Context: an optimization exercise on an open-source flow, tuned for small area, a short achievable clock period and few clock cycles. The choices shown serve that exercise and are no tape-out recipe.
The RTL was checked by simulation tests, not by an equivalence proof against the original design.
Some runs may be left out. An edit can pass the tests and still lose a function that they never use.

`flow/design.v`:
```
module Bicubic #(parameter fraction_bits = 15)
(
input CLK,
input RST,
input enable,
input [7:0] input_data,
output logic [13:0] iaddr,
output logic ird,
output logic we,
output logic [13:0] waddr,
output logic [7:0] output_data,
input [6:0] V0,
input [6:0] H0,
input [4:0] SW,
input [4:0] SH,
input [5:0] TW,
input [5:0] TH,
output logic DONE
);
localparam JS_IDLE = 2'd0, JS_DIV = 2'd1, JS_RUN = 2'd2;
reg [1:0] js;
reg [3:0] dcnt;
reg [5:0] rTW, rTW1, rTH1, rRows;    
reg [6:0] rH0, rV0m1;
reg [6:0] remx, remy;
reg [15:0] qx, qy;
wire eqS = qy[15];                   
wire [6:0] dvx = (dcnt == 0) ? remx : {remx[5:0], 1'b0};
wire [6:0] dvy = (dcnt == 0) ? remy : {remy[5:0], 1'b0};
wire [7:0] dsx = {1'b0, dvx} - {2'b0, rTW1};
wire [7:0] dsy = {1'b0, dvy} - {2'b0, rTH1};
wire start_run = (js == JS_DIV) && (dcnt == 4'd15);
always @(posedge CLK or posedge RST) begin
    if (RST) begin
        js <= JS_IDLE;
        dcnt <= 0;
    end else begin
        case (js)
            JS_IDLE: if (enable) begin js <= JS_DIV; dcnt <= 0; end
            JS_DIV: begin
                dcnt <= dcnt + 1'b1;
                if (dcnt == 4'd15) js <= JS_RUN;
            end
            default: ;
        endcase
    end
end
always @(posedge CLK) begin
    if (js == JS_IDLE) begin
        rTW <= TW;
        rTW1 <= TW - 1'b1;
        rTH1 <= TH - 1'b1;
        rRows <= {1'b0, SH} + 6'd2;
        rH0 <= H0;
        rV0m1 <= V0 - 1'b1;
        remx <= {2'b0, SW - 1'b1};
        remy <= {2'b0, SH - 1'b1};
    end else if (js == JS_DIV) begin
        if (!dsx[7]) begin remx <= dsx[6:0]; qx <= {qx[14:0], 1'b1}; end
        else begin remx <= dvx; qx <= {qx[14:0], 1'b0}; end
        if (!dsy[7]) begin remy <= dsy[6:0]; qy <= {qy[14:0], 1'b1}; end
        else begin remy <= dvy; qy <= {qy[14:0], 1'b0}; end
    end
end
reg [19:0] QX; reg [5:0] RX;
wire [6:0] rxs = {1'b0, RX} + {1'b0, remx[5:0]};
wire [7:0] rxd = {1'b0, rxs} - {2'b0, rTW1};
wire       rxc = !rxd[7];
wire [19:0] QXn = QX + {4'b0, qx} + rxc;
wire [5:0] RXn = rxc ? rxd[5:0] : rxs[5:0];
reg [19:0] QY; reg [5:0] RY;
reg [5:0] jp;
wire [6:0] rys = {1'b0, RY} + {1'b0, remy[5:0]};
wire [7:0] ryd = {1'b0, rys} - {2'b0, rTH1};
wire       ryc = !ryd[7];
wire [19:0] QYn = QY + {4'b0, qy} + ryc;
wire [5:0] RYn = ryc ? ryd[5:0] : rys[5:0];
reg tu_busy, tu_own;                 
reg [15:0] tu_tmp;
wire cs_req, pr_req, tu_rel;
wire tu_gcs = !tu_busy && cs_req;
wire tu_gpr = !tu_busy && !cs_req && pr_req;
wire [14:0] tu_fr = (tu_busy ? tu_own : tu_gcs) ? QX[14:0] : QY[14:0];
wire [15:0] tu_ma = tu_busy ? tu_tmp : {1'b0, tu_fr};
wire [30:0] tu_p;
tmul u_tmul(.a(tu_ma), .b(tu_fr), .p(tu_p));
wire [15:0] tu_t3 = tu_p[30:15];
always @(posedge CLK or posedge RST) begin
    if (RST) tu_busy <= 0;
    else if (tu_gcs || tu_gpr) tu_busy <= 1;
    else if (tu_busy && (tu_own || tu_rel)) tu_busy <= 0;
end
always @(posedge CLK) begin
    if (tu_gcs || tu_gpr) begin
        tu_tmp <= tu_p[29:14];
        tu_own <= tu_gcs;
    end
end
reg [14:0] bf  [0:1];                
reg [15:0] bt2 [0:1];
reg [15:0] bt3 [0:1];
reg [1:0]  cf;                       
reg [1:0]  bw;                       
reg        fe_lat;                   
localparam CS_OFF = 2'd0, CS_COL = 2'd1, CS_WT = 2'd2;
reg [1:0] cs_st;
reg cs_c;
reg [5:0] cs_i;
wire cs_valid = cs_i < rTW;
wire cs_xf = |QX[14:10];
wire [6:0] cs_X = rH0 + {2'b0, QX[19:15]};
wire [6:0] cs_Xn = rH0 + {2'b0, QXn[19:15]};
wire cs_ok = (cs_st == CS_COL) && fe_lat && cf[cs_c];
assign cs_req = cs_ok && cs_valid && cs_xf;
wire cs_colgo = cs_ok && (!(cs_valid && cs_xf) || tu_gcs);
wire cs_coldone = cs_colgo && !(cs_valid && cs_xf) || (cs_st == CS_WT);
wire fe_take;                        
wire col_free;                       
always @(posedge CLK or posedge RST) begin
    if (RST) begin
        cs_st <= CS_OFF;
        cf <= 2'b00;
        bw <= 2'b00;
        fe_lat <= 0;
    end else begin
        if (start_run) begin
            cs_st <= CS_COL;
            cf <= 2'b11;
            bw <= 2'b00;
            fe_lat <= 0;
        end else begin
            case (cs_st)
                CS_COL: if (cs_colgo && cs_valid && cs_xf) cs_st <= CS_WT;
                CS_WT:  cs_st <= CS_COL;
                default: ;
            endcase
            if (fe_take) begin
                fe_lat <= 1'b1;
                bw <= 2'b00;
            end else if (cs_coldone) begin
                bw[cs_c] <= 1'b1;
                if (cs_c) fe_lat <= 1'b0;
            end
            if (cs_coldone) cf[cs_c] <= 1'b0;
            if (col_free) cf[tg3_c] <= 1'b1;
        end
    end
end
always @(posedge CLK) begin
    if (start_run) begin
        cs_c <= 0; cs_i <= 0;
        QX <= 0; RX <= 0;
    end else begin
        if (cs_st == CS_COL && cs_colgo) begin
            bf[cs_c] <= cs_xf ? QX[14:0] : 15'd0;
            if (!(cs_valid && cs_xf)) begin
                bt2[cs_c] <= 0;
                bt3[cs_c] <= 0;
            end
        end
        if (cs_st == CS_WT) begin
            bt2[cs_c] <= tu_tmp;
            bt3[cs_c] <= tu_t3;
        end
        if (cs_coldone) begin
            QX <= QXn; RX <= RXn;
            cs_i <= cs_i + 1'b1;
            cs_c <= ~cs_c;
        end
    end
end
localparam FE_OFF = 2'd0, FE_GRP = 2'd1, FE_ROW = 2'd2;
reg [1:0] fe_st;
reg [2:0] slot;
reg [5:0] rr;
reg [13:0] rowaddr;
reg [2:0] pend;
reg col1v, samex;
wire oe_pop;
assign fe_take = (fe_st == FE_GRP) && (cs_st == CS_COL) && !cs_c && !fe_lat && cs_valid;
wire [13:0] grprow = ({7'b0, cs_X} * 14'd100) - 14'd100 + {7'b0, rV0m1};
wire row_start = (fe_st == FE_ROW) && (slot == 0) && (!pend[2] || oe_pop);
wire slot_act = (fe_st == FE_ROW) && ((slot != 0) || row_start) &&
                !(slot == 3'd3 && !bw[0]) && !(slot == 3'd4 && !bw[1]);
wire last_slot = slot_act && ((slot == 3'd4) || (slot == 3'd3 && !col1v));
wire s_read = slot_act && !(slot == 3'd4 && samex);
wire s_fire = slot_act && (slot == 3'd3 || slot == 3'd4);
wire lastrow = (rr == rRows);
reg tg1_sh, tg1_fire, tg1_c, tg1_alt, tg1_last, tg1_free;
reg tg2_sh, tg2_fire, tg2_c, tg2_alt, tg2_last, tg2_free;
reg tg3_fire, tg3_c, tg3_alt, tg3_last, tg3_free, tg3_xf;
always @(posedge CLK or posedge RST) begin
    if (RST) begin
        fe_st <= FE_OFF;
        pend <= 0;
        ird <= 0;
        tg1_sh <= 0; tg1_fire <= 0; tg2_sh <= 0; tg2_fire <= 0; tg3_fire <= 0;
    end else begin
        if (start_run) begin
            fe_st <= FE_GRP;
            pend <= 0;
        end else begin
            case (fe_st)
                FE_GRP: if (fe_take) fe_st <= FE_ROW;
                FE_ROW: if (last_slot && lastrow) fe_st <= FE_GRP;
                default: ;
            endcase
            pend <= pend + row_start - oe_pop;
        end
        ird <= s_read;
        tg1_sh <= s_read;
        tg1_fire <= s_fire;
        tg2_sh <= tg1_sh;
        tg2_fire <= tg1_fire;
        tg3_fire <= tg2_fire;
    end
end
always @(posedge CLK) begin
    if (fe_take) begin
        rowaddr <= grprow;
        samex <= cs_Xn == cs_X;
        col1v <= (cs_i + 1'b1) < rTW;
        rr <= 0;
        slot <= 0;
    end
    if (slot_act) begin
        if (s_read) iaddr <= ((slot == 0) ? rowaddr : iaddr + 14'd100);
        slot <= last_slot ? 3'd0 : slot + 1'b1;
        if (last_slot) begin
            rowaddr <= rowaddr + 1'b1;
            rr <= rr + 1'b1;
        end
    end
    tg1_c <= (slot == 3'd4);
    tg1_alt <= eqS && (rr == 6'd4);
    tg1_last <= last_slot;
    tg1_free <= lastrow;
    tg2_c <= tg1_c; tg2_alt <= tg1_alt; tg2_last <= tg1_last;
    tg2_free <= tg1_free;
    tg3_c <= tg2_c; tg3_alt <= tg2_alt; tg3_last <= tg2_last;
    tg3_free <= tg2_free;
    tg3_xf <= |bf[tg2_c][14:10];
end
reg [7:0] sr [0:3];
always @(posedge CLK) begin
    if (tg2_sh) begin
        sr[0] <= sr[1]; sr[1] <= sr[2]; sr[2] <= sr[3]; sr[3] <= input_data;
    end
end
wire fire = tg3_fire;
assign col_free = fire && tg3_free;
reg [7:0] nH [0:3][0:1];             
reg [7:0] nA [0:3][0:1];
reg       nX [0:3][0:1];
reg [3:0] nvalid;
reg [1:0] wptr, rptr;
reg [7:0] W [0:1][0:3];              
reg oe_on, pr_on, rv, need_pop, oc, gfirst;
reg [2:0] initcnt;
reg [5:0] oi0;
reg [14:0] rf; reg [15:0] rt2, rt3;
reg rstep, rlast, rj0;
reg d1, d2;
reg k_iss, k_fire;                   
wire g_yf = |QY[14:10];
wire g_last = (jp == rTH1);
wire g_step = !g_last && (QYn[19:15] != QY[19:15]);
wire g_tready = tu_busy && !tu_own;
assign pr_req = pr_on && g_yf && !tu_busy;
wire pvalid = pr_on && (!g_yf || g_tready);
wire olastc = ({1'b0, oi0} + 7'd1) < {1'b0, rTW};
reg ryf;                             
wire issue = oe_on && rv && !fire;
wire last_issue = issue && (oc == olastc);
wire grp_end = last_issue && rlast;
wire all_end = grp_end && (({1'b0, oi0} + 7'd2) >= {1'b0, rTW});
wire head_v = nvalid[rptr];
wire step_now = last_issue && rstep;
wire pop_step = head_v && (need_pop || step_now);
wire pop_init = oe_on && head_v && (initcnt != 0) && !rv;
assign oe_pop = pop_step || pop_init;
wire need_pop_after = (need_pop || step_now) && !pop_step;
wire [2:0] initcnt_after = grp_end ? (all_end ? 3'd0 : 3'd4) : (initcnt - pop_init);
wire oe_load = oe_on && pvalid && (!rv || last_issue) && !need_pop_after &&
               (initcnt_after == 0) && !grp_end;
assign tu_rel = oe_load || cs_req;
always @(posedge CLK or posedge RST) begin
    if (RST) begin
        oe_on <= 0; pr_on <= 0; rv <= 0; need_pop <= 0; initcnt <= 0;
        nvalid <= 0; wptr <= 0; rptr <= 0;
        d1 <= 0; d2 <= 0; DONE <= 0;
    end else begin
        if (start_run) begin
            oe_on <= 1; pr_on <= 1; rv <= 0; need_pop <= 0; initcnt <= 3'd4;
            nvalid <= 0; wptr <= 0; rptr <= 0;
        end else begin
            if (all_end) begin oe_on <= 0; pr_on <= 0; end
            initcnt <= initcnt_after;
            need_pop <= need_pop_after;
            if (oe_load) rv <= 1;
            else if (last_issue) rv <= 0;
            if (oe_pop) begin
                nvalid[rptr] <= 1'b0;
                rptr <= rptr + 1'b1;
            end
            if (k_fire && k_last) begin
                nvalid[wptr] <= 1'b1;
                wptr <= wptr + 1'b1;
            end
        end
        d1 <= all_end;
        d2 <= d1;
        if (d2) DONE <= 1'b1;
    end
end
integer c;
always @(posedge CLK) begin
    if (start_run) begin
        oi0 <= 0; oc <= 0; gfirst <= 1;
        QY <= 0; RY <= 0; jp <= 0;
    end
    if (issue) begin
        oc <= last_issue ? 1'b0 : ~oc;
        gfirst <= 0;
    end
    if (grp_end) begin
        oi0 <= oi0 + 6'd2;
        gfirst <= 1;
    end
    if (oe_load) begin
        rf <= g_yf ? QY[14:0] : 15'd0;
        ryf <= g_yf;
        rt2 <= g_yf ? tu_tmp : 16'd0;
        rt3 <= g_yf ? tu_t3 : 16'd0;
        rstep <= g_step; rlast <= g_last; rj0 <= (jp == 0);
        if (g_last) begin QY <= 0; RY <= 0; jp <= 0; end
        else begin QY <= QYn; RY <= RYn; jp <= jp + 1'b1; end
    end
    if (oe_pop) begin
        for (c = 0; c < 2; c = c + 1) begin
            W[c][0] <= W[c][1];
            W[c][1] <= W[c][2];
            W[c][2] <= W[c][3];
            if (pop_init)
                W[c][3] <= nH[rptr][c];
            else if (nX[rptr][c])
                W[c][3] <= ryf ? nH[rptr][c] : nA[rptr][c];
            else
                W[c][3] <= rj0 ? W[c][3] : nH[rptr][c];
        end
    end
end
wire [7:0] kp0 = fire ? sr[0] : W[oc][0];
wire [7:0] kp1 = fire ? sr[1] : W[oc][1];
wire [7:0] kp2 = fire ? sr[2] : W[oc][2];
wire [7:0] kp3 = fire ? sr[3] : W[oc][3];
wire [14:0] kf = fire ? bf[tg3_c] : rf;
wire [15:0] kt2 = fire ? bt2[tg3_c] : rt2;
wire [15:0] kt3 = fire ? bt3[tg3_c] : rt3;
wire [12:0] kha, khb;
wire kc17;
cubic_kernel u_kernel(.pm1(kp0), .p0(kp1), .p1(kp2), .p2(kp3), .f(kf), .t2(kt2), .t3(kt3),
                      .ha(kha), .hb(khb), .c17(kc17));
reg [12:0] kha_r, khb_r;
reg kc17_r;
reg k_c, k_last, k_xf, k_oc, k_gf, k_olc;
reg [7:0] k_alt;
wire [7:0] kres;
kernel_round u_round(.ha(kha_r), .hb(khb_r), .c17(kc17_r), .q(kres));
always @(posedge CLK or posedge RST) begin
    if (RST) begin
        k_iss <= 0; k_fire <= 0; we <= 0;
    end else begin
        k_iss <= issue;
        k_fire <= fire;
        we <= k_iss;
    end
end
always @(posedge CLK) begin
    kha_r <= kha; khb_r <= khb; kc17_r <= kc17;
    k_c <= tg3_c; k_last <= tg3_last; k_xf <= tg3_xf;
    k_alt <= tg3_alt ? sr[2] : sr[0];
    k_oc <= oc; k_gf <= gfirst; k_olc <= olastc;
    if (k_iss) begin
        output_data <= kres;
        waddr <= k_gf ? {8'b0, oi0} :
                 k_oc ? waddr + 1'b1 :
                 waddr + {8'b0, rTW} - {13'b0, k_olc};
    end
    if (k_fire) begin
        nH[wptr][k_c] <= kres;
        nA[wptr][k_c] <= k_alt;
        nX[wptr][k_c] <= k_xf;
    end
end
endmodule
module cubic_kernel (
input [7:0] pm1, p0, p1, p2,
input [14:0] f,
input [15:0] t2, t3,
output [12:0] ha, hb,
output c17
);
wire [8:0] c = {1'b0, p1} - {1'b0, pm1};
wire kbw_pp0 = pm1[0];
wire kbw_pp1 = pm1[1];
wire kbw_pp2 = pm1[2];
wire kbw_pp3 = pm1[3];
wire kbw_pp4 = pm1[4];
wire kbw_pp5 = pm1[5];
wire kbw_pp6 = pm1[6];
wire kbw_pp7 = pm1[7];
wire kbw_pp8 = ~(p0[0]);
wire kbw_pp9 = ~(p0[1]);
wire kbw_pp10 = ~(p0[2]);
wire kbw_pp11 = ~(p0[3]);
wire kbw_pp12 = ~(p0[4]);
wire kbw_pp13 = ~(p0[5]);
wire kbw_pp14 = ~(p0[6]);
wire kbw_pp15 = ~(p0[7]);
wire kbw_pp16 = ~(p0[0]);
wire kbw_pp17 = ~(p0[1]);
wire kbw_pp18 = ~(p0[2]);
wire kbw_pp19 = ~(p0[3]);
wire kbw_pp20 = ~(p0[4]);
wire kbw_pp21 = ~(p0[5]);
wire kbw_pp22 = ~(p0[6]);
wire kbw_pp23 = ~(p0[7]);
wire kbw_pp24 = p1[0];
wire kbw_pp25 = p1[1];
wire kbw_pp26 = p1[2];
wire kbw_pp27 = p1[3];
wire kbw_pp28 = p1[4];
wire kbw_pp29 = p1[5];
wire kbw_pp30 = p1[6];
wire kbw_pp31 = p1[7];
wire kbw_pp32 = ~(p2[0]);
wire kbw_pp33 = ~(p2[1]);
wire kbw_pp34 = ~(p2[2]);
wire kbw_pp35 = ~(p2[3]);
wire kbw_pp36 = ~(p2[4]);
wire kbw_pp37 = ~(p2[5]);
wire kbw_pp38 = ~(p2[6]);
wire kbw_pp39 = ~(p2[7]);
wire kbw_s1, kbw_k2, kbw_s3, kbw_k4, kbw_s5, kbw_k6, kbw_s7, kbw_k8, kbw_s9, kbw_k10, kbw_s11, kbw_k12, kbw_s13, kbw_k14, kbw_s15, kbw_k16, kbw_s17, kbw_k18, kbw_s19, kbw_k20, kbw_s21, kbw_k22, kbw_s23, kbw_k24, kbw_s25, kbw_k26, kbw_s27, kbw_k28, kbw_s29, kbw_k30, kbw_s31, kbw_k32, kbw_s33, kbw_k34, kbw_s35, kbw_k36, kbw_s37, kbw_k38, kbw_s39, kbw_k40, kbw_s41, kbw_k42, kbw_s43, kbw_k44, kbw_s45, kbw_k46, kbw_s47, kbw_k48;
kfa ukbw_s1(.a(kbw_pp1), .b(kbw_pp8), .c(kbw_pp18), .s(kbw_s1), .co(kbw_k2));
kfa ukbw_s3(.a(kbw_pp2), .b(kbw_pp9), .c(kbw_pp19), .s(kbw_s3), .co(kbw_k4));
kfa ukbw_s5(.a(kbw_pp3), .b(kbw_pp10), .c(kbw_pp20), .s(kbw_s5), .co(kbw_k6));
kfa ukbw_s7(.a(kbw_pp4), .b(kbw_pp11), .c(kbw_pp21), .s(kbw_s7), .co(kbw_k8));
kfa ukbw_s9(.a(kbw_pp5), .b(kbw_pp12), .c(kbw_pp22), .s(kbw_s9), .co(kbw_k10));
kfa ukbw_s11(.a(kbw_pp6), .b(kbw_pp13), .c(kbw_pp23), .s(kbw_s11), .co(kbw_k12));
kha ukbw_s13(.a(kbw_pp0), .b(kbw_pp17), .s(kbw_s13), .co(kbw_k14));
kfa ukbw_s15(.a(kbw_s1), .b(kbw_pp24), .c(kbw_pp34), .s(kbw_s15), .co(kbw_k16));
kfa ukbw_s17(.a(kbw_k2), .b(kbw_s3), .c(kbw_pp25), .s(kbw_s17), .co(kbw_k18));
kfa ukbw_s19(.a(kbw_k4), .b(kbw_s5), .c(kbw_pp26), .s(kbw_s19), .co(kbw_k20));
kfa ukbw_s21(.a(kbw_k6), .b(kbw_s7), .c(kbw_pp27), .s(kbw_s21), .co(kbw_k22));
kfa ukbw_s23(.a(kbw_k8), .b(kbw_s9), .c(kbw_pp28), .s(kbw_s23), .co(kbw_k24));
kfa ukbw_s25(.a(kbw_k10), .b(kbw_s11), .c(kbw_pp29), .s(kbw_s25), .co(kbw_k26));
kfa ukbw_s27(.a(kbw_k12), .b(kbw_pp7), .c(kbw_pp14), .s(kbw_s27), .co(kbw_k28));
kha ukbw_s29(.a(kbw_pp15), .b(kbw_pp31), .s(kbw_s29), .co(kbw_k30));
kha ukbw_s31(.a(kbw_s13), .b(kbw_pp33), .s(kbw_s31), .co(kbw_k32));
kfa ukbw_s33(.a(kbw_k14), .b(kbw_s15), .c(1'b1), .s(kbw_s33), .co(kbw_k34));
kfa ukbw_s35(.a(kbw_k16), .b(kbw_s17), .c(kbw_pp35), .s(kbw_s35), .co(kbw_k36));
kfa ukbw_s37(.a(kbw_k18), .b(kbw_s19), .c(kbw_pp36), .s(kbw_s37), .co(kbw_k38));
kfa ukbw_s39(.a(kbw_k20), .b(kbw_s21), .c(kbw_pp37), .s(kbw_s39), .co(kbw_k40));
kfa ukbw_s41(.a(kbw_k22), .b(kbw_s23), .c(kbw_pp38), .s(kbw_s41), .co(kbw_k42));
kfa ukbw_s43(.a(kbw_k24), .b(kbw_s25), .c(kbw_pp39), .s(kbw_s43), .co(kbw_k44));
kfa ukbw_s45(.a(kbw_k26), .b(kbw_s27), .c(kbw_pp30), .s(kbw_s45), .co(kbw_k46));
kfa ukbw_s47(.a(kbw_k28), .b(kbw_s29), .c(1'b1), .s(kbw_s47), .co(kbw_k48));
wire [10:0] kbw_ra = {kbw_k48, kbw_k46, kbw_k44, kbw_k42, kbw_k40, kbw_k38, kbw_k36, kbw_k34, kbw_k32, kbw_s31, kbw_pp16};
wire [10:0] kbw_rb = {kbw_k30, kbw_s47, kbw_s45, kbw_s43, kbw_s41, kbw_s39, kbw_s37, kbw_s35, kbw_s33, 1'b1, kbw_pp32};
wire [10:0] kbw = kbw_ra + kbw_rb;
wire ka_pp0 = p2[0];
wire ka_pp1 = p2[1];
wire ka_pp2 = p2[2];
wire ka_pp3 = p2[3];
wire ka_pp4 = p2[4];
wire ka_pp5 = p2[5];
wire ka_pp6 = p2[6];
wire ka_pp7 = p2[7];
wire ka_pp8 = ~(pm1[0]);
wire ka_pp9 = ~(pm1[1]);
wire ka_pp10 = ~(pm1[2]);
wire ka_pp11 = ~(pm1[3]);
wire ka_pp12 = ~(pm1[4]);
wire ka_pp13 = ~(pm1[5]);
wire ka_pp14 = ~(pm1[6]);
wire ka_pp15 = ~(pm1[7]);
wire ka_pp16 = p0[0];
wire ka_pp17 = p0[1];
wire ka_pp18 = p0[2];
wire ka_pp19 = p0[3];
wire ka_pp20 = p0[4];
wire ka_pp21 = p0[5];
wire ka_pp22 = p0[6];
wire ka_pp23 = p0[7];
wire ka_pp24 = p0[0];
wire ka_pp25 = p0[1];
wire ka_pp26 = p0[2];
wire ka_pp27 = p0[3];
wire ka_pp28 = p0[4];
wire ka_pp29 = p0[5];
wire ka_pp30 = p0[6];
wire ka_pp31 = p0[7];
wire ka_pp32 = ~(p1[0]);
wire ka_pp33 = ~(p1[1]);
wire ka_pp34 = ~(p1[2]);
wire ka_pp35 = ~(p1[3]);
wire ka_pp36 = ~(p1[4]);
wire ka_pp37 = ~(p1[5]);
wire ka_pp38 = ~(p1[6]);
wire ka_pp39 = ~(p1[7]);
wire ka_pp40 = ~(p1[0]);
wire ka_pp41 = ~(p1[1]);
wire ka_pp42 = ~(p1[2]);
wire ka_pp43 = ~(p1[3]);
wire ka_pp44 = ~(p1[4]);
wire ka_pp45 = ~(p1[5]);
wire ka_pp46 = ~(p1[6]);
wire ka_pp47 = ~(p1[7]);
wire ka_s1, ka_k2, ka_s3, ka_k4, ka_s5, ka_k6, ka_s7, ka_k8, ka_s9, ka_k10, ka_s11, ka_k12, ka_s13, ka_k14, ka_s15, ka_k16, ka_s17, ka_k18, ka_s19, ka_k20, ka_s21, ka_k22, ka_s23, ka_k24, ka_s25, ka_k26, ka_s27, ka_k28, ka_s29, ka_k30, ka_s31, ka_k32, ka_s33, ka_k34, ka_s35, ka_k36, ka_s37, ka_k38, ka_s39, ka_k40, ka_s41, ka_k42, ka_s43, ka_k44, ka_s45, ka_k46, ka_s47, ka_k48, ka_s49, ka_k50, ka_s51, ka_k52, ka_s53, ka_k54, ka_s55, ka_k56, ka_s57, ka_k58, ka_s59, ka_k60, ka_s61, ka_k62, ka_s63, ka_k64, ka_s65, ka_k66, ka_s67, ka_k68, ka_s69, ka_k70, ka_s71, ka_k72, ka_s73, ka_k74, ka_s75, ka_k76, ka_s77, ka_k78;
kha uka_s1(.a(ka_pp2), .b(ka_pp10), .s(ka_s1), .co(ka_k2));
kha uka_s3(.a(ka_pp3), .b(ka_pp11), .s(ka_s3), .co(ka_k4));
kha uka_s5(.a(ka_pp4), .b(ka_pp12), .s(ka_s5), .co(ka_k6));
kha uka_s7(.a(ka_pp5), .b(ka_pp13), .s(ka_s7), .co(ka_k8));
kha uka_s9(.a(ka_pp6), .b(ka_pp14), .s(ka_s9), .co(ka_k10));
kha uka_s11(.a(ka_pp7), .b(ka_pp15), .s(ka_s11), .co(ka_k12));
kfa uka_s13(.a(ka_pp1), .b(ka_pp9), .c(ka_pp16), .s(ka_s13), .co(ka_k14));
kfa uka_s15(.a(ka_s1), .b(ka_pp17), .c(ka_pp26), .s(ka_s15), .co(ka_k16));
kha uka_s17(.a(ka_pp33), .b(ka_pp42), .s(ka_s17), .co(ka_k18));
kfa uka_s19(.a(ka_k2), .b(ka_s3), .c(ka_pp18), .s(ka_s19), .co(ka_k20));
kfa uka_s21(.a(ka_pp27), .b(ka_pp34), .c(ka_pp43), .s(ka_s21), .co(ka_k22));
kfa uka_s23(.a(ka_k4), .b(ka_s5), .c(ka_pp19), .s(ka_s23), .co(ka_k24));
kfa uka_s25(.a(ka_pp28), .b(ka_pp35), .c(ka_pp44), .s(ka_s25), .co(ka_k26));
kfa uka_s27(.a(ka_k6), .b(ka_s7), .c(ka_pp20), .s(ka_s27), .co(ka_k28));
kfa uka_s29(.a(ka_pp29), .b(ka_pp36), .c(ka_pp45), .s(ka_s29), .co(ka_k30));
kfa uka_s31(.a(ka_k8), .b(ka_s9), .c(ka_pp21), .s(ka_s31), .co(ka_k32));
kfa uka_s33(.a(ka_pp30), .b(ka_pp37), .c(ka_pp46), .s(ka_s33), .co(ka_k34));
kfa uka_s35(.a(ka_k10), .b(ka_s11), .c(ka_pp22), .s(ka_s35), .co(ka_k36));
kfa uka_s37(.a(ka_pp31), .b(ka_pp38), .c(ka_pp47), .s(ka_s37), .co(ka_k38));
kha uka_s39(.a(ka_k12), .b(ka_pp23), .s(ka_s39), .co(ka_k40));
kha uka_s41(.a(ka_pp0), .b(ka_pp8), .s(ka_s41), .co(ka_k42));
kfa uka_s43(.a(ka_s13), .b(ka_pp25), .c(ka_pp32), .s(ka_s43), .co(ka_k44));
kfa uka_s45(.a(ka_k14), .b(ka_s15), .c(ka_s17), .s(ka_s45), .co(ka_k46));
kfa uka_s47(.a(ka_k16), .b(ka_k18), .c(ka_s19), .s(ka_s47), .co(ka_k48));
kfa uka_s49(.a(ka_k20), .b(ka_k22), .c(ka_s23), .s(ka_s49), .co(ka_k50));
kfa uka_s51(.a(ka_k24), .b(ka_k26), .c(ka_s27), .s(ka_s51), .co(ka_k52));
kfa uka_s53(.a(ka_k28), .b(ka_k30), .c(ka_s31), .s(ka_s53), .co(ka_k54));
kfa uka_s55(.a(ka_k32), .b(ka_k34), .c(ka_s35), .s(ka_s55), .co(ka_k56));
kfa uka_s57(.a(ka_k36), .b(ka_k38), .c(ka_s39), .s(ka_s57), .co(ka_k58));
kha uka_s59(.a(ka_s41), .b(ka_pp24), .s(ka_s59), .co(ka_k60));
kfa uka_s61(.a(ka_k42), .b(ka_s43), .c(ka_pp41), .s(ka_s61), .co(ka_k62));
kfa uka_s63(.a(ka_k44), .b(ka_s45), .c(1'b1), .s(ka_s63), .co(ka_k64));
kfa uka_s65(.a(ka_k46), .b(ka_s47), .c(ka_s21), .s(ka_s65), .co(ka_k66));
kfa uka_s67(.a(ka_k48), .b(ka_s49), .c(ka_s25), .s(ka_s67), .co(ka_k68));
kfa uka_s69(.a(ka_k50), .b(ka_s51), .c(ka_s29), .s(ka_s69), .co(ka_k70));
kfa uka_s71(.a(ka_k52), .b(ka_s53), .c(ka_s33), .s(ka_s71), .co(ka_k72));
kfa uka_s73(.a(ka_k54), .b(ka_s55), .c(ka_s37), .s(ka_s73), .co(ka_k74));
kfa uka_s75(.a(ka_k56), .b(ka_s57), .c(ka_pp39), .s(ka_s75), .co(ka_k76));
kha uka_s77(.a(ka_k58), .b(ka_k40), .s(ka_s77), .co(ka_k78));
wire [10:0] ka_ra = {ka_k78, ka_k76, ka_k74, ka_k72, ka_k70, ka_k68, ka_k66, ka_k64, ka_k62, ka_k60, ka_s59};
wire [10:0] ka_rb = {1'b1, ka_s77, ka_s75, ka_s73, ka_s71, ka_s69, ka_s67, ka_s65, ka_s63, ka_s61, ka_pp40};
wire [10:0] ka = ka_ra + ka_rb;
wire kzr0 = kbw_ra[0] ^ kbw_rb[0];
wire kzc0 = (kbw_ra[0] & kbw_rb[0]) | ((kbw_ra[0] ^ kbw_rb[0]));
wire kzr1 = kbw_ra[1] ^ kbw_rb[1];
wire kzc1 = (kbw_ra[1] & kbw_rb[1]) | ((kbw_ra[1] ^ kbw_rb[1]));
wire kzr2 = kbw_ra[2] ^ kbw_rb[2];
wire kzc2 = (kbw_ra[2] & kbw_rb[2]) | ((kbw_ra[2] ^ kbw_rb[2]));
wire kzr3 = kbw_ra[3] ^ kbw_rb[3];
wire kzc3 = (kbw_ra[3] & kbw_rb[3]) | ((kbw_ra[3] ^ kbw_rb[3]));
wire kzr4 = kbw_ra[4] ^ kbw_rb[4];
wire kzc4 = (kbw_ra[4] & kbw_rb[4]) | ((kbw_ra[4] ^ kbw_rb[4]));
wire kzr5 = kbw_ra[5] ^ kbw_rb[5];
wire kzc5 = (kbw_ra[5] & kbw_rb[5]) | ((kbw_ra[5] ^ kbw_rb[5]));
wire kzr6 = kbw_ra[6] ^ kbw_rb[6];
wire kzc6 = (kbw_ra[6] & kbw_rb[6]) | ((kbw_ra[6] ^ kbw_rb[6]));
wire kzr7 = kbw_ra[7] ^ kbw_rb[7];
wire kzc7 = (kbw_ra[7] & kbw_rb[7]) | ((kbw_ra[7] ^ kbw_rb[7]));
wire kzr8 = kbw_ra[8] ^ kbw_rb[8];
wire kzc8 = (kbw_ra[8] & kbw_rb[8]) | ((kbw_ra[8] ^ kbw_rb[8]));
wire kzr9 = kbw_ra[9] ^ kbw_rb[9];
wire kzc9 = (kbw_ra[9] & kbw_rb[9]) | ((kbw_ra[9] ^ kbw_rb[9]));
wire kzr10 = kbw_ra[10] ^ kbw_rb[10] ^ 1'b1;
wire kzc10 = (kbw_ra[10] & kbw_rb[10]) | ((kbw_ra[10] ^ kbw_rb[10]) & 1'b0);
wire kz = ~kzr0 & (kzr1 ~^ kzc0) & (kzr2 ~^ kzc1) & (kzr3 ~^ kzc2) & (kzr4 ~^ kzc3) & (kzr5 ~^ kzc4) & (kzr6 ~^ kzc5) & (kzr7 ~^ kzc6) & (kzr8 ~^ kzc7) & (kzr9 ~^ kzc8) & (kzr10 ~^ kzc9);    
wire [10:0] kb = kbw;
wire ob = kb[0] & t2[0];
wire oa = ka[0] & t3[0];
wire pp0 = c[0] & f[0];
wire pp1 = c[0] & f[1];
wire pp2 = c[0] & f[2];
wire pp3 = c[0] & f[3];
wire pp4 = c[0] & f[4];
wire pp5 = c[0] & f[5];
wire pp6 = c[0] & f[6];
wire pp7 = c[0] & f[7];
wire pp8 = c[0] & f[8];
wire pp9 = c[0] & f[9];
wire pp10 = c[0] & f[10];
wire pp11 = c[0] & f[11];
wire pp12 = c[0] & f[12];
wire pp13 = c[0] & f[13];
wire pp14 = c[0] & f[14];
wire pp15 = c[1] & f[0];
wire pp16 = c[1] & f[1];
wire pp17 = c[1] & f[2];
wire pp18 = c[1] & f[3];
wire pp19 = c[1] & f[4];
wire pp20 = c[1] & f[5];
wire pp21 = c[1] & f[6];
wire pp22 = c[1] & f[7];
wire pp23 = c[1] & f[8];
wire pp24 = c[1] & f[9];
wire pp25 = c[1] & f[10];
wire pp26 = c[1] & f[11];
wire pp27 = c[1] & f[12];
wire pp28 = c[1] & f[13];
wire pp29 = c[1] & f[14];
wire pp30 = c[2] & f[0];
wire pp31 = c[2] & f[1];
wire pp32 = c[2] & f[2];
wire pp33 = c[2] & f[3];
wire pp34 = c[2] & f[4];
wire pp35 = c[2] & f[5];
wire pp36 = c[2] & f[6];
wire pp37 = c[2] & f[7];
wire pp38 = c[2] & f[8];
wire pp39 = c[2] & f[9];
wire pp40 = c[2] & f[10];
wire pp41 = c[2] & f[11];
wire pp42 = c[2] & f[12];
wire pp43 = c[2] & f[13];
wire pp44 = c[2] & f[14];
wire pp45 = c[3] & f[0];
wire pp46 = c[3] & f[1];
wire pp47 = c[3] & f[2];
wire pp48 = c[3] & f[3];
wire pp49 = c[3] & f[4];
wire pp50 = c[3] & f[5];
wire pp51 = c[3] & f[6];
wire pp52 = c[3] & f[7];
wire pp53 = c[3] & f[8];
wire pp54 = c[3] & f[9];
wire pp55 = c[3] & f[10];
wire pp56 = c[3] & f[11];
wire pp57 = c[3] & f[12];
wire pp58 = c[3] & f[13];
wire pp59 = c[3] & f[14];
wire pp60 = c[4] & f[0];
wire pp61 = c[4] & f[1];
wire pp62 = c[4] & f[2];
wire pp63 = c[4] & f[3];
wire pp64 = c[4] & f[4];
wire pp65 = c[4] & f[5];
wire pp66 = c[4] & f[6];
wire pp67 = c[4] & f[7];
wire pp68 = c[4] & f[8];
wire pp69 = c[4] & f[9];
wire pp70 = c[4] & f[10];
wire pp71 = c[4] & f[11];
wire pp72 = c[4] & f[12];
wire pp73 = c[4] & f[13];
wire pp74 = c[4] & f[14];
wire pp75 = c[5] & f[0];
wire pp76 = c[5] & f[1];
wire pp77 = c[5] & f[2];
wire pp78 = c[5] & f[3];
wire pp79 = c[5] & f[4];
wire pp80 = c[5] & f[5];
wire pp81 = c[5] & f[6];
wire pp82 = c[5] & f[7];
wire pp83 = c[5] & f[8];
wire pp84 = c[5] & f[9];
wire pp85 = c[5] & f[10];
wire pp86 = c[5] & f[11];
wire pp87 = c[5] & f[12];
wire pp88 = c[5] & f[13];
wire pp89 = c[5] & f[14];
wire pp90 = c[6] & f[0];
wire pp91 = c[6] & f[1];
wire pp92 = c[6] & f[2];
wire pp93 = c[6] & f[3];
wire pp94 = c[6] & f[4];
wire pp95 = c[6] & f[5];
wire pp96 = c[6] & f[6];
wire pp97 = c[6] & f[7];
wire pp98 = c[6] & f[8];
wire pp99 = c[6] & f[9];
wire pp100 = c[6] & f[10];
wire pp101 = c[6] & f[11];
wire pp102 = c[6] & f[12];
wire pp103 = c[6] & f[13];
wire pp104 = c[6] & f[14];
wire pp105 = c[7] & f[0];
wire pp106 = c[7] & f[1];
wire pp107 = c[7] & f[2];
wire pp108 = c[7] & f[3];
wire pp109 = c[7] & f[4];
wire pp110 = c[7] & f[5];
wire pp111 = c[7] & f[6];
wire pp112 = c[7] & f[7];
wire pp113 = c[7] & f[8];
wire pp114 = c[7] & f[9];
wire pp115 = c[7] & f[10];
wire pp116 = c[7] & f[11];
wire pp117 = c[7] & f[12];
wire pp118 = c[7] & f[13];
wire pp119 = c[7] & f[14];
wire pp120 = ~(c[8] & f[0]);
wire pp121 = ~(c[8] & f[1]);
wire pp122 = ~(c[8] & f[2]);
wire pp123 = ~(c[8] & f[3]);
wire pp124 = ~(c[8] & f[4]);
wire pp125 = ~(c[8] & f[5]);
wire pp126 = ~(c[8] & f[6]);
wire pp127 = ~(c[8] & f[7]);
wire pp128 = ~(c[8] & f[8]);
wire pp129 = ~(c[8] & f[9]);
wire pp130 = ~(c[8] & f[10]);
wire pp131 = ~(c[8] & f[11]);
wire pp132 = ~(c[8] & f[12]);
wire pp133 = ~(c[8] & f[13]);
wire pp134 = ~(c[8] & f[14]);
wire pp135 = kb[0] & t2[0];
wire pp136 = kb[0] & t2[1];
wire pp137 = kb[0] & t2[2];
wire pp138 = kb[0] & t2[3];
wire pp139 = kb[0] & t2[4];
wire pp140 = kb[0] & t2[5];
wire pp141 = kb[0] & t2[6];
wire pp142 = kb[0] & t2[7];
wire pp143 = kb[0] & t2[8];
wire pp144 = kb[0] & t2[9];
wire pp145 = kb[0] & t2[10];
wire pp146 = kb[0] & t2[11];
wire pp147 = kb[0] & t2[12];
wire pp148 = kb[0] & t2[13];
wire pp149 = kb[0] & t2[14];
wire pp150 = kb[0] & t2[15];
wire pp151 = kb[1] & t2[0];
wire pp152 = kb[1] & t2[1];
wire pp153 = kb[1] & t2[2];
wire pp154 = kb[1] & t2[3];
wire pp155 = kb[1] & t2[4];
wire pp156 = kb[1] & t2[5];
wire pp157 = kb[1] & t2[6];
wire pp158 = kb[1] & t2[7];
wire pp159 = kb[1] & t2[8];
wire pp160 = kb[1] & t2[9];
wire pp161 = kb[1] & t2[10];
wire pp162 = kb[1] & t2[11];
wire pp163 = kb[1] & t2[12];
wire pp164 = kb[1] & t2[13];
wire pp165 = kb[1] & t2[14];
wire pp166 = kb[1] & t2[15];
wire pp167 = kb[2] & t2[0];
wire pp168 = kb[2] & t2[1];
wire pp169 = kb[2] & t2[2];
wire pp170 = kb[2] & t2[3];
wire pp171 = kb[2] & t2[4];
wire pp172 = kb[2] & t2[5];
wire pp173 = kb[2] & t2[6];
wire pp174 = kb[2] & t2[7];
wire pp175 = kb[2] & t2[8];
wire pp176 = kb[2] & t2[9];
wire pp177 = kb[2] & t2[10];
wire pp178 = kb[2] & t2[11];
wire pp179 = kb[2] & t2[12];
wire pp180 = kb[2] & t2[13];
wire pp181 = kb[2] & t2[14];
wire pp182 = kb[2] & t2[15];
wire pp183 = kb[3] & t2[0];
wire pp184 = kb[3] & t2[1];
wire pp185 = kb[3] & t2[2];
wire pp186 = kb[3] & t2[3];
wire pp187 = kb[3] & t2[4];
wire pp188 = kb[3] & t2[5];
wire pp189 = kb[3] & t2[6];
wire pp190 = kb[3] & t2[7];
wire pp191 = kb[3] & t2[8];
wire pp192 = kb[3] & t2[9];
wire pp193 = kb[3] & t2[10];
wire pp194 = kb[3] & t2[11];
wire pp195 = kb[3] & t2[12];
wire pp196 = kb[3] & t2[13];
wire pp197 = kb[3] & t2[14];
wire pp198 = kb[3] & t2[15];
wire pp199 = kb[4] & t2[0];
wire pp200 = kb[4] & t2[1];
wire pp201 = kb[4] & t2[2];
wire pp202 = kb[4] & t2[3];
wire pp203 = kb[4] & t2[4];
wire pp204 = kb[4] & t2[5];
wire pp205 = kb[4] & t2[6];
wire pp206 = kb[4] & t2[7];
wire pp207 = kb[4] & t2[8];
wire pp208 = kb[4] & t2[9];
wire pp209 = kb[4] & t2[10];
wire pp210 = kb[4] & t2[11];
wire pp211 = kb[4] & t2[12];
wire pp212 = kb[4] & t2[13];
wire pp213 = kb[4] & t2[14];
wire pp214 = kb[4] & t2[15];
wire pp215 = kb[5] & t2[0];
wire pp216 = kb[5] & t2[1];
wire pp217 = kb[5] & t2[2];
wire pp218 = kb[5] & t2[3];
wire pp219 = kb[5] & t2[4];
wire pp220 = kb[5] & t2[5];
wire pp221 = kb[5] & t2[6];
wire pp222 = kb[5] & t2[7];
wire pp223 = kb[5] & t2[8];
wire pp224 = kb[5] & t2[9];
wire pp225 = kb[5] & t2[10];
wire pp226 = kb[5] & t2[11];
wire pp227 = kb[5] & t2[12];
wire pp228 = kb[5] & t2[13];
wire pp229 = kb[5] & t2[14];
wire pp230 = kb[5] & t2[15];
wire pp231 = kb[6] & t2[0];
wire pp232 = kb[6] & t2[1];
wire pp233 = kb[6] & t2[2];
wire pp234 = kb[6] & t2[3];
wire pp235 = kb[6] & t2[4];
wire pp236 = kb[6] & t2[5];
wire pp237 = kb[6] & t2[6];
wire pp238 = kb[6] & t2[7];
wire pp239 = kb[6] & t2[8];
wire pp240 = kb[6] & t2[9];
wire pp241 = kb[6] & t2[10];
wire pp242 = kb[6] & t2[11];
wire pp243 = kb[6] & t2[12];
wire pp244 = kb[6] & t2[13];
wire pp245 = kb[6] & t2[14];
wire pp246 = kb[6] & t2[15];
wire pp247 = kb[7] & t2[0];
wire pp248 = kb[7] & t2[1];
wire pp249 = kb[7] & t2[2];
wire pp250 = kb[7] & t2[3];
wire pp251 = kb[7] & t2[4];
wire pp252 = kb[7] & t2[5];
wire pp253 = kb[7] & t2[6];
wire pp254 = kb[7] & t2[7];
wire pp255 = kb[7] & t2[8];
wire pp256 = kb[7] & t2[9];
wire pp257 = kb[7] & t2[10];
wire pp258 = kb[7] & t2[11];
wire pp259 = kb[7] & t2[12];
wire pp260 = kb[7] & t2[13];
wire pp261 = kb[7] & t2[14];
wire pp262 = kb[7] & t2[15];
wire pp263 = kb[8] & t2[0];
wire pp264 = kb[8] & t2[1];
wire pp265 = kb[8] & t2[2];
wire pp266 = kb[8] & t2[3];
wire pp267 = kb[8] & t2[4];
wire pp268 = kb[8] & t2[5];
wire pp269 = kb[8] & t2[6];
wire pp270 = kb[8] & t2[7];
wire pp271 = kb[8] & t2[8];
wire pp272 = kb[8] & t2[9];
wire pp273 = kb[8] & t2[10];
wire pp274 = kb[8] & t2[11];
wire pp275 = kb[8] & t2[12];
wire pp276 = kb[8] & t2[13];
wire pp277 = kb[8] & t2[14];
wire pp278 = kb[8] & t2[15];
wire pp279 = kb[9] & t2[0];
wire pp280 = kb[9] & t2[1];
wire pp281 = kb[9] & t2[2];
wire pp282 = kb[9] & t2[3];
wire pp283 = kb[9] & t2[4];
wire pp284 = kb[9] & t2[5];
wire pp285 = kb[9] & t2[6];
wire pp286 = kb[9] & t2[7];
wire pp287 = kb[9] & t2[8];
wire pp288 = kb[9] & t2[9];
wire pp289 = kb[9] & t2[10];
wire pp290 = kb[9] & t2[11];
wire pp291 = kb[9] & t2[12];
wire pp292 = kb[9] & t2[13];
wire pp293 = kb[9] & t2[14];
wire pp294 = kb[9] & t2[15];
wire pp295 = ~(kb[10] & t2[0]);
wire pp296 = ~(kb[10] & t2[1]);
wire pp297 = ~(kb[10] & t2[2]);
wire pp298 = ~(kb[10] & t2[3]);
wire pp299 = ~(kb[10] & t2[4]);
wire pp300 = ~(kb[10] & t2[5]);
wire pp301 = ~(kb[10] & t2[6]);
wire pp302 = ~(kb[10] & t2[7]);
wire pp303 = ~(kb[10] & t2[8]);
wire pp304 = ~(kb[10] & t2[9]);
wire pp305 = ~(kb[10] & t2[10]);
wire pp306 = ~(kb[10] & t2[11]);
wire pp307 = ~(kb[10] & t2[12]);
wire pp308 = ~(kb[10] & t2[13]);
wire pp309 = ~(kb[10] & t2[14]);
wire pp310 = ~(kb[10] & t2[15]);
wire pp311 = ka[0] & t3[0];
wire pp312 = ka[0] & t3[1];
wire pp313 = ka[0] & t3[2];
wire pp314 = ka[0] & t3[3];
wire pp315 = ka[0] & t3[4];
wire pp316 = ka[0] & t3[5];
wire pp317 = ka[0] & t3[6];
wire pp318 = ka[0] & t3[7];
wire pp319 = ka[0] & t3[8];
wire pp320 = ka[0] & t3[9];
wire pp321 = ka[0] & t3[10];
wire pp322 = ka[0] & t3[11];
wire pp323 = ka[0] & t3[12];
wire pp324 = ka[0] & t3[13];
wire pp325 = ka[0] & t3[14];
wire pp326 = ka[0] & t3[15];
wire pp327 = ka[1] & t3[0];
wire pp328 = ka[1] & t3[1];
wire pp329 = ka[1] & t3[2];
wire pp330 = ka[1] & t3[3];
wire pp331 = ka[1] & t3[4];
wire pp332 = ka[1] & t3[5];
wire pp333 = ka[1] & t3[6];
wire pp334 = ka[1] & t3[7];
wire pp335 = ka[1] & t3[8];
wire pp336 = ka[1] & t3[9];
wire pp337 = ka[1] & t3[10];
wire pp338 = ka[1] & t3[11];
wire pp339 = ka[1] & t3[12];
wire pp340 = ka[1] & t3[13];
wire pp341 = ka[1] & t3[14];
wire pp342 = ka[1] & t3[15];
wire pp343 = ka[2] & t3[0];
wire pp344 = ka[2] & t3[1];
wire pp345 = ka[2] & t3[2];
wire pp346 = ka[2] & t3[3];
wire pp347 = ka[2] & t3[4];
wire pp348 = ka[2] & t3[5];
wire pp349 = ka[2] & t3[6];
wire pp350 = ka[2] & t3[7];
wire pp351 = ka[2] & t3[8];
wire pp352 = ka[2] & t3[9];
wire pp353 = ka[2] & t3[10];
wire pp354 = ka[2] & t3[11];
wire pp355 = ka[2] & t3[12];
wire pp356 = ka[2] & t3[13];
wire pp357 = ka[2] & t3[14];
wire pp358 = ka[2] & t3[15];
wire pp359 = ka[3] & t3[0];
wire pp360 = ka[3] & t3[1];
wire pp361 = ka[3] & t3[2];
wire pp362 = ka[3] & t3[3];
wire pp363 = ka[3] & t3[4];
wire pp364 = ka[3] & t3[5];
wire pp365 = ka[3] & t3[6];
wire pp366 = ka[3] & t3[7];
wire pp367 = ka[3] & t3[8];
wire pp368 = ka[3] & t3[9];
wire pp369 = ka[3] & t3[10];
wire pp370 = ka[3] & t3[11];
wire pp371 = ka[3] & t3[12];
wire pp372 = ka[3] & t3[13];
wire pp373 = ka[3] & t3[14];
wire pp374 = ka[3] & t3[15];
wire pp375 = ka[4] & t3[0];
wire pp376 = ka[4] & t3[1];
wire pp377 = ka[4] & t3[2];
wire pp378 = ka[4] & t3[3];
wire pp379 = ka[4] & t3[4];
wire pp380 = ka[4] & t3[5];
wire pp381 = ka[4] & t3[6];
wire pp382 = ka[4] & t3[7];
wire pp383 = ka[4] & t3[8];
wire pp384 = ka[4] & t3[9];
wire pp385 = ka[4] & t3[10];
wire pp386 = ka[4] & t3[11];
wire pp387 = ka[4] & t3[12];
wire pp388 = ka[4] & t3[13];
wire pp389 = ka[4] & t3[14];
wire pp390 = ka[4] & t3[15];
wire pp391 = ka[5] & t3[0];
wire pp392 = ka[5] & t3[1];
wire pp393 = ka[5] & t3[2];
wire pp394 = ka[5] & t3[3];
wire pp395 = ka[5] & t3[4];
wire pp396 = ka[5] & t3[5];
wire pp397 = ka[5] & t3[6];
wire pp398 = ka[5] & t3[7];
wire pp399 = ka[5] & t3[8];
wire pp400 = ka[5] & t3[9];
wire pp401 = ka[5] & t3[10];
wire pp402 = ka[5] & t3[11];
wire pp403 = ka[5] & t3[12];
wire pp404 = ka[5] & t3[13];
wire pp405 = ka[5] & t3[14];
wire pp406 = ka[5] & t3[15];
wire pp407 = ka[6] & t3[0];
wire pp408 = ka[6] & t3[1];
wire pp409 = ka[6] & t3[2];
wire pp410 = ka[6] & t3[3];
wire pp411 = ka[6] & t3[4];
wire pp412 = ka[6] & t3[5];
wire pp413 = ka[6] & t3[6];
wire pp414 = ka[6] & t3[7];
wire pp415 = ka[6] & t3[8];
wire pp416 = ka[6] & t3[9];
wire pp417 = ka[6] & t3[10];
wire pp418 = ka[6] & t3[11];
wire pp419 = ka[6] & t3[12];
wire pp420 = ka[6] & t3[13];
wire pp421 = ka[6] & t3[14];
wire pp422 = ka[6] & t3[15];
wire pp423 = ka[7] & t3[0];
wire pp424 = ka[7] & t3[1];
wire pp425 = ka[7] & t3[2];
wire pp426 = ka[7] & t3[3];
wire pp427 = ka[7] & t3[4];
wire pp428 = ka[7] & t3[5];
wire pp429 = ka[7] & t3[6];
wire pp430 = ka[7] & t3[7];
wire pp431 = ka[7] & t3[8];
wire pp432 = ka[7] & t3[9];
wire pp433 = ka[7] & t3[10];
wire pp434 = ka[7] & t3[11];
wire pp435 = ka[7] & t3[12];
wire pp436 = ka[7] & t3[13];
wire pp437 = ka[7] & t3[14];
wire pp438 = ka[7] & t3[15];
wire pp439 = ka[8] & t3[0];
wire pp440 = ka[8] & t3[1];
wire pp441 = ka[8] & t3[2];
wire pp442 = ka[8] & t3[3];
wire pp443 = ka[8] & t3[4];
wire pp444 = ka[8] & t3[5];
wire pp445 = ka[8] & t3[6];
wire pp446 = ka[8] & t3[7];
wire pp447 = ka[8] & t3[8];
wire pp448 = ka[8] & t3[9];
wire pp449 = ka[8] & t3[10];
wire pp450 = ka[8] & t3[11];
wire pp451 = ka[8] & t3[12];
wire pp452 = ka[8] & t3[13];
wire pp453 = ka[8] & t3[14];
wire pp454 = ka[8] & t3[15];
wire pp455 = ka[9] & t3[0];
wire pp456 = ka[9] & t3[1];
wire pp457 = ka[9] & t3[2];
wire pp458 = ka[9] & t3[3];
wire pp459 = ka[9] & t3[4];
wire pp460 = ka[9] & t3[5];
wire pp461 = ka[9] & t3[6];
wire pp462 = ka[9] & t3[7];
wire pp463 = ka[9] & t3[8];
wire pp464 = ka[9] & t3[9];
wire pp465 = ka[9] & t3[10];
wire pp466 = ka[9] & t3[11];
wire pp467 = ka[9] & t3[12];
wire pp468 = ka[9] & t3[13];
wire pp469 = ka[9] & t3[14];
wire pp470 = ka[9] & t3[15];
wire pp471 = ~(ka[10] & t3[0]);
wire pp472 = ~(ka[10] & t3[1]);
wire pp473 = ~(ka[10] & t3[2]);
wire pp474 = ~(ka[10] & t3[3]);
wire pp475 = ~(ka[10] & t3[4]);
wire pp476 = ~(ka[10] & t3[5]);
wire pp477 = ~(ka[10] & t3[6]);
wire pp478 = ~(ka[10] & t3[7]);
wire pp479 = ~(ka[10] & t3[8]);
wire pp480 = ~(ka[10] & t3[9]);
wire pp481 = ~(ka[10] & t3[10]);
wire pp482 = ~(ka[10] & t3[11]);
wire pp483 = ~(ka[10] & t3[12]);
wire pp484 = ~(ka[10] & t3[13]);
wire pp485 = ~(ka[10] & t3[14]);
wire pp486 = ~(ka[10] & t3[15]);
wire pp487 = kz & t2[0];
wire pp488 = kz & t2[1];
wire pp489 = kz & t2[2];
wire pp490 = kz & t2[3];
wire pp491 = kz & t2[4];
wire pp492 = kz & t2[5];
wire pp493 = kz & t2[6];
wire pp494 = kz & t2[7];
wire pp495 = kz & t2[8];
wire pp496 = kz & t2[9];
wire pp497 = kz & t2[10];
wire pp498 = kz & t2[11];
wire pp499 = kz & t2[12];
wire pp500 = kz & t2[13];
wire pp501 = kz & t2[14];
wire pp502 = kz & t2[15];
wire pp503 = p0[0];
wire pp504 = p0[1];
wire pp505 = p0[2];
wire pp506 = p0[3];
wire pp507 = p0[4];
wire pp508 = p0[5];
wire pp509 = p0[6];
wire pp510 = p0[7];
wire pp511 = ob & kb[10];
wire pp512 = ~(ob);
wire pp513 = oa & ka[10];
wire pp514 = ~(oa);
wire s1, k2, s3, k4, s5, k6, s7, k8, s9, k10, s11, k12, s13, k14, s15, k16, s17, k18, s19, k20, s21, k22, s23, k24, s25, k26, s27, k28, s29, k30, s31, k32, s33, k34, s35, k36, s37, k38, s39, k40, s41, k42, s43, k44, s45, k46, s47, k48, s49, k50, s51, k52, s53, k54, s55, k56, s57, k58, s59, k60, s61, k62, s63, k64, s65, k66, s67, k68, s69, k70, s71, k72, s73, k74, s75, k76, s77, k78, s79, k80, s81, k82, s83, k84, s85, k86, s87, k88, s89, k90, s91, k92, s93, k94, s95, k96, s97, k98, s99, k100, s101, k102, s103, k104, s105, k106, s107, k108, s109, k110, s111, k112, s113, k114, s115, k116, s117, k118, s119, k120, s121, k122, s123, k124, s125, k126, s127, k128, s129, k130, s131, k132, s133, k134, s135, k136, s137, k138, s139, k140, s141, k142, s143, k144, s145, k146, s147, k148, s149, k150, s151, k152, s153, k154, s155, k156, s157, k158, s159, k160, s161, k162, s163, k164, s165, k166, s167, k168, s169, k170, s171, k172, s173, k174, s175, k176, s177, k178, s179, k180, s181, k182, s183, k184, s185, k186, s187, k188, s189, k190, s191, k192, s193, k194, s195, k196, s197, k198, s199, k200, s201, k202, s203, k204, s205, k206, s207, k208, s209, k210, s211, k212, s213, k214, s215, k216, s217, k218, s219, k220, s221, k222, s223, k224, s225, k226, s227, k228, s229, k230, s231, k232, s233, k234, s235, k236, s237, k238, s239, k240, s241, k242, s243, k244, s245, k246, s247, k248, s249, k250, s251, k252, s253, k254, s255, k256, s257, k258, s259, k260, s261, k262, s263, k264, s265, k266, s267, k268, s269, k270, s271, k272, s273, k274, s275, k276, s277, k278, s279, k280, s281, k282, s283, k284, s285, k286, s287, k288, s289, k290, s291, k292, s293, k294, s295, k296, s297, k298, s299, k300, s301, k302, s303, k304, s305, k306, s307, k308, s309, k310, s311, k312, s313, k314, s315, k316, s317, k318, s319, k320, s321, k322, s323, k324, s325, k326, s327, k328, s329, k330, s331, k332, s333, k334, s335, k336, s337, k338, s339, k340, s341, k342, s343, k344, s345, k346, s347, k348, s349, k350, s351, k352, s353, k354, s355, k356, s357, k358, s359, k360, s361, k362, s363, k364, s365, k366, s367, k368, s369, k370, s371, k372, s373, k374, s375, k376, s377, k378, s379, k380, s381, k382, s383, k384, s385, k386, s387, k388, s389, k390, s391, k392, s393, k394, s395, k396, s397, k398, s399, k400, s401, k402, s403, k404, s405, k406, s407, k408, s409, k410, s411, k412, s413, k414, s415, k416, s417, k418, s419, k420, s421, k422, s423, k424, s425, k426, s427, k428, s429, k430, s431, k432, s433, k434, s435, k436, s437, k438, s439, k440, s441, k442, s443, k444, s445, k446, s447, k448, s449, k450, s451, k452, s453, k454, s455, k456, s457, k458, s459, k460, s461, k462, s463, k464, s465, k466, s467, k468, s469, k470, s471, k472, s473, k474, s475, k476, s477, k478, s479, k480, s481, k482, s483, k484, s485, k486, s487, k488, s489, k490, s491, k492, s493, k494, s495, k496, s497, k498, s499, k500, s501, k502, s503, k504, s505, k506, s507, k508, s509, k510, s511, k512, s513, k514, s515, k516, s517, k518, s519, k520, s521, k522, s523, k524, s525, k526, s527, k528, s529, k530, s531, k532, s533, k534, s535, k536, s537, k538, s539, k540, s541, k542, s543, k544, s545, k546, s547, k548, s549, k550, s551, k552, s553, k554, s555, k556, s557, k558, s559, k560, s561, k562, s563, k564, s565, k566, s567, k568, s569, k570, s571, k572, s573, k574, s575, k576, s577, k578, s579, k580, s581, k582, s583, k584, s585, k586, s587, k588, s589, k590, s591, k592, s593, k594, s595, k596, s597, k598, s599, k600, s601, k602, s603, k604, s605, k606, s607, k608, s609, k610, s611, k612, s613, k614, s615, k616, s617, k618, s619, k620, s621, k622, s623, k624, s625, k626, s627, k628, s629, k630, s631, k632, s633, k634, s635, k636, s637, k638, s639, k640, s641, k642, s643, k644, s645, k646, s647, k648, s649, k650, s651, k652, s653, k654, s655, k656, s657, k658, s659, k660, s661, k662, s663, k664, s665, k666, s667, k668, s669, k670, s671, k672, s673, k674, s675, k676, s677, k678, s679, k680, s681, k682, s683, k684, s685, k686, s687, k688, s689, k690, s691, k692, s693, k694, s695, k696, s697, k698, s699, k700, s701, k702, s703, k704, s705, k706, s707, k708, s709, k710, s711, k712, s713, k714, s715, k716, s717, k718, s719, k720, s721, k722, s723, k724, s725, k726, s727, k728, s729, k730, s731, k732, s733, k734, s735, k736, s737, k738, s739, k740, s741, k742, s743, k744, s745, k746, s747, k748, s749, k750, s751, k752, s753, k754, s755, k756, s757, k758, s759, k760, s761, k762, s763, k764, s765, k766, s767, k768, s769, k770, s771, k772, s773, k774, s775, k776, s777, k778, s779, k780, s781, k782, s783, k784, s785, k786, s787, k788, s789, k790, s791, k792, s793, k794, s795, k796, s797, k798, s799, k800, s801, k802, s803, k804, s805, k806, s807, k808, s809, k810, s811, k812, s813, k814, s815, k816, s817, k818, s819, k820, s821, k822, s823, k824, s825, k826, s827, k828, s829, k830, s831, k832, s833, k834, s835, k836, s837, k838, s839, k840, s841, k842, s843, k844, s845, k846, s847, k848, s849, k850, s851, k852, s853, k854, s855, k856, s857, k858, s859, k860, s861, k862, s863, k864, s865, k866, s867, k868, s869, k870, s871, k872, s873, k874, s875, k876, s877, k878, s879, k880, s881, k882, s883, k884, s885, k886, s887, k888, s889, k890, s891, k892, s893, k894, s895, k896, s897, k898, s899, k900, s901, k902, s903, k904, s905, k906, s907, k908, s909, k910, s911, k912, s913, k914, s915, k916, s917, k918, s919, k920, s921, k922, s923, k924, s925, k926, s927, k928, s929, k930, s931, k932, s933, k934, s935, k936, s937, k938, s939, k940, s941, k942, s943, k944, s945, k946, s947, k948, s949, k950, s951, k952, s953, k954, s955, k956, s957, k958, s959, k960, s961, k962, s963, k964, s965, k966, s967, k968, s969, k970, s971, k972, s973, k974;
kha us1(.a(pp8), .b(pp22), .s(s1), .co(k2));
kfa us3(.a(pp9), .b(pp23), .c(pp37), .s(s3), .co(k4));
kfa us5(.a(pp51), .b(pp65), .c(pp79), .s(s5), .co(k6));
kha us7(.a(pp93), .b(pp107), .s(s7), .co(k8));
kfa us9(.a(pp10), .b(pp24), .c(pp38), .s(s9), .co(k10));
kfa us11(.a(pp52), .b(pp66), .c(pp80), .s(s11), .co(k12));
kfa us13(.a(pp94), .b(pp108), .c(pp122), .s(s13), .co(k14));
kfa us15(.a(pp146), .b(pp161), .c(pp176), .s(s15), .co(k16));
kfa us17(.a(pp11), .b(pp25), .c(pp39), .s(s17), .co(k18));
kfa us19(.a(pp53), .b(pp67), .c(pp81), .s(s19), .co(k20));
kfa us21(.a(pp95), .b(pp109), .c(pp123), .s(s21), .co(k22));
kfa us23(.a(pp147), .b(pp162), .c(pp177), .s(s23), .co(k24));
kfa us25(.a(pp12), .b(pp26), .c(pp40), .s(s25), .co(k26));
kfa us27(.a(pp54), .b(pp68), .c(pp82), .s(s27), .co(k28));
kfa us29(.a(pp96), .b(pp110), .c(pp124), .s(s29), .co(k30));
kfa us31(.a(pp148), .b(pp163), .c(pp178), .s(s31), .co(k32));
kfa us33(.a(pp13), .b(pp27), .c(pp41), .s(s33), .co(k34));
kfa us35(.a(pp55), .b(pp69), .c(pp83), .s(s35), .co(k36));
kfa us37(.a(pp97), .b(pp111), .c(pp125), .s(s37), .co(k38));
kfa us39(.a(pp149), .b(pp164), .c(pp179), .s(s39), .co(k40));
kfa us41(.a(pp14), .b(pp28), .c(pp42), .s(s41), .co(k42));
kfa us43(.a(pp56), .b(pp70), .c(pp84), .s(s43), .co(k44));
kfa us45(.a(pp98), .b(pp112), .c(pp126), .s(s45), .co(k46));
kfa us47(.a(pp150), .b(pp165), .c(pp180), .s(s47), .co(k48));
kfa us49(.a(pp29), .b(pp43), .c(pp57), .s(s49), .co(k50));
kfa us51(.a(pp71), .b(pp85), .c(pp99), .s(s51), .co(k52));
kfa us53(.a(pp113), .b(pp127), .c(pp166), .s(s53), .co(k54));
kfa us55(.a(pp44), .b(pp58), .c(pp72), .s(s55), .co(k56));
kfa us57(.a(pp5), .b(pp19), .c(pp33), .s(s57), .co(k58));
kfa us59(.a(pp6), .b(pp20), .c(pp34), .s(s59), .co(k60));
kfa us61(.a(pp48), .b(pp62), .c(pp76), .s(s61), .co(k62));
kfa us63(.a(pp90), .b(pp142), .c(pp157), .s(s63), .co(k64));
kfa us65(.a(pp7), .b(pp21), .c(pp35), .s(s65), .co(k66));
kfa us67(.a(pp49), .b(pp63), .c(pp77), .s(s67), .co(k68));
kfa us69(.a(pp91), .b(pp105), .c(pp143), .s(s69), .co(k70));
kfa us71(.a(pp158), .b(pp173), .c(pp188), .s(s71), .co(k72));
kfa us73(.a(pp203), .b(pp218), .c(pp233), .s(s73), .co(k74));
kha us75(.a(pp248), .b(pp263), .s(s75), .co(k76));
kfa us77(.a(s1), .b(pp36), .c(pp50), .s(s77), .co(k78));
kfa us79(.a(pp64), .b(pp78), .c(pp92), .s(s79), .co(k80));
kfa us81(.a(pp106), .b(pp120), .c(pp144), .s(s81), .co(k82));
kfa us83(.a(pp159), .b(pp174), .c(pp189), .s(s83), .co(k84));
kfa us85(.a(pp204), .b(pp219), .c(pp234), .s(s85), .co(k86));
kfa us87(.a(pp249), .b(pp264), .c(pp279), .s(s87), .co(k88));
kfa us89(.a(pp320), .b(pp335), .c(pp350), .s(s89), .co(k90));
kha us91(.a(pp365), .b(pp380), .s(s91), .co(k92));
kfa us93(.a(k2), .b(s3), .c(s5), .s(s93), .co(k94));
kfa us95(.a(s7), .b(pp121), .c(pp145), .s(s95), .co(k96));
kfa us97(.a(pp160), .b(pp175), .c(pp190), .s(s97), .co(k98));
kfa us99(.a(pp205), .b(pp220), .c(pp235), .s(s99), .co(k100));
kfa us101(.a(pp250), .b(pp265), .c(pp280), .s(s101), .co(k102));
kfa us103(.a(pp295), .b(pp321), .c(pp336), .s(s103), .co(k104));
kfa us105(.a(pp351), .b(pp366), .c(pp381), .s(s105), .co(k106));
kfa us107(.a(pp396), .b(pp411), .c(pp426), .s(s107), .co(k108));
kha us109(.a(pp441), .b(pp456), .s(s109), .co(k110));
kfa us111(.a(k4), .b(k6), .c(k8), .s(s111), .co(k112));
kfa us113(.a(s9), .b(s11), .c(s13), .s(s113), .co(k114));
kfa us115(.a(s15), .b(pp191), .c(pp206), .s(s115), .co(k116));
kfa us117(.a(pp221), .b(pp236), .c(pp251), .s(s117), .co(k118));
kfa us119(.a(pp266), .b(pp281), .c(pp296), .s(s119), .co(k120));
kfa us121(.a(pp322), .b(pp337), .c(pp352), .s(s121), .co(k122));
kfa us123(.a(pp367), .b(pp382), .c(pp397), .s(s123), .co(k124));
kfa us125(.a(pp412), .b(pp427), .c(pp442), .s(s125), .co(k126));
kfa us127(.a(pp457), .b(pp472), .c(pp488), .s(s127), .co(k128));
kfa us129(.a(k10), .b(k12), .c(k14), .s(s129), .co(k130));
kfa us131(.a(k16), .b(s17), .c(s19), .s(s131), .co(k132));
kfa us133(.a(s21), .b(s23), .c(pp192), .s(s133), .co(k134));
kfa us135(.a(pp207), .b(pp222), .c(pp237), .s(s135), .co(k136));
kfa us137(.a(pp252), .b(pp267), .c(pp282), .s(s137), .co(k138));
kfa us139(.a(pp297), .b(pp323), .c(pp338), .s(s139), .co(k140));
kfa us141(.a(pp353), .b(pp368), .c(pp383), .s(s141), .co(k142));
kfa us143(.a(pp398), .b(pp413), .c(pp428), .s(s143), .co(k144));
kfa us145(.a(pp443), .b(pp458), .c(pp473), .s(s145), .co(k146));
kfa us147(.a(k18), .b(k20), .c(k22), .s(s147), .co(k148));
kfa us149(.a(k24), .b(s25), .c(s27), .s(s149), .co(k150));
kfa us151(.a(s29), .b(s31), .c(pp193), .s(s151), .co(k152));
kfa us153(.a(pp208), .b(pp223), .c(pp238), .s(s153), .co(k154));
kfa us155(.a(pp253), .b(pp268), .c(pp283), .s(s155), .co(k156));
kfa us157(.a(pp298), .b(pp324), .c(pp339), .s(s157), .co(k158));
kfa us159(.a(pp354), .b(pp369), .c(pp384), .s(s159), .co(k160));
kfa us161(.a(pp399), .b(pp414), .c(pp429), .s(s161), .co(k162));
kfa us163(.a(pp444), .b(pp459), .c(pp474), .s(s163), .co(k164));
kfa us165(.a(k26), .b(k28), .c(k30), .s(s165), .co(k166));
kfa us167(.a(k32), .b(s33), .c(s35), .s(s167), .co(k168));
kfa us169(.a(s37), .b(s39), .c(pp194), .s(s169), .co(k170));
kfa us171(.a(pp209), .b(pp224), .c(pp239), .s(s171), .co(k172));
kfa us173(.a(pp254), .b(pp269), .c(pp284), .s(s173), .co(k174));
kfa us175(.a(pp299), .b(pp325), .c(pp340), .s(s175), .co(k176));
kfa us177(.a(pp355), .b(pp370), .c(pp385), .s(s177), .co(k178));
kfa us179(.a(pp400), .b(pp415), .c(pp430), .s(s179), .co(k180));
kfa us181(.a(pp445), .b(pp460), .c(pp475), .s(s181), .co(k182));
kfa us183(.a(k34), .b(k36), .c(k38), .s(s183), .co(k184));
kfa us185(.a(k40), .b(s41), .c(s43), .s(s185), .co(k186));
kfa us187(.a(s45), .b(s47), .c(pp195), .s(s187), .co(k188));
kfa us189(.a(pp210), .b(pp225), .c(pp240), .s(s189), .co(k190));
kfa us191(.a(pp255), .b(pp270), .c(pp285), .s(s191), .co(k192));
kfa us193(.a(pp300), .b(pp326), .c(pp341), .s(s193), .co(k194));
kfa us195(.a(pp356), .b(pp371), .c(pp386), .s(s195), .co(k196));
kfa us197(.a(pp401), .b(pp416), .c(pp431), .s(s197), .co(k198));
kfa us199(.a(pp446), .b(pp461), .c(pp476), .s(s199), .co(k200));
kfa us201(.a(k42), .b(k44), .c(k46), .s(s201), .co(k202));
kfa us203(.a(k48), .b(s49), .c(s51), .s(s203), .co(k204));
kfa us205(.a(s53), .b(pp181), .c(pp196), .s(s205), .co(k206));
kfa us207(.a(pp211), .b(pp226), .c(pp241), .s(s207), .co(k208));
kfa us209(.a(pp256), .b(pp271), .c(pp286), .s(s209), .co(k210));
kfa us211(.a(pp301), .b(pp342), .c(pp357), .s(s211), .co(k212));
kfa us213(.a(pp372), .b(pp387), .c(pp402), .s(s213), .co(k214));
kfa us215(.a(pp417), .b(pp432), .c(pp447), .s(s215), .co(k216));
kfa us217(.a(pp462), .b(pp477), .c(pp493), .s(s217), .co(k218));
kfa us219(.a(k50), .b(k52), .c(k54), .s(s219), .co(k220));
kfa us221(.a(s55), .b(pp86), .c(pp100), .s(s221), .co(k222));
kfa us223(.a(pp114), .b(pp128), .c(pp182), .s(s223), .co(k224));
kfa us225(.a(pp197), .b(pp212), .c(pp227), .s(s225), .co(k226));
kfa us227(.a(pp242), .b(pp257), .c(pp272), .s(s227), .co(k228));
kfa us229(.a(pp287), .b(pp302), .c(pp358), .s(s229), .co(k230));
kfa us231(.a(pp373), .b(pp388), .c(pp403), .s(s231), .co(k232));
kfa us233(.a(pp418), .b(pp433), .c(pp448), .s(s233), .co(k234));
kfa us235(.a(pp463), .b(pp478), .c(pp494), .s(s235), .co(k236));
kfa us237(.a(k56), .b(pp59), .c(pp73), .s(s237), .co(k238));
kfa us239(.a(pp87), .b(pp101), .c(pp115), .s(s239), .co(k240));
kfa us241(.a(pp129), .b(pp198), .c(pp213), .s(s241), .co(k242));
kfa us243(.a(pp228), .b(pp243), .c(pp258), .s(s243), .co(k244));
kfa us245(.a(pp273), .b(pp288), .c(pp303), .s(s245), .co(k246));
kfa us247(.a(pp374), .b(pp389), .c(pp404), .s(s247), .co(k248));
kfa us249(.a(pp419), .b(pp434), .c(pp449), .s(s249), .co(k250));
kha us251(.a(pp464), .b(pp479), .s(s251), .co(k252));
kfa us253(.a(pp74), .b(pp88), .c(pp102), .s(s253), .co(k254));
kfa us255(.a(pp116), .b(pp130), .c(pp214), .s(s255), .co(k256));
kfa us257(.a(pp229), .b(pp244), .c(pp259), .s(s257), .co(k258));
kfa us259(.a(pp274), .b(pp289), .c(pp304), .s(s259), .co(k260));
kfa us261(.a(pp390), .b(pp405), .c(pp420), .s(s261), .co(k262));
kfa us263(.a(pp89), .b(pp103), .c(pp117), .s(s263), .co(k264));
kfa us265(.a(pp131), .b(pp230), .c(pp245), .s(s265), .co(k266));
kfa us267(.a(pp3), .b(pp17), .c(pp31), .s(s267), .co(k268));
kfa us269(.a(pp4), .b(pp18), .c(pp32), .s(s269), .co(k270));
kfa us271(.a(pp46), .b(pp60), .c(pp140), .s(s271), .co(k272));
kfa us273(.a(pp155), .b(pp170), .c(pp185), .s(s273), .co(k274));
kfa us275(.a(s57), .b(pp47), .c(pp61), .s(s275), .co(k276));
kfa us277(.a(pp75), .b(pp141), .c(pp156), .s(s277), .co(k278));
kfa us279(.a(pp171), .b(pp186), .c(pp201), .s(s279), .co(k280));
kfa us281(.a(pp216), .b(pp231), .c(pp317), .s(s281), .co(k282));
kha us283(.a(pp332), .b(pp347), .s(s283), .co(k284));
kfa us285(.a(k58), .b(s59), .c(s61), .s(s285), .co(k286));
kfa us287(.a(s63), .b(pp172), .c(pp187), .s(s287), .co(k288));
kfa us289(.a(pp202), .b(pp217), .c(pp232), .s(s289), .co(k290));
kfa us291(.a(pp247), .b(pp318), .c(pp333), .s(s291), .co(k292));
kfa us293(.a(pp348), .b(pp363), .c(pp378), .s(s293), .co(k294));
kha us295(.a(pp393), .b(pp408), .s(s295), .co(k296));
kfa us297(.a(k60), .b(k62), .c(k64), .s(s297), .co(k298));
kfa us299(.a(s65), .b(s67), .c(s69), .s(s299), .co(k300));
kfa us301(.a(s71), .b(s73), .c(s75), .s(s301), .co(k302));
kfa us303(.a(pp319), .b(pp334), .c(pp349), .s(s303), .co(k304));
kfa us305(.a(pp364), .b(pp379), .c(pp394), .s(s305), .co(k306));
kfa us307(.a(pp409), .b(pp424), .c(pp439), .s(s307), .co(k308));
kfa us309(.a(k66), .b(k68), .c(k70), .s(s309), .co(k310));
kfa us311(.a(k72), .b(k74), .c(k76), .s(s311), .co(k312));
kfa us313(.a(s77), .b(s79), .c(s81), .s(s313), .co(k314));
kfa us315(.a(s83), .b(s85), .c(s87), .s(s315), .co(k316));
kfa us317(.a(s89), .b(s91), .c(pp395), .s(s317), .co(k318));
kfa us319(.a(pp410), .b(pp425), .c(pp440), .s(s319), .co(k320));
kfa us321(.a(k78), .b(k80), .c(k82), .s(s321), .co(k322));
kfa us323(.a(k84), .b(k86), .c(k88), .s(s323), .co(k324));
kfa us325(.a(k90), .b(k92), .c(s93), .s(s325), .co(k326));
kfa us327(.a(s95), .b(s97), .c(s99), .s(s327), .co(k328));
kfa us329(.a(s101), .b(s103), .c(s105), .s(s329), .co(k330));
kfa us331(.a(s107), .b(s109), .c(pp471), .s(s331), .co(k332));
kfa us333(.a(k94), .b(k96), .c(k98), .s(s333), .co(k334));
kfa us335(.a(k100), .b(k102), .c(k104), .s(s335), .co(k336));
kfa us337(.a(k106), .b(k108), .c(k110), .s(s337), .co(k338));
kfa us339(.a(s111), .b(s113), .c(s115), .s(s339), .co(k340));
kfa us341(.a(s117), .b(s119), .c(s121), .s(s341), .co(k342));
kfa us343(.a(s123), .b(s125), .c(s127), .s(s343), .co(k344));
kfa us345(.a(k112), .b(k114), .c(k116), .s(s345), .co(k346));
kfa us347(.a(k118), .b(k120), .c(k122), .s(s347), .co(k348));
kfa us349(.a(k124), .b(k126), .c(k128), .s(s349), .co(k350));
kfa us351(.a(s129), .b(s131), .c(s133), .s(s351), .co(k352));
kfa us353(.a(s135), .b(s137), .c(s139), .s(s353), .co(k354));
kfa us355(.a(s141), .b(s143), .c(s145), .s(s355), .co(k356));
kfa us357(.a(k130), .b(k132), .c(k134), .s(s357), .co(k358));
kfa us359(.a(k136), .b(k138), .c(k140), .s(s359), .co(k360));
kfa us361(.a(k142), .b(k144), .c(k146), .s(s361), .co(k362));
kfa us363(.a(s147), .b(s149), .c(s151), .s(s363), .co(k364));
kfa us365(.a(s153), .b(s155), .c(s157), .s(s365), .co(k366));
kfa us367(.a(s159), .b(s161), .c(s163), .s(s367), .co(k368));
kfa us369(.a(k148), .b(k150), .c(k152), .s(s369), .co(k370));
kfa us371(.a(k154), .b(k156), .c(k158), .s(s371), .co(k372));
kfa us373(.a(k160), .b(k162), .c(k164), .s(s373), .co(k374));
kfa us375(.a(s165), .b(s167), .c(s169), .s(s375), .co(k376));
kfa us377(.a(s171), .b(s173), .c(s175), .s(s377), .co(k378));
kfa us379(.a(s177), .b(s179), .c(s181), .s(s379), .co(k380));
kfa us381(.a(k166), .b(k168), .c(k170), .s(s381), .co(k382));
kfa us383(.a(k172), .b(k174), .c(k176), .s(s383), .co(k384));
kfa us385(.a(k178), .b(k180), .c(k182), .s(s385), .co(k386));
kfa us387(.a(s183), .b(s185), .c(s187), .s(s387), .co(k388));
kfa us389(.a(s189), .b(s191), .c(s193), .s(s389), .co(k390));
kfa us391(.a(s195), .b(s197), .c(s199), .s(s391), .co(k392));
kfa us393(.a(k184), .b(k186), .c(k188), .s(s393), .co(k394));
kfa us395(.a(k190), .b(k192), .c(k194), .s(s395), .co(k396));
kfa us397(.a(k196), .b(k198), .c(k200), .s(s397), .co(k398));
kfa us399(.a(s201), .b(s203), .c(s205), .s(s399), .co(k400));
kfa us401(.a(s207), .b(s209), .c(s211), .s(s401), .co(k402));
kfa us403(.a(s213), .b(s215), .c(s217), .s(s403), .co(k404));
kfa us405(.a(k202), .b(k204), .c(k206), .s(s405), .co(k406));
kfa us407(.a(k208), .b(k210), .c(k212), .s(s407), .co(k408));
kfa us409(.a(k214), .b(k216), .c(k218), .s(s409), .co(k410));
kfa us411(.a(s219), .b(s221), .c(s223), .s(s411), .co(k412));
kfa us413(.a(s225), .b(s227), .c(s229), .s(s413), .co(k414));
kfa us415(.a(s231), .b(s233), .c(s235), .s(s415), .co(k416));
kfa us417(.a(k220), .b(k222), .c(k224), .s(s417), .co(k418));
kfa us419(.a(k226), .b(k228), .c(k230), .s(s419), .co(k420));
kfa us421(.a(k232), .b(k234), .c(k236), .s(s421), .co(k422));
kfa us423(.a(s237), .b(s239), .c(s241), .s(s423), .co(k424));
kfa us425(.a(s243), .b(s245), .c(s247), .s(s425), .co(k426));
kfa us427(.a(s249), .b(s251), .c(pp495), .s(s427), .co(k428));
kfa us429(.a(k238), .b(k240), .c(k242), .s(s429), .co(k430));
kfa us431(.a(k244), .b(k246), .c(k248), .s(s431), .co(k432));
kfa us433(.a(k250), .b(k252), .c(s253), .s(s433), .co(k434));
kfa us435(.a(s255), .b(s257), .c(s259), .s(s435), .co(k436));
kfa us437(.a(s261), .b(pp435), .c(pp450), .s(s437), .co(k438));
kfa us439(.a(pp465), .b(pp480), .c(pp496), .s(s439), .co(k440));
kfa us441(.a(k254), .b(k256), .c(k258), .s(s441), .co(k442));
kfa us443(.a(k260), .b(k262), .c(s263), .s(s443), .co(k444));
kfa us445(.a(s265), .b(pp260), .c(pp275), .s(s445), .co(k446));
kfa us447(.a(pp290), .b(pp305), .c(pp406), .s(s447), .co(k448));
kfa us449(.a(pp421), .b(pp436), .c(pp451), .s(s449), .co(k450));
kfa us451(.a(pp466), .b(pp481), .c(pp497), .s(s451), .co(k452));
kfa us453(.a(k264), .b(k266), .c(pp104), .s(s453), .co(k454));
kfa us455(.a(pp118), .b(pp132), .c(pp246), .s(s455), .co(k456));
kfa us457(.a(pp261), .b(pp276), .c(pp291), .s(s457), .co(k458));
kfa us459(.a(pp306), .b(pp422), .c(pp437), .s(s459), .co(k460));
kfa us461(.a(pp452), .b(pp467), .c(pp482), .s(s461), .co(k462));
kfa us463(.a(pp119), .b(pp133), .c(pp262), .s(s463), .co(k464));
kfa us465(.a(pp277), .b(pp292), .c(pp307), .s(s465), .co(k466));
kfa us467(.a(pp2), .b(pp16), .c(pp30), .s(s467), .co(k468));
kha us469(.a(pp138), .b(pp153), .s(s469), .co(k470));
kfa us471(.a(s267), .b(pp45), .c(pp139), .s(s471), .co(k472));
kfa us473(.a(pp154), .b(pp169), .c(pp184), .s(s473), .co(k474));
kfa us475(.a(pp199), .b(pp315), .c(pp330), .s(s475), .co(k476));
kfa us477(.a(k268), .b(s269), .c(s271), .s(s477), .co(k478));
kfa us479(.a(s273), .b(pp200), .c(pp215), .s(s479), .co(k480));
kfa us481(.a(pp316), .b(pp331), .c(pp346), .s(s481), .co(k482));
kha us483(.a(pp361), .b(pp376), .s(s483), .co(k484));
kfa us485(.a(k270), .b(k272), .c(k274), .s(s485), .co(k486));
kfa us487(.a(s275), .b(s277), .c(s279), .s(s487), .co(k488));
kfa us489(.a(s281), .b(s283), .c(pp362), .s(s489), .co(k490));
kfa us491(.a(pp377), .b(pp392), .c(pp407), .s(s491), .co(k492));
kfa us493(.a(k276), .b(k278), .c(k280), .s(s493), .co(k494));
kfa us495(.a(k282), .b(k284), .c(s285), .s(s495), .co(k496));
kfa us497(.a(s287), .b(s289), .c(s291), .s(s497), .co(k498));
kfa us499(.a(s293), .b(s295), .c(pp423), .s(s499), .co(k500));
kfa us501(.a(k286), .b(k288), .c(k290), .s(s501), .co(k502));
kfa us503(.a(k292), .b(k294), .c(k296), .s(s503), .co(k504));
kfa us505(.a(s297), .b(s299), .c(s301), .s(s505), .co(k506));
kfa us507(.a(s303), .b(s305), .c(s307), .s(s507), .co(k508));
kfa us509(.a(k298), .b(k300), .c(k302), .s(s509), .co(k510));
kfa us511(.a(k304), .b(k306), .c(k308), .s(s511), .co(k512));
kfa us513(.a(s309), .b(s311), .c(s313), .s(s513), .co(k514));
kfa us515(.a(s315), .b(s317), .c(s319), .s(s515), .co(k516));
kfa us517(.a(k310), .b(k312), .c(k314), .s(s517), .co(k518));
kfa us519(.a(k316), .b(k318), .c(k320), .s(s519), .co(k520));
kfa us521(.a(s321), .b(s323), .c(s325), .s(s521), .co(k522));
kfa us523(.a(s327), .b(s329), .c(s331), .s(s523), .co(k524));
kfa us525(.a(k322), .b(k324), .c(k326), .s(s525), .co(k526));
kfa us527(.a(k328), .b(k330), .c(k332), .s(s527), .co(k528));
kfa us529(.a(s333), .b(s335), .c(s337), .s(s529), .co(k530));
kfa us531(.a(s339), .b(s341), .c(s343), .s(s531), .co(k532));
kfa us533(.a(k334), .b(k336), .c(k338), .s(s533), .co(k534));
kfa us535(.a(k340), .b(k342), .c(k344), .s(s535), .co(k536));
kfa us537(.a(s345), .b(s347), .c(s349), .s(s537), .co(k538));
kfa us539(.a(s351), .b(s353), .c(s355), .s(s539), .co(k540));
kfa us541(.a(k346), .b(k348), .c(k350), .s(s541), .co(k542));
kfa us543(.a(k352), .b(k354), .c(k356), .s(s543), .co(k544));
kfa us545(.a(s357), .b(s359), .c(s361), .s(s545), .co(k546));
kfa us547(.a(s363), .b(s365), .c(s367), .s(s547), .co(k548));
kfa us549(.a(k358), .b(k360), .c(k362), .s(s549), .co(k550));
kfa us551(.a(k364), .b(k366), .c(k368), .s(s551), .co(k552));
kfa us553(.a(s369), .b(s371), .c(s373), .s(s553), .co(k554));
kfa us555(.a(s375), .b(s377), .c(s379), .s(s555), .co(k556));
kfa us557(.a(k370), .b(k372), .c(k374), .s(s557), .co(k558));
kfa us559(.a(k376), .b(k378), .c(k380), .s(s559), .co(k560));
kfa us561(.a(s381), .b(s383), .c(s385), .s(s561), .co(k562));
kfa us563(.a(s387), .b(s389), .c(s391), .s(s563), .co(k564));
kfa us565(.a(k382), .b(k384), .c(k386), .s(s565), .co(k566));
kfa us567(.a(k388), .b(k390), .c(k392), .s(s567), .co(k568));
kfa us569(.a(s393), .b(s395), .c(s397), .s(s569), .co(k570));
kfa us571(.a(s399), .b(s401), .c(s403), .s(s571), .co(k572));
kfa us573(.a(k394), .b(k396), .c(k398), .s(s573), .co(k574));
kfa us575(.a(k400), .b(k402), .c(k404), .s(s575), .co(k576));
kfa us577(.a(s405), .b(s407), .c(s409), .s(s577), .co(k578));
kfa us579(.a(s411), .b(s413), .c(s415), .s(s579), .co(k580));
kfa us581(.a(k406), .b(k408), .c(k410), .s(s581), .co(k582));
kfa us583(.a(k412), .b(k414), .c(k416), .s(s583), .co(k584));
kfa us585(.a(s417), .b(s419), .c(s421), .s(s585), .co(k586));
kfa us587(.a(s423), .b(s425), .c(s427), .s(s587), .co(k588));
kfa us589(.a(k418), .b(k420), .c(k422), .s(s589), .co(k590));
kfa us591(.a(k424), .b(k426), .c(k428), .s(s591), .co(k592));
kfa us593(.a(s429), .b(s431), .c(s433), .s(s593), .co(k594));
kfa us595(.a(s435), .b(s437), .c(s439), .s(s595), .co(k596));
kfa us597(.a(k430), .b(k432), .c(k434), .s(s597), .co(k598));
kfa us599(.a(k436), .b(k438), .c(k440), .s(s599), .co(k600));
kfa us601(.a(s441), .b(s443), .c(s445), .s(s601), .co(k602));
kfa us603(.a(s447), .b(s449), .c(s451), .s(s603), .co(k604));
kfa us605(.a(k442), .b(k444), .c(k446), .s(s605), .co(k606));
kfa us607(.a(k448), .b(k450), .c(k452), .s(s607), .co(k608));
kfa us609(.a(s453), .b(s455), .c(s457), .s(s609), .co(k610));
kfa us611(.a(s459), .b(s461), .c(pp498), .s(s611), .co(k612));
kfa us613(.a(k454), .b(k456), .c(k458), .s(s613), .co(k614));
kfa us615(.a(k460), .b(k462), .c(s463), .s(s615), .co(k616));
kfa us617(.a(s465), .b(pp438), .c(pp453), .s(s617), .co(k618));
kfa us619(.a(pp468), .b(pp483), .c(pp499), .s(s619), .co(k620));
kfa us621(.a(k464), .b(k466), .c(pp134), .s(s621), .co(k622));
kfa us623(.a(pp278), .b(pp293), .c(pp308), .s(s623), .co(k624));
kfa us625(.a(pp454), .b(pp469), .c(pp484), .s(s625), .co(k626));
kha us627(.a(pp294), .b(pp309), .s(s627), .co(k628));
kfa us629(.a(pp0), .b(pp136), .c(pp151), .s(s629), .co(k630));
kfa us631(.a(pp1), .b(pp15), .c(pp137), .s(s631), .co(k632));
kfa us633(.a(pp152), .b(pp167), .c(pp313), .s(s633), .co(k634));
kfa us635(.a(s467), .b(s469), .c(pp168), .s(s635), .co(k636));
kfa us637(.a(pp183), .b(pp314), .c(pp329), .s(s637), .co(k638));
kha us639(.a(pp344), .b(pp359), .s(s639), .co(k640));
kfa us641(.a(k468), .b(k470), .c(s471), .s(s641), .co(k642));
kfa us643(.a(s473), .b(s475), .c(pp345), .s(s643), .co(k644));
kfa us645(.a(pp360), .b(pp375), .c(1'b1), .s(s645), .co(k646));
kfa us647(.a(k472), .b(k474), .c(k476), .s(s647), .co(k648));
kfa us649(.a(s477), .b(s479), .c(s481), .s(s649), .co(k650));
kfa us651(.a(s483), .b(pp391), .c(1'b1), .s(s651), .co(k652));
kfa us653(.a(k478), .b(k480), .c(k482), .s(s653), .co(k654));
kfa us655(.a(k484), .b(s485), .c(s487), .s(s655), .co(k656));
kfa us657(.a(s489), .b(s491), .c(1'b1), .s(s657), .co(k658));
kfa us659(.a(k486), .b(k488), .c(k490), .s(s659), .co(k660));
kfa us661(.a(k492), .b(s493), .c(s495), .s(s661), .co(k662));
kfa us663(.a(s497), .b(s499), .c(1'b1), .s(s663), .co(k664));
kfa us665(.a(k494), .b(k496), .c(k498), .s(s665), .co(k666));
kfa us667(.a(k500), .b(s501), .c(s503), .s(s667), .co(k668));
kfa us669(.a(s505), .b(s507), .c(1'b1), .s(s669), .co(k670));
kfa us671(.a(k502), .b(k504), .c(k506), .s(s671), .co(k672));
kfa us673(.a(k508), .b(s509), .c(s511), .s(s673), .co(k674));
kfa us675(.a(s513), .b(s515), .c(pp455), .s(s675), .co(k676));
kfa us677(.a(k510), .b(k512), .c(k514), .s(s677), .co(k678));
kfa us679(.a(k516), .b(s517), .c(s519), .s(s679), .co(k680));
kfa us681(.a(s521), .b(s523), .c(pp487), .s(s681), .co(k682));
kfa us683(.a(k518), .b(k520), .c(k522), .s(s683), .co(k684));
kfa us685(.a(k524), .b(s525), .c(s527), .s(s685), .co(k686));
kfa us687(.a(s529), .b(s531), .c(1'b1), .s(s687), .co(k688));
kfa us689(.a(k526), .b(k528), .c(k530), .s(s689), .co(k690));
kfa us691(.a(k532), .b(s533), .c(s535), .s(s691), .co(k692));
kfa us693(.a(s537), .b(s539), .c(pp489), .s(s693), .co(k694));
kfa us695(.a(k534), .b(k536), .c(k538), .s(s695), .co(k696));
kfa us697(.a(k540), .b(s541), .c(s543), .s(s697), .co(k698));
kfa us699(.a(s545), .b(s547), .c(pp490), .s(s699), .co(k700));
kfa us701(.a(k542), .b(k544), .c(k546), .s(s701), .co(k702));
kfa us703(.a(k548), .b(s549), .c(s551), .s(s703), .co(k704));
kfa us705(.a(s553), .b(s555), .c(pp491), .s(s705), .co(k706));
kfa us707(.a(k550), .b(k552), .c(k554), .s(s707), .co(k708));
kfa us709(.a(k556), .b(s557), .c(s559), .s(s709), .co(k710));
kfa us711(.a(s561), .b(s563), .c(pp492), .s(s711), .co(k712));
kfa us713(.a(k558), .b(k560), .c(k562), .s(s713), .co(k714));
kfa us715(.a(k564), .b(s565), .c(s567), .s(s715), .co(k716));
kfa us717(.a(s569), .b(s571), .c(1'b1), .s(s717), .co(k718));
kfa us719(.a(k566), .b(k568), .c(k570), .s(s719), .co(k720));
kfa us721(.a(k572), .b(s573), .c(s575), .s(s721), .co(k722));
kfa us723(.a(s577), .b(s579), .c(pp503), .s(s723), .co(k724));
kfa us725(.a(k574), .b(k576), .c(k578), .s(s725), .co(k726));
kfa us727(.a(k580), .b(s581), .c(s583), .s(s727), .co(k728));
kfa us729(.a(s585), .b(s587), .c(pp504), .s(s729), .co(k730));
kfa us731(.a(k582), .b(k584), .c(k586), .s(s731), .co(k732));
kfa us733(.a(k588), .b(s589), .c(s591), .s(s733), .co(k734));
kfa us735(.a(s593), .b(s595), .c(pp505), .s(s735), .co(k736));
kfa us737(.a(k590), .b(k592), .c(k594), .s(s737), .co(k738));
kfa us739(.a(k596), .b(s597), .c(s599), .s(s739), .co(k740));
kfa us741(.a(s601), .b(s603), .c(pp506), .s(s741), .co(k742));
kfa us743(.a(k598), .b(k600), .c(k602), .s(s743), .co(k744));
kfa us745(.a(k604), .b(s605), .c(s607), .s(s745), .co(k746));
kfa us747(.a(s609), .b(s611), .c(pp507), .s(s747), .co(k748));
kfa us749(.a(k606), .b(k608), .c(k610), .s(s749), .co(k750));
kfa us751(.a(k612), .b(s613), .c(s615), .s(s751), .co(k752));
kfa us753(.a(s617), .b(s619), .c(pp508), .s(s753), .co(k754));
kfa us755(.a(k614), .b(k616), .c(k618), .s(s755), .co(k756));
kfa us757(.a(k620), .b(s621), .c(s623), .s(s757), .co(k758));
kfa us759(.a(s625), .b(pp500), .c(pp509), .s(s759), .co(k760));
kfa us761(.a(k622), .b(k624), .c(k626), .s(s761), .co(k762));
kfa us763(.a(s627), .b(pp470), .c(pp485), .s(s763), .co(k764));
kfa us765(.a(pp501), .b(pp510), .c(1'b1), .s(s765), .co(k766));
kfa us767(.a(k628), .b(pp310), .c(pp486), .s(s767), .co(k768));
kfa us769(.a(s629), .b(pp312), .c(pp327), .s(s769), .co(k770));
kfa us771(.a(k630), .b(s631), .c(s633), .s(s771), .co(k772));
kha us773(.a(pp328), .b(pp343), .s(s773), .co(k774));
kfa us775(.a(k632), .b(k634), .c(s635), .s(s775), .co(k776));
kfa us777(.a(s637), .b(s639), .c(1'b1), .s(s777), .co(k778));
kfa us779(.a(k636), .b(k638), .c(k640), .s(s779), .co(k780));
kfa us781(.a(s641), .b(s643), .c(s645), .s(s781), .co(k782));
kfa us783(.a(k642), .b(k644), .c(k646), .s(s783), .co(k784));
kfa us785(.a(s647), .b(s649), .c(s651), .s(s785), .co(k786));
kfa us787(.a(k648), .b(k650), .c(k652), .s(s787), .co(k788));
kfa us789(.a(s653), .b(s655), .c(s657), .s(s789), .co(k790));
kfa us791(.a(k654), .b(k656), .c(k658), .s(s791), .co(k792));
kfa us793(.a(s659), .b(s661), .c(s663), .s(s793), .co(k794));
kfa us795(.a(k660), .b(k662), .c(k664), .s(s795), .co(k796));
kfa us797(.a(s665), .b(s667), .c(s669), .s(s797), .co(k798));
kfa us799(.a(k666), .b(k668), .c(k670), .s(s799), .co(k800));
kfa us801(.a(s671), .b(s673), .c(s675), .s(s801), .co(k802));
kfa us803(.a(k672), .b(k674), .c(k676), .s(s803), .co(k804));
kfa us805(.a(s677), .b(s679), .c(s681), .s(s805), .co(k806));
kfa us807(.a(k678), .b(k680), .c(k682), .s(s807), .co(k808));
kfa us809(.a(s683), .b(s685), .c(s687), .s(s809), .co(k810));
kfa us811(.a(k684), .b(k686), .c(k688), .s(s811), .co(k812));
kfa us813(.a(s689), .b(s691), .c(s693), .s(s813), .co(k814));
kfa us815(.a(k690), .b(k692), .c(k694), .s(s815), .co(k816));
kfa us817(.a(s695), .b(s697), .c(s699), .s(s817), .co(k818));
kfa us819(.a(k696), .b(k698), .c(k700), .s(s819), .co(k820));
kfa us821(.a(s701), .b(s703), .c(s705), .s(s821), .co(k822));
kfa us823(.a(k702), .b(k704), .c(k706), .s(s823), .co(k824));
kfa us825(.a(s707), .b(s709), .c(s711), .s(s825), .co(k826));
kfa us827(.a(k708), .b(k710), .c(k712), .s(s827), .co(k828));
kfa us829(.a(s713), .b(s715), .c(s717), .s(s829), .co(k830));
kfa us831(.a(k714), .b(k716), .c(k718), .s(s831), .co(k832));
kfa us833(.a(s719), .b(s721), .c(s723), .s(s833), .co(k834));
kfa us835(.a(k720), .b(k722), .c(k724), .s(s835), .co(k836));
kfa us837(.a(s725), .b(s727), .c(s729), .s(s837), .co(k838));
kfa us839(.a(k726), .b(k728), .c(k730), .s(s839), .co(k840));
kfa us841(.a(s731), .b(s733), .c(s735), .s(s841), .co(k842));
kfa us843(.a(k732), .b(k734), .c(k736), .s(s843), .co(k844));
kfa us845(.a(s737), .b(s739), .c(s741), .s(s845), .co(k846));
kfa us847(.a(k738), .b(k740), .c(k742), .s(s847), .co(k848));
kfa us849(.a(s743), .b(s745), .c(s747), .s(s849), .co(k850));
kfa us851(.a(k744), .b(k746), .c(k748), .s(s851), .co(k852));
kfa us853(.a(s749), .b(s751), .c(s753), .s(s853), .co(k854));
kfa us855(.a(k750), .b(k752), .c(k754), .s(s855), .co(k856));
kfa us857(.a(s755), .b(s757), .c(s759), .s(s857), .co(k858));
kfa us859(.a(k756), .b(k758), .c(k760), .s(s859), .co(k860));
kfa us861(.a(s761), .b(s763), .c(s765), .s(s861), .co(k862));
kfa us863(.a(k762), .b(k764), .c(k766), .s(s863), .co(k864));
kfa us865(.a(s767), .b(pp502), .c(1'b1), .s(s865), .co(k866));
kha us867(.a(pp135), .b(pp311), .s(s867), .co(k868));
kfa us869(.a(s769), .b(pp511), .c(pp513), .s(s869), .co(k870));
kfa us871(.a(k770), .b(s771), .c(s773), .s(s871), .co(k872));
kfa us873(.a(k772), .b(k774), .c(s775), .s(s873), .co(k874));
kfa us875(.a(k776), .b(k778), .c(s779), .s(s875), .co(k876));
kfa us877(.a(k780), .b(k782), .c(s783), .s(s877), .co(k878));
kfa us879(.a(k784), .b(k786), .c(s787), .s(s879), .co(k880));
kfa us881(.a(k788), .b(k790), .c(s791), .s(s881), .co(k882));
kfa us883(.a(k792), .b(k794), .c(s795), .s(s883), .co(k884));
kfa us885(.a(k796), .b(k798), .c(s799), .s(s885), .co(k886));
kfa us887(.a(k800), .b(k802), .c(s803), .s(s887), .co(k888));
kfa us889(.a(k804), .b(k806), .c(s807), .s(s889), .co(k890));
kfa us891(.a(k808), .b(k810), .c(s811), .s(s891), .co(k892));
kfa us893(.a(k812), .b(k814), .c(s815), .s(s893), .co(k894));
kfa us895(.a(k816), .b(k818), .c(s819), .s(s895), .co(k896));
kfa us897(.a(k820), .b(k822), .c(s823), .s(s897), .co(k898));
kfa us899(.a(k824), .b(k826), .c(s827), .s(s899), .co(k900));
kfa us901(.a(k828), .b(k830), .c(s831), .s(s901), .co(k902));
kfa us903(.a(k832), .b(k834), .c(s835), .s(s903), .co(k904));
kfa us905(.a(k836), .b(k838), .c(s839), .s(s905), .co(k906));
kfa us907(.a(k840), .b(k842), .c(s843), .s(s907), .co(k908));
kfa us909(.a(k844), .b(k846), .c(s847), .s(s909), .co(k910));
kfa us911(.a(k848), .b(k850), .c(s851), .s(s911), .co(k912));
kfa us913(.a(k852), .b(k854), .c(s855), .s(s913), .co(k914));
kfa us915(.a(k856), .b(k858), .c(s859), .s(s915), .co(k916));
kfa us917(.a(k860), .b(k862), .c(s863), .s(s917), .co(k918));
kfa us919(.a(k864), .b(k866), .c(k768), .s(s919), .co(k920));
kha us921(.a(s867), .b(pp512), .s(s921), .co(k922));
kfa us923(.a(k868), .b(s869), .c(1'b1), .s(s923), .co(k924));
kfa us925(.a(k870), .b(s871), .c(1'b1), .s(s925), .co(k926));
kfa us927(.a(k872), .b(s873), .c(s777), .s(s927), .co(k928));
kfa us929(.a(k874), .b(s875), .c(s781), .s(s929), .co(k930));
kfa us931(.a(k876), .b(s877), .c(s785), .s(s931), .co(k932));
kfa us933(.a(k878), .b(s879), .c(s789), .s(s933), .co(k934));
kfa us935(.a(k880), .b(s881), .c(s793), .s(s935), .co(k936));
kfa us937(.a(k882), .b(s883), .c(s797), .s(s937), .co(k938));
kfa us939(.a(k884), .b(s885), .c(s801), .s(s939), .co(k940));
kfa us941(.a(k886), .b(s887), .c(s805), .s(s941), .co(k942));
kfa us943(.a(k888), .b(s889), .c(s809), .s(s943), .co(k944));
kfa us945(.a(k890), .b(s891), .c(s813), .s(s945), .co(k946));
kfa us947(.a(k892), .b(s893), .c(s817), .s(s947), .co(k948));
kfa us949(.a(k894), .b(s895), .c(s821), .s(s949), .co(k950));
kfa us951(.a(k896), .b(s897), .c(s825), .s(s951), .co(k952));
kfa us953(.a(k898), .b(s899), .c(s829), .s(s953), .co(k954));
kfa us955(.a(k900), .b(s901), .c(s833), .s(s955), .co(k956));
kfa us957(.a(k902), .b(s903), .c(s837), .s(s957), .co(k958));
kfa us959(.a(k904), .b(s905), .c(s841), .s(s959), .co(k960));
kfa us961(.a(k906), .b(s907), .c(s845), .s(s961), .co(k962));
kfa us963(.a(k908), .b(s909), .c(s849), .s(s963), .co(k964));
kfa us965(.a(k910), .b(s911), .c(s853), .s(s965), .co(k966));
kfa us967(.a(k912), .b(s913), .c(s857), .s(s967), .co(k968));
kfa us969(.a(k914), .b(s915), .c(s861), .s(s969), .co(k970));
kfa us971(.a(k916), .b(s917), .c(s865), .s(s971), .co(k972));
kfa us973(.a(k918), .b(s919), .c(1'b1), .s(s973), .co(k974));
wire [29:0] ra = {1'b1, 1'b1, k974, k972, k970, k968, k966, k964, k962, k960, k958, k956, k954, k952, k950, k948, k946, k944, k942, k940, k938, k936, k934, k932, k930, k928, k926, k924, k922, s921};
wire [29:0] rb = {1'b0, 1'b0, k920, s973, s971, s969, s967, s965, s963, s961, s959, s957, s955, s953, s951, s949, s947, s945, s943, s941, s939, s937, s935, s933, s931, s929, s927, s925, s923, pp514};
wire [17:0] lo = {1'b0, ra[16:0]} + {1'b0, rb[16:0]};
assign c17 = lo[17];
assign ha = ra[29:17];
assign hb = rb[29:17];
endmodule
module kernel_round (
input [12:0] ha, hb,
input c17,
output [7:0] q
);
wire [12:0] S = ha + hb + {12'b0, c17};
assign q = S[12] ? 8'd0 : (|S[11:8]) ? 8'd255 : S[7:0];
endmodule
module tmul (
input [15:0] a,
input [14:0] b,
output [30:0] p
);
wire pp0 = a[0] & b[0];
wire pp1 = a[0] & b[1];
wire pp2 = a[0] & b[2];
wire pp3 = a[0] & b[3];
wire pp4 = a[0] & b[4];
wire pp5 = a[0] & b[5];
wire pp6 = a[0] & b[6];
wire pp7 = a[0] & b[7];
wire pp8 = a[0] & b[8];
wire pp9 = a[0] & b[9];
wire pp10 = a[0] & b[10];
wire pp11 = a[0] & b[11];
wire pp12 = a[0] & b[12];
wire pp13 = a[0] & b[13];
wire pp14 = a[0] & b[14];
wire pp15 = a[1] & b[0];
wire pp16 = a[1] & b[1];
wire pp17 = a[1] & b[2];
wire pp18 = a[1] & b[3];
wire pp19 = a[1] & b[4];
wire pp20 = a[1] & b[5];
wire pp21 = a[1] & b[6];
wire pp22 = a[1] & b[7];
wire pp23 = a[1] & b[8];
wire pp24 = a[1] & b[9];
wire pp25 = a[1] & b[10];
wire pp26 = a[1] & b[11];
wire pp27 = a[1] & b[12];
wire pp28 = a[1] & b[13];
wire pp29 = a[1] & b[14];
wire pp30 = a[2] & b[0];
wire pp31 = a[2] & b[1];
wire pp32 = a[2] & b[2];
wire pp33 = a[2] & b[3];
wire pp34 = a[2] & b[4];
wire pp35 = a[2] & b[5];
wire pp36 = a[2] & b[6];
wire pp37 = a[2] & b[7];
wire pp38 = a[2] & b[8];
wire pp39 = a[2] & b[9];
wire pp40 = a[2] & b[10];
wire pp41 = a[2] & b[11];
wire pp42 = a[2] & b[12];
wire pp43 = a[2] & b[13];
wire pp44 = a[2] & b[14];
wire pp45 = a[3] & b[0];
wire pp46 = a[3] & b[1];
wire pp47 = a[3] & b[2];
wire pp48 = a[3] & b[3];
wire pp49 = a[3] & b[4];
wire pp50 = a[3] & b[5];
wire pp51 = a[3] & b[6];
wire pp52 = a[3] & b[7];
wire pp53 = a[3] & b[8];
wire pp54 = a[3] & b[9];
wire pp55 = a[3] & b[10];
wire pp56 = a[3] & b[11];
wire pp57 = a[3] & b[12];
wire pp58 = a[3] & b[13];
wire pp59 = a[3] & b[14];
wire pp60 = a[4] & b[0];
wire pp61 = a[4] & b[1];
wire pp62 = a[4] & b[2];
wire pp63 = a[4] & b[3];
wire pp64 = a[4] & b[4];
wire pp65 = a[4] & b[5];
wire pp66 = a[4] & b[6];
wire pp67 = a[4] & b[7];
wire pp68 = a[4] & b[8];
wire pp69 = a[4] & b[9];
wire pp70 = a[4] & b[10];
wire pp71 = a[4] & b[11];
wire pp72 = a[4] & b[12];
wire pp73 = a[4] & b[13];
wire pp74 = a[4] & b[14];
wire pp75 = a[5] & b[0];
wire pp76 = a[5] & b[1];
wire pp77 = a[5] & b[2];
wire pp78 = a[5] & b[3];
wire pp79 = a[5] & b[4];
wire pp80 = a[5] & b[5];
wire pp81 = a[5] & b[6];
wire pp82 = a[5] & b[7];
wire pp83 = a[5] & b[8];
wire pp84 = a[5] & b[9];
wire pp85 = a[5] & b[10];
wire pp86 = a[5] & b[11];
wire pp87 = a[5] & b[12];
wire pp88 = a[5] & b[13];
wire pp89 = a[5] & b[14];
wire pp90 = a[6] & b[0];
wire pp91 = a[6] & b[1];
wire pp92 = a[6] & b[2];
wire pp93 = a[6] & b[3];
wire pp94 = a[6] & b[4];
wire pp95 = a[6] & b[5];
wire pp96 = a[6] & b[6];
wire pp97 = a[6] & b[7];
wire pp98 = a[6] & b[8];
wire pp99 = a[6] & b[9];
wire pp100 = a[6] & b[10];
wire pp101 = a[6] & b[11];
wire pp102 = a[6] & b[12];
wire pp103 = a[6] & b[13];
wire pp104 = a[6] & b[14];
wire pp105 = a[7] & b[0];
wire pp106 = a[7] & b[1];
wire pp107 = a[7] & b[2];
wire pp108 = a[7] & b[3];
wire pp109 = a[7] & b[4];
wire pp110 = a[7] & b[5];
wire pp111 = a[7] & b[6];
wire pp112 = a[7] & b[7];
wire pp113 = a[7] & b[8];
wire pp114 = a[7] & b[9];
wire pp115 = a[7] & b[10];
wire pp116 = a[7] & b[11];
wire pp117 = a[7] & b[12];
wire pp118 = a[7] & b[13];
wire pp119 = a[7] & b[14];
wire pp120 = a[8] & b[0];
wire pp121 = a[8] & b[1];
wire pp122 = a[8] & b[2];
wire pp123 = a[8] & b[3];
wire pp124 = a[8] & b[4];
wire pp125 = a[8] & b[5];
wire pp126 = a[8] & b[6];
wire pp127 = a[8] & b[7];
wire pp128 = a[8] & b[8];
wire pp129 = a[8] & b[9];
wire pp130 = a[8] & b[10];
wire pp131 = a[8] & b[11];
wire pp132 = a[8] & b[12];
wire pp133 = a[8] & b[13];
wire pp134 = a[8] & b[14];
wire pp135 = a[9] & b[0];
wire pp136 = a[9] & b[1];
wire pp137 = a[9] & b[2];
wire pp138 = a[9] & b[3];
wire pp139 = a[9] & b[4];
wire pp140 = a[9] & b[5];
wire pp141 = a[9] & b[6];
wire pp142 = a[9] & b[7];
wire pp143 = a[9] & b[8];
wire pp144 = a[9] & b[9];
wire pp145 = a[9] & b[10];
wire pp146 = a[9] & b[11];
wire pp147 = a[9] & b[12];
wire pp148 = a[9] & b[13];
wire pp149 = a[9] & b[14];
wire pp150 = a[10] & b[0];
wire pp151 = a[10] & b[1];
wire pp152 = a[10] & b[2];
wire pp153 = a[10] & b[3];
wire pp154 = a[10] & b[4];
wire pp155 = a[10] & b[5];
wire pp156 = a[10] & b[6];
wire pp157 = a[10] & b[7];
wire pp158 = a[10] & b[8];
wire pp159 = a[10] & b[9];
wire pp160 = a[10] & b[10];
wire pp161 = a[10] & b[11];
wire pp162 = a[10] & b[12];
wire pp163 = a[10] & b[13];
wire pp164 = a[10] & b[14];
wire pp165 = a[11] & b[0];
wire pp166 = a[11] & b[1];
wire pp167 = a[11] & b[2];
wire pp168 = a[11] & b[3];
wire pp169 = a[11] & b[4];
wire pp170 = a[11] & b[5];
wire pp171 = a[11] & b[6];
wire pp172 = a[11] & b[7];
wire pp173 = a[11] & b[8];
wire pp174 = a[11] & b[9];
wire pp175 = a[11] & b[10];
wire pp176 = a[11] & b[11];
wire pp177 = a[11] & b[12];
wire pp178 = a[11] & b[13];
wire pp179 = a[11] & b[14];
wire pp180 = a[12] & b[0];
wire pp181 = a[12] & b[1];
wire pp182 = a[12] & b[2];
wire pp183 = a[12] & b[3];
wire pp184 = a[12] & b[4];
wire pp185 = a[12] & b[5];
wire pp186 = a[12] & b[6];
wire pp187 = a[12] & b[7];
wire pp188 = a[12] & b[8];
wire pp189 = a[12] & b[9];
wire pp190 = a[12] & b[10];
wire pp191 = a[12] & b[11];
wire pp192 = a[12] & b[12];
wire pp193 = a[12] & b[13];
wire pp194 = a[12] & b[14];
wire pp195 = a[13] & b[0];
wire pp196 = a[13] & b[1];
wire pp197 = a[13] & b[2];
wire pp198 = a[13] & b[3];
wire pp199 = a[13] & b[4];
wire pp200 = a[13] & b[5];
wire pp201 = a[13] & b[6];
wire pp202 = a[13] & b[7];
wire pp203 = a[13] & b[8];
wire pp204 = a[13] & b[9];
wire pp205 = a[13] & b[10];
wire pp206 = a[13] & b[11];
wire pp207 = a[13] & b[12];
wire pp208 = a[13] & b[13];
wire pp209 = a[13] & b[14];
wire pp210 = a[14] & b[0];
wire pp211 = a[14] & b[1];
wire pp212 = a[14] & b[2];
wire pp213 = a[14] & b[3];
wire pp214 = a[14] & b[4];
wire pp215 = a[14] & b[5];
wire pp216 = a[14] & b[6];
wire pp217 = a[14] & b[7];
wire pp218 = a[14] & b[8];
wire pp219 = a[14] & b[9];
wire pp220 = a[14] & b[10];
wire pp221 = a[14] & b[11];
wire pp222 = a[14] & b[12];
wire pp223 = a[14] & b[13];
wire pp224 = a[14] & b[14];
wire pp225 = a[15] & b[0];
wire pp226 = a[15] & b[1];
wire pp227 = a[15] & b[2];
wire pp228 = a[15] & b[3];
wire pp229 = a[15] & b[4];
wire pp230 = a[15] & b[5];
wire pp231 = a[15] & b[6];
wire pp232 = a[15] & b[7];
wire pp233 = a[15] & b[8];
wire pp234 = a[15] & b[9];
wire pp235 = a[15] & b[10];
wire pp236 = a[15] & b[11];
wire pp237 = a[15] & b[12];
wire pp238 = a[15] & b[13];
wire pp239 = a[15] & b[14];
wire s1, k2, s3, k4, s5, k6, s7, k8, s9, k10, s11, k12, s13, k14, s15, k16, s17, k18, s19, k20, s21, k22, s23, k24, s25, k26, s27, k28, s29, k30, s31, k32, s33, k34, s35, k36, s37, k38, s39, k40, s41, k42, s43, k44, s45, k46, s47, k48, s49, k50, s51, k52, s53, k54, s55, k56, s57, k58, s59, k60, s61, k62, s63, k64, s65, k66, s67, k68, s69, k70, s71, k72, s73, k74, s75, k76, s77, k78, s79, k80, s81, k82, s83, k84, s85, k86, s87, k88, s89, k90, s91, k92, s93, k94, s95, k96, s97, k98, s99, k100, s101, k102, s103, k104, s105, k106, s107, k108, s109, k110, s111, k112, s113, k114, s115, k116, s117, k118, s119, k120, s121, k122, s123, k124, s125, k126, s127, k128, s129, k130, s131, k132, s133, k134, s135, k136, s137, k138, s139, k140, s141, k142, s143, k144, s145, k146, s147, k148, s149, k150, s151, k152, s153, k154, s155, k156, s157, k158, s159, k160, s161, k162, s163, k164, s165, k166, s167, k168, s169, k170, s171, k172, s173, k174, s175, k176, s177, k178, s179, k180, s181, k182, s183, k184, s185, k186, s187, k188, s189, k190, s191, k192, s193, k194, s195, k196, s197, k198, s199, k200, s201, k202, s203, k204, s205, k206, s207, k208, s209, k210, s211, k212, s213, k214, s215, k216, s217, k218, s219, k220, s221, k222, s223, k224, s225, k226, s227, k228, s229, k230, s231, k232, s233, k234, s235, k236, s237, k238, s239, k240, s241, k242, s243, k244, s245, k246, s247, k248, s249, k250, s251, k252, s253, k254, s255, k256, s257, k258, s259, k260, s261, k262, s263, k264, s265, k266, s267, k268, s269, k270, s271, k272, s273, k274, s275, k276, s277, k278, s279, k280, s281, k282, s283, k284, s285, k286, s287, k288, s289, k290, s291, k292, s293, k294, s295, k296, s297, k298, s299, k300, s301, k302, s303, k304, s305, k306, s307, k308, s309, k310, s311, k312, s313, k314, s315, k316, s317, k318, s319, k320, s321, k322, s323, k324, s325, k326, s327, k328, s329, k330, s331, k332, s333, k334, s335, k336, s337, k338, s339, k340, s341, k342, s343, k344, s345, k346, s347, k348, s349, k350, s351, k352, s353, k354, s355, k356, s357, k358, s359, k360, s361, k362, s363, k364, s365, k366, s367, k368, s369, k370, s371, k372, s373, k374, s375, k376, s377, k378, s379, k380, s381, k382, s383, k384, s385, k386, s387, k388, s389, k390;
kha us1(.a(pp13), .b(pp27), .s(s1), .co(k2));
kfa us3(.a(pp14), .b(pp28), .c(pp42), .s(s3), .co(k4));
kha us5(.a(pp56), .b(pp70), .s(s5), .co(k6));
kfa us7(.a(pp29), .b(pp43), .c(pp57), .s(s7), .co(k8));
kfa us9(.a(pp71), .b(pp85), .c(pp99), .s(s9), .co(k10));
kfa us11(.a(pp44), .b(pp58), .c(pp72), .s(s11), .co(k12));
kha us13(.a(pp86), .b(pp100), .s(s13), .co(k14));
kfa us15(.a(pp59), .b(pp73), .c(pp87), .s(s15), .co(k16));
kha us17(.a(pp9), .b(pp23), .s(s17), .co(k18));
kfa us19(.a(pp10), .b(pp24), .c(pp38), .s(s19), .co(k20));
kha us21(.a(pp52), .b(pp66), .s(s21), .co(k22));
kfa us23(.a(pp11), .b(pp25), .c(pp39), .s(s23), .co(k24));
kfa us25(.a(pp53), .b(pp67), .c(pp81), .s(s25), .co(k26));
kha us27(.a(pp95), .b(pp109), .s(s27), .co(k28));
kfa us29(.a(pp12), .b(pp26), .c(pp40), .s(s29), .co(k30));
kfa us31(.a(pp54), .b(pp68), .c(pp82), .s(s31), .co(k32));
kfa us33(.a(pp96), .b(pp110), .c(pp124), .s(s33), .co(k34));
kha us35(.a(pp138), .b(pp152), .s(s35), .co(k36));
kfa us37(.a(s1), .b(pp41), .c(pp55), .s(s37), .co(k38));
kfa us39(.a(pp69), .b(pp83), .c(pp97), .s(s39), .co(k40));
kfa us41(.a(pp111), .b(pp125), .c(pp139), .s(s41), .co(k42));
kfa us43(.a(pp153), .b(pp167), .c(pp181), .s(s43), .co(k44));
kfa us45(.a(k2), .b(s3), .c(s5), .s(s45), .co(k46));
kfa us47(.a(pp84), .b(pp98), .c(pp112), .s(s47), .co(k48));
kfa us49(.a(pp126), .b(pp140), .c(pp154), .s(s49), .co(k50));
kfa us51(.a(pp168), .b(pp182), .c(pp196), .s(s51), .co(k52));
kfa us53(.a(k4), .b(k6), .c(s7), .s(s53), .co(k54));
kfa us55(.a(s9), .b(pp113), .c(pp127), .s(s55), .co(k56));
kfa us57(.a(pp141), .b(pp155), .c(pp169), .s(s57), .co(k58));
kfa us59(.a(pp183), .b(pp197), .c(pp211), .s(s59), .co(k60));
kfa us61(.a(k8), .b(k10), .c(s11), .s(s61), .co(k62));
kfa us63(.a(s13), .b(pp114), .c(pp128), .s(s63), .co(k64));
kfa us65(.a(pp142), .b(pp156), .c(pp170), .s(s65), .co(k66));
kfa us67(.a(pp184), .b(pp198), .c(pp212), .s(s67), .co(k68));
kfa us69(.a(k12), .b(k14), .c(s15), .s(s69), .co(k70));
kfa us71(.a(pp101), .b(pp115), .c(pp129), .s(s71), .co(k72));
kfa us73(.a(pp143), .b(pp157), .c(pp171), .s(s73), .co(k74));
kfa us75(.a(pp185), .b(pp199), .c(pp213), .s(s75), .co(k76));
kfa us77(.a(k16), .b(pp74), .c(pp88), .s(s77), .co(k78));
kfa us79(.a(pp102), .b(pp116), .c(pp130), .s(s79), .co(k80));
kfa us81(.a(pp144), .b(pp158), .c(pp172), .s(s81), .co(k82));
kfa us83(.a(pp186), .b(pp200), .c(pp214), .s(s83), .co(k84));
kfa us85(.a(pp89), .b(pp103), .c(pp117), .s(s85), .co(k86));
kfa us87(.a(pp131), .b(pp145), .c(pp159), .s(s87), .co(k88));
kfa us89(.a(pp173), .b(pp187), .c(pp201), .s(s89), .co(k90));
kfa us91(.a(pp104), .b(pp118), .c(pp132), .s(s91), .co(k92));
kfa us93(.a(pp146), .b(pp160), .c(pp174), .s(s93), .co(k94));
kfa us95(.a(pp119), .b(pp133), .c(pp147), .s(s95), .co(k96));
kha us97(.a(pp6), .b(pp20), .s(s97), .co(k98));
kfa us99(.a(pp7), .b(pp21), .c(pp35), .s(s99), .co(k100));
kha us101(.a(pp49), .b(pp63), .s(s101), .co(k102));
kfa us103(.a(pp8), .b(pp22), .c(pp36), .s(s103), .co(k104));
kfa us105(.a(pp50), .b(pp64), .c(pp78), .s(s105), .co(k106));
kha us107(.a(pp92), .b(pp106), .s(s107), .co(k108));
kfa us109(.a(s17), .b(pp37), .c(pp51), .s(s109), .co(k110));
kfa us111(.a(pp65), .b(pp79), .c(pp93), .s(s111), .co(k112));
kfa us113(.a(pp107), .b(pp121), .c(pp135), .s(s113), .co(k114));
kfa us115(.a(k18), .b(s19), .c(s21), .s(s115), .co(k116));
kfa us117(.a(pp80), .b(pp94), .c(pp108), .s(s117), .co(k118));
kfa us119(.a(pp122), .b(pp136), .c(pp150), .s(s119), .co(k120));
kfa us121(.a(k20), .b(k22), .c(s23), .s(s121), .co(k122));
kfa us123(.a(s25), .b(s27), .c(pp123), .s(s123), .co(k124));
kfa us125(.a(pp137), .b(pp151), .c(pp165), .s(s125), .co(k126));
kfa us127(.a(k24), .b(k26), .c(k28), .s(s127), .co(k128));
kfa us129(.a(s29), .b(s31), .c(s33), .s(s129), .co(k130));
kfa us131(.a(s35), .b(pp166), .c(pp180), .s(s131), .co(k132));
kfa us133(.a(k30), .b(k32), .c(k34), .s(s133), .co(k134));
kfa us135(.a(k36), .b(s37), .c(s39), .s(s135), .co(k136));
kfa us137(.a(s41), .b(s43), .c(pp195), .s(s137), .co(k138));
kfa us139(.a(k38), .b(k40), .c(k42), .s(s139), .co(k140));
kfa us141(.a(k44), .b(s45), .c(s47), .s(s141), .co(k142));
kfa us143(.a(s49), .b(s51), .c(pp210), .s(s143), .co(k144));
kfa us145(.a(k46), .b(k48), .c(k50), .s(s145), .co(k146));
kfa us147(.a(k52), .b(s53), .c(s55), .s(s147), .co(k148));
kfa us149(.a(s57), .b(s59), .c(pp225), .s(s149), .co(k150));
kfa us151(.a(k54), .b(k56), .c(k58), .s(s151), .co(k152));
kfa us153(.a(k60), .b(s61), .c(s63), .s(s153), .co(k154));
kfa us155(.a(s65), .b(s67), .c(pp226), .s(s155), .co(k156));
kfa us157(.a(k62), .b(k64), .c(k66), .s(s157), .co(k158));
kfa us159(.a(k68), .b(s69), .c(s71), .s(s159), .co(k160));
kfa us161(.a(s73), .b(s75), .c(pp227), .s(s161), .co(k162));
kfa us163(.a(k70), .b(k72), .c(k74), .s(s163), .co(k164));
kfa us165(.a(k76), .b(s77), .c(s79), .s(s165), .co(k166));
kfa us167(.a(s81), .b(s83), .c(pp228), .s(s167), .co(k168));
kfa us169(.a(k78), .b(k80), .c(k82), .s(s169), .co(k170));
kfa us171(.a(k84), .b(s85), .c(s87), .s(s171), .co(k172));
kfa us173(.a(s89), .b(pp215), .c(pp229), .s(s173), .co(k174));
kfa us175(.a(k86), .b(k88), .c(k90), .s(s175), .co(k176));
kfa us177(.a(s91), .b(s93), .c(pp188), .s(s177), .co(k178));
kfa us179(.a(pp202), .b(pp216), .c(pp230), .s(s179), .co(k180));
kfa us181(.a(k92), .b(k94), .c(s95), .s(s181), .co(k182));
kfa us183(.a(pp161), .b(pp175), .c(pp189), .s(s183), .co(k184));
kfa us185(.a(pp203), .b(pp217), .c(pp231), .s(s185), .co(k186));
kfa us187(.a(k96), .b(pp134), .c(pp148), .s(s187), .co(k188));
kfa us189(.a(pp162), .b(pp176), .c(pp190), .s(s189), .co(k190));
kfa us191(.a(pp204), .b(pp218), .c(pp232), .s(s191), .co(k192));
kfa us193(.a(pp149), .b(pp163), .c(pp177), .s(s193), .co(k194));
kfa us195(.a(pp191), .b(pp205), .c(pp219), .s(s195), .co(k196));
kfa us197(.a(pp164), .b(pp178), .c(pp192), .s(s197), .co(k198));
kha us199(.a(pp4), .b(pp18), .s(s199), .co(k200));
kfa us201(.a(pp5), .b(pp19), .c(pp33), .s(s201), .co(k202));
kha us203(.a(pp47), .b(pp61), .s(s203), .co(k204));
kfa us205(.a(s97), .b(pp34), .c(pp48), .s(s205), .co(k206));
kfa us207(.a(pp62), .b(pp76), .c(pp90), .s(s207), .co(k208));
kfa us209(.a(k98), .b(s99), .c(s101), .s(s209), .co(k210));
kfa us211(.a(pp77), .b(pp91), .c(pp105), .s(s211), .co(k212));
kfa us213(.a(k100), .b(k102), .c(s103), .s(s213), .co(k214));
kfa us215(.a(s105), .b(s107), .c(pp120), .s(s215), .co(k216));
kfa us217(.a(k104), .b(k106), .c(k108), .s(s217), .co(k218));
kfa us219(.a(s109), .b(s111), .c(s113), .s(s219), .co(k220));
kfa us221(.a(k110), .b(k112), .c(k114), .s(s221), .co(k222));
kfa us223(.a(s115), .b(s117), .c(s119), .s(s223), .co(k224));
kfa us225(.a(k116), .b(k118), .c(k120), .s(s225), .co(k226));
kfa us227(.a(s121), .b(s123), .c(s125), .s(s227), .co(k228));
kfa us229(.a(k122), .b(k124), .c(k126), .s(s229), .co(k230));
kfa us231(.a(s127), .b(s129), .c(s131), .s(s231), .co(k232));
kfa us233(.a(k128), .b(k130), .c(k132), .s(s233), .co(k234));
kfa us235(.a(s133), .b(s135), .c(s137), .s(s235), .co(k236));
kfa us237(.a(k134), .b(k136), .c(k138), .s(s237), .co(k238));
kfa us239(.a(s139), .b(s141), .c(s143), .s(s239), .co(k240));
kfa us241(.a(k140), .b(k142), .c(k144), .s(s241), .co(k242));
kfa us243(.a(s145), .b(s147), .c(s149), .s(s243), .co(k244));
kfa us245(.a(k146), .b(k148), .c(k150), .s(s245), .co(k246));
kfa us247(.a(s151), .b(s153), .c(s155), .s(s247), .co(k248));
kfa us249(.a(k152), .b(k154), .c(k156), .s(s249), .co(k250));
kfa us251(.a(s157), .b(s159), .c(s161), .s(s251), .co(k252));
kfa us253(.a(k158), .b(k160), .c(k162), .s(s253), .co(k254));
kfa us255(.a(s163), .b(s165), .c(s167), .s(s255), .co(k256));
kfa us257(.a(k164), .b(k166), .c(k168), .s(s257), .co(k258));
kfa us259(.a(s169), .b(s171), .c(s173), .s(s259), .co(k260));
kfa us261(.a(k170), .b(k172), .c(k174), .s(s261), .co(k262));
kfa us263(.a(s175), .b(s177), .c(s179), .s(s263), .co(k264));
kfa us265(.a(k176), .b(k178), .c(k180), .s(s265), .co(k266));
kfa us267(.a(s181), .b(s183), .c(s185), .s(s267), .co(k268));
kfa us269(.a(k182), .b(k184), .c(k186), .s(s269), .co(k270));
kfa us271(.a(s187), .b(s189), .c(s191), .s(s271), .co(k272));
kfa us273(.a(k188), .b(k190), .c(k192), .s(s273), .co(k274));
kfa us275(.a(s193), .b(s195), .c(pp233), .s(s275), .co(k276));
kfa us277(.a(k194), .b(k196), .c(s197), .s(s277), .co(k278));
kfa us279(.a(pp206), .b(pp220), .c(pp234), .s(s279), .co(k280));
kfa us281(.a(k198), .b(pp179), .c(pp193), .s(s281), .co(k282));
kfa us283(.a(pp207), .b(pp221), .c(pp235), .s(s283), .co(k284));
kfa us285(.a(pp194), .b(pp208), .c(pp222), .s(s285), .co(k286));
kha us287(.a(pp3), .b(pp17), .s(s287), .co(k288));
kfa us289(.a(s199), .b(pp32), .c(pp46), .s(s289), .co(k290));
kfa us291(.a(k200), .b(s201), .c(s203), .s(s291), .co(k292));
kfa us293(.a(k202), .b(k204), .c(s205), .s(s293), .co(k294));
kfa us295(.a(k206), .b(k208), .c(s209), .s(s295), .co(k296));
kfa us297(.a(k210), .b(k212), .c(s213), .s(s297), .co(k298));
kfa us299(.a(k214), .b(k216), .c(s217), .s(s299), .co(k300));
kfa us301(.a(k218), .b(k220), .c(s221), .s(s301), .co(k302));
kfa us303(.a(k222), .b(k224), .c(s225), .s(s303), .co(k304));
kfa us305(.a(k226), .b(k228), .c(s229), .s(s305), .co(k306));
kfa us307(.a(k230), .b(k232), .c(s233), .s(s307), .co(k308));
kfa us309(.a(k234), .b(k236), .c(s237), .s(s309), .co(k310));
kfa us311(.a(k238), .b(k240), .c(s241), .s(s311), .co(k312));
kfa us313(.a(k242), .b(k244), .c(s245), .s(s313), .co(k314));
kfa us315(.a(k246), .b(k248), .c(s249), .s(s315), .co(k316));
kfa us317(.a(k250), .b(k252), .c(s253), .s(s317), .co(k318));
kfa us319(.a(k254), .b(k256), .c(s257), .s(s319), .co(k320));
kfa us321(.a(k258), .b(k260), .c(s261), .s(s321), .co(k322));
kfa us323(.a(k262), .b(k264), .c(s265), .s(s323), .co(k324));
kfa us325(.a(k266), .b(k268), .c(s269), .s(s325), .co(k326));
kfa us327(.a(k270), .b(k272), .c(s273), .s(s327), .co(k328));
kfa us329(.a(k274), .b(k276), .c(s277), .s(s329), .co(k330));
kfa us331(.a(k278), .b(k280), .c(s281), .s(s331), .co(k332));
kfa us333(.a(k282), .b(k284), .c(s285), .s(s333), .co(k334));
kfa us335(.a(k286), .b(pp209), .c(pp223), .s(s335), .co(k336));
kha us337(.a(pp2), .b(pp16), .s(s337), .co(k338));
kfa us339(.a(s287), .b(pp31), .c(pp45), .s(s339), .co(k340));
kfa us341(.a(k288), .b(s289), .c(pp60), .s(s341), .co(k342));
kfa us343(.a(k290), .b(s291), .c(pp75), .s(s343), .co(k344));
kfa us345(.a(k292), .b(s293), .c(s207), .s(s345), .co(k346));
kfa us347(.a(k294), .b(s295), .c(s211), .s(s347), .co(k348));
kfa us349(.a(k296), .b(s297), .c(s215), .s(s349), .co(k350));
kfa us351(.a(k298), .b(s299), .c(s219), .s(s351), .co(k352));
kfa us353(.a(k300), .b(s301), .c(s223), .s(s353), .co(k354));
kfa us355(.a(k302), .b(s303), .c(s227), .s(s355), .co(k356));
kfa us357(.a(k304), .b(s305), .c(s231), .s(s357), .co(k358));
kfa us359(.a(k306), .b(s307), .c(s235), .s(s359), .co(k360));
kfa us361(.a(k308), .b(s309), .c(s239), .s(s361), .co(k362));
kfa us363(.a(k310), .b(s311), .c(s243), .s(s363), .co(k364));
kfa us365(.a(k312), .b(s313), .c(s247), .s(s365), .co(k366));
kfa us367(.a(k314), .b(s315), .c(s251), .s(s367), .co(k368));
kfa us369(.a(k316), .b(s317), .c(s255), .s(s369), .co(k370));
kfa us371(.a(k318), .b(s319), .c(s259), .s(s371), .co(k372));
kfa us373(.a(k320), .b(s321), .c(s263), .s(s373), .co(k374));
kfa us375(.a(k322), .b(s323), .c(s267), .s(s375), .co(k376));
kfa us377(.a(k324), .b(s325), .c(s271), .s(s377), .co(k378));
kfa us379(.a(k326), .b(s327), .c(s275), .s(s379), .co(k380));
kfa us381(.a(k328), .b(s329), .c(s279), .s(s381), .co(k382));
kfa us383(.a(k330), .b(s331), .c(s283), .s(s383), .co(k384));
kfa us385(.a(k332), .b(s333), .c(pp236), .s(s385), .co(k386));
kfa us387(.a(k334), .b(s335), .c(pp237), .s(s387), .co(k388));
kfa us389(.a(k336), .b(pp224), .c(pp238), .s(s389), .co(k390));
wire [30:0] ra = {1'b0, k390, k388, k386, k384, k382, k380, k378, k376, k374, k372, k370, k368, k366, k364, k362, k360, k358, k356, k354, k352, k350, k348, k346, k344, k342, k340, k338, s337, pp1, pp0};
wire [30:0] rb = {1'b0, pp239, s389, s387, s385, s383, s381, s379, s377, s375, s373, s371, s369, s367, s365, s363, s361, s359, s357, s355, s353, s351, s349, s347, s345, s343, s341, s339, pp30, pp15, 1'b0};
assign p = ra + rb;
endmodule
module kfa (input a, input b, input c, output s, output co);
assign s = a ^ b ^ c;
assign co = (a & b) | (c & (a ^ b));
endmodule
module kha (input a, input b, output s, output co);
assign s = a ^ b;
assign co = a & b;
endmodule
```
`flow/flow/run.sh`:
```
#!/bin/bash
# The standard layout (standard.sh), except that the ports are buffered with a
# plain buffer cell instead of the default delay cell.  The make output goes
# to standard.log; each ORFS step also keeps its own log under orfs/logs/.
set -euo pipefail
export BUFFER_PORTS_ARGS="-buffer_cell sky130_fd_sc_hd__buf_2"
bash standard.sh > standard.log 2>&1
```
`flow/standard.sh`:
```
#!/bin/bash
# synth_recipe.tcl (not shown) runs the flow's synth.tcl, then flattens the netlist and writes it again
# the make line also repeats each setting of config.mk as NAME=value (left out here)
make -C /OpenROAD-flow-scripts/flow DESIGN_CONFIG=/design/flow/config.mk WORK_HOME=/design/flow/orfs CLKGATE_MAP_FILE= SYNTH_SCRIPT=/design/flow/synth_recipe.tcl "${@:-finish}"
```
`flow/config.mk`:
```
export PLATFORM = sky130hd
export DESIGN_NAME = Bicubic
export DESIGN_NICKNAME = Bicubic
export VERILOG_FILES = /design/flow/design.v
export SDC_FILE = /design/flow/constraint.sdc
export NUM_CORES = 4
export LEC_CHECK = 0
export CAP_MARGIN = 20
export CORE_MARGIN = 2
export CORE_UTILIZATION = 40
export CTS_BUF_LIST = sky130_fd_sc_hd__clkbuf_8
export SLEW_MARGIN = 20
export SYNTH_HIERARCHICAL = 1
export SYNTH_MINIMUM_KEEP_SIZE = 0
```
`flow/constraint.sdc`:
```
create_clock -name core_clock -period 55.0 [get_ports {CLK}]
set_input_delay 11.0000 -clock core_clock [delete_from_list [all_inputs] [get_ports {CLK}]]
set_output_delay 11.0000 -clock core_clock [all_outputs]
set_load 0.01 [all_outputs]
```
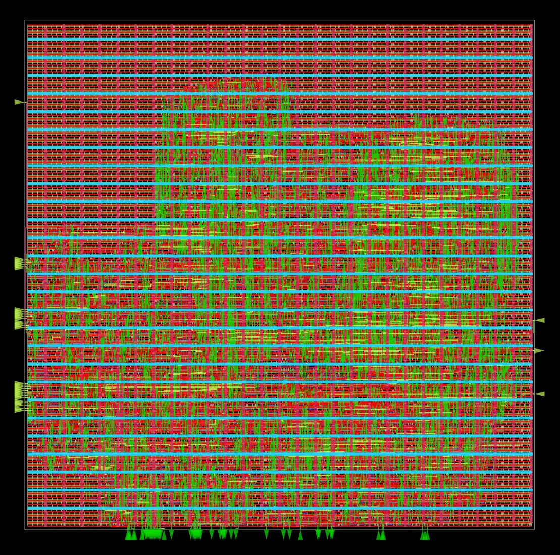
(run_1/top_view.png)
final wirelength: 146000 um
Chip Height: 385 um

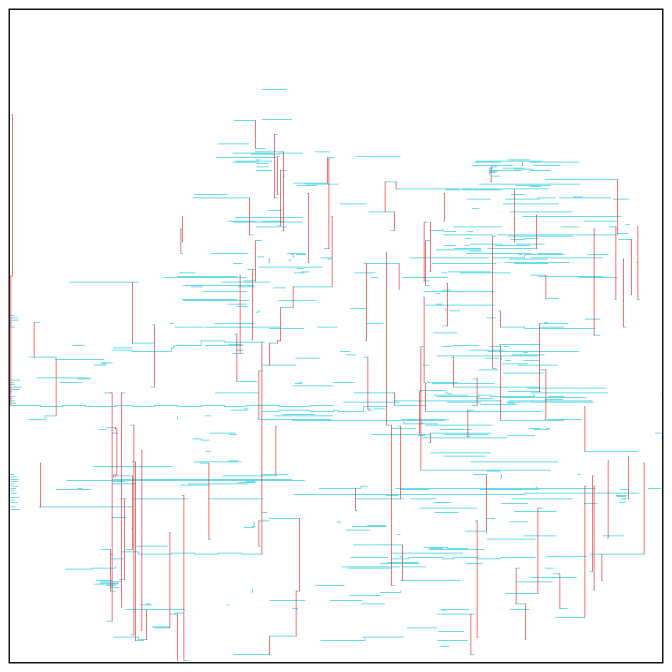
(run_1/layers.png)
Two of the layers only.
cyan -> M3  # wire length 8510 um
red -> M4  # wire length 4020 um

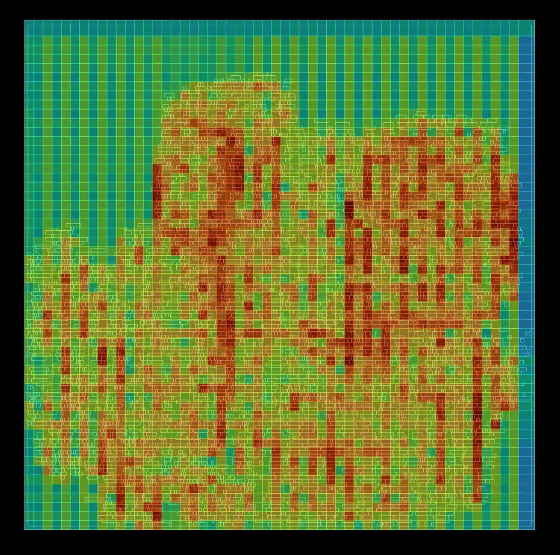
(run_1/congestion_map.png)
met2 Usage GRT: 32.1%
busiest grt layer: met2
total global-route track usage: 20.1%
met1 Usage GRT: 27.8%
WL/cell: 20.7 um

==> flow_metrics.tcl, run 1 <==
set metrics [dict create \
    finClkSkew_ns 0.0380 \
    initial_utilization_pct 40.3 \
    synthCells 4946 \
    io_pins 86 \
    clock_latency_ns 0.82 \
    dieArea_mm2 0.148 \
    cts_root_buf "clkbuf_8" \
    hold_slack_ns 0.331 \
    die_x_um 385 \
    grt_pass1_wl_um 230000 \
    rows 139 \
    critPathBufInv 1 \
    path_max_fanout 7 \
    tightest_slew_ns 1.14 \
    post-route-period-util_pct 22.7 \
    finalHoldViolations 0 \
    synth.avg_cell_area_um2 11.7 \
    drtIter0Drc 2465 \
    dpl_cell_area_mm2 0.0608 \
    top_layer_used "met4" \
    post-place-ws_ns 42.90 \
    syn_area_mm2 0.0579 \
    wl_met3_um 8510 \
    multi_input_area_mm2 0.0364 \
    fin_cells 7053 \
    fin_ws_ns 42.52 \
    gp_congestion 0.871 \
    regArea_mm2 0.0199 \
    post-route-min-period_ns 12.48 \
    arrival_ns 1.48 \
    core_mm2 0.144 \
    nets 6148 \
    fmax_mhz 80.1 \
    wl_met1_um 66200 \
    n_fill_cell 13500 \
    drive_gt1_share_pct 10.2 \
    cpMaxStageDelayCell "edfxtp_1" \
    hold_path.class "flip-flop to flip-flop" \
    cts.path.max_buffers 3 \
    vias 37400 \
    globalRouteOverflowTotal 0 \
    cts_tree "yes" \
    placed_cells 6827 \
    portBuffers 85 \
    cts_made_buffers 116 \
    cts.htree.levels 3 \
    status "finished clean" \
    antenna_found_initial 5 \
    viasPerCell 5.30 \
    drc_errors 0 \
]
Testbench counts for the RTL of run 1, summed over its fixed seeds: cycles 90,277.
==> run 1: worst paths after layout <==
| path | from | to | slack (ns) | cells past startpoint |
|---|---|---|---|---|
| min in group asynchronous | RST | DONE$_DFFE_PP0P_ | 10.34 | 3 |
| setup reg to reg | oc$_SDFFCE_PP0P_ | kc17_r$_DFF_P_ | 44.94 | 28 |
| setup / recovery | waddr[0]$_SDFFCE_PP0P_ | waddr[0] | 42.52 | 1 |
| max in group asynchronous | RST | tg3_fire$_DFF_PP0_ | 44.06 | 3 |
| hold reg to reg | tg1_c$_DFF_P_ | tg2_c$_DFF_P_ | 0.33 | 0 |
| hold / removal | tg1_c$_DFF_P_ | tg2_c$_DFF_P_ | 0.33 | 0 |
==> run 1: area by class of cell <==
cell class / instances / area share (%)
Clock inverter: 91 / 0.823
Tap cell: 1903 / 3.77
Sequential cell: 706 / 31.5
Timing Repair Buffer: 201 / 2.05
Clock buffer: 130 / 2.84
Antenna cell: 5 / 0.0198
Inverter: 232 / 1.38
Multi-Input combinational cell: 3785 / 57.6
==> run 1: routing by layer <==
metal | up-vias | GRT usage, %
met2 | 978 | 32.1
met5 | - | 0
met4 | 0 | 6.19
li1 | 17000 | -
met1 | 19200 | 27.8
met3 | 226 | 3.67
==> run 1: state kept, by name, summed over array words and instances, names as in the netlist, 17 cells and up <==
name / count
W: 64
nA: 64
nH: 64
bt2: 32
bt3: 32
sr: 32
bf: 30
QX: 20
QY: 17
==> run 1: placed cells by master, fill, tap and decap left out, drive strengths merged, types with 52 or more instances in the layout <==
cell type,n
fa,724
nor2,232
inv,286
nand2,339
mux2i,148
o21ai,159
nor3,52
xor2,86
and3,59
nand3,58
a21o,66
dfxtp,112
nor2b,146
clkbuf,130
ha,335
buf,201
a21oi,230
xnor2,125
edfxtp,550
and2,585
==> run_1/m3.png <==
Scale bar: 100 um. Cells faint in the background.
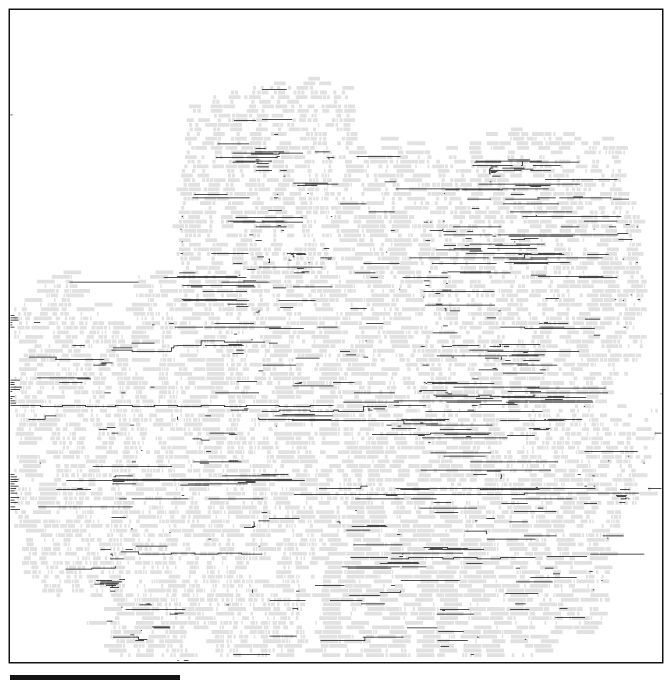

==> run 2, diff against run 1 <==
--- a/flow/design.v
+++ b/flow/design.v
@@ -110,5 +110,4 @@
 wire cs_xf = |QX[14:10];
 wire [6:0] cs_X = rH0 + {2'b0, QX[19:15]};
-wire [6:0] cs_Xn = rH0 + {2'b0, QXn[19:15]};
 wire cs_ok = (cs_st == CS_COL) && fe_lat && cf[cs_c];
 assign cs_req = cs_ok && cs_valid && cs_xf;
@@ -219,5 +218,5 @@
     if (fe_take) begin
         rowaddr <= grprow;
-        samex <= cs_Xn == cs_X;
+        samex <= QXn[19:15] == QX[19:15];
         col1v <= (cs_i + 1'b1) < rTW;
         rr <= 0;
@@ -364,6 +363,5 @@
 reg [12:0] kha_r, khb_r;
 reg kc17_r;
-reg k_c, k_last, k_xf, k_oc, k_gf, k_olc;
-reg [7:0] k_alt;
+reg k_c, k_last, k_oc, k_gf, k_olc;
 wire [7:0] kres;
 kernel_round u_round(.ha(kha_r), .hb(khb_r), .c17(kc17_r), .q(kres));
@@ -379,18 +377,16 @@
 always @(posedge CLK) begin
     kha_r <= kha; khb_r <= khb; kc17_r <= kc17;
-    k_c <= tg3_c; k_last <= tg3_last; k_xf <= tg3_xf;
-    k_alt <= tg3_alt ? sr[2] : sr[0];
+    k_c <= tg3_c; k_last <= tg3_last;
     k_oc <= oc; k_gf <= gfirst; k_olc <= olastc;
     if (k_iss) begin
         output_data <= kres;
         waddr <= k_gf ? {8'b0, oi0} :
-                 k_oc ? waddr + 1'b1 :
-                 waddr + {8'b0, rTW} - {13'b0, k_olc};
+                 waddr + (k_oc ? 14'd1 : {8'b0, rTW} - {13'b0, k_olc});
     end
-    if (k_fire) begin
-        nH[wptr][k_c] <= kres;
-        nA[wptr][k_c] <= k_alt;
-        nX[wptr][k_c] <= k_xf;
+    if (fire) begin
+        nA[wptr][tg3_c] <= tg3_alt ? sr[2] : sr[0];
+        nX[wptr][tg3_c] <= tg3_xf;
     end
+    if (k_fire) nH[wptr][k_c] <= kres;
 end
 endmodule
--- a/flow/config.mk
+++ b/flow/config.mk
@@ -9,5 +9,6 @@
 export CORE_MARGIN = 2
 export CORE_UTILIZATION = 40
-export CTS_BUF_LIST = sky130_fd_sc_hd__clkbuf_8
+export CTS_CLUSTER_DIAMETER = 70
+export CTS_CLUSTER_SIZE = 25
 export SLEW_MARGIN = 20
 export SYNTH_HIERARCHICAL = 1
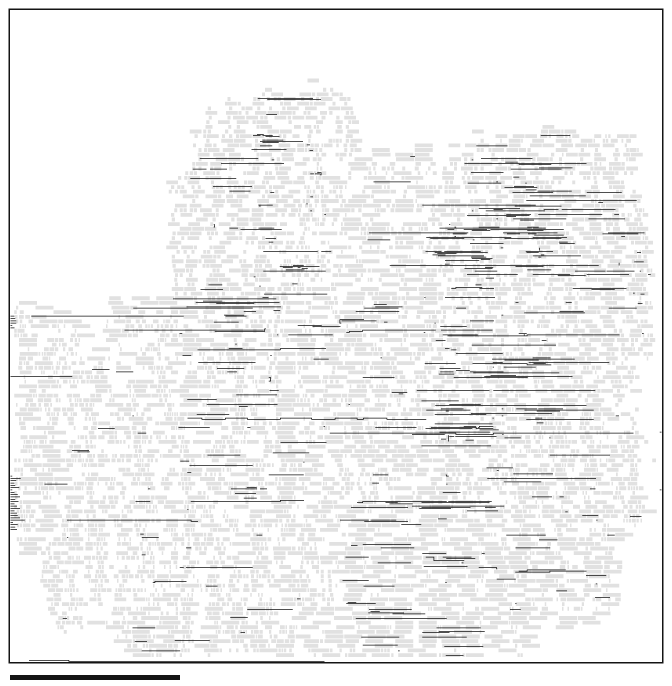
(run_2/m3.png)
Scale bar: 100 um. Cells faint in the background.
share of all routed wire = 5.4%
main direction = horizontal
nets with wire on the layer = 313

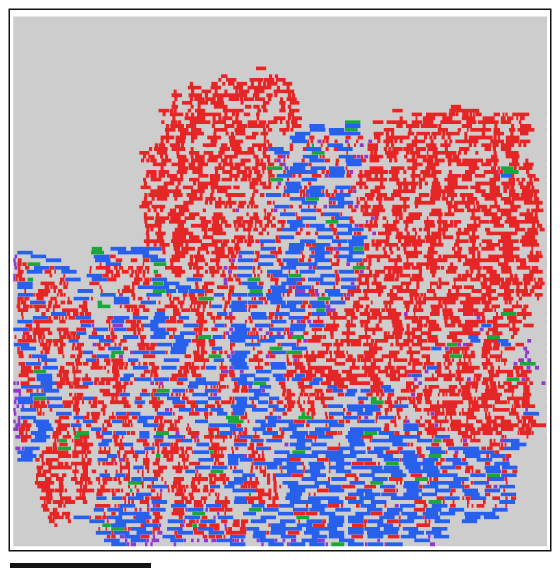
(run_2/class_map.png)
Scale bar: 100 um. Fill, decap, tap and diode cells in gray.
blue -> registers  # cells 697
purple -> remaining buffers and delay cells  # cells 195
red -> remaining logic cells  # cells 3948
green -> clock drivers and dummy loads  # cells 79

==> run 2 against run 1 <==
Hold slack better by 0.0034 ns. Wire length is 2.8% lower. Count of clock-buffer cells in the layout is 80 lower. Setup slack better by 0.16 ns. Area after synthesis is 0.96% lower. Core utilization is 0.30 points lower. Flip-flop and latch count is 9 lower. Critical path type unchanged. Highest routed layer is now met5.
==> flow_metrics.tcl, run 2 <==
set metrics [dict create \
    n_fill_cell 13300 \
    synth.avg_cell_area_um2 11.8 \
    io_pins 86 \
    globalRouteOverflowTotal 0 \
    fin_ws_ns 42.68 \
    nets 5978 \
    drtIter0Drc 2592 \
    drive_gt1_share_pct 9.01 \
    top_regs "W x64, nA x64, nH x64" \
    die_x_um 383 \
    grt_pass1_wl_um 223000 \
    reg2reg_to "kc17_r$_DFF_P_" \
    finClkSkew_ns 0.0553 \
    cts_root_buf "clkbuf_16" \
    cpMaxStageDelayCell "edfxtp_1" \
    cts.htree.levels 2 \
    mostFrequentLayoutCells "fa_1, and2_1, edfxtp_1, nand2_1, ha_1" \
    vias 36100 \
    syn_area_mm2 0.0574 \
    antenna_found_initial 6 \
    tightest_slew_ns 1.21 \
    cts_tree "yes" \
    worstRegToRegCells 27 \
    gp_congestion 0.877 \
    rows 138 \
    reg2reg_slack_ns 44.80 \
    clock_latency_ns 0.68 \
    min_path_cells 0 \
    drc_errors 0 \
    critPathBufInv 1 \
    core_mm2 0.142 \
    arrival_ns 1.32 \
    die_y_um 383 \
    status "finished clean" \
    finalHoldViolations 0 \
    portBuffers 85 \
    post-route-period-util_pct 22.4 \
]
Testbench counts for the RTL of run 2, summed over its fixed seeds: cycles 90,277.
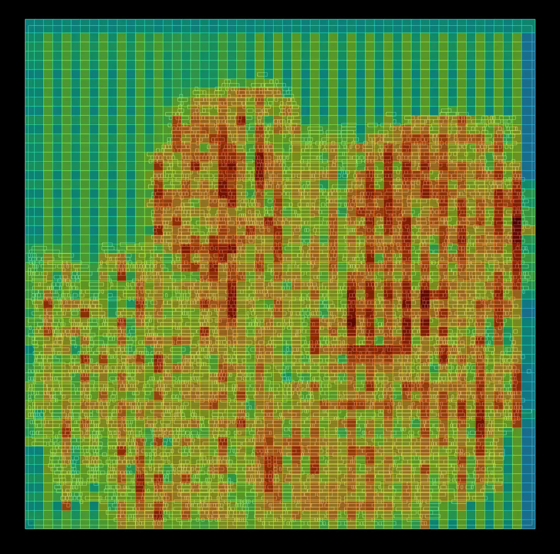
(run_2/congestion_map.png)
met1 Usage GRT: 27.8%
GR Util met3: 2.88%
total global-route track usage: 19.5%
WL/cell: 20.9 um
met2 Usage GRT: 31.9%

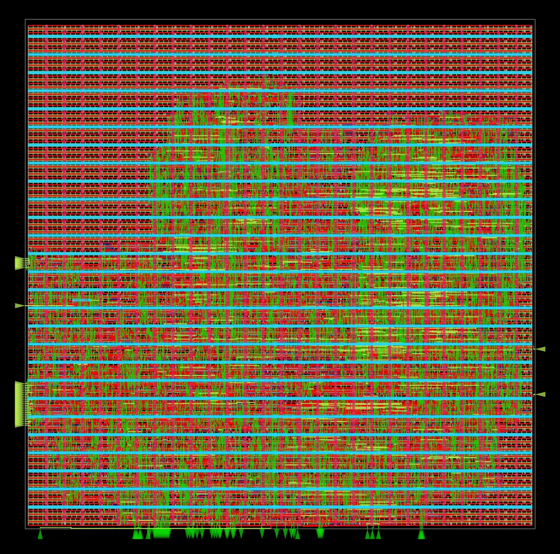
(run_2/top_view.png)
die area: 0.146 mm2
final wirelength: 142000 um
utilization after layout: 43.6%

-- run 2: layer usage --
layer / up-vias / wire length, um / global-route usage [%]
met5: - / 11 / 0
met4: 2 / 2390 / 3.79
met3: 138 / 7670 / 2.88
met2: 834 / 66500 / 31.9
met1: 18600 / 65500 / 27.8
li1: 16600 / - / -
-- run 2: worst max-delay path by stage --
stage | from | end | slack, ns | depth (start not counted)
final | iaddr[5]$_DFFE_PP_ | iaddr[5] | 42.68 | 1
after global routing | iaddr[5]$_DFFE_PP_ | iaddr[5] | 42.61 | 1
after global placement | RST | tg3_fire$_DFF_PP0_ | 42.77 | 2
after floorplan | RST | DONE$_DFFE_PP0P_ | 42.97 | 1
after detailed placement | RST | tg3_fire$_DFF_PP0_ | 42.76 | 2
after CTS | iaddr[5]$_DFFE_PP_ | iaddr[5] | 42.63 | 1
-- run 2: metrics by stage --
step           util, %  instance area [um2]  instances
2_1_floorplan        -                57400       4887
3_3_place_gp      42.3                60100       6725
3_5_place_dp      42.3                60100       6725
4_1_cts           43.6                61800       6804
5_1_grt           43.6                61900       6809
6_report          43.6                61900       6812
-- run 2: final cells by class --
type                       count  area [um2]  share of cell area, %
sequential                   697       19700                   31.8
clock inverter                29         490                  0.792
inverter                     202         761                   1.23
timing repair buffer         195        1290                   2.08
tap                         1890        2360                   3.82
antenna                        3        7.51                 0.0121
clock buffer                  50        1230                   1.99
multi-input combinational   3746       36100                   58.3
==> run 3, diff against run 2 <==
--- a/flow/config.mk
+++ b/flow/config.mk
@@ -6,10 +6,10 @@
 export NUM_CORES = 4
 export LEC_CHECK = 0
-export CAP_MARGIN = 20
+export CAP_MARGIN = 5
 export CORE_MARGIN = 2
 export CORE_UTILIZATION = 40
 export CTS_CLUSTER_DIAMETER = 70
 export CTS_CLUSTER_SIZE = 25
-export SLEW_MARGIN = 20
+export SLEW_MARGIN = 5
 export SYNTH_HIERARCHICAL = 1
 export SYNTH_MINIMUM_KEEP_SIZE = 0
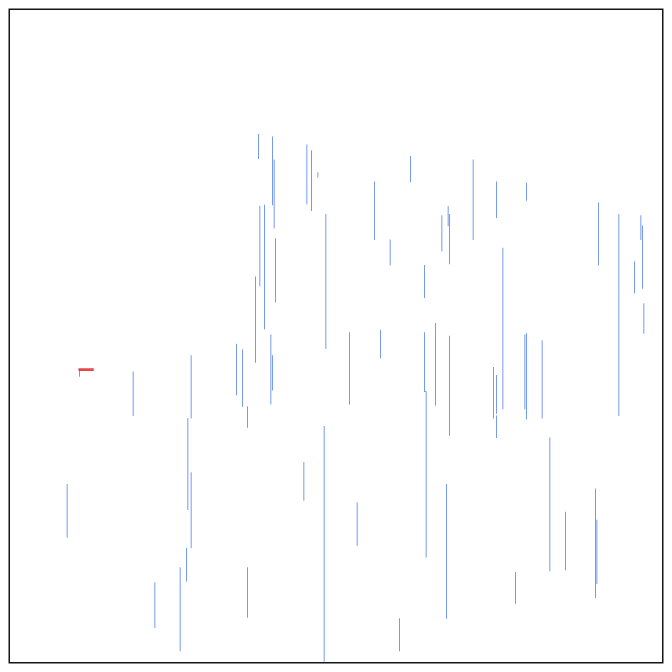
(run_3/layers.png)
Two of the layers only.
blue -> M4  # wire length 2490 um
red -> M5  # wire length 7.40 um
WL/cell: 20.9 um
DR vias: 36000
final wirelength: 142000 um

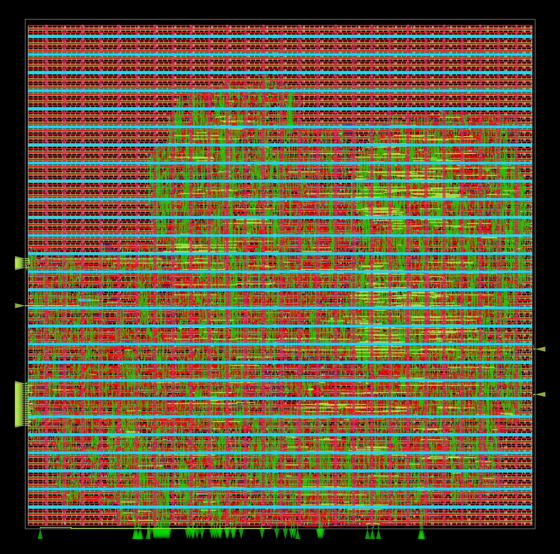
(run_3/top_view.png)
Ports: 86
# rows: 138
Chip Height: 383 um
die width: 383 um
Finished Layout Cells: 6806

==> run 3 against run 2 <==
Global-route usage unchanged. First-iteration DRC count fell by 0.69%. Design area down 0.15%. Via count fell by 0.23%. Die area unchanged. Non-clock buffer count decreased by 5. Still clean. Synthesized cell count unchanged.
==> flow_metrics.tcl, run 3 <==
set metrics [dict create \
    worstRegToRegCells 27 \
    dieArea_mm2 0.146 \
    reg2reg_slack_ns 44.79 \
    post-route-min-period_ns 12.32 \
    drc_errors 0 \
    finClkSkew_ns 0.0549 \
    post-route-period-util_pct 22.4 \
    drtIter0Drc 2574 \
    finalHoldViolations 0 \
    hold_path.class "flip-flop to flip-flop" \
    grt_pass1_wl_um 223000 \
    final_common_cell "fa_1" \
    initial_utilization_pct 40.4 \
    gp_congestion 0.877 \
    status "finished clean" \
    critPathBufInv 1 \
    synth.avg_cell_area_um2 11.8 \
    mostFrequentLayoutCells "fa_1, and2_1, edfxtp_1, nand2_1, ha_1" \
    r2r-start "oc$_SDFFCE_PP0P_" \
    n_fill_cell 13300 \
    synthCells 4869 \
    fin_ws_ns 42.68 \
    top_regs "W x64, nA x64, nH x64" \
    nets 5973 \
    globalRouteOverflowTotal 0 \
]
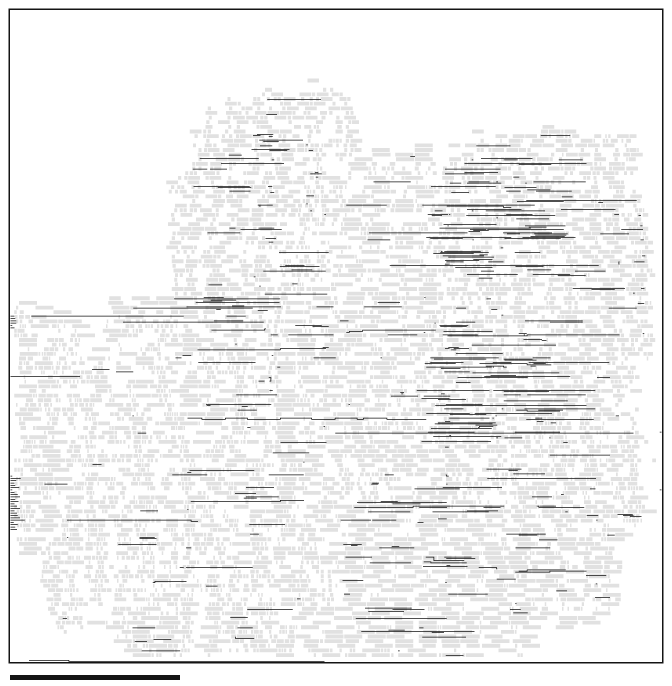
(run_3/m3.png)
Scale bar: 100 um. Cells faint in the background.
wire length on this layer = 7760 um
share of all routed wire = 5.5%
main direction = horizontal
nets with wire on the layer = 299
longest straight run = 175 um

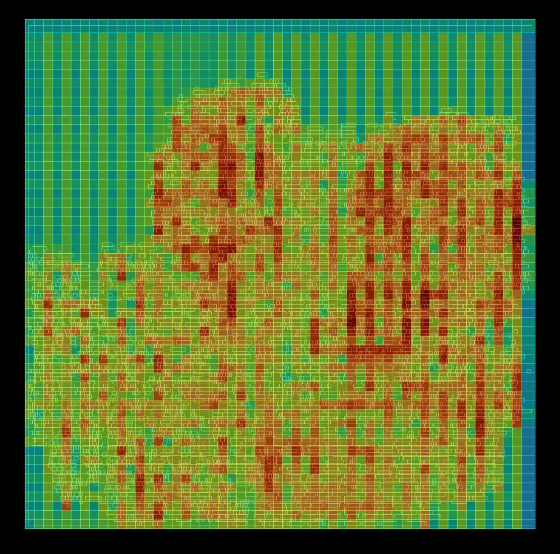
(run_3/congestion_map.png)
utilization after layout: 43.6%

-- run 3: through the flow --
step                cell area [um2]  util, %  cells  hold WS [ns]
detailed placement            60100     42.3   6725         0.314
global route                  61800     43.6   6804         0.342
finish                        61800     43.6   6806         0.333
global placement              60100     42.3   6725         0.311
CTS                           61800     43.6   6804         0.336
floorplan                     57400        -   4887         0.310
-- run 3: path summary, 6_finish.rpt --
kind                                            end
worst max register to register       kc17_r$_DFF_P_
max in group asynchronous        tg3_fire$_DFF_PP0_
worst max-delay path                       iaddr[5]
min in group asynchronous       tu_busy$_DFFE_PP0P_
worst min register to register     tg3_free$_DFF_P_
worst min-delay path               tg3_free$_DFF_P_
-- run 3: metal layers --
layer,share of wire [%],GRT usage [%],vias to the layer above
met5,0.0049,0,-
met4,1.7,3.79,2
met3,5.4,2.88,148
met2,47,31.9,803
met1,46,27.8,18500
li1,-,-,16600
-- run 3: cell type report --
type                            instances  area, um2  area share [%]
Antenna cell                            2       5.00         0.00810
Clock buffer                           50       1230            1.99
Clock inverter                         29        490           0.793
Inverter                              202        759            1.23
Multi-Input combinational cell       3746      36100            58.4
Sequential cell                       697      19700            31.8
Tap cell                             1890       2360            3.83
Timing Repair Buffer                  190       1210            1.96
==> run_3/class_map.png <==
Scale bar: 100 um. Fill, decap, tap and diode cells in gray.
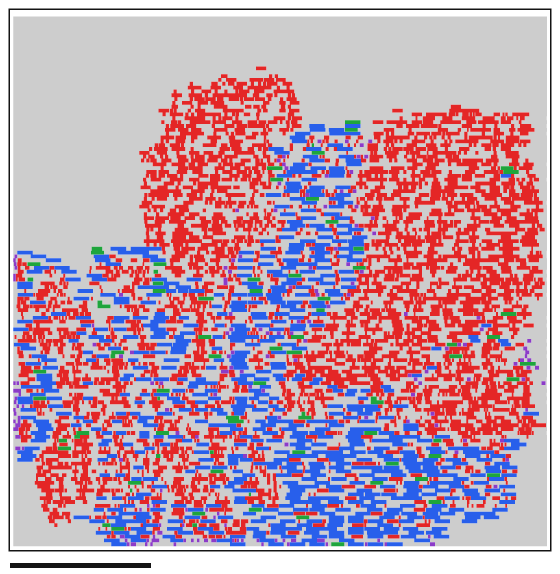

==> run 4, diff against run 3 <==
==> flow/config.mk (replaced) <==
export PLATFORM = sky130hd
export DESIGN_NAME = Bicubic
export DESIGN_NICKNAME = Bicubic
export VERILOG_FILES = /design/flow/design.v
export SDC_FILE = /design/flow/constraint.sdc
export NUM_CORES = 4
export LEC_CHECK = 0
export CAP_MARGIN = 20
export CORE_MARGIN = 2
export CORE_UTILIZATION = 55
export CTS_CLUSTER_DIAMETER = 80
export CTS_CLUSTER_SIZE = 30
export SLEW_MARGIN = 20
export SYNTH_HIERARCHICAL = 1
export SYNTH_MINIMUM_KEEP_SIZE = 0
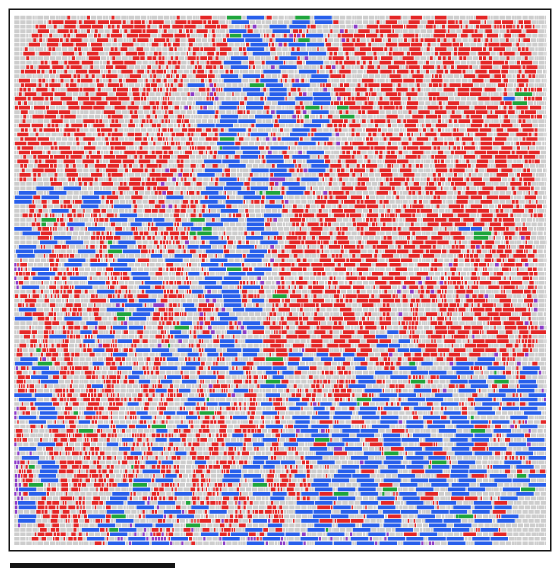
(run_4/class_map.png)
Scale bar: 100 um. Fill, decap, tap and diode cells in gray.
red -> remaining logic cells  # cells 3948
purple -> remaining buffers and delay cells  # cells 190
blue -> registers  # cells 697
green -> clock drivers and dummy loads  # cells 69

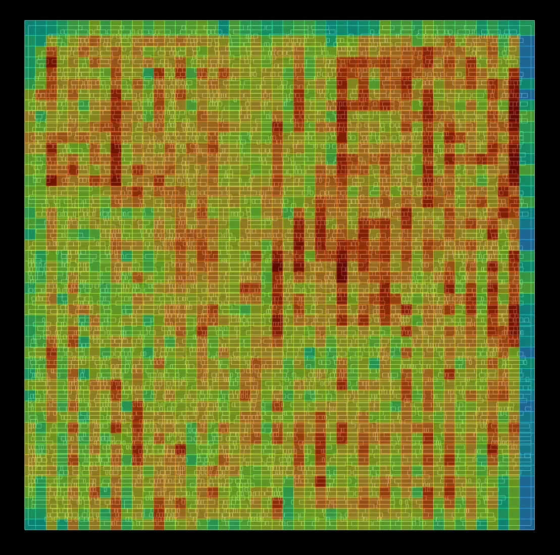
(run_4/congestion_map.png)
WL/cell: 22.7 um
met1 Usage GRT: 40.2%
met2 Usage GRT: 43.9%
total global-route track usage: 27.3%
GR Util met3: 3.29%

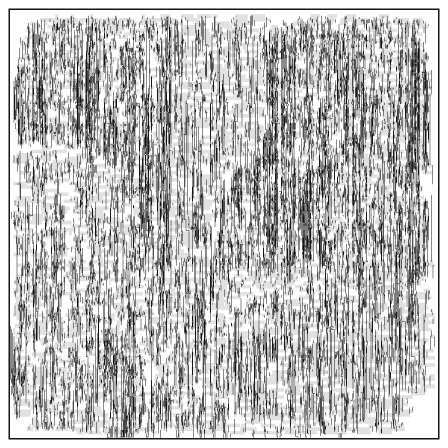
(run_4/m2.png)
Cells faint in the background.
share of all routed wire = 47%
main direction = vertical
nets with wire on the layer = 5010
wire length on this layer = 66.4 mm

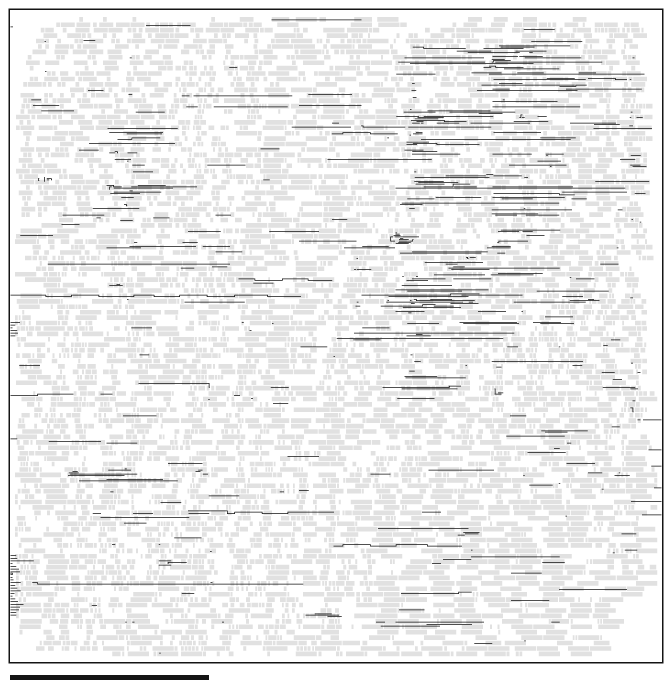
(run_4/m3.png)
Scale bar: 100 um. Cells faint in the background.
share of all routed wire = 4.9%
wire length on this layer = 6930 um
main direction = horizontal
nets with wire on the layer = 288
DR vias: 36100
final wirelength: 143000 um

==> run 4 against run 3 <==
Still clean on timing, DRC and antenna. Global-route usage up 7.7 points. Via count up 0.27%. Core utilization up 15 points. Critical path depth unchanged. Register-to-register slack worse by 0.07 ns. Flip-flop and latch count unchanged. Critical path type unchanged. Largest cell class unchanged. Highest routed layer unchanged.
==> flow_metrics.tcl, run 4 <==
set metrics [dict create \
    drtIter0Drc 2477 \
    initial_utilization_pct 55.4 \
    antenna_found_initial 6 \
    fin_cells 6287 \
    cts.htree.levels 2 \
    drc_errors 0 \
    portBuffers 85 \
    syn_area_mm2 0.0574 \
    post-place-ws_ns 42.89 \
    status "finished clean" \
    finClkSkew_ns 0.0391 \
    die_y_um 327 \
    cts_root_buf "clkbuf_16" \
    mostFrequentLayoutCells "fa_1, and2_1, edfxtp_1, nand2_1, ha_1" \
    r2r-start "oc$_SDFFCE_PP0P_" \
    path_max_fanout 5 \
    cts_made_buffers 38 \
    reg2reg_slack_ns 44.72 \
    post-route-period-util_pct 22.4 \
    fmax_mhz 81.2 \
    grt_pass1_wl_um 225000 \
    fin_ws_ns 42.68 \
    synthCells 4869 \
    cts_tree "yes" \
    critPathBufInv 1 \
    cts.path.max_buffers 3 \
    reg2reg_to "kc17_r$_DFF_P_" \
    cpMaxStageDelayCell "edfxtp_1" \
    crit_path_end "iaddr[9]" \
    core_mm2 0.103 \
    rows 118 \
]
-- run 4: changes by cell type in the layout (fill, tap and decap cells not counted), sizes merged --
cell      before  now
clkbuf        50   47
inv          213  211
diode          2    3
bufinv         2    1
clkinv        14   13
buf          190  189
clkinvlp       2    0
-- run 4: cell type report --
| type | instances | area (um2) | share of cell area [%] |
|---|---|---|---|
| Multi-Input combinational cell | 3746 | 36100 | 59.3 |
| Sequential cell | 697 | 19700 | 32.4 |
| Tap cell | 1380 | 1730 | 2.84 |
| Timing Repair Buffer | 190 | 1250 | 2.06 |
| Clock buffer | 46 | 991 | 1.63 |
| Inverter | 202 | 761 | 1.25 |
| Clock inverter | 23 | 312 | 0.512 |
| Antenna cell | 3 | 7.51 | 0.0123 |
-- run 4: worst register-to-register path, cell delays in order, from the launching register on --
cell and delay, ns:
edfxtp_1 0.45, buf_4 0.52, mux2i_1 0.20, o21ai_0 0.54
inv_1 0.21, fa_1 0.57, fa_1 0.45, fa_1 0.56
inv_1 0.05, ha_1 0.26, buf_4 0.36, nand2_1 0.13
o31ai_1 0.38, xor2_2 0.88, and2_1 0.26, fa_1 0.44
fa_1 0.52, fa_1 0.45, fa_1 0.53, fa_1 0.43
fa_1 0.54, fa_1 0.42, ha_1 0.33, a41oi_1 0.22
a21oi_1 0.09, a211oi_1 0.23, o31ai_1 0.10
-- run 4: how the worst min path moves through the flow --
stage / startpoint / end / slack, ns / depth (start not counted)
floorplan: tg3_last$_DFF_P_ / k_last$_DFF_P_ / 0.31 / 0
global placement: tg3_last$_DFF_P_ / k_last$_DFF_P_ / 0.31 / 0
detailed placement: tg3_last$_DFF_P_ / k_last$_DFF_P_ / 0.31 / 0
CTS: tg3_last$_DFF_P_ / k_last$_DFF_P_ / 0.34 / 0
global route: tg1_alt$_DFF_P_ / tg2_alt$_DFF_P_ / 0.34 / 0
finish: tg3_last$_DFF_P_ / k_last$_DFF_P_ / 0.33 / 0
-- run 4: per-stage QoR --
stage               hold slack, ns  instance area [um2]
finish                       0.334                60800
global route                 0.339                60800
CTS                          0.336                60700
detailed placement           0.314                59400
global placement             0.310                59400
floorplan                    0.310                57400
-- run 4: metal layers --
layer	part of all wire [%]	routed length [um]	up-vias
li1	-	-	16600
met1	47	66600	18600
met2	47	66400	817
met3	4.9	6930	147
met4	1.8	2580	2
met5	0.0091	13	-
==> run 5, diff against run 4 <==
--- a/flow/config.mk
+++ b/flow/config.mk
@@ -8,7 +8,8 @@
 export CAP_MARGIN = 20
 export CORE_MARGIN = 2
-export CORE_UTILIZATION = 55
+export CORE_UTILIZATION = 40
 export CTS_CLUSTER_DIAMETER = 80
 export CTS_CLUSTER_SIZE = 30
+export GPL_TIMING_DRIVEN = 0
 export SLEW_MARGIN = 20
 export SYNTH_HIERARCHICAL = 1
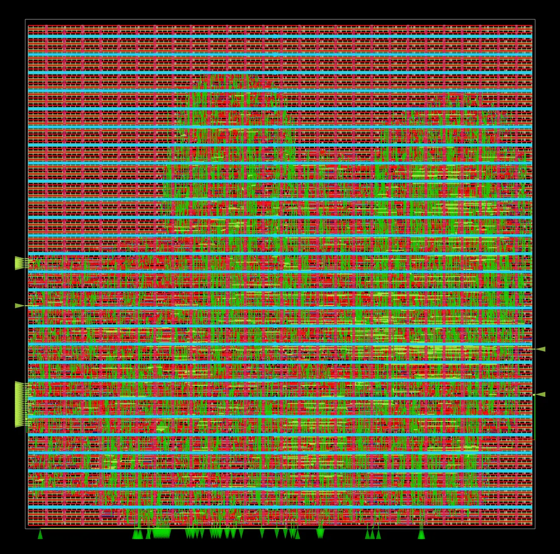
(run_5/top_view.png)
utilization after layout: 43.5%
Final Cell Area: 0.0618 mm2
Finished Layout Cells: 6941
final wirelength: 146000 um

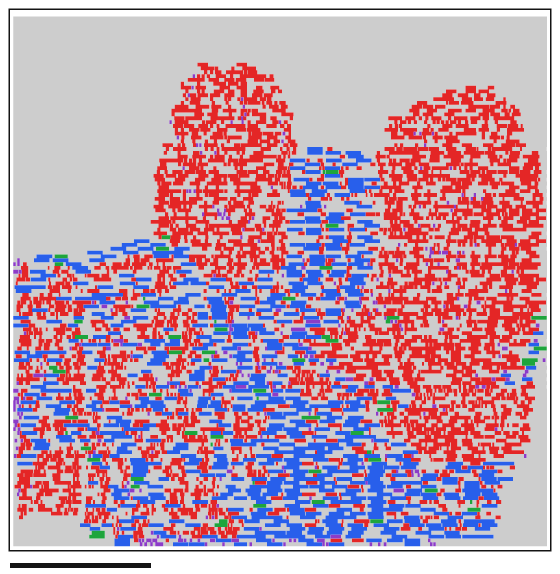
(run_5/class_map.png)
Scale bar: 100 um. Fill, decap, tap and diode cells in gray.
purple -> remaining buffers and delay cells  # cells 342
red -> remaining logic cells  # cells 3948
blue -> registers  # cells 697
green -> clock drivers and dummy loads  # cells 61

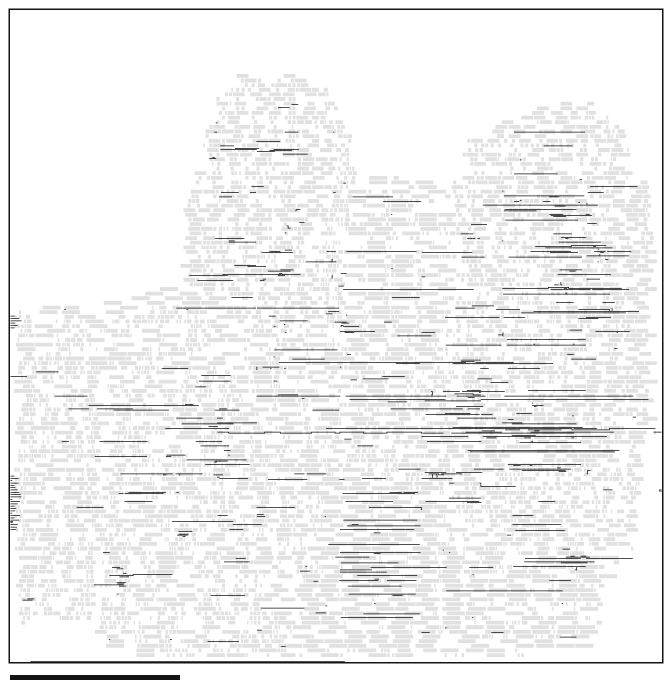
(run_5/m3.png)
Scale bar: 100 um. Cells faint in the background.
longest straight run = 184 um
nets with wire on the layer = 346
share of all routed wire = 4.8%

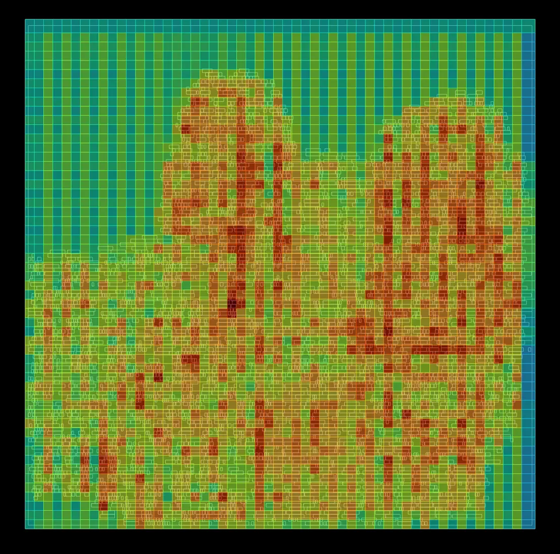
(run_5/congestion_map.png)
total global-route track usage: 20.2%
GR Util met3: 2.12%

==> run 5 against run 4 <==
Still clean on timing, DRC and antenna. Die area rose by 37%. Sequential share of layout area is 0.50 points lower. Clock skew barely moved. Synthesized cell count stayed put. Critical endpoint unchanged.
==> flow_metrics.tcl, run 5 <==
set metrics [dict create \
    critPathBufInv 1 \
    clock_latency_ns 0.61 \
    io_pins 86 \
    vias 36600 \
    hold_path.class "flip-flop to flip-flop" \
    wire_per_inst_um 21.1 \
    gp_congestion 0.885 \
    final_common_cell "fa_1" \
    antenna_found_initial 4 \
    synthCells 4869 \
    cts_tree "yes" \
    finClkSkew_ns 0.0387 \
    hold_buffers 0 \
    initial_utilization_pct 40.4 \
    cts.htree.levels 2 \
    path_max_fanout 5 \
    syn_area_mm2 0.0574 \
    portBuffers 85 \
    drc_errors 0 \
    drtIter0Drc 2836 \
    cts_root_buf "clkbuf_16" \
    fmax_mhz 81.5 \
    rows 138 \
    globalRouteOverflowTotal 0 \
    synth.avg_cell_area_um2 11.8 \
    tightest_slew_ns 1.17 \
    die_x_um 383 \
    die_y_um 383 \
    nets 6114 \
    top_regs "W x64, nA x64, nH x64" \
    dieArea_mm2 0.146 \
    cts_made_buffers 36 \
    mostFrequentLayoutCells "fa_1, and2_1, edfxtp_1, nand2_1, ha_1" \
    cpMaxStageDelayCell "edfxtp_1" \
    arrival_ns 1.27 \
    status "finished clean" \
    drive_gt1_share_pct 7.33 \
    cts.path.max_buffers 3 \
    dpl_cell_area_mm2 0.0605 \
    grt_pass1_wl_um 230000 \
    viasPerCell 5.28 \
]
-- run 5: path summary, 6_finish.rpt --
path,endpoint,from,slack [ns],cells past startpoint
worst max register to register,kc17_r$_DFF_P_,tg3_fire$_DFF_PP0_,42.94,27
worst min-delay path,tg2_c$_DFF_P_,tg1_c$_DFF_P_,0.34,0
max in group asynchronous,tg2_sh$_DFF_PP0_,RST,43.93,3
worst max-delay path,iaddr[9],iaddr[9]$_DFFE_PP_,42.73,1
min in group asynchronous,cf[0]$_DFF_PP0_,RST,10.52,2
worst min register to register,tg2_c$_DFF_P_,tg1_c$_DFF_P_,0.34,0
-- run 5: metrics by stage --
stage          worst slack (ns)  std cells  hold slack (ns)  util, %
2_1_floorplan             42.97       4887            0.310        -
3_3_place_gp              41.95       6862            0.312     42.4
3_5_place_dp              42.86       6875            0.312     42.6
4_1_cts                   42.68       6936            0.339     43.5
5_1_grt                   42.50       6940            0.351     43.5
6_report                  42.73       6941            0.338     43.5
-- run 5: final cells by class --
| cell class | instances | area [um2] |
|---|---|---|
| inverter | 202 | 762 |
| sequential | 697 | 19700 |
| timing repair buffer | 100 | 634 |
| buffer | 242 | 1090 |
| multi-input combinational | 3746 | 36000 |
| antenna | 3 | 7.51 |
| tap | 1890 | 2360 |
| clock inverter | 20 | 312 |
| clock buffer | 41 | 941 |
| fill | 13200 | 80200 |
-- run 5: metal layers --
layer	vias up	global-route usage, %	wire length, um
li1	16900	-	-
met1	18900	28.8	67000
met2	787	33.8	70300
met3	130	2.12	7090
met4	0	3.15	2010
met5	-	0	0
==> run 6, diff against run 5 <==
--- a/flow/config.mk
+++ b/flow/config.mk
@@ -11,5 +11,4 @@
 export CTS_CLUSTER_DIAMETER = 80
 export CTS_CLUSTER_SIZE = 30
-export GPL_TIMING_DRIVEN = 0
 export SLEW_MARGIN = 20
 export SYNTH_HIERARCHICAL = 1
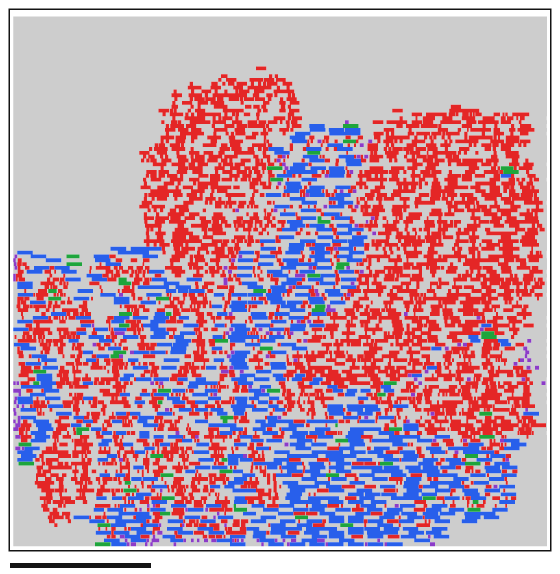
(run_6/class_map.png)
Scale bar: 100 um. Fill, decap, tap and diode cells in gray.
green -> clock drivers and dummy loads  # cells 70
red -> remaining logic cells  # cells 3948
purple -> remaining buffers and delay cells  # cells 195
blue -> registers  # cells 697

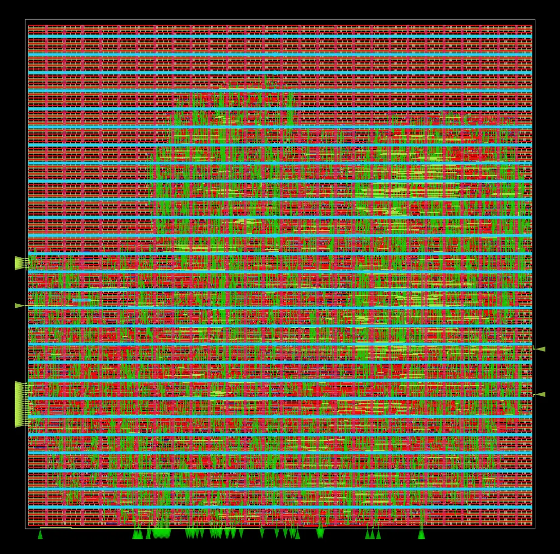
(run_6/top_view.png)
utilization after layout: 43.5%
Finished Layout Cells: 6802
Final Cell Area: 0.0618 mm2
final wirelength: 142000 um

==> run 6 against run 5 <==
Still clean on timing, DRC and antenna. Core utilization is essentially flat. Fmax shrank 0.15%. Area after synthesis is the same. Sequential share of layout area is essentially flat.
==> flow_metrics.tcl, run 6 <==
set metrics [dict create \
    syn_area_mm2 0.0574 \
    grtUsageTotal_pct 19.5 \
    globalRouteOverflowTotal 0 \
    cts_tree "yes" \
    top_regs "W x64, nA x64, nH x64" \
    mostFrequentLayoutCells "fa_1, and2_1, edfxtp_1, nand2_1, ha_1" \
    wire_per_inst_um 20.9 \
    cts_root_buf "clkbuf_16" \
    post-place-ws_ns 42.76 \
    final_common_cell "fa_1" \
    die_x_um 383 \
    cts_made_buffers 41 \
    cts.path.max_buffers 3 \
    hold_buffers 0 \
    nets 5972 \
    initial_utilization_pct 40.4 \
    hold_path.class "flip-flop to flip-flop" \
    finalHoldViolations 0 \
    cts_sinks 697 \
    cts.htree.levels 2 \
    io_pins 86 \
    gp_congestion 0.877 \
    path_max_fanout 4 \
    arrival_ns 1.29 \
    crit_path_start "iaddr[5]$_DFFE_PP_" \
    synth.avg_cell_area_um2 11.8 \
    critPathBufInv 1 \
    r2r-start "oc$_SDFFCE_PP0P_" \
    grt_max_degree 69 \
    finClkSkew_ns 0.0491 \
    drive_gt1_share_pct 8.88 \
    post-route-min-period_ns 12.29 \
    portBuffers 85 \
    cp_num_cells 1 \
    synthCells 4869 \
    status "finished clean" \
    antenna_found_initial 6 \
    viasPerCell 5.30 \
    die_y_um 383 \
    reg2reg_slack_ns 44.78 \
    dpl_cell_area_mm2 0.0601 \
    clock_latency_ns 0.65 \
    worstRegToRegCells 27 \
    drtIter0Drc 2516 \
    dieArea_mm2 0.146 \
    post-route-period-util_pct 22.4 \
    reg2reg_to "kc17_r$_DFF_P_" \
    grt_pass1_wl_um 223000 \
    tightest_slew_ns 1.16 \
    maxSlewHeadroom_pct 22.4 \
    drc_errors 0 \
    fin_ws_ns 42.71 \
    cpMaxStageDelayCell "edfxtp_1" \
    core_mm2 0.142 \
    fmax_mhz 81.3 \
]
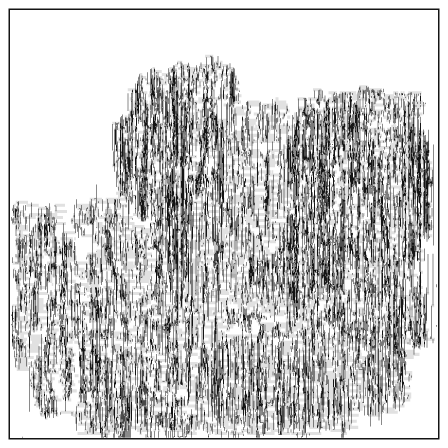
(run_6/m2.png)
Cells faint in the background.
share of all routed wire = 47%
longest straight run = 99.3 um
main direction = vertical
wire length on this layer = 66.5 mm
nets with wire on the layer = 5029

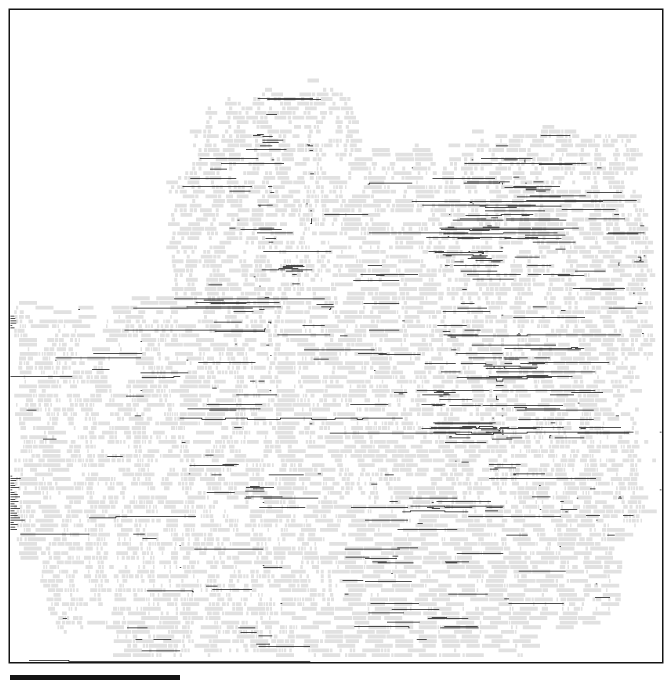
(run_6/m3.png)
Scale bar: 100 um. Cells faint in the background.
longest straight run = 142 um
wire length on this layer = 7370 um
main direction = horizontal
share of all routed wire = 5.2%
DR vias: 36100
GR Util met3: 2.73%

==> run 6: worst min path at each step <==
stage	from	endpoint	slack [ns]	depth (start not counted)
after floorplan	tg3_last$_DFF_P_	k_last$_DFF_P_	0.31	0
after global placement	tg1_last$_DFF_P_	tg2_last$_DFF_P_	0.31	0
after detailed placement	tg2_alt$_DFF_P_	tg3_alt$_DFF_P_	0.31	0
after CTS	tg1_last$_DFF_P_	tg2_last$_DFF_P_	0.33	0
after global routing	tg1_last$_DFF_P_	tg2_last$_DFF_P_	0.34	0
final	tg1_last$_DFF_P_	tg2_last$_DFF_P_	0.33	0
==> run 6: final cells by class <==
type | instances | area [um2]
flip-flops and latches | 697 | 19700
repair buffers | 195 | 1290
fillers | 13300 | 80200
multi-input cells | 3746 | 36100
clock inverters | 27 | 509
clock buffers | 43 | 1050
diodes | 2 | 5.00
inverters | 202 | 761
well taps | 1890 | 2360
==> run 6: metal layers <==
layer | vias up | track usage [%] | part of all wire [%]
li1 | 16600 | - | -
met1 | 18500 | 27.8 | 46
met2 | 832 | 32.0 | 47
met3 | 128 | 2.73 | 5.2
met4 | 2 | 3.59 | 1.6
met5 | - | 0 | 0.0078
==> run 6: through the flow <==
stage               cells  utilization (%)  hold slack [ns]
floorplan            4887                -            0.310
global placement     6725             42.3            0.311
detailed placement   6725             42.3            0.314
CTS                  6795             43.4            0.330
global route         6800             43.5            0.340
finish               6802             43.5            0.331
==> run 7, diff against run 6 <==
--- a/flow/design.v
+++ b/flow/design.v
@@ -270,5 +270,7 @@
 wire olastc = ({1'b0, oi0} + 7'd1) < {1'b0, rTW};
 reg ryf;                             
-wire issue = oe_on && rv && !fire;
+wire fxf = tg3_xf;
+wire fire_k = fire && fxf;           
+wire issue = oe_on && rv && !(fire_k && ryf);
 wire last_issue = issue && (oc == olastc);
 wire grp_end = last_issue && rlast;
@@ -350,11 +352,11 @@
     end
 end
-wire [7:0] kp0 = fire ? sr[0] : W[oc][0];
-wire [7:0] kp1 = fire ? sr[1] : W[oc][1];
-wire [7:0] kp2 = fire ? sr[2] : W[oc][2];
-wire [7:0] kp3 = fire ? sr[3] : W[oc][3];
-wire [14:0] kf = fire ? bf[tg3_c] : rf;
-wire [15:0] kt2 = fire ? bt2[tg3_c] : rt2;
-wire [15:0] kt3 = fire ? bt3[tg3_c] : rt3;
+wire [7:0] kp0 = fire_k ? sr[0] : W[oc][0];
+wire [7:0] kp1 = fire_k ? sr[1] : W[oc][1];
+wire [7:0] kp2 = fire_k ? sr[2] : W[oc][2];
+wire [7:0] kp3 = fire_k ? sr[3] : W[oc][3];
+wire [14:0] kf = fire_k ? bf[tg3_c] : rf;
+wire [15:0] kt2 = fire_k ? bt2[tg3_c] : rt2;
+wire [15:0] kt3 = fire_k ? bt3[tg3_c] : rt3;
 wire [12:0] kha, khb;
 wire kc17;
@@ -363,5 +365,6 @@
 reg [12:0] kha_r, khb_r;
 reg kc17_r;
-reg k_c, k_last, k_oc, k_gf, k_olc;
+reg k_c, k_last, k_oc, k_gf, k_olc, k_kf, k_ik;
+reg [7:0] k_bv;
 wire [7:0] kres;
 kernel_round u_round(.ha(kha_r), .hb(khb_r), .c17(kc17_r), .q(kres));
@@ -378,7 +381,8 @@
     kha_r <= kha; khb_r <= khb; kc17_r <= kc17;
     k_c <= tg3_c; k_last <= tg3_last;
+    k_kf <= fxf; k_ik <= ryf; k_bv <= W[oc][1];
     k_oc <= oc; k_gf <= gfirst; k_olc <= olastc;
     if (k_iss) begin
-        output_data <= kres;
+        output_data <= k_ik ? kres : k_bv;
         waddr <= k_gf ? {8'b0, oi0} :
                  waddr + (k_oc ? 14'd1 : {8'b0, rTW} - {13'b0, k_olc});
@@ -387,6 +391,7 @@
         nA[wptr][tg3_c] <= tg3_alt ? sr[2] : sr[0];
         nX[wptr][tg3_c] <= tg3_xf;
+        if (!fxf) nH[wptr][tg3_c] <= sr[1];
     end
-    if (k_fire) nH[wptr][k_c] <= kres;
+    if (k_fire && k_kf) nH[wptr][k_c] <= kres;
 end
 endmodule
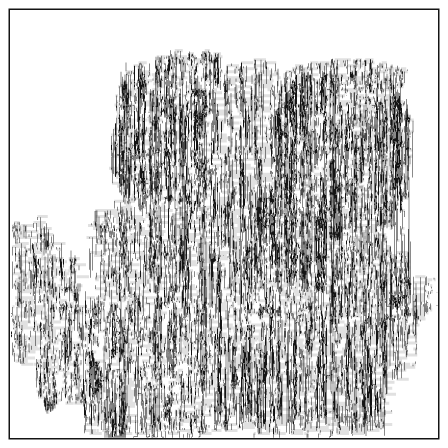
(run_7/m2.png)
Cells faint in the background.
longest straight run = 108 um
main direction = vertical

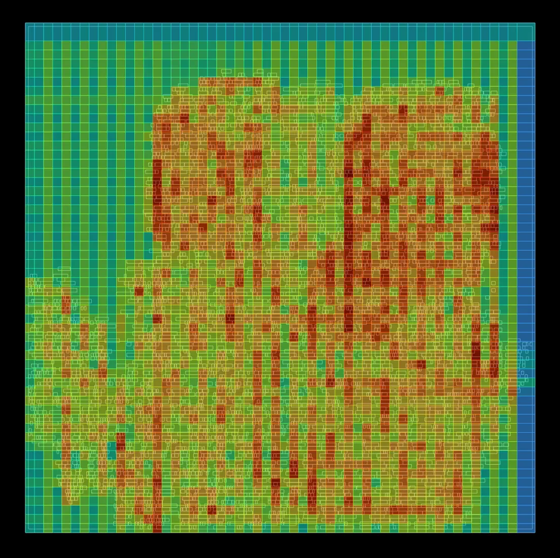
(run_7/congestion_map.png)
WL/cell: 21.3 um
met2 Usage GRT: 33.3%
total global-route track usage: 20.0%

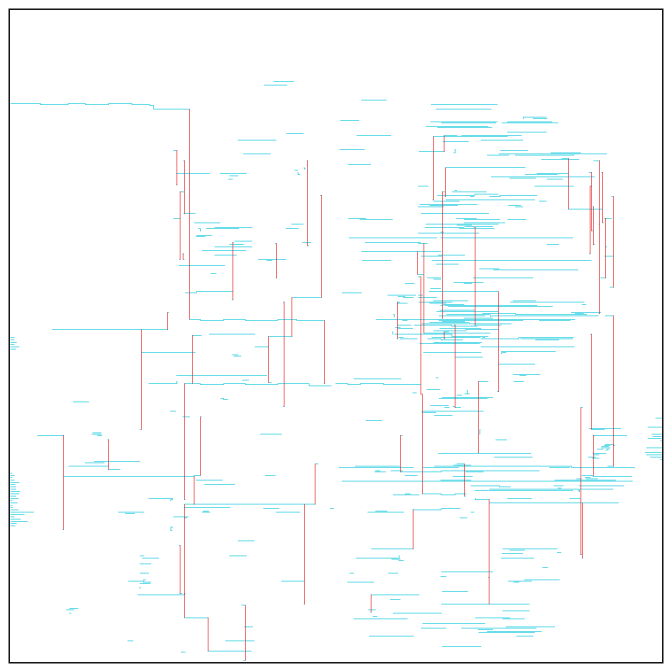
(run_7/layers.png)
Two of the layers only.
red -> M4  # wire length 2390 um
cyan -> M3  # wire length 7490 um
final wirelength: 147000 um
DR vias: 36900

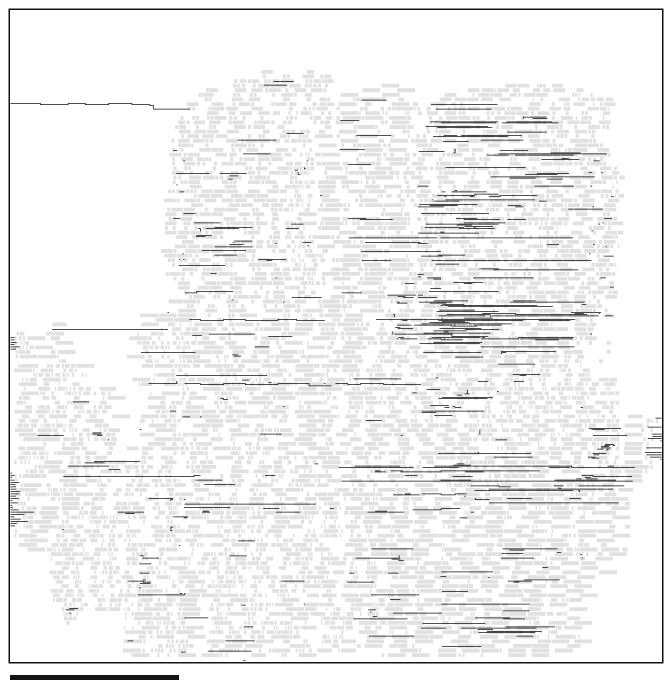
(run_7/m3.png)
Scale bar: 100 um. Cells faint in the background.
main direction = horizontal
nets with wire on the layer = 326
share of all routed wire = 5.1%
longest straight run = 172 um

==> run 7 against run 6 <==
Via count grew 2.4%. Synthesized cell count grew 1.3%. Flip-flop and latch count grew 10. Clock skew grew 0.0068 ns. Critical endpoint is now iaddr[9].
==> flow_metrics.tcl, run 7 <==
set metrics [dict create \
    status "finished clean" \
    grt.met1_usage_pct 28.3 \
    tightest_slew_ns 1.19 \
    post-place-ws_ns 42.93 \
    grt_use_met3_pct 2.38 \
    post-route-period-util_pct 22.4 \
    fin_cells 6889 \
    crit_path_start "iaddr[9]$_DFFE_PP_" \
    hold_path.class "flip-flop to flip-flop" \
    mostFrequentLayoutCells "fa_1, and2_1, edfxtp_1, nand2_1, ha_1" \
    finalHoldViolations 0 \
    grt_max_degree 96 \
    syn_area_mm2 0.0584 \
    synthCells 4933 \
    reg2reg_slack_ns 44.33 \
    placed_cells 6811 \
    grt_pass1_wl_um 231000 \
    dpl_cell_area_mm2 0.0612 \
    crit_path_end "iaddr[9]" \
    finClkSkew_ns 0.0559 \
    r2r-start "tg3_fire$_DFF_PP0_" \
    worstRegToRegCells 27 \
    drc_errors 0 \
    path_max_fanout 5 \
    antenna_found_initial 3 \
    reg2reg_to "kc17_r$_DFF_P_" \
    maxSlewHeadroom_pct 20.5 \
    die_y_um 386 \
    arrival_ns 1.34 \
    hold_buffers 0 \
    initial_utilization_pct 40.2 \
    drive_gt1_share_pct 10.6 \
    critPathBufInv 1 \
    clock_latency_ns 0.67 \
    gp_congestion 0.857 \
    cpMaxStageDelayCell "edfxtp_1" \
    utilization_pct 43.1 \
    rows 140 \
    die_x_um 386 \
    drtIter0Drc 2402 \
    dieArea_mm2 0.149 \
    top_usage_layer "met2" \
    cts_sinks 707 \
    fin_ws_ns 42.66 \
    io_pins 86 \
    portBuffers 85 \
    hold_slack_ns 0.336 \
]
Testbench counts for the RTL of run 7, summed over its fixed seeds: cycles 87,983.
-- run 7: per-layer routing --
layer  part of all wire [%]  routed length [um]  up-vias
met4                    1.6                2390        0
met5                      0                   0        -
met2                     48               70000      872
met3                    5.1                7490      132
met1                     46               66900    19100
li1                       -                   -    16800
-- run 7: how the worst min path moves through the flow --
stage,from,endpoint,slack (ns),cells past startpoint
after global placement,tg3_last$_DFF_P_,k_last$_DFF_P_,0.31,0
after global routing,tg3_last$_DFF_P_,k_last$_DFF_P_,0.34,0
final,tg3_last$_DFF_P_,k_last$_DFF_P_,0.34,0
after CTS,tg1_last$_DFF_P_,tg2_last$_DFF_P_,0.34,0
after detailed placement,tg1_last$_DFF_P_,tg2_last$_DFF_P_,0.31,0
after floorplan,tg3_last$_DFF_P_,k_last$_DFF_P_,0.31,0
-- run 7: layout make-up --
cell class | count | area (um2)
antenna | 2 | 5.00
clock buffer | 47 | 1050
clock inverter | 27 | 445
fill | 13500 | 82700
inverter | 212 | 796
multi-input combinational | 3792 | 36900
sequential | 707 | 19900
tap | 1917 | 2400
timing repair buffer | 185 | 1210
==> run 8, diff against run 7 <==
--- a/flow/design.v
+++ b/flow/design.v
@@ -366,5 +366,5 @@
 reg kc17_r;
 reg k_c, k_last, k_oc, k_gf, k_olc, k_kf, k_ik;
-reg [7:0] k_bv;
+reg [7:0] k_bv, k_fv;
 wire [7:0] kres;
 kernel_round u_round(.ha(kha_r), .hb(khb_r), .c17(kc17_r), .q(kres));
@@ -381,5 +381,5 @@
     kha_r <= kha; khb_r <= khb; kc17_r <= kc17;
     k_c <= tg3_c; k_last <= tg3_last;
-    k_kf <= fxf; k_ik <= ryf; k_bv <= W[oc][1];
+    k_kf <= fxf; k_ik <= ryf; k_bv <= W[oc][1]; k_fv <= sr[1];
     k_oc <= oc; k_gf <= gfirst; k_olc <= olastc;
     if (k_iss) begin
@@ -391,7 +391,6 @@
         nA[wptr][tg3_c] <= tg3_alt ? sr[2] : sr[0];
         nX[wptr][tg3_c] <= tg3_xf;
-        if (!fxf) nH[wptr][tg3_c] <= sr[1];
     end
-    if (k_fire && k_kf) nH[wptr][k_c] <= kres;
+    if (k_fire) nH[wptr][k_c] <= k_kf ? kres : k_fv;
 end
 endmodule
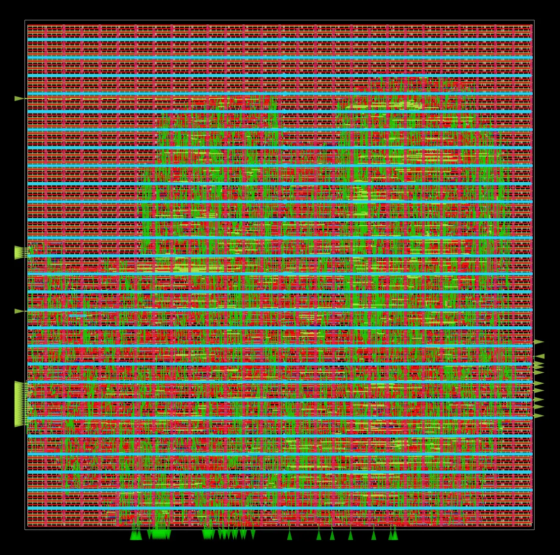
(run_8/top_view.png)
Chip Height: 385 um
utilization after layout: 43.2%

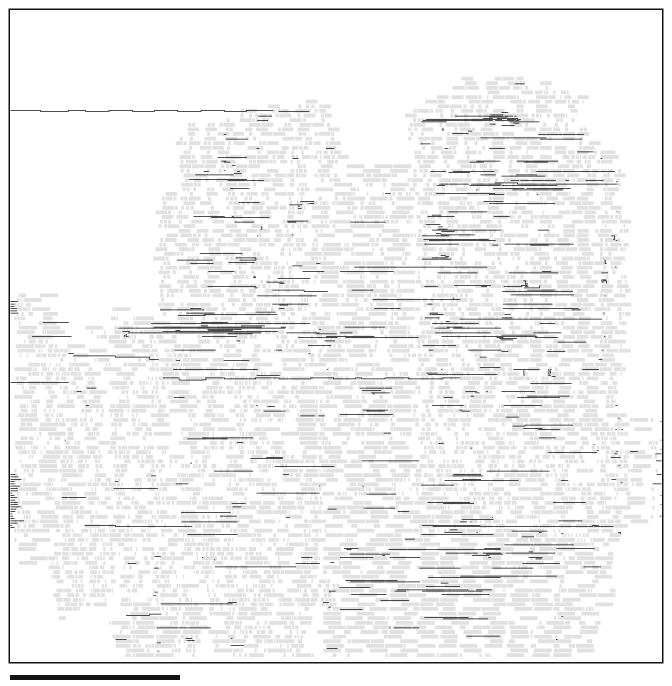
(run_8/m3.png)
Scale bar: 100 um. Cells faint in the background.
wire length on this layer = 6900 um
nets with wire on the layer = 340
share of all routed wire = 4.8%
main direction = horizontal

==> run 8 against run 7 <==
Still clean on timing, DRC and antenna. Register-to-register slack better by 0.28 ns. Area after synthesis shrank 0.85%. Final cell count down 1.2%. Clock skew down 0.0053 ns. Count of clock-buffer cells in the layout increased by 2. Die area decreased by 0.84%. Core utilization is 0.12 points higher. Hold slack gained 0.0031 ns. Fmax up 0.22%. Largest cell class unchanged. Highest routed layer is now met5.
==> flow_metrics.tcl, run 8 <==
set metrics [dict create \
    top_regs "W x64, nA x64, nH x64" \
    whs_endpoint "tg3_free$_DFF_P_" \
    n_fill_cell 13500 \
    finClkSkew_ns 0.0506 \
    cts.path.max_buffers 3 \
    critPathBufInv 1 \
    initial_utilization_pct 40.3 \
    arrival_ns 1.31 \
    final_common_cell "fa_1" \
    syn_area_mm2 0.0579 \
    dpl_cell_area_mm2 0.0607 \
    fin_ws_ns 42.69 \
    mostFrequentLayoutCells "fa_1, and2_1, edfxtp_1, nand2_1, ha_1" \
    globalRouteOverflowTotal 0 \
    nets 5962 \
    dieArea_mm2 0.148 \
    gp_congestion 0.879 \
    finalHoldViolations 0 \
    hold_start "tg2_free$_DFF_P_" \
    status "finished clean" \
    path_max_fanout 5 \
    die_x_um 385 \
    rows 139 \
    worstRegToRegCells 25 \
    drive_gt1_share_pct 9.42 \
    wl_um 144000 \
    hold_path.class "flip-flop to flip-flop" \
    vias 36200 \
    io_pins 86 \
    viasPerCell 5.32 \
    met2WireLength_um 68100 \
    synthCells 4859 \
    post-place-ws_ns 42.94 \
    cts_sinks 715 \
    hold_buffers 0 \
    wl_met1_um 66800 \
    min_path_cells 0 \
]
Testbench counts for the RTL of run 8, summed over its fixed seeds: cycles 87,983.
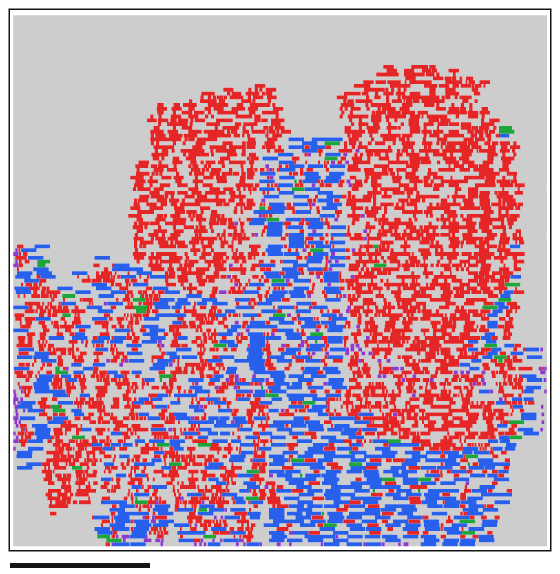
(run_8/class_map.png)
Scale bar: 100 um. Fill, decap, tap and diode cells in gray.
red -> remaining logic cells  # cells 3918
green -> clock drivers and dummy loads  # cells 69
purple -> remaining buffers and delay cells  # cells 200
blue -> registers  # cells 715

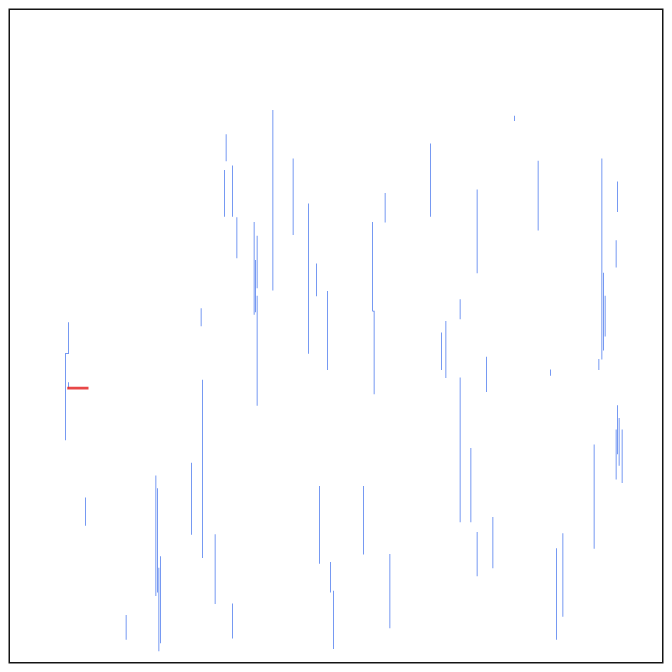
(run_8/layers.png)
Two of the layers only.
blue -> M4  # wire length 2350 um
red -> M5  # wire length 11.0 um

[run 8: cell types whose count changed in the layout (fill, tap and decap cells not counted), sizes merged, moves of 9 or more]
| cell | delta |
|---|---|
| nor2b | +38 |
| nor2 | +16 |
| nand2 | -44 |
| xor2 | +9 |
| xnor2 | -12 |
| buf | +16 |
| mux2i | +23 |
| and2 | -74 |
| inv | -16 |
| and3 | +31 |
| mux2 | -54 |
| nor3 | +9 |
[run 8: cell type report]
| cell class | instances | share of cell area, % |
|---|---|---|
| flip-flops and latches | 715 | 32.3 |
| clock inverters | 20 | 0.590 |
| well taps | 1903 | 3.83 |
| multi-input cells | 3720 | 58.4 |
| clock buffers | 49 | 1.67 |
| repair buffers | 200 | 2.07 |
| inverters | 198 | 1.20 |
| diodes | 2 | 0.00806 |
[run 8: metrics by stage]
stage / hold WS, ns / instances
finish: 0.339 / 6807
global route: 0.343 / 6805
CTS: 0.340 / 6805
detailed placement: 0.313 / 6736
global placement: 0.315 / 6736
floorplan: 0.310 / 4877
[run 8: per-layer routing]
layer  up-vias  GRT usage (%)
li1      16600              -
met4         2           4.01
met2       860           32.2
met3       136           2.12
met5         -              0
met1     18600           28.3
[run 8: worst max path at each step]
stage	startpoint	end	slack, ns	cells after the start
3_3_place_gp	TH[1]	rTH1[5]$_DFFE_PP_	42.95	4
2_1_floorplan	RST	DONE$_DFFE_PP0P_	42.97	1
5_1_grt	iaddr[8]$_DFFE_PP_	iaddr[8]	42.63	1
6_report	iaddr[8]$_DFFE_PP_	iaddr[8]	42.69	1
3_5_place_dp	SH[1]	remy[3]$_DFFE_PP_	42.94	8
4_1_cts	iaddr[8]$_DFFE_PP_	iaddr[8]	42.64	1
==> run 9, diff against run 8 <==
--- a/flow/design.v
+++ b/flow/design.v
@@ -142,5 +142,5 @@
             end
             if (cs_coldone) cf[cs_c] <= 1'b0;
-            if (col_free) cf[tg3_c] <= 1'b1;
+            if (col_free) cf[fcol] <= 1'b1;
         end
     end
@@ -180,13 +180,15 @@
 wire [13:0] grprow = ({7'b0, cs_X} * 14'd100) - 14'd100 + {7'b0, rV0m1};
 wire row_start = (fe_st == FE_ROW) && (slot == 0) && (!pend[2] || oe_pop);
+wire dbl = col1v && samex;
 wire slot_act = (fe_st == FE_ROW) && ((slot != 0) || row_start) &&
-                !(slot == 3'd3 && !bw[0]) && !(slot == 3'd4 && !bw[1]);
-wire last_slot = slot_act && ((slot == 3'd4) || (slot == 3'd3 && !col1v));
+                !(slot == 3'd3 && (!bw[0] || (dbl && !bw[1]))) && !(slot == 3'd4 && !bw[1]);
+wire last_slot = slot_act && ((slot == 3'd4) || (slot == 3'd3 && (!col1v || samex)));
 wire s_read = slot_act && !(slot == 3'd4 && samex);
 wire s_fire = slot_act && (slot == 3'd3 || slot == 3'd4);
 wire lastrow = (rr == rRows);
-reg tg1_sh, tg1_fire, tg1_c, tg1_alt, tg1_last, tg1_free;
-reg tg2_sh, tg2_fire, tg2_c, tg2_alt, tg2_last, tg2_free;
-reg tg3_fire, tg3_c, tg3_alt, tg3_last, tg3_free, tg3_xf;
+reg tg1_sh, tg1_fire, tg1_c, tg1_alt, tg1_last, tg1_free, tg1_dbl;
+reg tg2_sh, tg2_fire, tg2_c, tg2_alt, tg2_last, tg2_free, tg2_dbl;
+reg tg3_fire, tg3_c, tg3_alt, tg3_last, tg3_free, tg3_xf, tg3_dbl;
+reg fd, fd_alt, fd_free, sh_d;          
 always @(posedge CLK or posedge RST) begin
     if (RST) begin
@@ -195,4 +197,5 @@
         ird <= 0;
         tg1_sh <= 0; tg1_fire <= 0; tg2_sh <= 0; tg2_fire <= 0; tg3_fire <= 0;
+        fd <= 0;
     end else begin
         if (start_run) begin
@@ -213,4 +216,5 @@
         tg2_fire <= tg1_fire;
         tg3_fire <= tg2_fire;
+        fd <= tg3_fire && tg3_dbl;
     end
 end
@@ -233,5 +237,6 @@
     tg1_c <= (slot == 3'd4);
     tg1_alt <= eqS && (rr == 6'd4);
-    tg1_last <= last_slot;
+    tg1_last <= last_slot && !(slot == 3'd3 && dbl);
+    tg1_dbl <= (slot == 3'd3) && dbl;
     tg1_free <= lastrow;
     tg2_c <= tg1_c; tg2_alt <= tg1_alt; tg2_last <= tg1_last;
@@ -239,14 +244,27 @@
     tg3_c <= tg2_c; tg3_alt <= tg2_alt; tg3_last <= tg2_last;
     tg3_free <= tg2_free;
+    tg2_dbl <= tg1_dbl; tg3_dbl <= tg2_dbl;
+    fd_alt <= tg3_alt; fd_free <= tg3_free; sh_d <= tg2_sh;
     tg3_xf <= |bf[tg2_c][14:10];
 end
 reg [7:0] sr [0:3];
+reg [7:0] srx;                       
 always @(posedge CLK) begin
     if (tg2_sh) begin
+        srx <= sr[0];
         sr[0] <= sr[1]; sr[1] <= sr[2]; sr[2] <= sr[3]; sr[3] <= input_data;
     end
 end
-wire fire = tg3_fire;
-assign col_free = fire && tg3_free;
+wire fire = tg3_fire || fd;
+wire fcol = fd || tg3_c;
+wire flast = fd || tg3_last;
+wire falt = fd ? fd_alt : tg3_alt;
+wire fxf = fd ? |bf[1][14:10] : tg3_xf;
+wire fwin = fd && sh_d;              
+wire [7:0] fp0 = fwin ? srx : sr[0];
+wire [7:0] fp1 = fwin ? sr[0] : sr[1];
+wire [7:0] fp2 = fwin ? sr[1] : sr[2];
+wire [7:0] fp3 = fwin ? sr[2] : sr[3];
+assign col_free = fire && (fd ? fd_free : tg3_free);
 reg [7:0] nH [0:3][0:1];             
 reg [7:0] nA [0:3][0:1];
@@ -270,7 +288,5 @@
 wire olastc = ({1'b0, oi0} + 7'd1) < {1'b0, rTW};
 reg ryf;                             
-wire fxf = tg3_xf;
-wire fire_k = fire && fxf;           
-wire issue = oe_on && rv && !(fire_k && ryf);
+wire issue = oe_on && rv && !fire;
 wire last_issue = issue && (oc == olastc);
 wire grp_end = last_issue && rlast;
@@ -352,11 +368,11 @@
     end
 end
-wire [7:0] kp0 = fire_k ? sr[0] : W[oc][0];
-wire [7:0] kp1 = fire_k ? sr[1] : W[oc][1];
-wire [7:0] kp2 = fire_k ? sr[2] : W[oc][2];
-wire [7:0] kp3 = fire_k ? sr[3] : W[oc][3];
-wire [14:0] kf = fire_k ? bf[tg3_c] : rf;
-wire [15:0] kt2 = fire_k ? bt2[tg3_c] : rt2;
-wire [15:0] kt3 = fire_k ? bt3[tg3_c] : rt3;
+wire [7:0] kp0 = fire ? fp0 : W[oc][0];
+wire [7:0] kp1 = fire ? fp1 : W[oc][1];
+wire [7:0] kp2 = fire ? fp2 : W[oc][2];
+wire [7:0] kp3 = fire ? fp3 : W[oc][3];
+wire [14:0] kf = fire ? bf[fcol] : rf;
+wire [15:0] kt2 = fire ? bt2[fcol] : rt2;
+wire [15:0] kt3 = fire ? bt3[fcol] : rt3;
 wire [12:0] kha, khb;
 wire kc17;
@@ -365,6 +381,5 @@
 reg [12:0] kha_r, khb_r;
 reg kc17_r;
-reg k_c, k_last, k_oc, k_gf, k_olc, k_kf, k_ik;
-reg [7:0] k_bv, k_fv;
+reg k_c, k_last, k_oc, k_gf, k_olc;
 wire [7:0] kres;
 kernel_round u_round(.ha(kha_r), .hb(khb_r), .c17(kc17_r), .q(kres));
@@ -380,17 +395,16 @@
 always @(posedge CLK) begin
     kha_r <= kha; khb_r <= khb; kc17_r <= kc17;
-    k_c <= tg3_c; k_last <= tg3_last;
-    k_kf <= fxf; k_ik <= ryf; k_bv <= W[oc][1]; k_fv <= sr[1];
+    k_c <= fcol; k_last <= flast;
     k_oc <= oc; k_gf <= gfirst; k_olc <= olastc;
     if (k_iss) begin
-        output_data <= k_ik ? kres : k_bv;
+        output_data <= kres;
         waddr <= k_gf ? {8'b0, oi0} :
                  waddr + (k_oc ? 14'd1 : {8'b0, rTW} - {13'b0, k_olc});
     end
     if (fire) begin
-        nA[wptr][tg3_c] <= tg3_alt ? sr[2] : sr[0];
-        nX[wptr][tg3_c] <= tg3_xf;
+        nA[wptr][fcol] <= falt ? fp2 : fp0;
+        nX[wptr][fcol] <= fxf;
     end
-    if (k_fire) nH[wptr][k_c] <= k_kf ? kres : k_fv;
+    if (k_fire) nH[wptr][k_c] <= kres;
 end
 endmodule
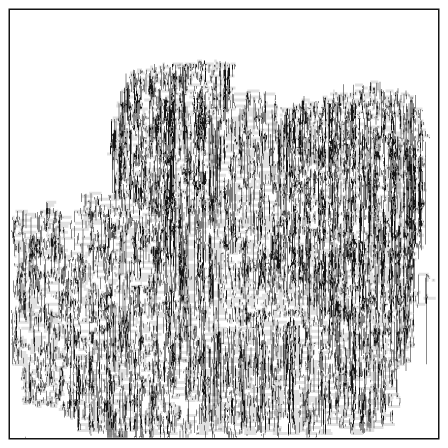
(run_9/m2.png)
Cells faint in the background.
main direction = vertical
nets with wire on the layer = 5162
wire length on this layer = 69.8 mm

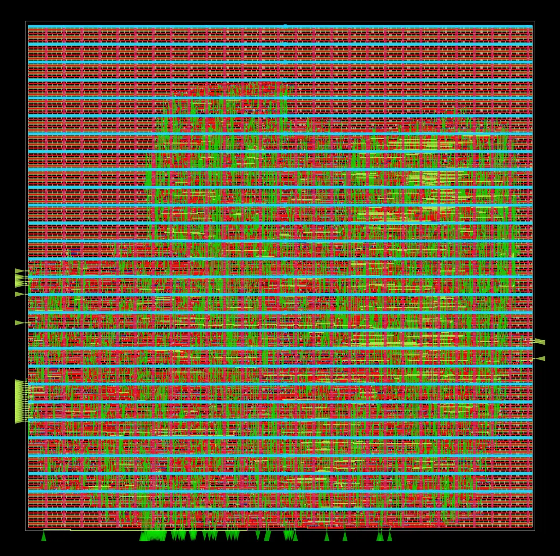
(run_9/top_view.png)
die width: 388 um
utilization after layout: 43.3%
die area: 0.150 mm2

==> run 9 against run 8 <==
Area after synthesis grew 1.6%. Wire length grew 3.5%. Hold slack lost 0.0016 ns. Via count grew 4.8%. Register-to-register slack lost 0.60 ns. Highest routed layer is now met4. Fmax shrank 0.30%. Clock skew grew 0.0036 ns. Global-route usage grew 0.23 points. Setup slack lost 0.038 ns. Sequential share of layout area shrank 0.50 points.
==> flow_metrics.tcl, run 9 <==
set metrics [dict create \
    crit_path_start_kind "flip-flop" \
    grtUsageTotal_pct 19.9 \
    crit_chain "buf_2" \
    hold_path.class "flip-flop to flip-flop" \
    wire_per_inst_um 21.4 \
    portBuffers 85 \
    fin_ws_ns 42.65 \
    cts.htree.levels 2 \
    status "finished clean" \
    globalRouteOverflowTotal 0 \
    cts.path.max_buffers 3 \
    synth.avg_cell_area_um2 11.6 \
    gp_congestion 0.881 \
    top_regs "W x64, nA x64, nH x64" \
    viasPerCell 5.43 \
    clock_latency_ns 0.67 \
    io_pins 86 \
    nets 6126 \
    drtIter0Drc 2596 \
    hold_buffers 0 \
    reg2reg_slack_ns 44.01 \
    grt_max_degree 79 \
    post-route-period-util_pct 22.5 \
    cts_root_buf "clkbuf_16" \
    syn_area_mm2 0.0588 \
    drive_gt1_share_pct 9.63 \
    fmax_mhz 81.0 \
    post-place-ws_ns 42.67 \
    whs_endpoint "tg3_dbl$_DFF_P_" \
    arrival_ns 1.35 \
    post-route-min-period_ns 12.35 \
    min_path_cells 0 \
    n_fill_cell 13600 \
    final_common_cell "fa_1" \
    critPathBufInv 1 \
    multi_input_area_mm2 0.0372 \
    hold_slack_ns 0.338 \
    initial_utilization_pct 40.3 \
    rows 140 \
    finClkSkew_ns 0.0542 \
    finalHoldViolations 0 \
    grt_pass1_wl_um 235000 \
    worstRegToRegCells 30 \
    antenna_found_initial 3 \
    reg2reg_to "kc17_r$_DFF_P_" \
    core_mm2 0.146 \
    r2r-start "fd$_DFF_PP0_" \
    cpMaxStageDelayCell "edfxtp_1" \
    slew_viol_final 0 \
    post-cts-setup-buffers 0 \
    hold_start "tg2_dbl$_DFF_P_" \
    regArea_mm2 0.0201 \
    maxSlewHeadroom_pct 21.3 \
    cts_sinks 712 \
    mostFrequentLayoutCells "fa_1, and2_1, edfxtp_1, nand2_1, ha_1" \
    tightest_slew_ns 1.18 \
    cts_tree "yes" \
]
Testbench counts for the RTL of run 9, summed over its fixed seeds: cycles 88,947.
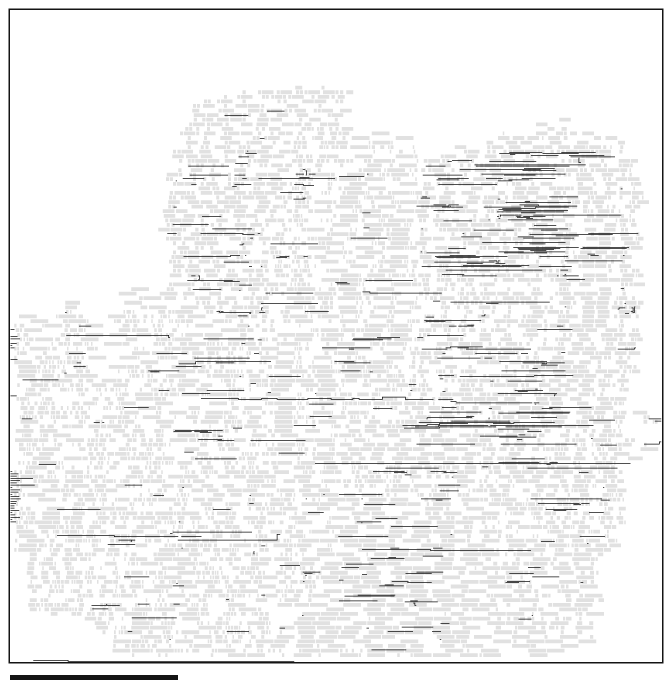
(run_9/m3.png)
Scale bar: 100 um. Cells faint in the background.
wire length on this layer = 6960 um
share of all routed wire = 4.7%
longest straight run = 187 um
main direction = horizontal
GR Util met3: 2.26%
final wirelength: 149000 um
DR vias: 38000

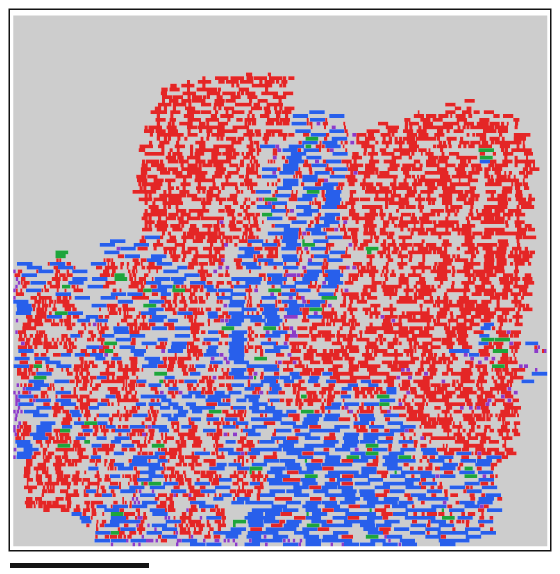
(run_9/class_map.png)
Scale bar: 100 um. Fill, decap, tap and diode cells in gray.
blue -> registers  # cells 712
green -> clock drivers and dummy loads  # cells 71
red -> remaining logic cells  # cells 4083
purple -> remaining buffers and delay cells  # cells 201

## run 9: area by class of cell
cell class	instances	area share, %
diodes	4	0.0158
clock buffers	48	1.63
clock inverters	23	0.606
inverters	200	1.20
multi-input cells	3883	58.9
flip-flops and latches	712	31.8
well taps	1917	3.80
repair buffers	201	2.09
## run 9: per-layer routing
metal | global-route usage (%) | wire [um] | vias to the layer above
li1 | - | - | 17300
met1 | 28.9 | 69900 | 19600
met2 | 32.2 | 69800 | 865
met3 | 2.26 | 6960 | 146
met4 | 3.95 | 2570 | 0
met5 | 0 | 0 | -
## run 9: how the worst max path moves through the flow
| stage | from | end | slack (ns) | cells after the start |
|---|---|---|---|---|
| after floorplan | SH[1] | remy[3]$_DFFE_PP_ | 42.93 | 7 |
| after global placement | SH[1] | remy[3]$_DFFE_PP_ | 42.68 | 8 |
| after detailed placement | SH[1] | remy[3]$_DFFE_PP_ | 42.67 | 8 |
| after CTS | iaddr[9]$_DFFE_PP_ | iaddr[9] | 42.61 | 1 |
| after global routing | iaddr[9]$_DFFE_PP_ | iaddr[9] | 42.58 | 1 |
| final | iaddr[9]$_DFFE_PP_ | iaddr[9] | 42.65 | 1 |
## run 9: through the flow
stage	std cells	utilization, %	area, um2
2_1_floorplan	5070	-	58900
3_3_place_gp	6911	42.3	61700
3_5_place_dp	6911	42.3	61700
4_1_cts	6982	43.3	63100
5_1_grt	6985	43.3	63200
6_report	6988	43.3	63200
==> run 10, diff against run 9 <==
--- a/flow/design.v
+++ b/flow/design.v
@@ -288,5 +288,6 @@
 wire olastc = ({1'b0, oi0} + 7'd1) < {1'b0, rTW};
 reg ryf;                             
-wire issue = oe_on && rv && !fire;
+wire fire_k = fire && fxf;           
+wire issue = oe_on && rv && !(fire_k && ryf);
 wire last_issue = issue && (oc == olastc);
 wire grp_end = last_issue && rlast;
@@ -368,11 +369,11 @@
     end
 end
-wire [7:0] kp0 = fire ? fp0 : W[oc][0];
-wire [7:0] kp1 = fire ? fp1 : W[oc][1];
-wire [7:0] kp2 = fire ? fp2 : W[oc][2];
-wire [7:0] kp3 = fire ? fp3 : W[oc][3];
-wire [14:0] kf = fire ? bf[fcol] : rf;
-wire [15:0] kt2 = fire ? bt2[fcol] : rt2;
-wire [15:0] kt3 = fire ? bt3[fcol] : rt3;
+wire [7:0] kp0 = fire_k ? fp0 : W[oc][0];
+wire [7:0] kp1 = fire_k ? fp1 : W[oc][1];
+wire [7:0] kp2 = fire_k ? fp2 : W[oc][2];
+wire [7:0] kp3 = fire_k ? fp3 : W[oc][3];
+wire [14:0] kf = fire_k ? bf[fcol] : rf;
+wire [15:0] kt2 = fire_k ? bt2[fcol] : rt2;
+wire [15:0] kt3 = fire_k ? bt3[fcol] : rt3;
 wire [12:0] kha, khb;
 wire kc17;
@@ -381,5 +382,6 @@
 reg [12:0] kha_r, khb_r;
 reg kc17_r;
-reg k_c, k_last, k_oc, k_gf, k_olc;
+reg k_c, k_last, k_oc, k_gf, k_olc, k_kf, k_ik;
+reg [7:0] k_bv;
 wire [7:0] kres;
 kernel_round u_round(.ha(kha_r), .hb(khb_r), .c17(kc17_r), .q(kres));
@@ -396,7 +398,8 @@
     kha_r <= kha; khb_r <= khb; kc17_r <= kc17;
     k_c <= fcol; k_last <= flast;
+    k_kf <= fxf; k_ik <= ryf; k_bv <= W[oc][1];
     k_oc <= oc; k_gf <= gfirst; k_olc <= olastc;
     if (k_iss) begin
-        output_data <= kres;
+        output_data <= k_ik ? kres : k_bv;
         waddr <= k_gf ? {8'b0, oi0} :
                  waddr + (k_oc ? 14'd1 : {8'b0, rTW} - {13'b0, k_olc});
@@ -405,6 +408,7 @@
         nA[wptr][fcol] <= falt ? fp2 : fp0;
         nX[wptr][fcol] <= fxf;
+        if (!fxf) nH[wptr][fcol] <= fp1;
     end
-    if (k_fire) nH[wptr][k_c] <= kres;
+    if (k_fire && k_kf) nH[wptr][k_c] <= kres;
 end
 endmodule
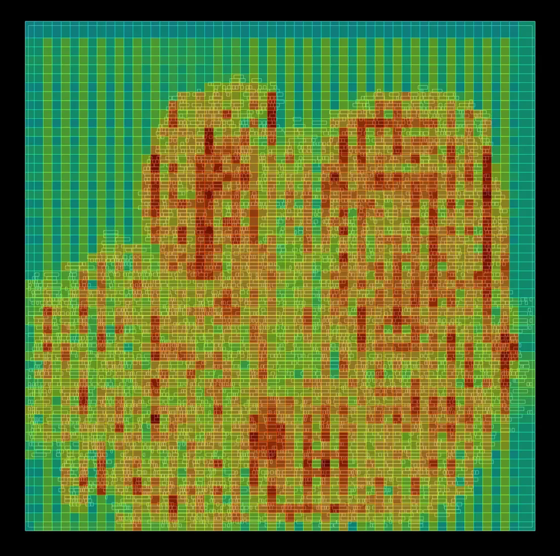
(run_10/congestion_map.png)
utilization after layout: 43.2%
met2 Usage GRT: 33.8%
met1 Usage GRT: 28.8%
GR Util met3: 2.32%
WL/cell: 21.4 um

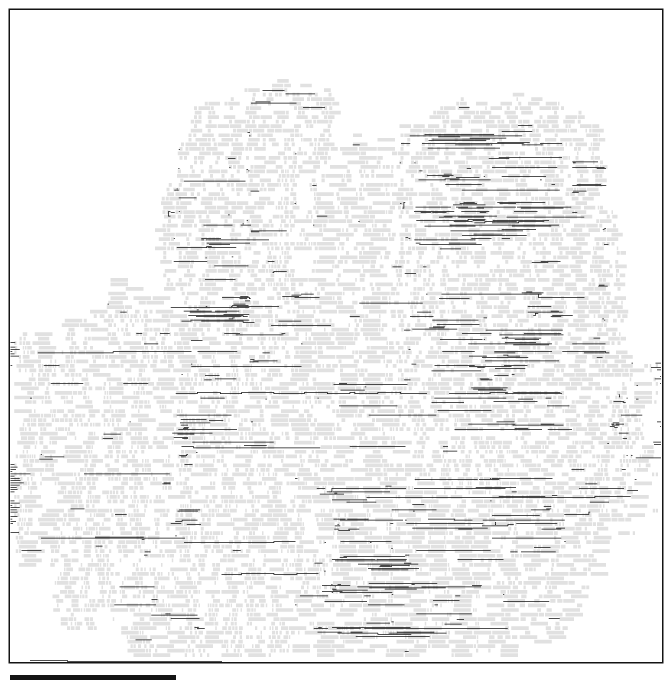
(run_10/m3.png)
Scale bar: 100 um. Cells faint in the background.
share of all routed wire = 5.2%
longest straight run = 137 um
main direction = horizontal
nets with wire on the layer = 367

==> run 10 against run 9 <==
Count of clock-buffer cells in the layout is the same. Fmax is 0.21% higher. Hold slack better by 0.0020 ns. Synthesized cell count increased by 4.2%. Critical path depth unchanged. Critical path type unchanged. Largest cell class unchanged. Highest routed layer unchanged.
==> flow_metrics.tcl, run 10 <==
set metrics [dict create \
    finClkSkew_ns 0.0562 \
    synthCells 5262 \
    hold_start "tg2_last$_DFF_P_" \
    die_y_um 392 \
    drive_gt1_share_pct 9.70 \
    io_pins 86 \
    synth.avg_cell_area_um2 11.5 \
    final_common_cell "fa_1" \
    drc_errors 0 \
    hold_slack_ns 0.340 \
    top_regs "W x64, nA x64, nH x64" \
    globalRouteOverflowTotal 0 \
    placed_cells 7212 \
    slew_viol_final 0 \
    grt_max_degree 73 \
    r2r-start "fd$_DFF_PP0_" \
    fmax_mhz 81.1 \
    crit_path_start "iaddr[2]$_DFFE_PP_" \
    mostFrequentLayoutCells "fa_1, and2_1, edfxtp_1, nand2_1, ha_1" \
    cts_sinks 722 \
    syn_area_mm2 0.0603 \
    cts.path.max_buffers 3 \
    crit_chain "buf_2" \
    dieArea_mm2 0.154 \
    antenna_found_initial 0 \
    grtUsageTotal_pct 20.4 \
    drtIter0Drc 2914 \
    status "finished clean" \
    hold_path.class "flip-flop to flip-flop" \
    cts_tree "yes" \
]
Testbench counts for the RTL of run 10, summed over its fixed seeds: cycles 85,609.
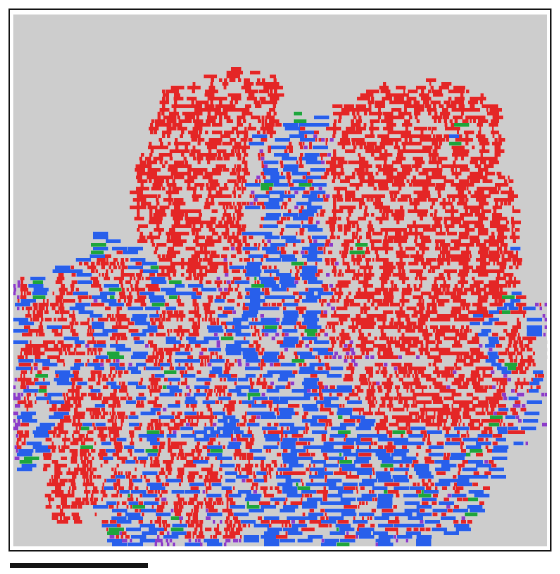
(run_10/class_map.png)
Scale bar: 100 um. Fill, decap, tap and diode cells in gray.
purple -> remaining buffers and delay cells  # cells 207
green -> clock drivers and dummy loads  # cells 73
red -> remaining logic cells  # cells 4267
blue -> registers  # cells 722
Final Cell Area: 0.0647 mm2
# rows: 142
Core Area: 0.150 mm2

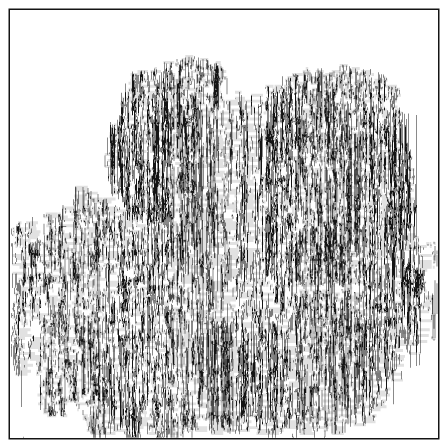
(run_10/m2.png)
Cells faint in the background.
wire length on this layer = 73.8 mm
main direction = vertical
final wirelength: 156000 um
DR vias: 39300

run 10: cell type report:
type | instances | area [um2] | area share (%)
Antenna cell | 2 | 5.00 | 0.00774
Tap cell | 2016 | 2520 | 3.90
Sequential cell | 722 | 20300 | 31.3
Multi-Input combinational cell | 4073 | 38300 | 59.2
Timing Repair Buffer | 207 | 1340 | 2.07
Clock inverter | 25 | 449 | 0.694
Inverter | 194 | 728 | 1.13
Clock buffer | 48 | 1050 | 1.63
run 10: worst paths after layout:
path,to,slack [ns],cells after the start
min reg2reg,tg3_last$_DFF_P_,0.34,0
max,iaddr[2],42.68,1
max in group asynchronous,tg2_sh$_DFF_PP0_,43.89,3
min,tg3_last$_DFF_P_,0.34,0
max reg2reg,kc17_r$_DFF_P_,43.13,26
min in group asynchronous,DONE$_DFFE_PP0P_,10.49,3
run 10: through the flow:
| step | utilization [%] | setup WS (ns) |
|---|---|---|
| floorplan | - | 42.93 |
| global placement | 42.2 | 42.69 |
| detailed placement | 42.2 | 42.69 |
| CTS | 43.2 | 42.61 |
| global route | 43.2 | 42.53 |
| finish | 43.2 | 42.68 |
run 10: metal layers:
metal	GRT usage, %	wire length, um
met5	0	0
met4	4.20	2800
met3	2.32	8080
met2	33.8	73800
met1	28.8	71300
==> run 11, diff against run 10 <==
--- a/flow/design.v
+++ b/flow/design.v
@@ -383,5 +383,5 @@
 reg kc17_r;
 reg k_c, k_last, k_oc, k_gf, k_olc, k_kf, k_ik;
-reg [7:0] k_bv;
+reg [7:0] k_bv, k_fv;
 wire [7:0] kres;
 kernel_round u_round(.ha(kha_r), .hb(khb_r), .c17(kc17_r), .q(kres));
@@ -398,5 +398,5 @@
     kha_r <= kha; khb_r <= khb; kc17_r <= kc17;
     k_c <= fcol; k_last <= flast;
-    k_kf <= fxf; k_ik <= ryf; k_bv <= W[oc][1];
+    k_kf <= fxf; k_ik <= ryf; k_bv <= W[oc][1]; k_fv <= fp1;
     k_oc <= oc; k_gf <= gfirst; k_olc <= olastc;
     if (k_iss) begin
@@ -408,7 +408,6 @@
         nA[wptr][fcol] <= falt ? fp2 : fp0;
         nX[wptr][fcol] <= fxf;
-        if (!fxf) nH[wptr][fcol] <= fp1;
     end
-    if (k_fire && k_kf) nH[wptr][k_c] <= kres;
+    if (k_fire) nH[wptr][k_c] <= k_kf ? kres : k_fv;
 end
 endmodule
==> run 11 against run 10 <==
Still clean. Critical endpoint is now iaddr[9]. Wire length down 6.2%. Register-to-register slack better by 0.65 ns. Die area down 1.4%. Non-clock buffer count down 24. First-iteration DRC count down 9.7%. Via count down 4.2%. Global-route usage down 1.0 points. Final cell count down 4.0%. Critical path depth unchanged. Setup slack better by 0.0066 ns. Clock skew down 0.0068 ns.
==> flow_metrics.tcl, run 11 <==
set metrics [dict create \
    status "finished clean" \
    cts_tree "yes" \
    worstRegToRegCells 30 \
    initial_utilization_pct 40.2 \
    io_pins 86 \
    cp_num_cells 1 \
    crit_chain "buf_2" \
    hold_buffers 0 \
    fmax_mhz 81.2 \
    grt_max_degree 59 \
    cts_sinks 730 \
    die_y_um 389 \
    synth.avg_cell_area_um2 11.7 \
    post-route-min-period_ns 12.32 \
    die_x_um 389 \
    critPathBufInv 1 \
    globalRouteOverflowTotal 0 \
    clock_latency_ns 0.67 \
    drive_gt1_share_pct 9.62 \
    cts_root_buf "clkbuf_16" \
    antenna_cells 0 \
    nets 6123 \
    arrival_ns 1.32 \
    dieArea_mm2 0.152 \
    wl_um 146000 \
    r2r-start "bf[1][11]$_DFFE_PP_" \
    cts.path.max_buffers 3 \
    rows 141 \
    reg2reg_slack_ns 43.78 \
    tightest_slew_ns 1.21 \
    slew_viol_final 0 \
    path_max_fanout 5 \
    cts.htree.levels 2 \
    post-route-period-util_pct 22.4 \
    final_common_cell "fa_1" \
    drc_errors 0 \
]
Testbench counts for the RTL of run 11, summed over its fixed seeds: cycles 85,609.
run 11: per-stage QoR:
stage          hold slack [ns]  cell area, um2  std cells  setup WS [ns]
6_report                 0.339           63600       6995          42.68
5_1_grt                  0.344           63600       6995          42.61
4_1_cts                  0.338           63500       6993          42.63
3_5_place_dp             0.313           62000       6920          42.94
3_3_place_gp             0.313           62000       6920          42.94
2_1_floorplan            0.310           59500       5086          42.94
run 11: cell type report:
type                            instances  area, um2  area share, %
Clock buffer                           47       1050           1.65
Clock inverter                         26        424          0.667
Inverter                              204        767           1.21
Multi-Input combinational cell       3875      37300           58.7
Sequential cell                       730      20400           32.1
Tap cell                             1930       2410           3.80
Timing Repair Buffer                  183       1190           1.87
run 11: per-layer routing:
metal | vias to the layer above | part of all wire (%) | global-route usage, %
li1 | 17200 | - | -
met1 | 19400 | 46 | 27.0
met2 | 852 | 47 | 31.8
met3 | 153 | 5.1 | 3.03
met4 | 0 | 2.0 | 4.09
met5 | - | 0 | 0
run 11: worst max-delay path by stage:
stage | start | to | slack [ns]
after floorplan | RST | DONE$_DFFE_PP0P_ | 42.94
after global placement | TW[1] | rTW1[5]$_DFFE_PP_ | 42.94
after detailed placement | TW[1] | rTW1[5]$_DFFE_PP_ | 42.94
after CTS | iaddr[4]$_DFFE_PP_ | iaddr[4] | 42.63
after global routing | iaddr[6]$_DFFE_PP_ | iaddr[6] | 42.61
final | iaddr[9]$_DFFE_PP_ | iaddr[9] | 42.68
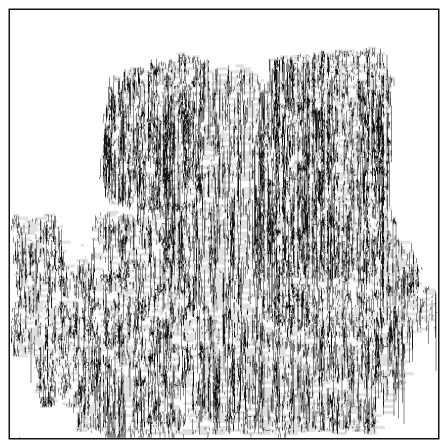
(run_11/m2.png)
Cells faint in the background.
longest straight run = 106 um
main direction = vertical
nets with wire on the layer = 5166
share of all routed wire = 47%
wire length on this layer = 68.9 mm

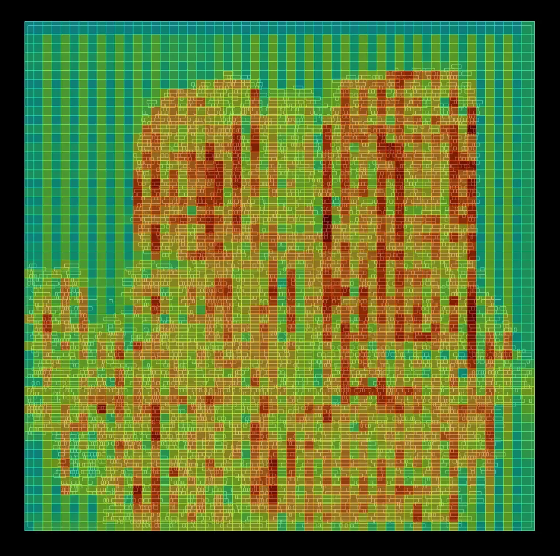
(run_11/congestion_map.png)
total global-route track usage: 19.3%
met1 Usage GRT: 27.0%
met2 Usage GRT: 31.8%
WL/cell: 20.9 um

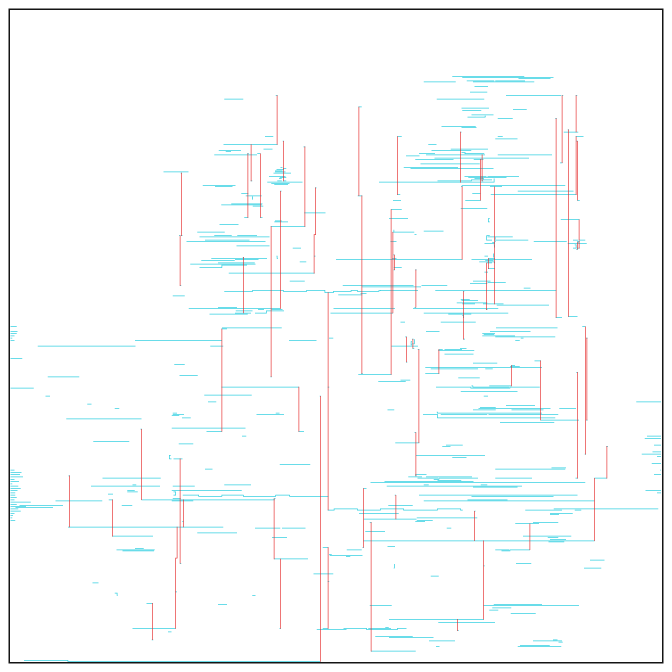
(run_11/layers.png)
Two of the layers only.
cyan -> M3  # wire length 7410 um
red -> M4  # wire length 2890 um

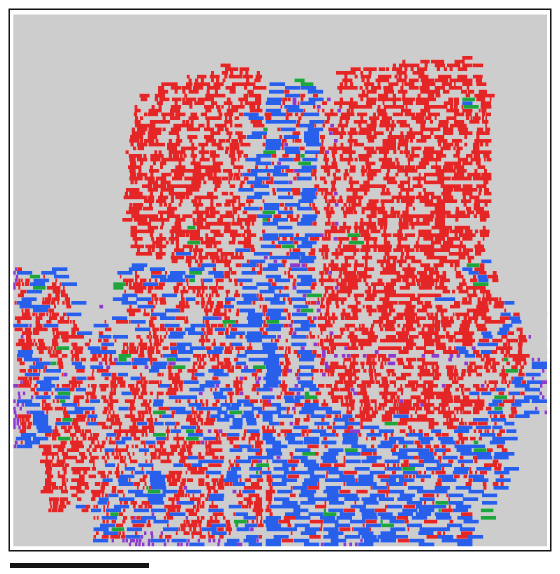
(run_11/class_map.png)
Scale bar: 100 um. Fill, decap, tap and diode cells in gray.
purple -> remaining buffers and delay cells  # cells 183
blue -> registers  # cells 730
green -> clock drivers and dummy loads  # cells 73
red -> remaining logic cells  # cells 4079

==> run 12, diff against run 11 <==
--- a/flow/design.v
+++ b/flow/design.v
@@ -302,5 +302,6 @@
 wire oe_load = oe_on && pvalid && (!rv || last_issue) && !need_pop_after &&
                (initcnt_after == 0) && !grp_end;
-assign tu_rel = oe_load || cs_req;
+wire fe_near = (fe_st == FE_ROW) && ((slot == 3'd2) || (slot == 3'd3) || (slot == 3'd4));
+assign tu_rel = oe_load || (cs_req && fe_near);
 always @(posedge CLK or posedge RST) begin
     if (RST) begin
@@ -400,6 +401,6 @@
     k_kf <= fxf; k_ik <= ryf; k_bv <= W[oc][1]; k_fv <= fp1;
     k_oc <= oc; k_gf <= gfirst; k_olc <= olastc;
+    output_data <= k_ik ? kres : k_bv;       
     if (k_iss) begin
-        output_data <= k_ik ? kres : k_bv;
         waddr <= k_gf ? {8'b0, oi0} :
                  waddr + (k_oc ? 14'd1 : {8'b0, rTW} - {13'b0, k_olc});
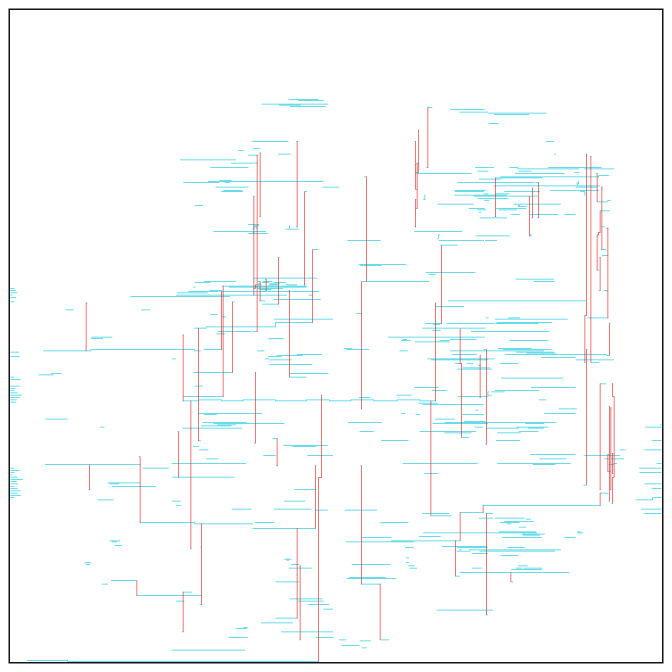
(run_12/layers.png)
Two of the layers only.
cyan -> M3  # wire length 6780 um
red -> M4  # wire length 3010 um
total global-route track usage: 19.8%
DR vias: 37600

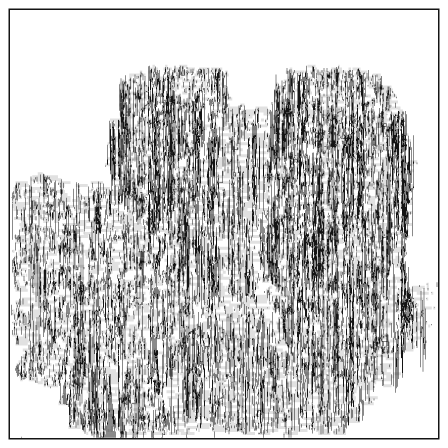
(run_12/m2.png)
Cells faint in the background.
nets with wire on the layer = 5137
longest straight run = 94.5 um
wire length on this layer = 70.4 mm

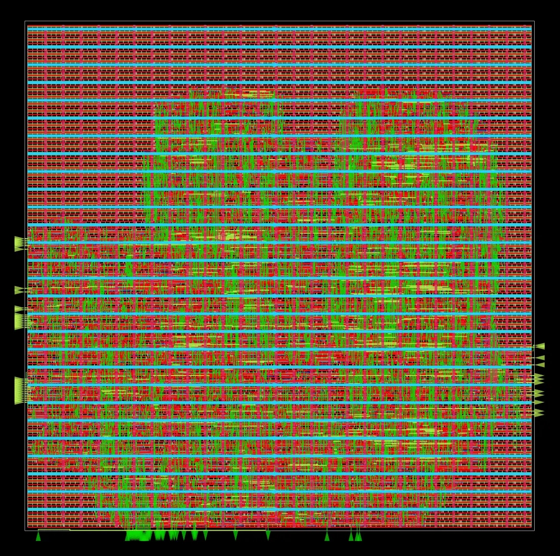
(run_12/top_view.png)
die area: 0.152 mm2
Final Cell Area: 0.0636 mm2

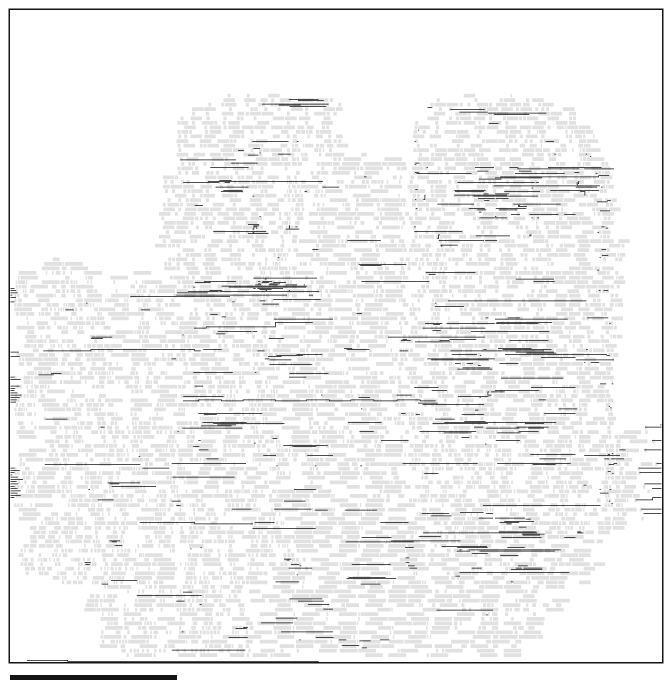
(run_12/m3.png)
Scale bar: 100 um. Cells faint in the background.
wire length on this layer = 6780 um
longest straight run = 150 um

==> run 12 against run 11 <==
Highest routed layer unchanged. Critical endpoint is now iaddr[8]. First-iteration DRC count fell by 3.6%. Largest cell class unchanged. Design area barely moved. Still clean. Hold slack got worse by 0.0018 ns. Final cell count rose by 0.30%. Critical path depth did not move. Flip-flop and latch count did not move.
==> flow_metrics.tcl, run 12 <==
set metrics [dict create \
    status "finished clean" \
    core_mm2 0.148 \
    min_path_cells 0 \
    fin_cells 7016 \
    hold_buffers 0 \
    finClkSkew_ns 0.0473 \
    placed_cells 6947 \
    grt_pass1_wl_um 234000 \
    rows 141 \
    gp_congestion 0.865 \
    final_common_cell "fa_1" \
    cts.path.max_buffers 3 \
    top_regs "W x64, nA x64, nH x64" \
    hold_start "tg1_free$_DFF_P_" \
    n_fill_cell 13600 \
    arrival_ns 1.33 \
    syn_area_mm2 0.0595 \
    cpMaxStageDelayCell "edfxtp_1" \
    wl_um 149000 \
    finalHoldViolations 0 \
    io_pins 86 \
    viasPerCell 5.36 \
    path_max_fanout 5 \
    synth.avg_cell_area_um2 11.7 \
    cts_made_buffers 37 \
    whs_endpoint "tg2_free$_DFF_P_" \
    die_x_um 390 \
    mostFrequentLayoutCells "fa_1, and2_1, edfxtp_1, ha_1, nand2_1" \
    reg2reg_slack_ns 44.02 \
    drc_errors 0 \
    worstRegToRegCells 29 \
    grt_max_degree 58 \
]
Testbench counts for the RTL of run 12, summed over its fixed seeds: cycles 85,340.
-- run 12: cell type report --
type	count	area (um2)	area share (%)
multi-input cells	3885	37500	58.9
well taps	1930	2410	3.80
clock inverters	19	298	0.468
inverters	196	736	1.16
clock buffers	49	995	1.56
flip-flops and latches	730	20300	32.0
diodes	1	2.50	0.00393
repair buffers	206	1330	2.10
-- run 12: per-layer routing --
metal	vias to the layer above	wire length [um]	track usage [%]
li1	17300	-	-
met1	19300	69100	28.2
met2	873	70400	32.5
met3	158	6780	2.13
met4	0	3010	4.22
met5	-	0	0
-- run 12: how the worst max path moves through the flow --
stage                        end  slack [ns]  cells past startpoint
2_1_floorplan   DONE$_DFFE_PP0P_       42.94                      1
3_3_place_gp   rTW1[5]$_DFFE_PP_       42.96                      4
3_5_place_dp   rTW1[5]$_DFFE_PP_       42.93                      4
4_1_cts                 iaddr[8]       42.61                      1
5_1_grt                 iaddr[8]       42.60                      1
6_report                iaddr[8]       42.67                      1
-- run 12: stage by stage --
step / utilization [%] / hold slack (ns) / instance area (um2) / worst slack (ns)
final: 43.1 / 0.337 / 63600 / 42.67
after detailed placement: 42.2 / 0.314 / 62300 / 42.93
after CTS: 43.1 / 0.340 / 63600 / 42.61
after global placement: 42.2 / 0.315 / 62300 / 42.96
after floorplan: - / 0.310 / 59600 / 42.94
after global routing: 43.1 / 0.344 / 63600 / 42.60

re-timing with driven ports:
In the flow no input, the clock included, has a driving cell. The finished layouts below were timed again as built, in two steps.
Step 1: set_driving_cell puts a clkbuf_16 on CLK and a buf_2 on each other input, an assumption about the parent block.
Step 2 moves the port delays by t, midway between the first and last clock arrival at a register: inputs arrive t later, outputs are due t later. That takes back most of the time a late clock gives input paths.
a / b / c = ideal ports / drivers / drivers and shift; a / b = the first two.
run | shift t [ns] | slack for setup (ns) | slew at the worst register clock pin (ns)
run 1 | 0.867 | 42.520 / 42.449 / 42.906 | 0.09 / 0.09
run 2 | 0.719 | 42.679 / 42.611 / 42.917 | 0.10 / 0.10
run 3 | 0.720 | 42.679 / 42.612 / 42.874 | 0.10 / 0.10
run 4 | 0.685 | 42.683 / 42.614 / 42.902 | 0.11 / 0.11
run 5 | 0.662 | 42.726 / 42.660 / 42.916 | 0.11 / 0.11
run 6 | 0.691 | 42.707 / 42.644 / 42.927 | 0.11 / 0.11
run 7 | 0.720 | 42.660 / 42.583 / 42.932 | 0.12 / 0.12
run 8 | 0.720 | 42.688 / 42.612 / 42.929 | 0.12 / 0.12
run 9 | 0.708 | 42.650 / 42.583 / 42.677 | 0.12 / 0.12
run 10 | 0.716 | 42.676 / 42.606 / 42.708 | 0.12 / 0.12
run 11 | 0.713 | 42.683 / 42.614 / 42.977 | 0.12 / 0.12
run 12 | 0.699 | 42.668 / 42.599 / 42.937 | 0.12 / 0.12
After both steps setup and hold are still met in every run listed. The worst setup slack also covers recovery checks on asynchronous resets.
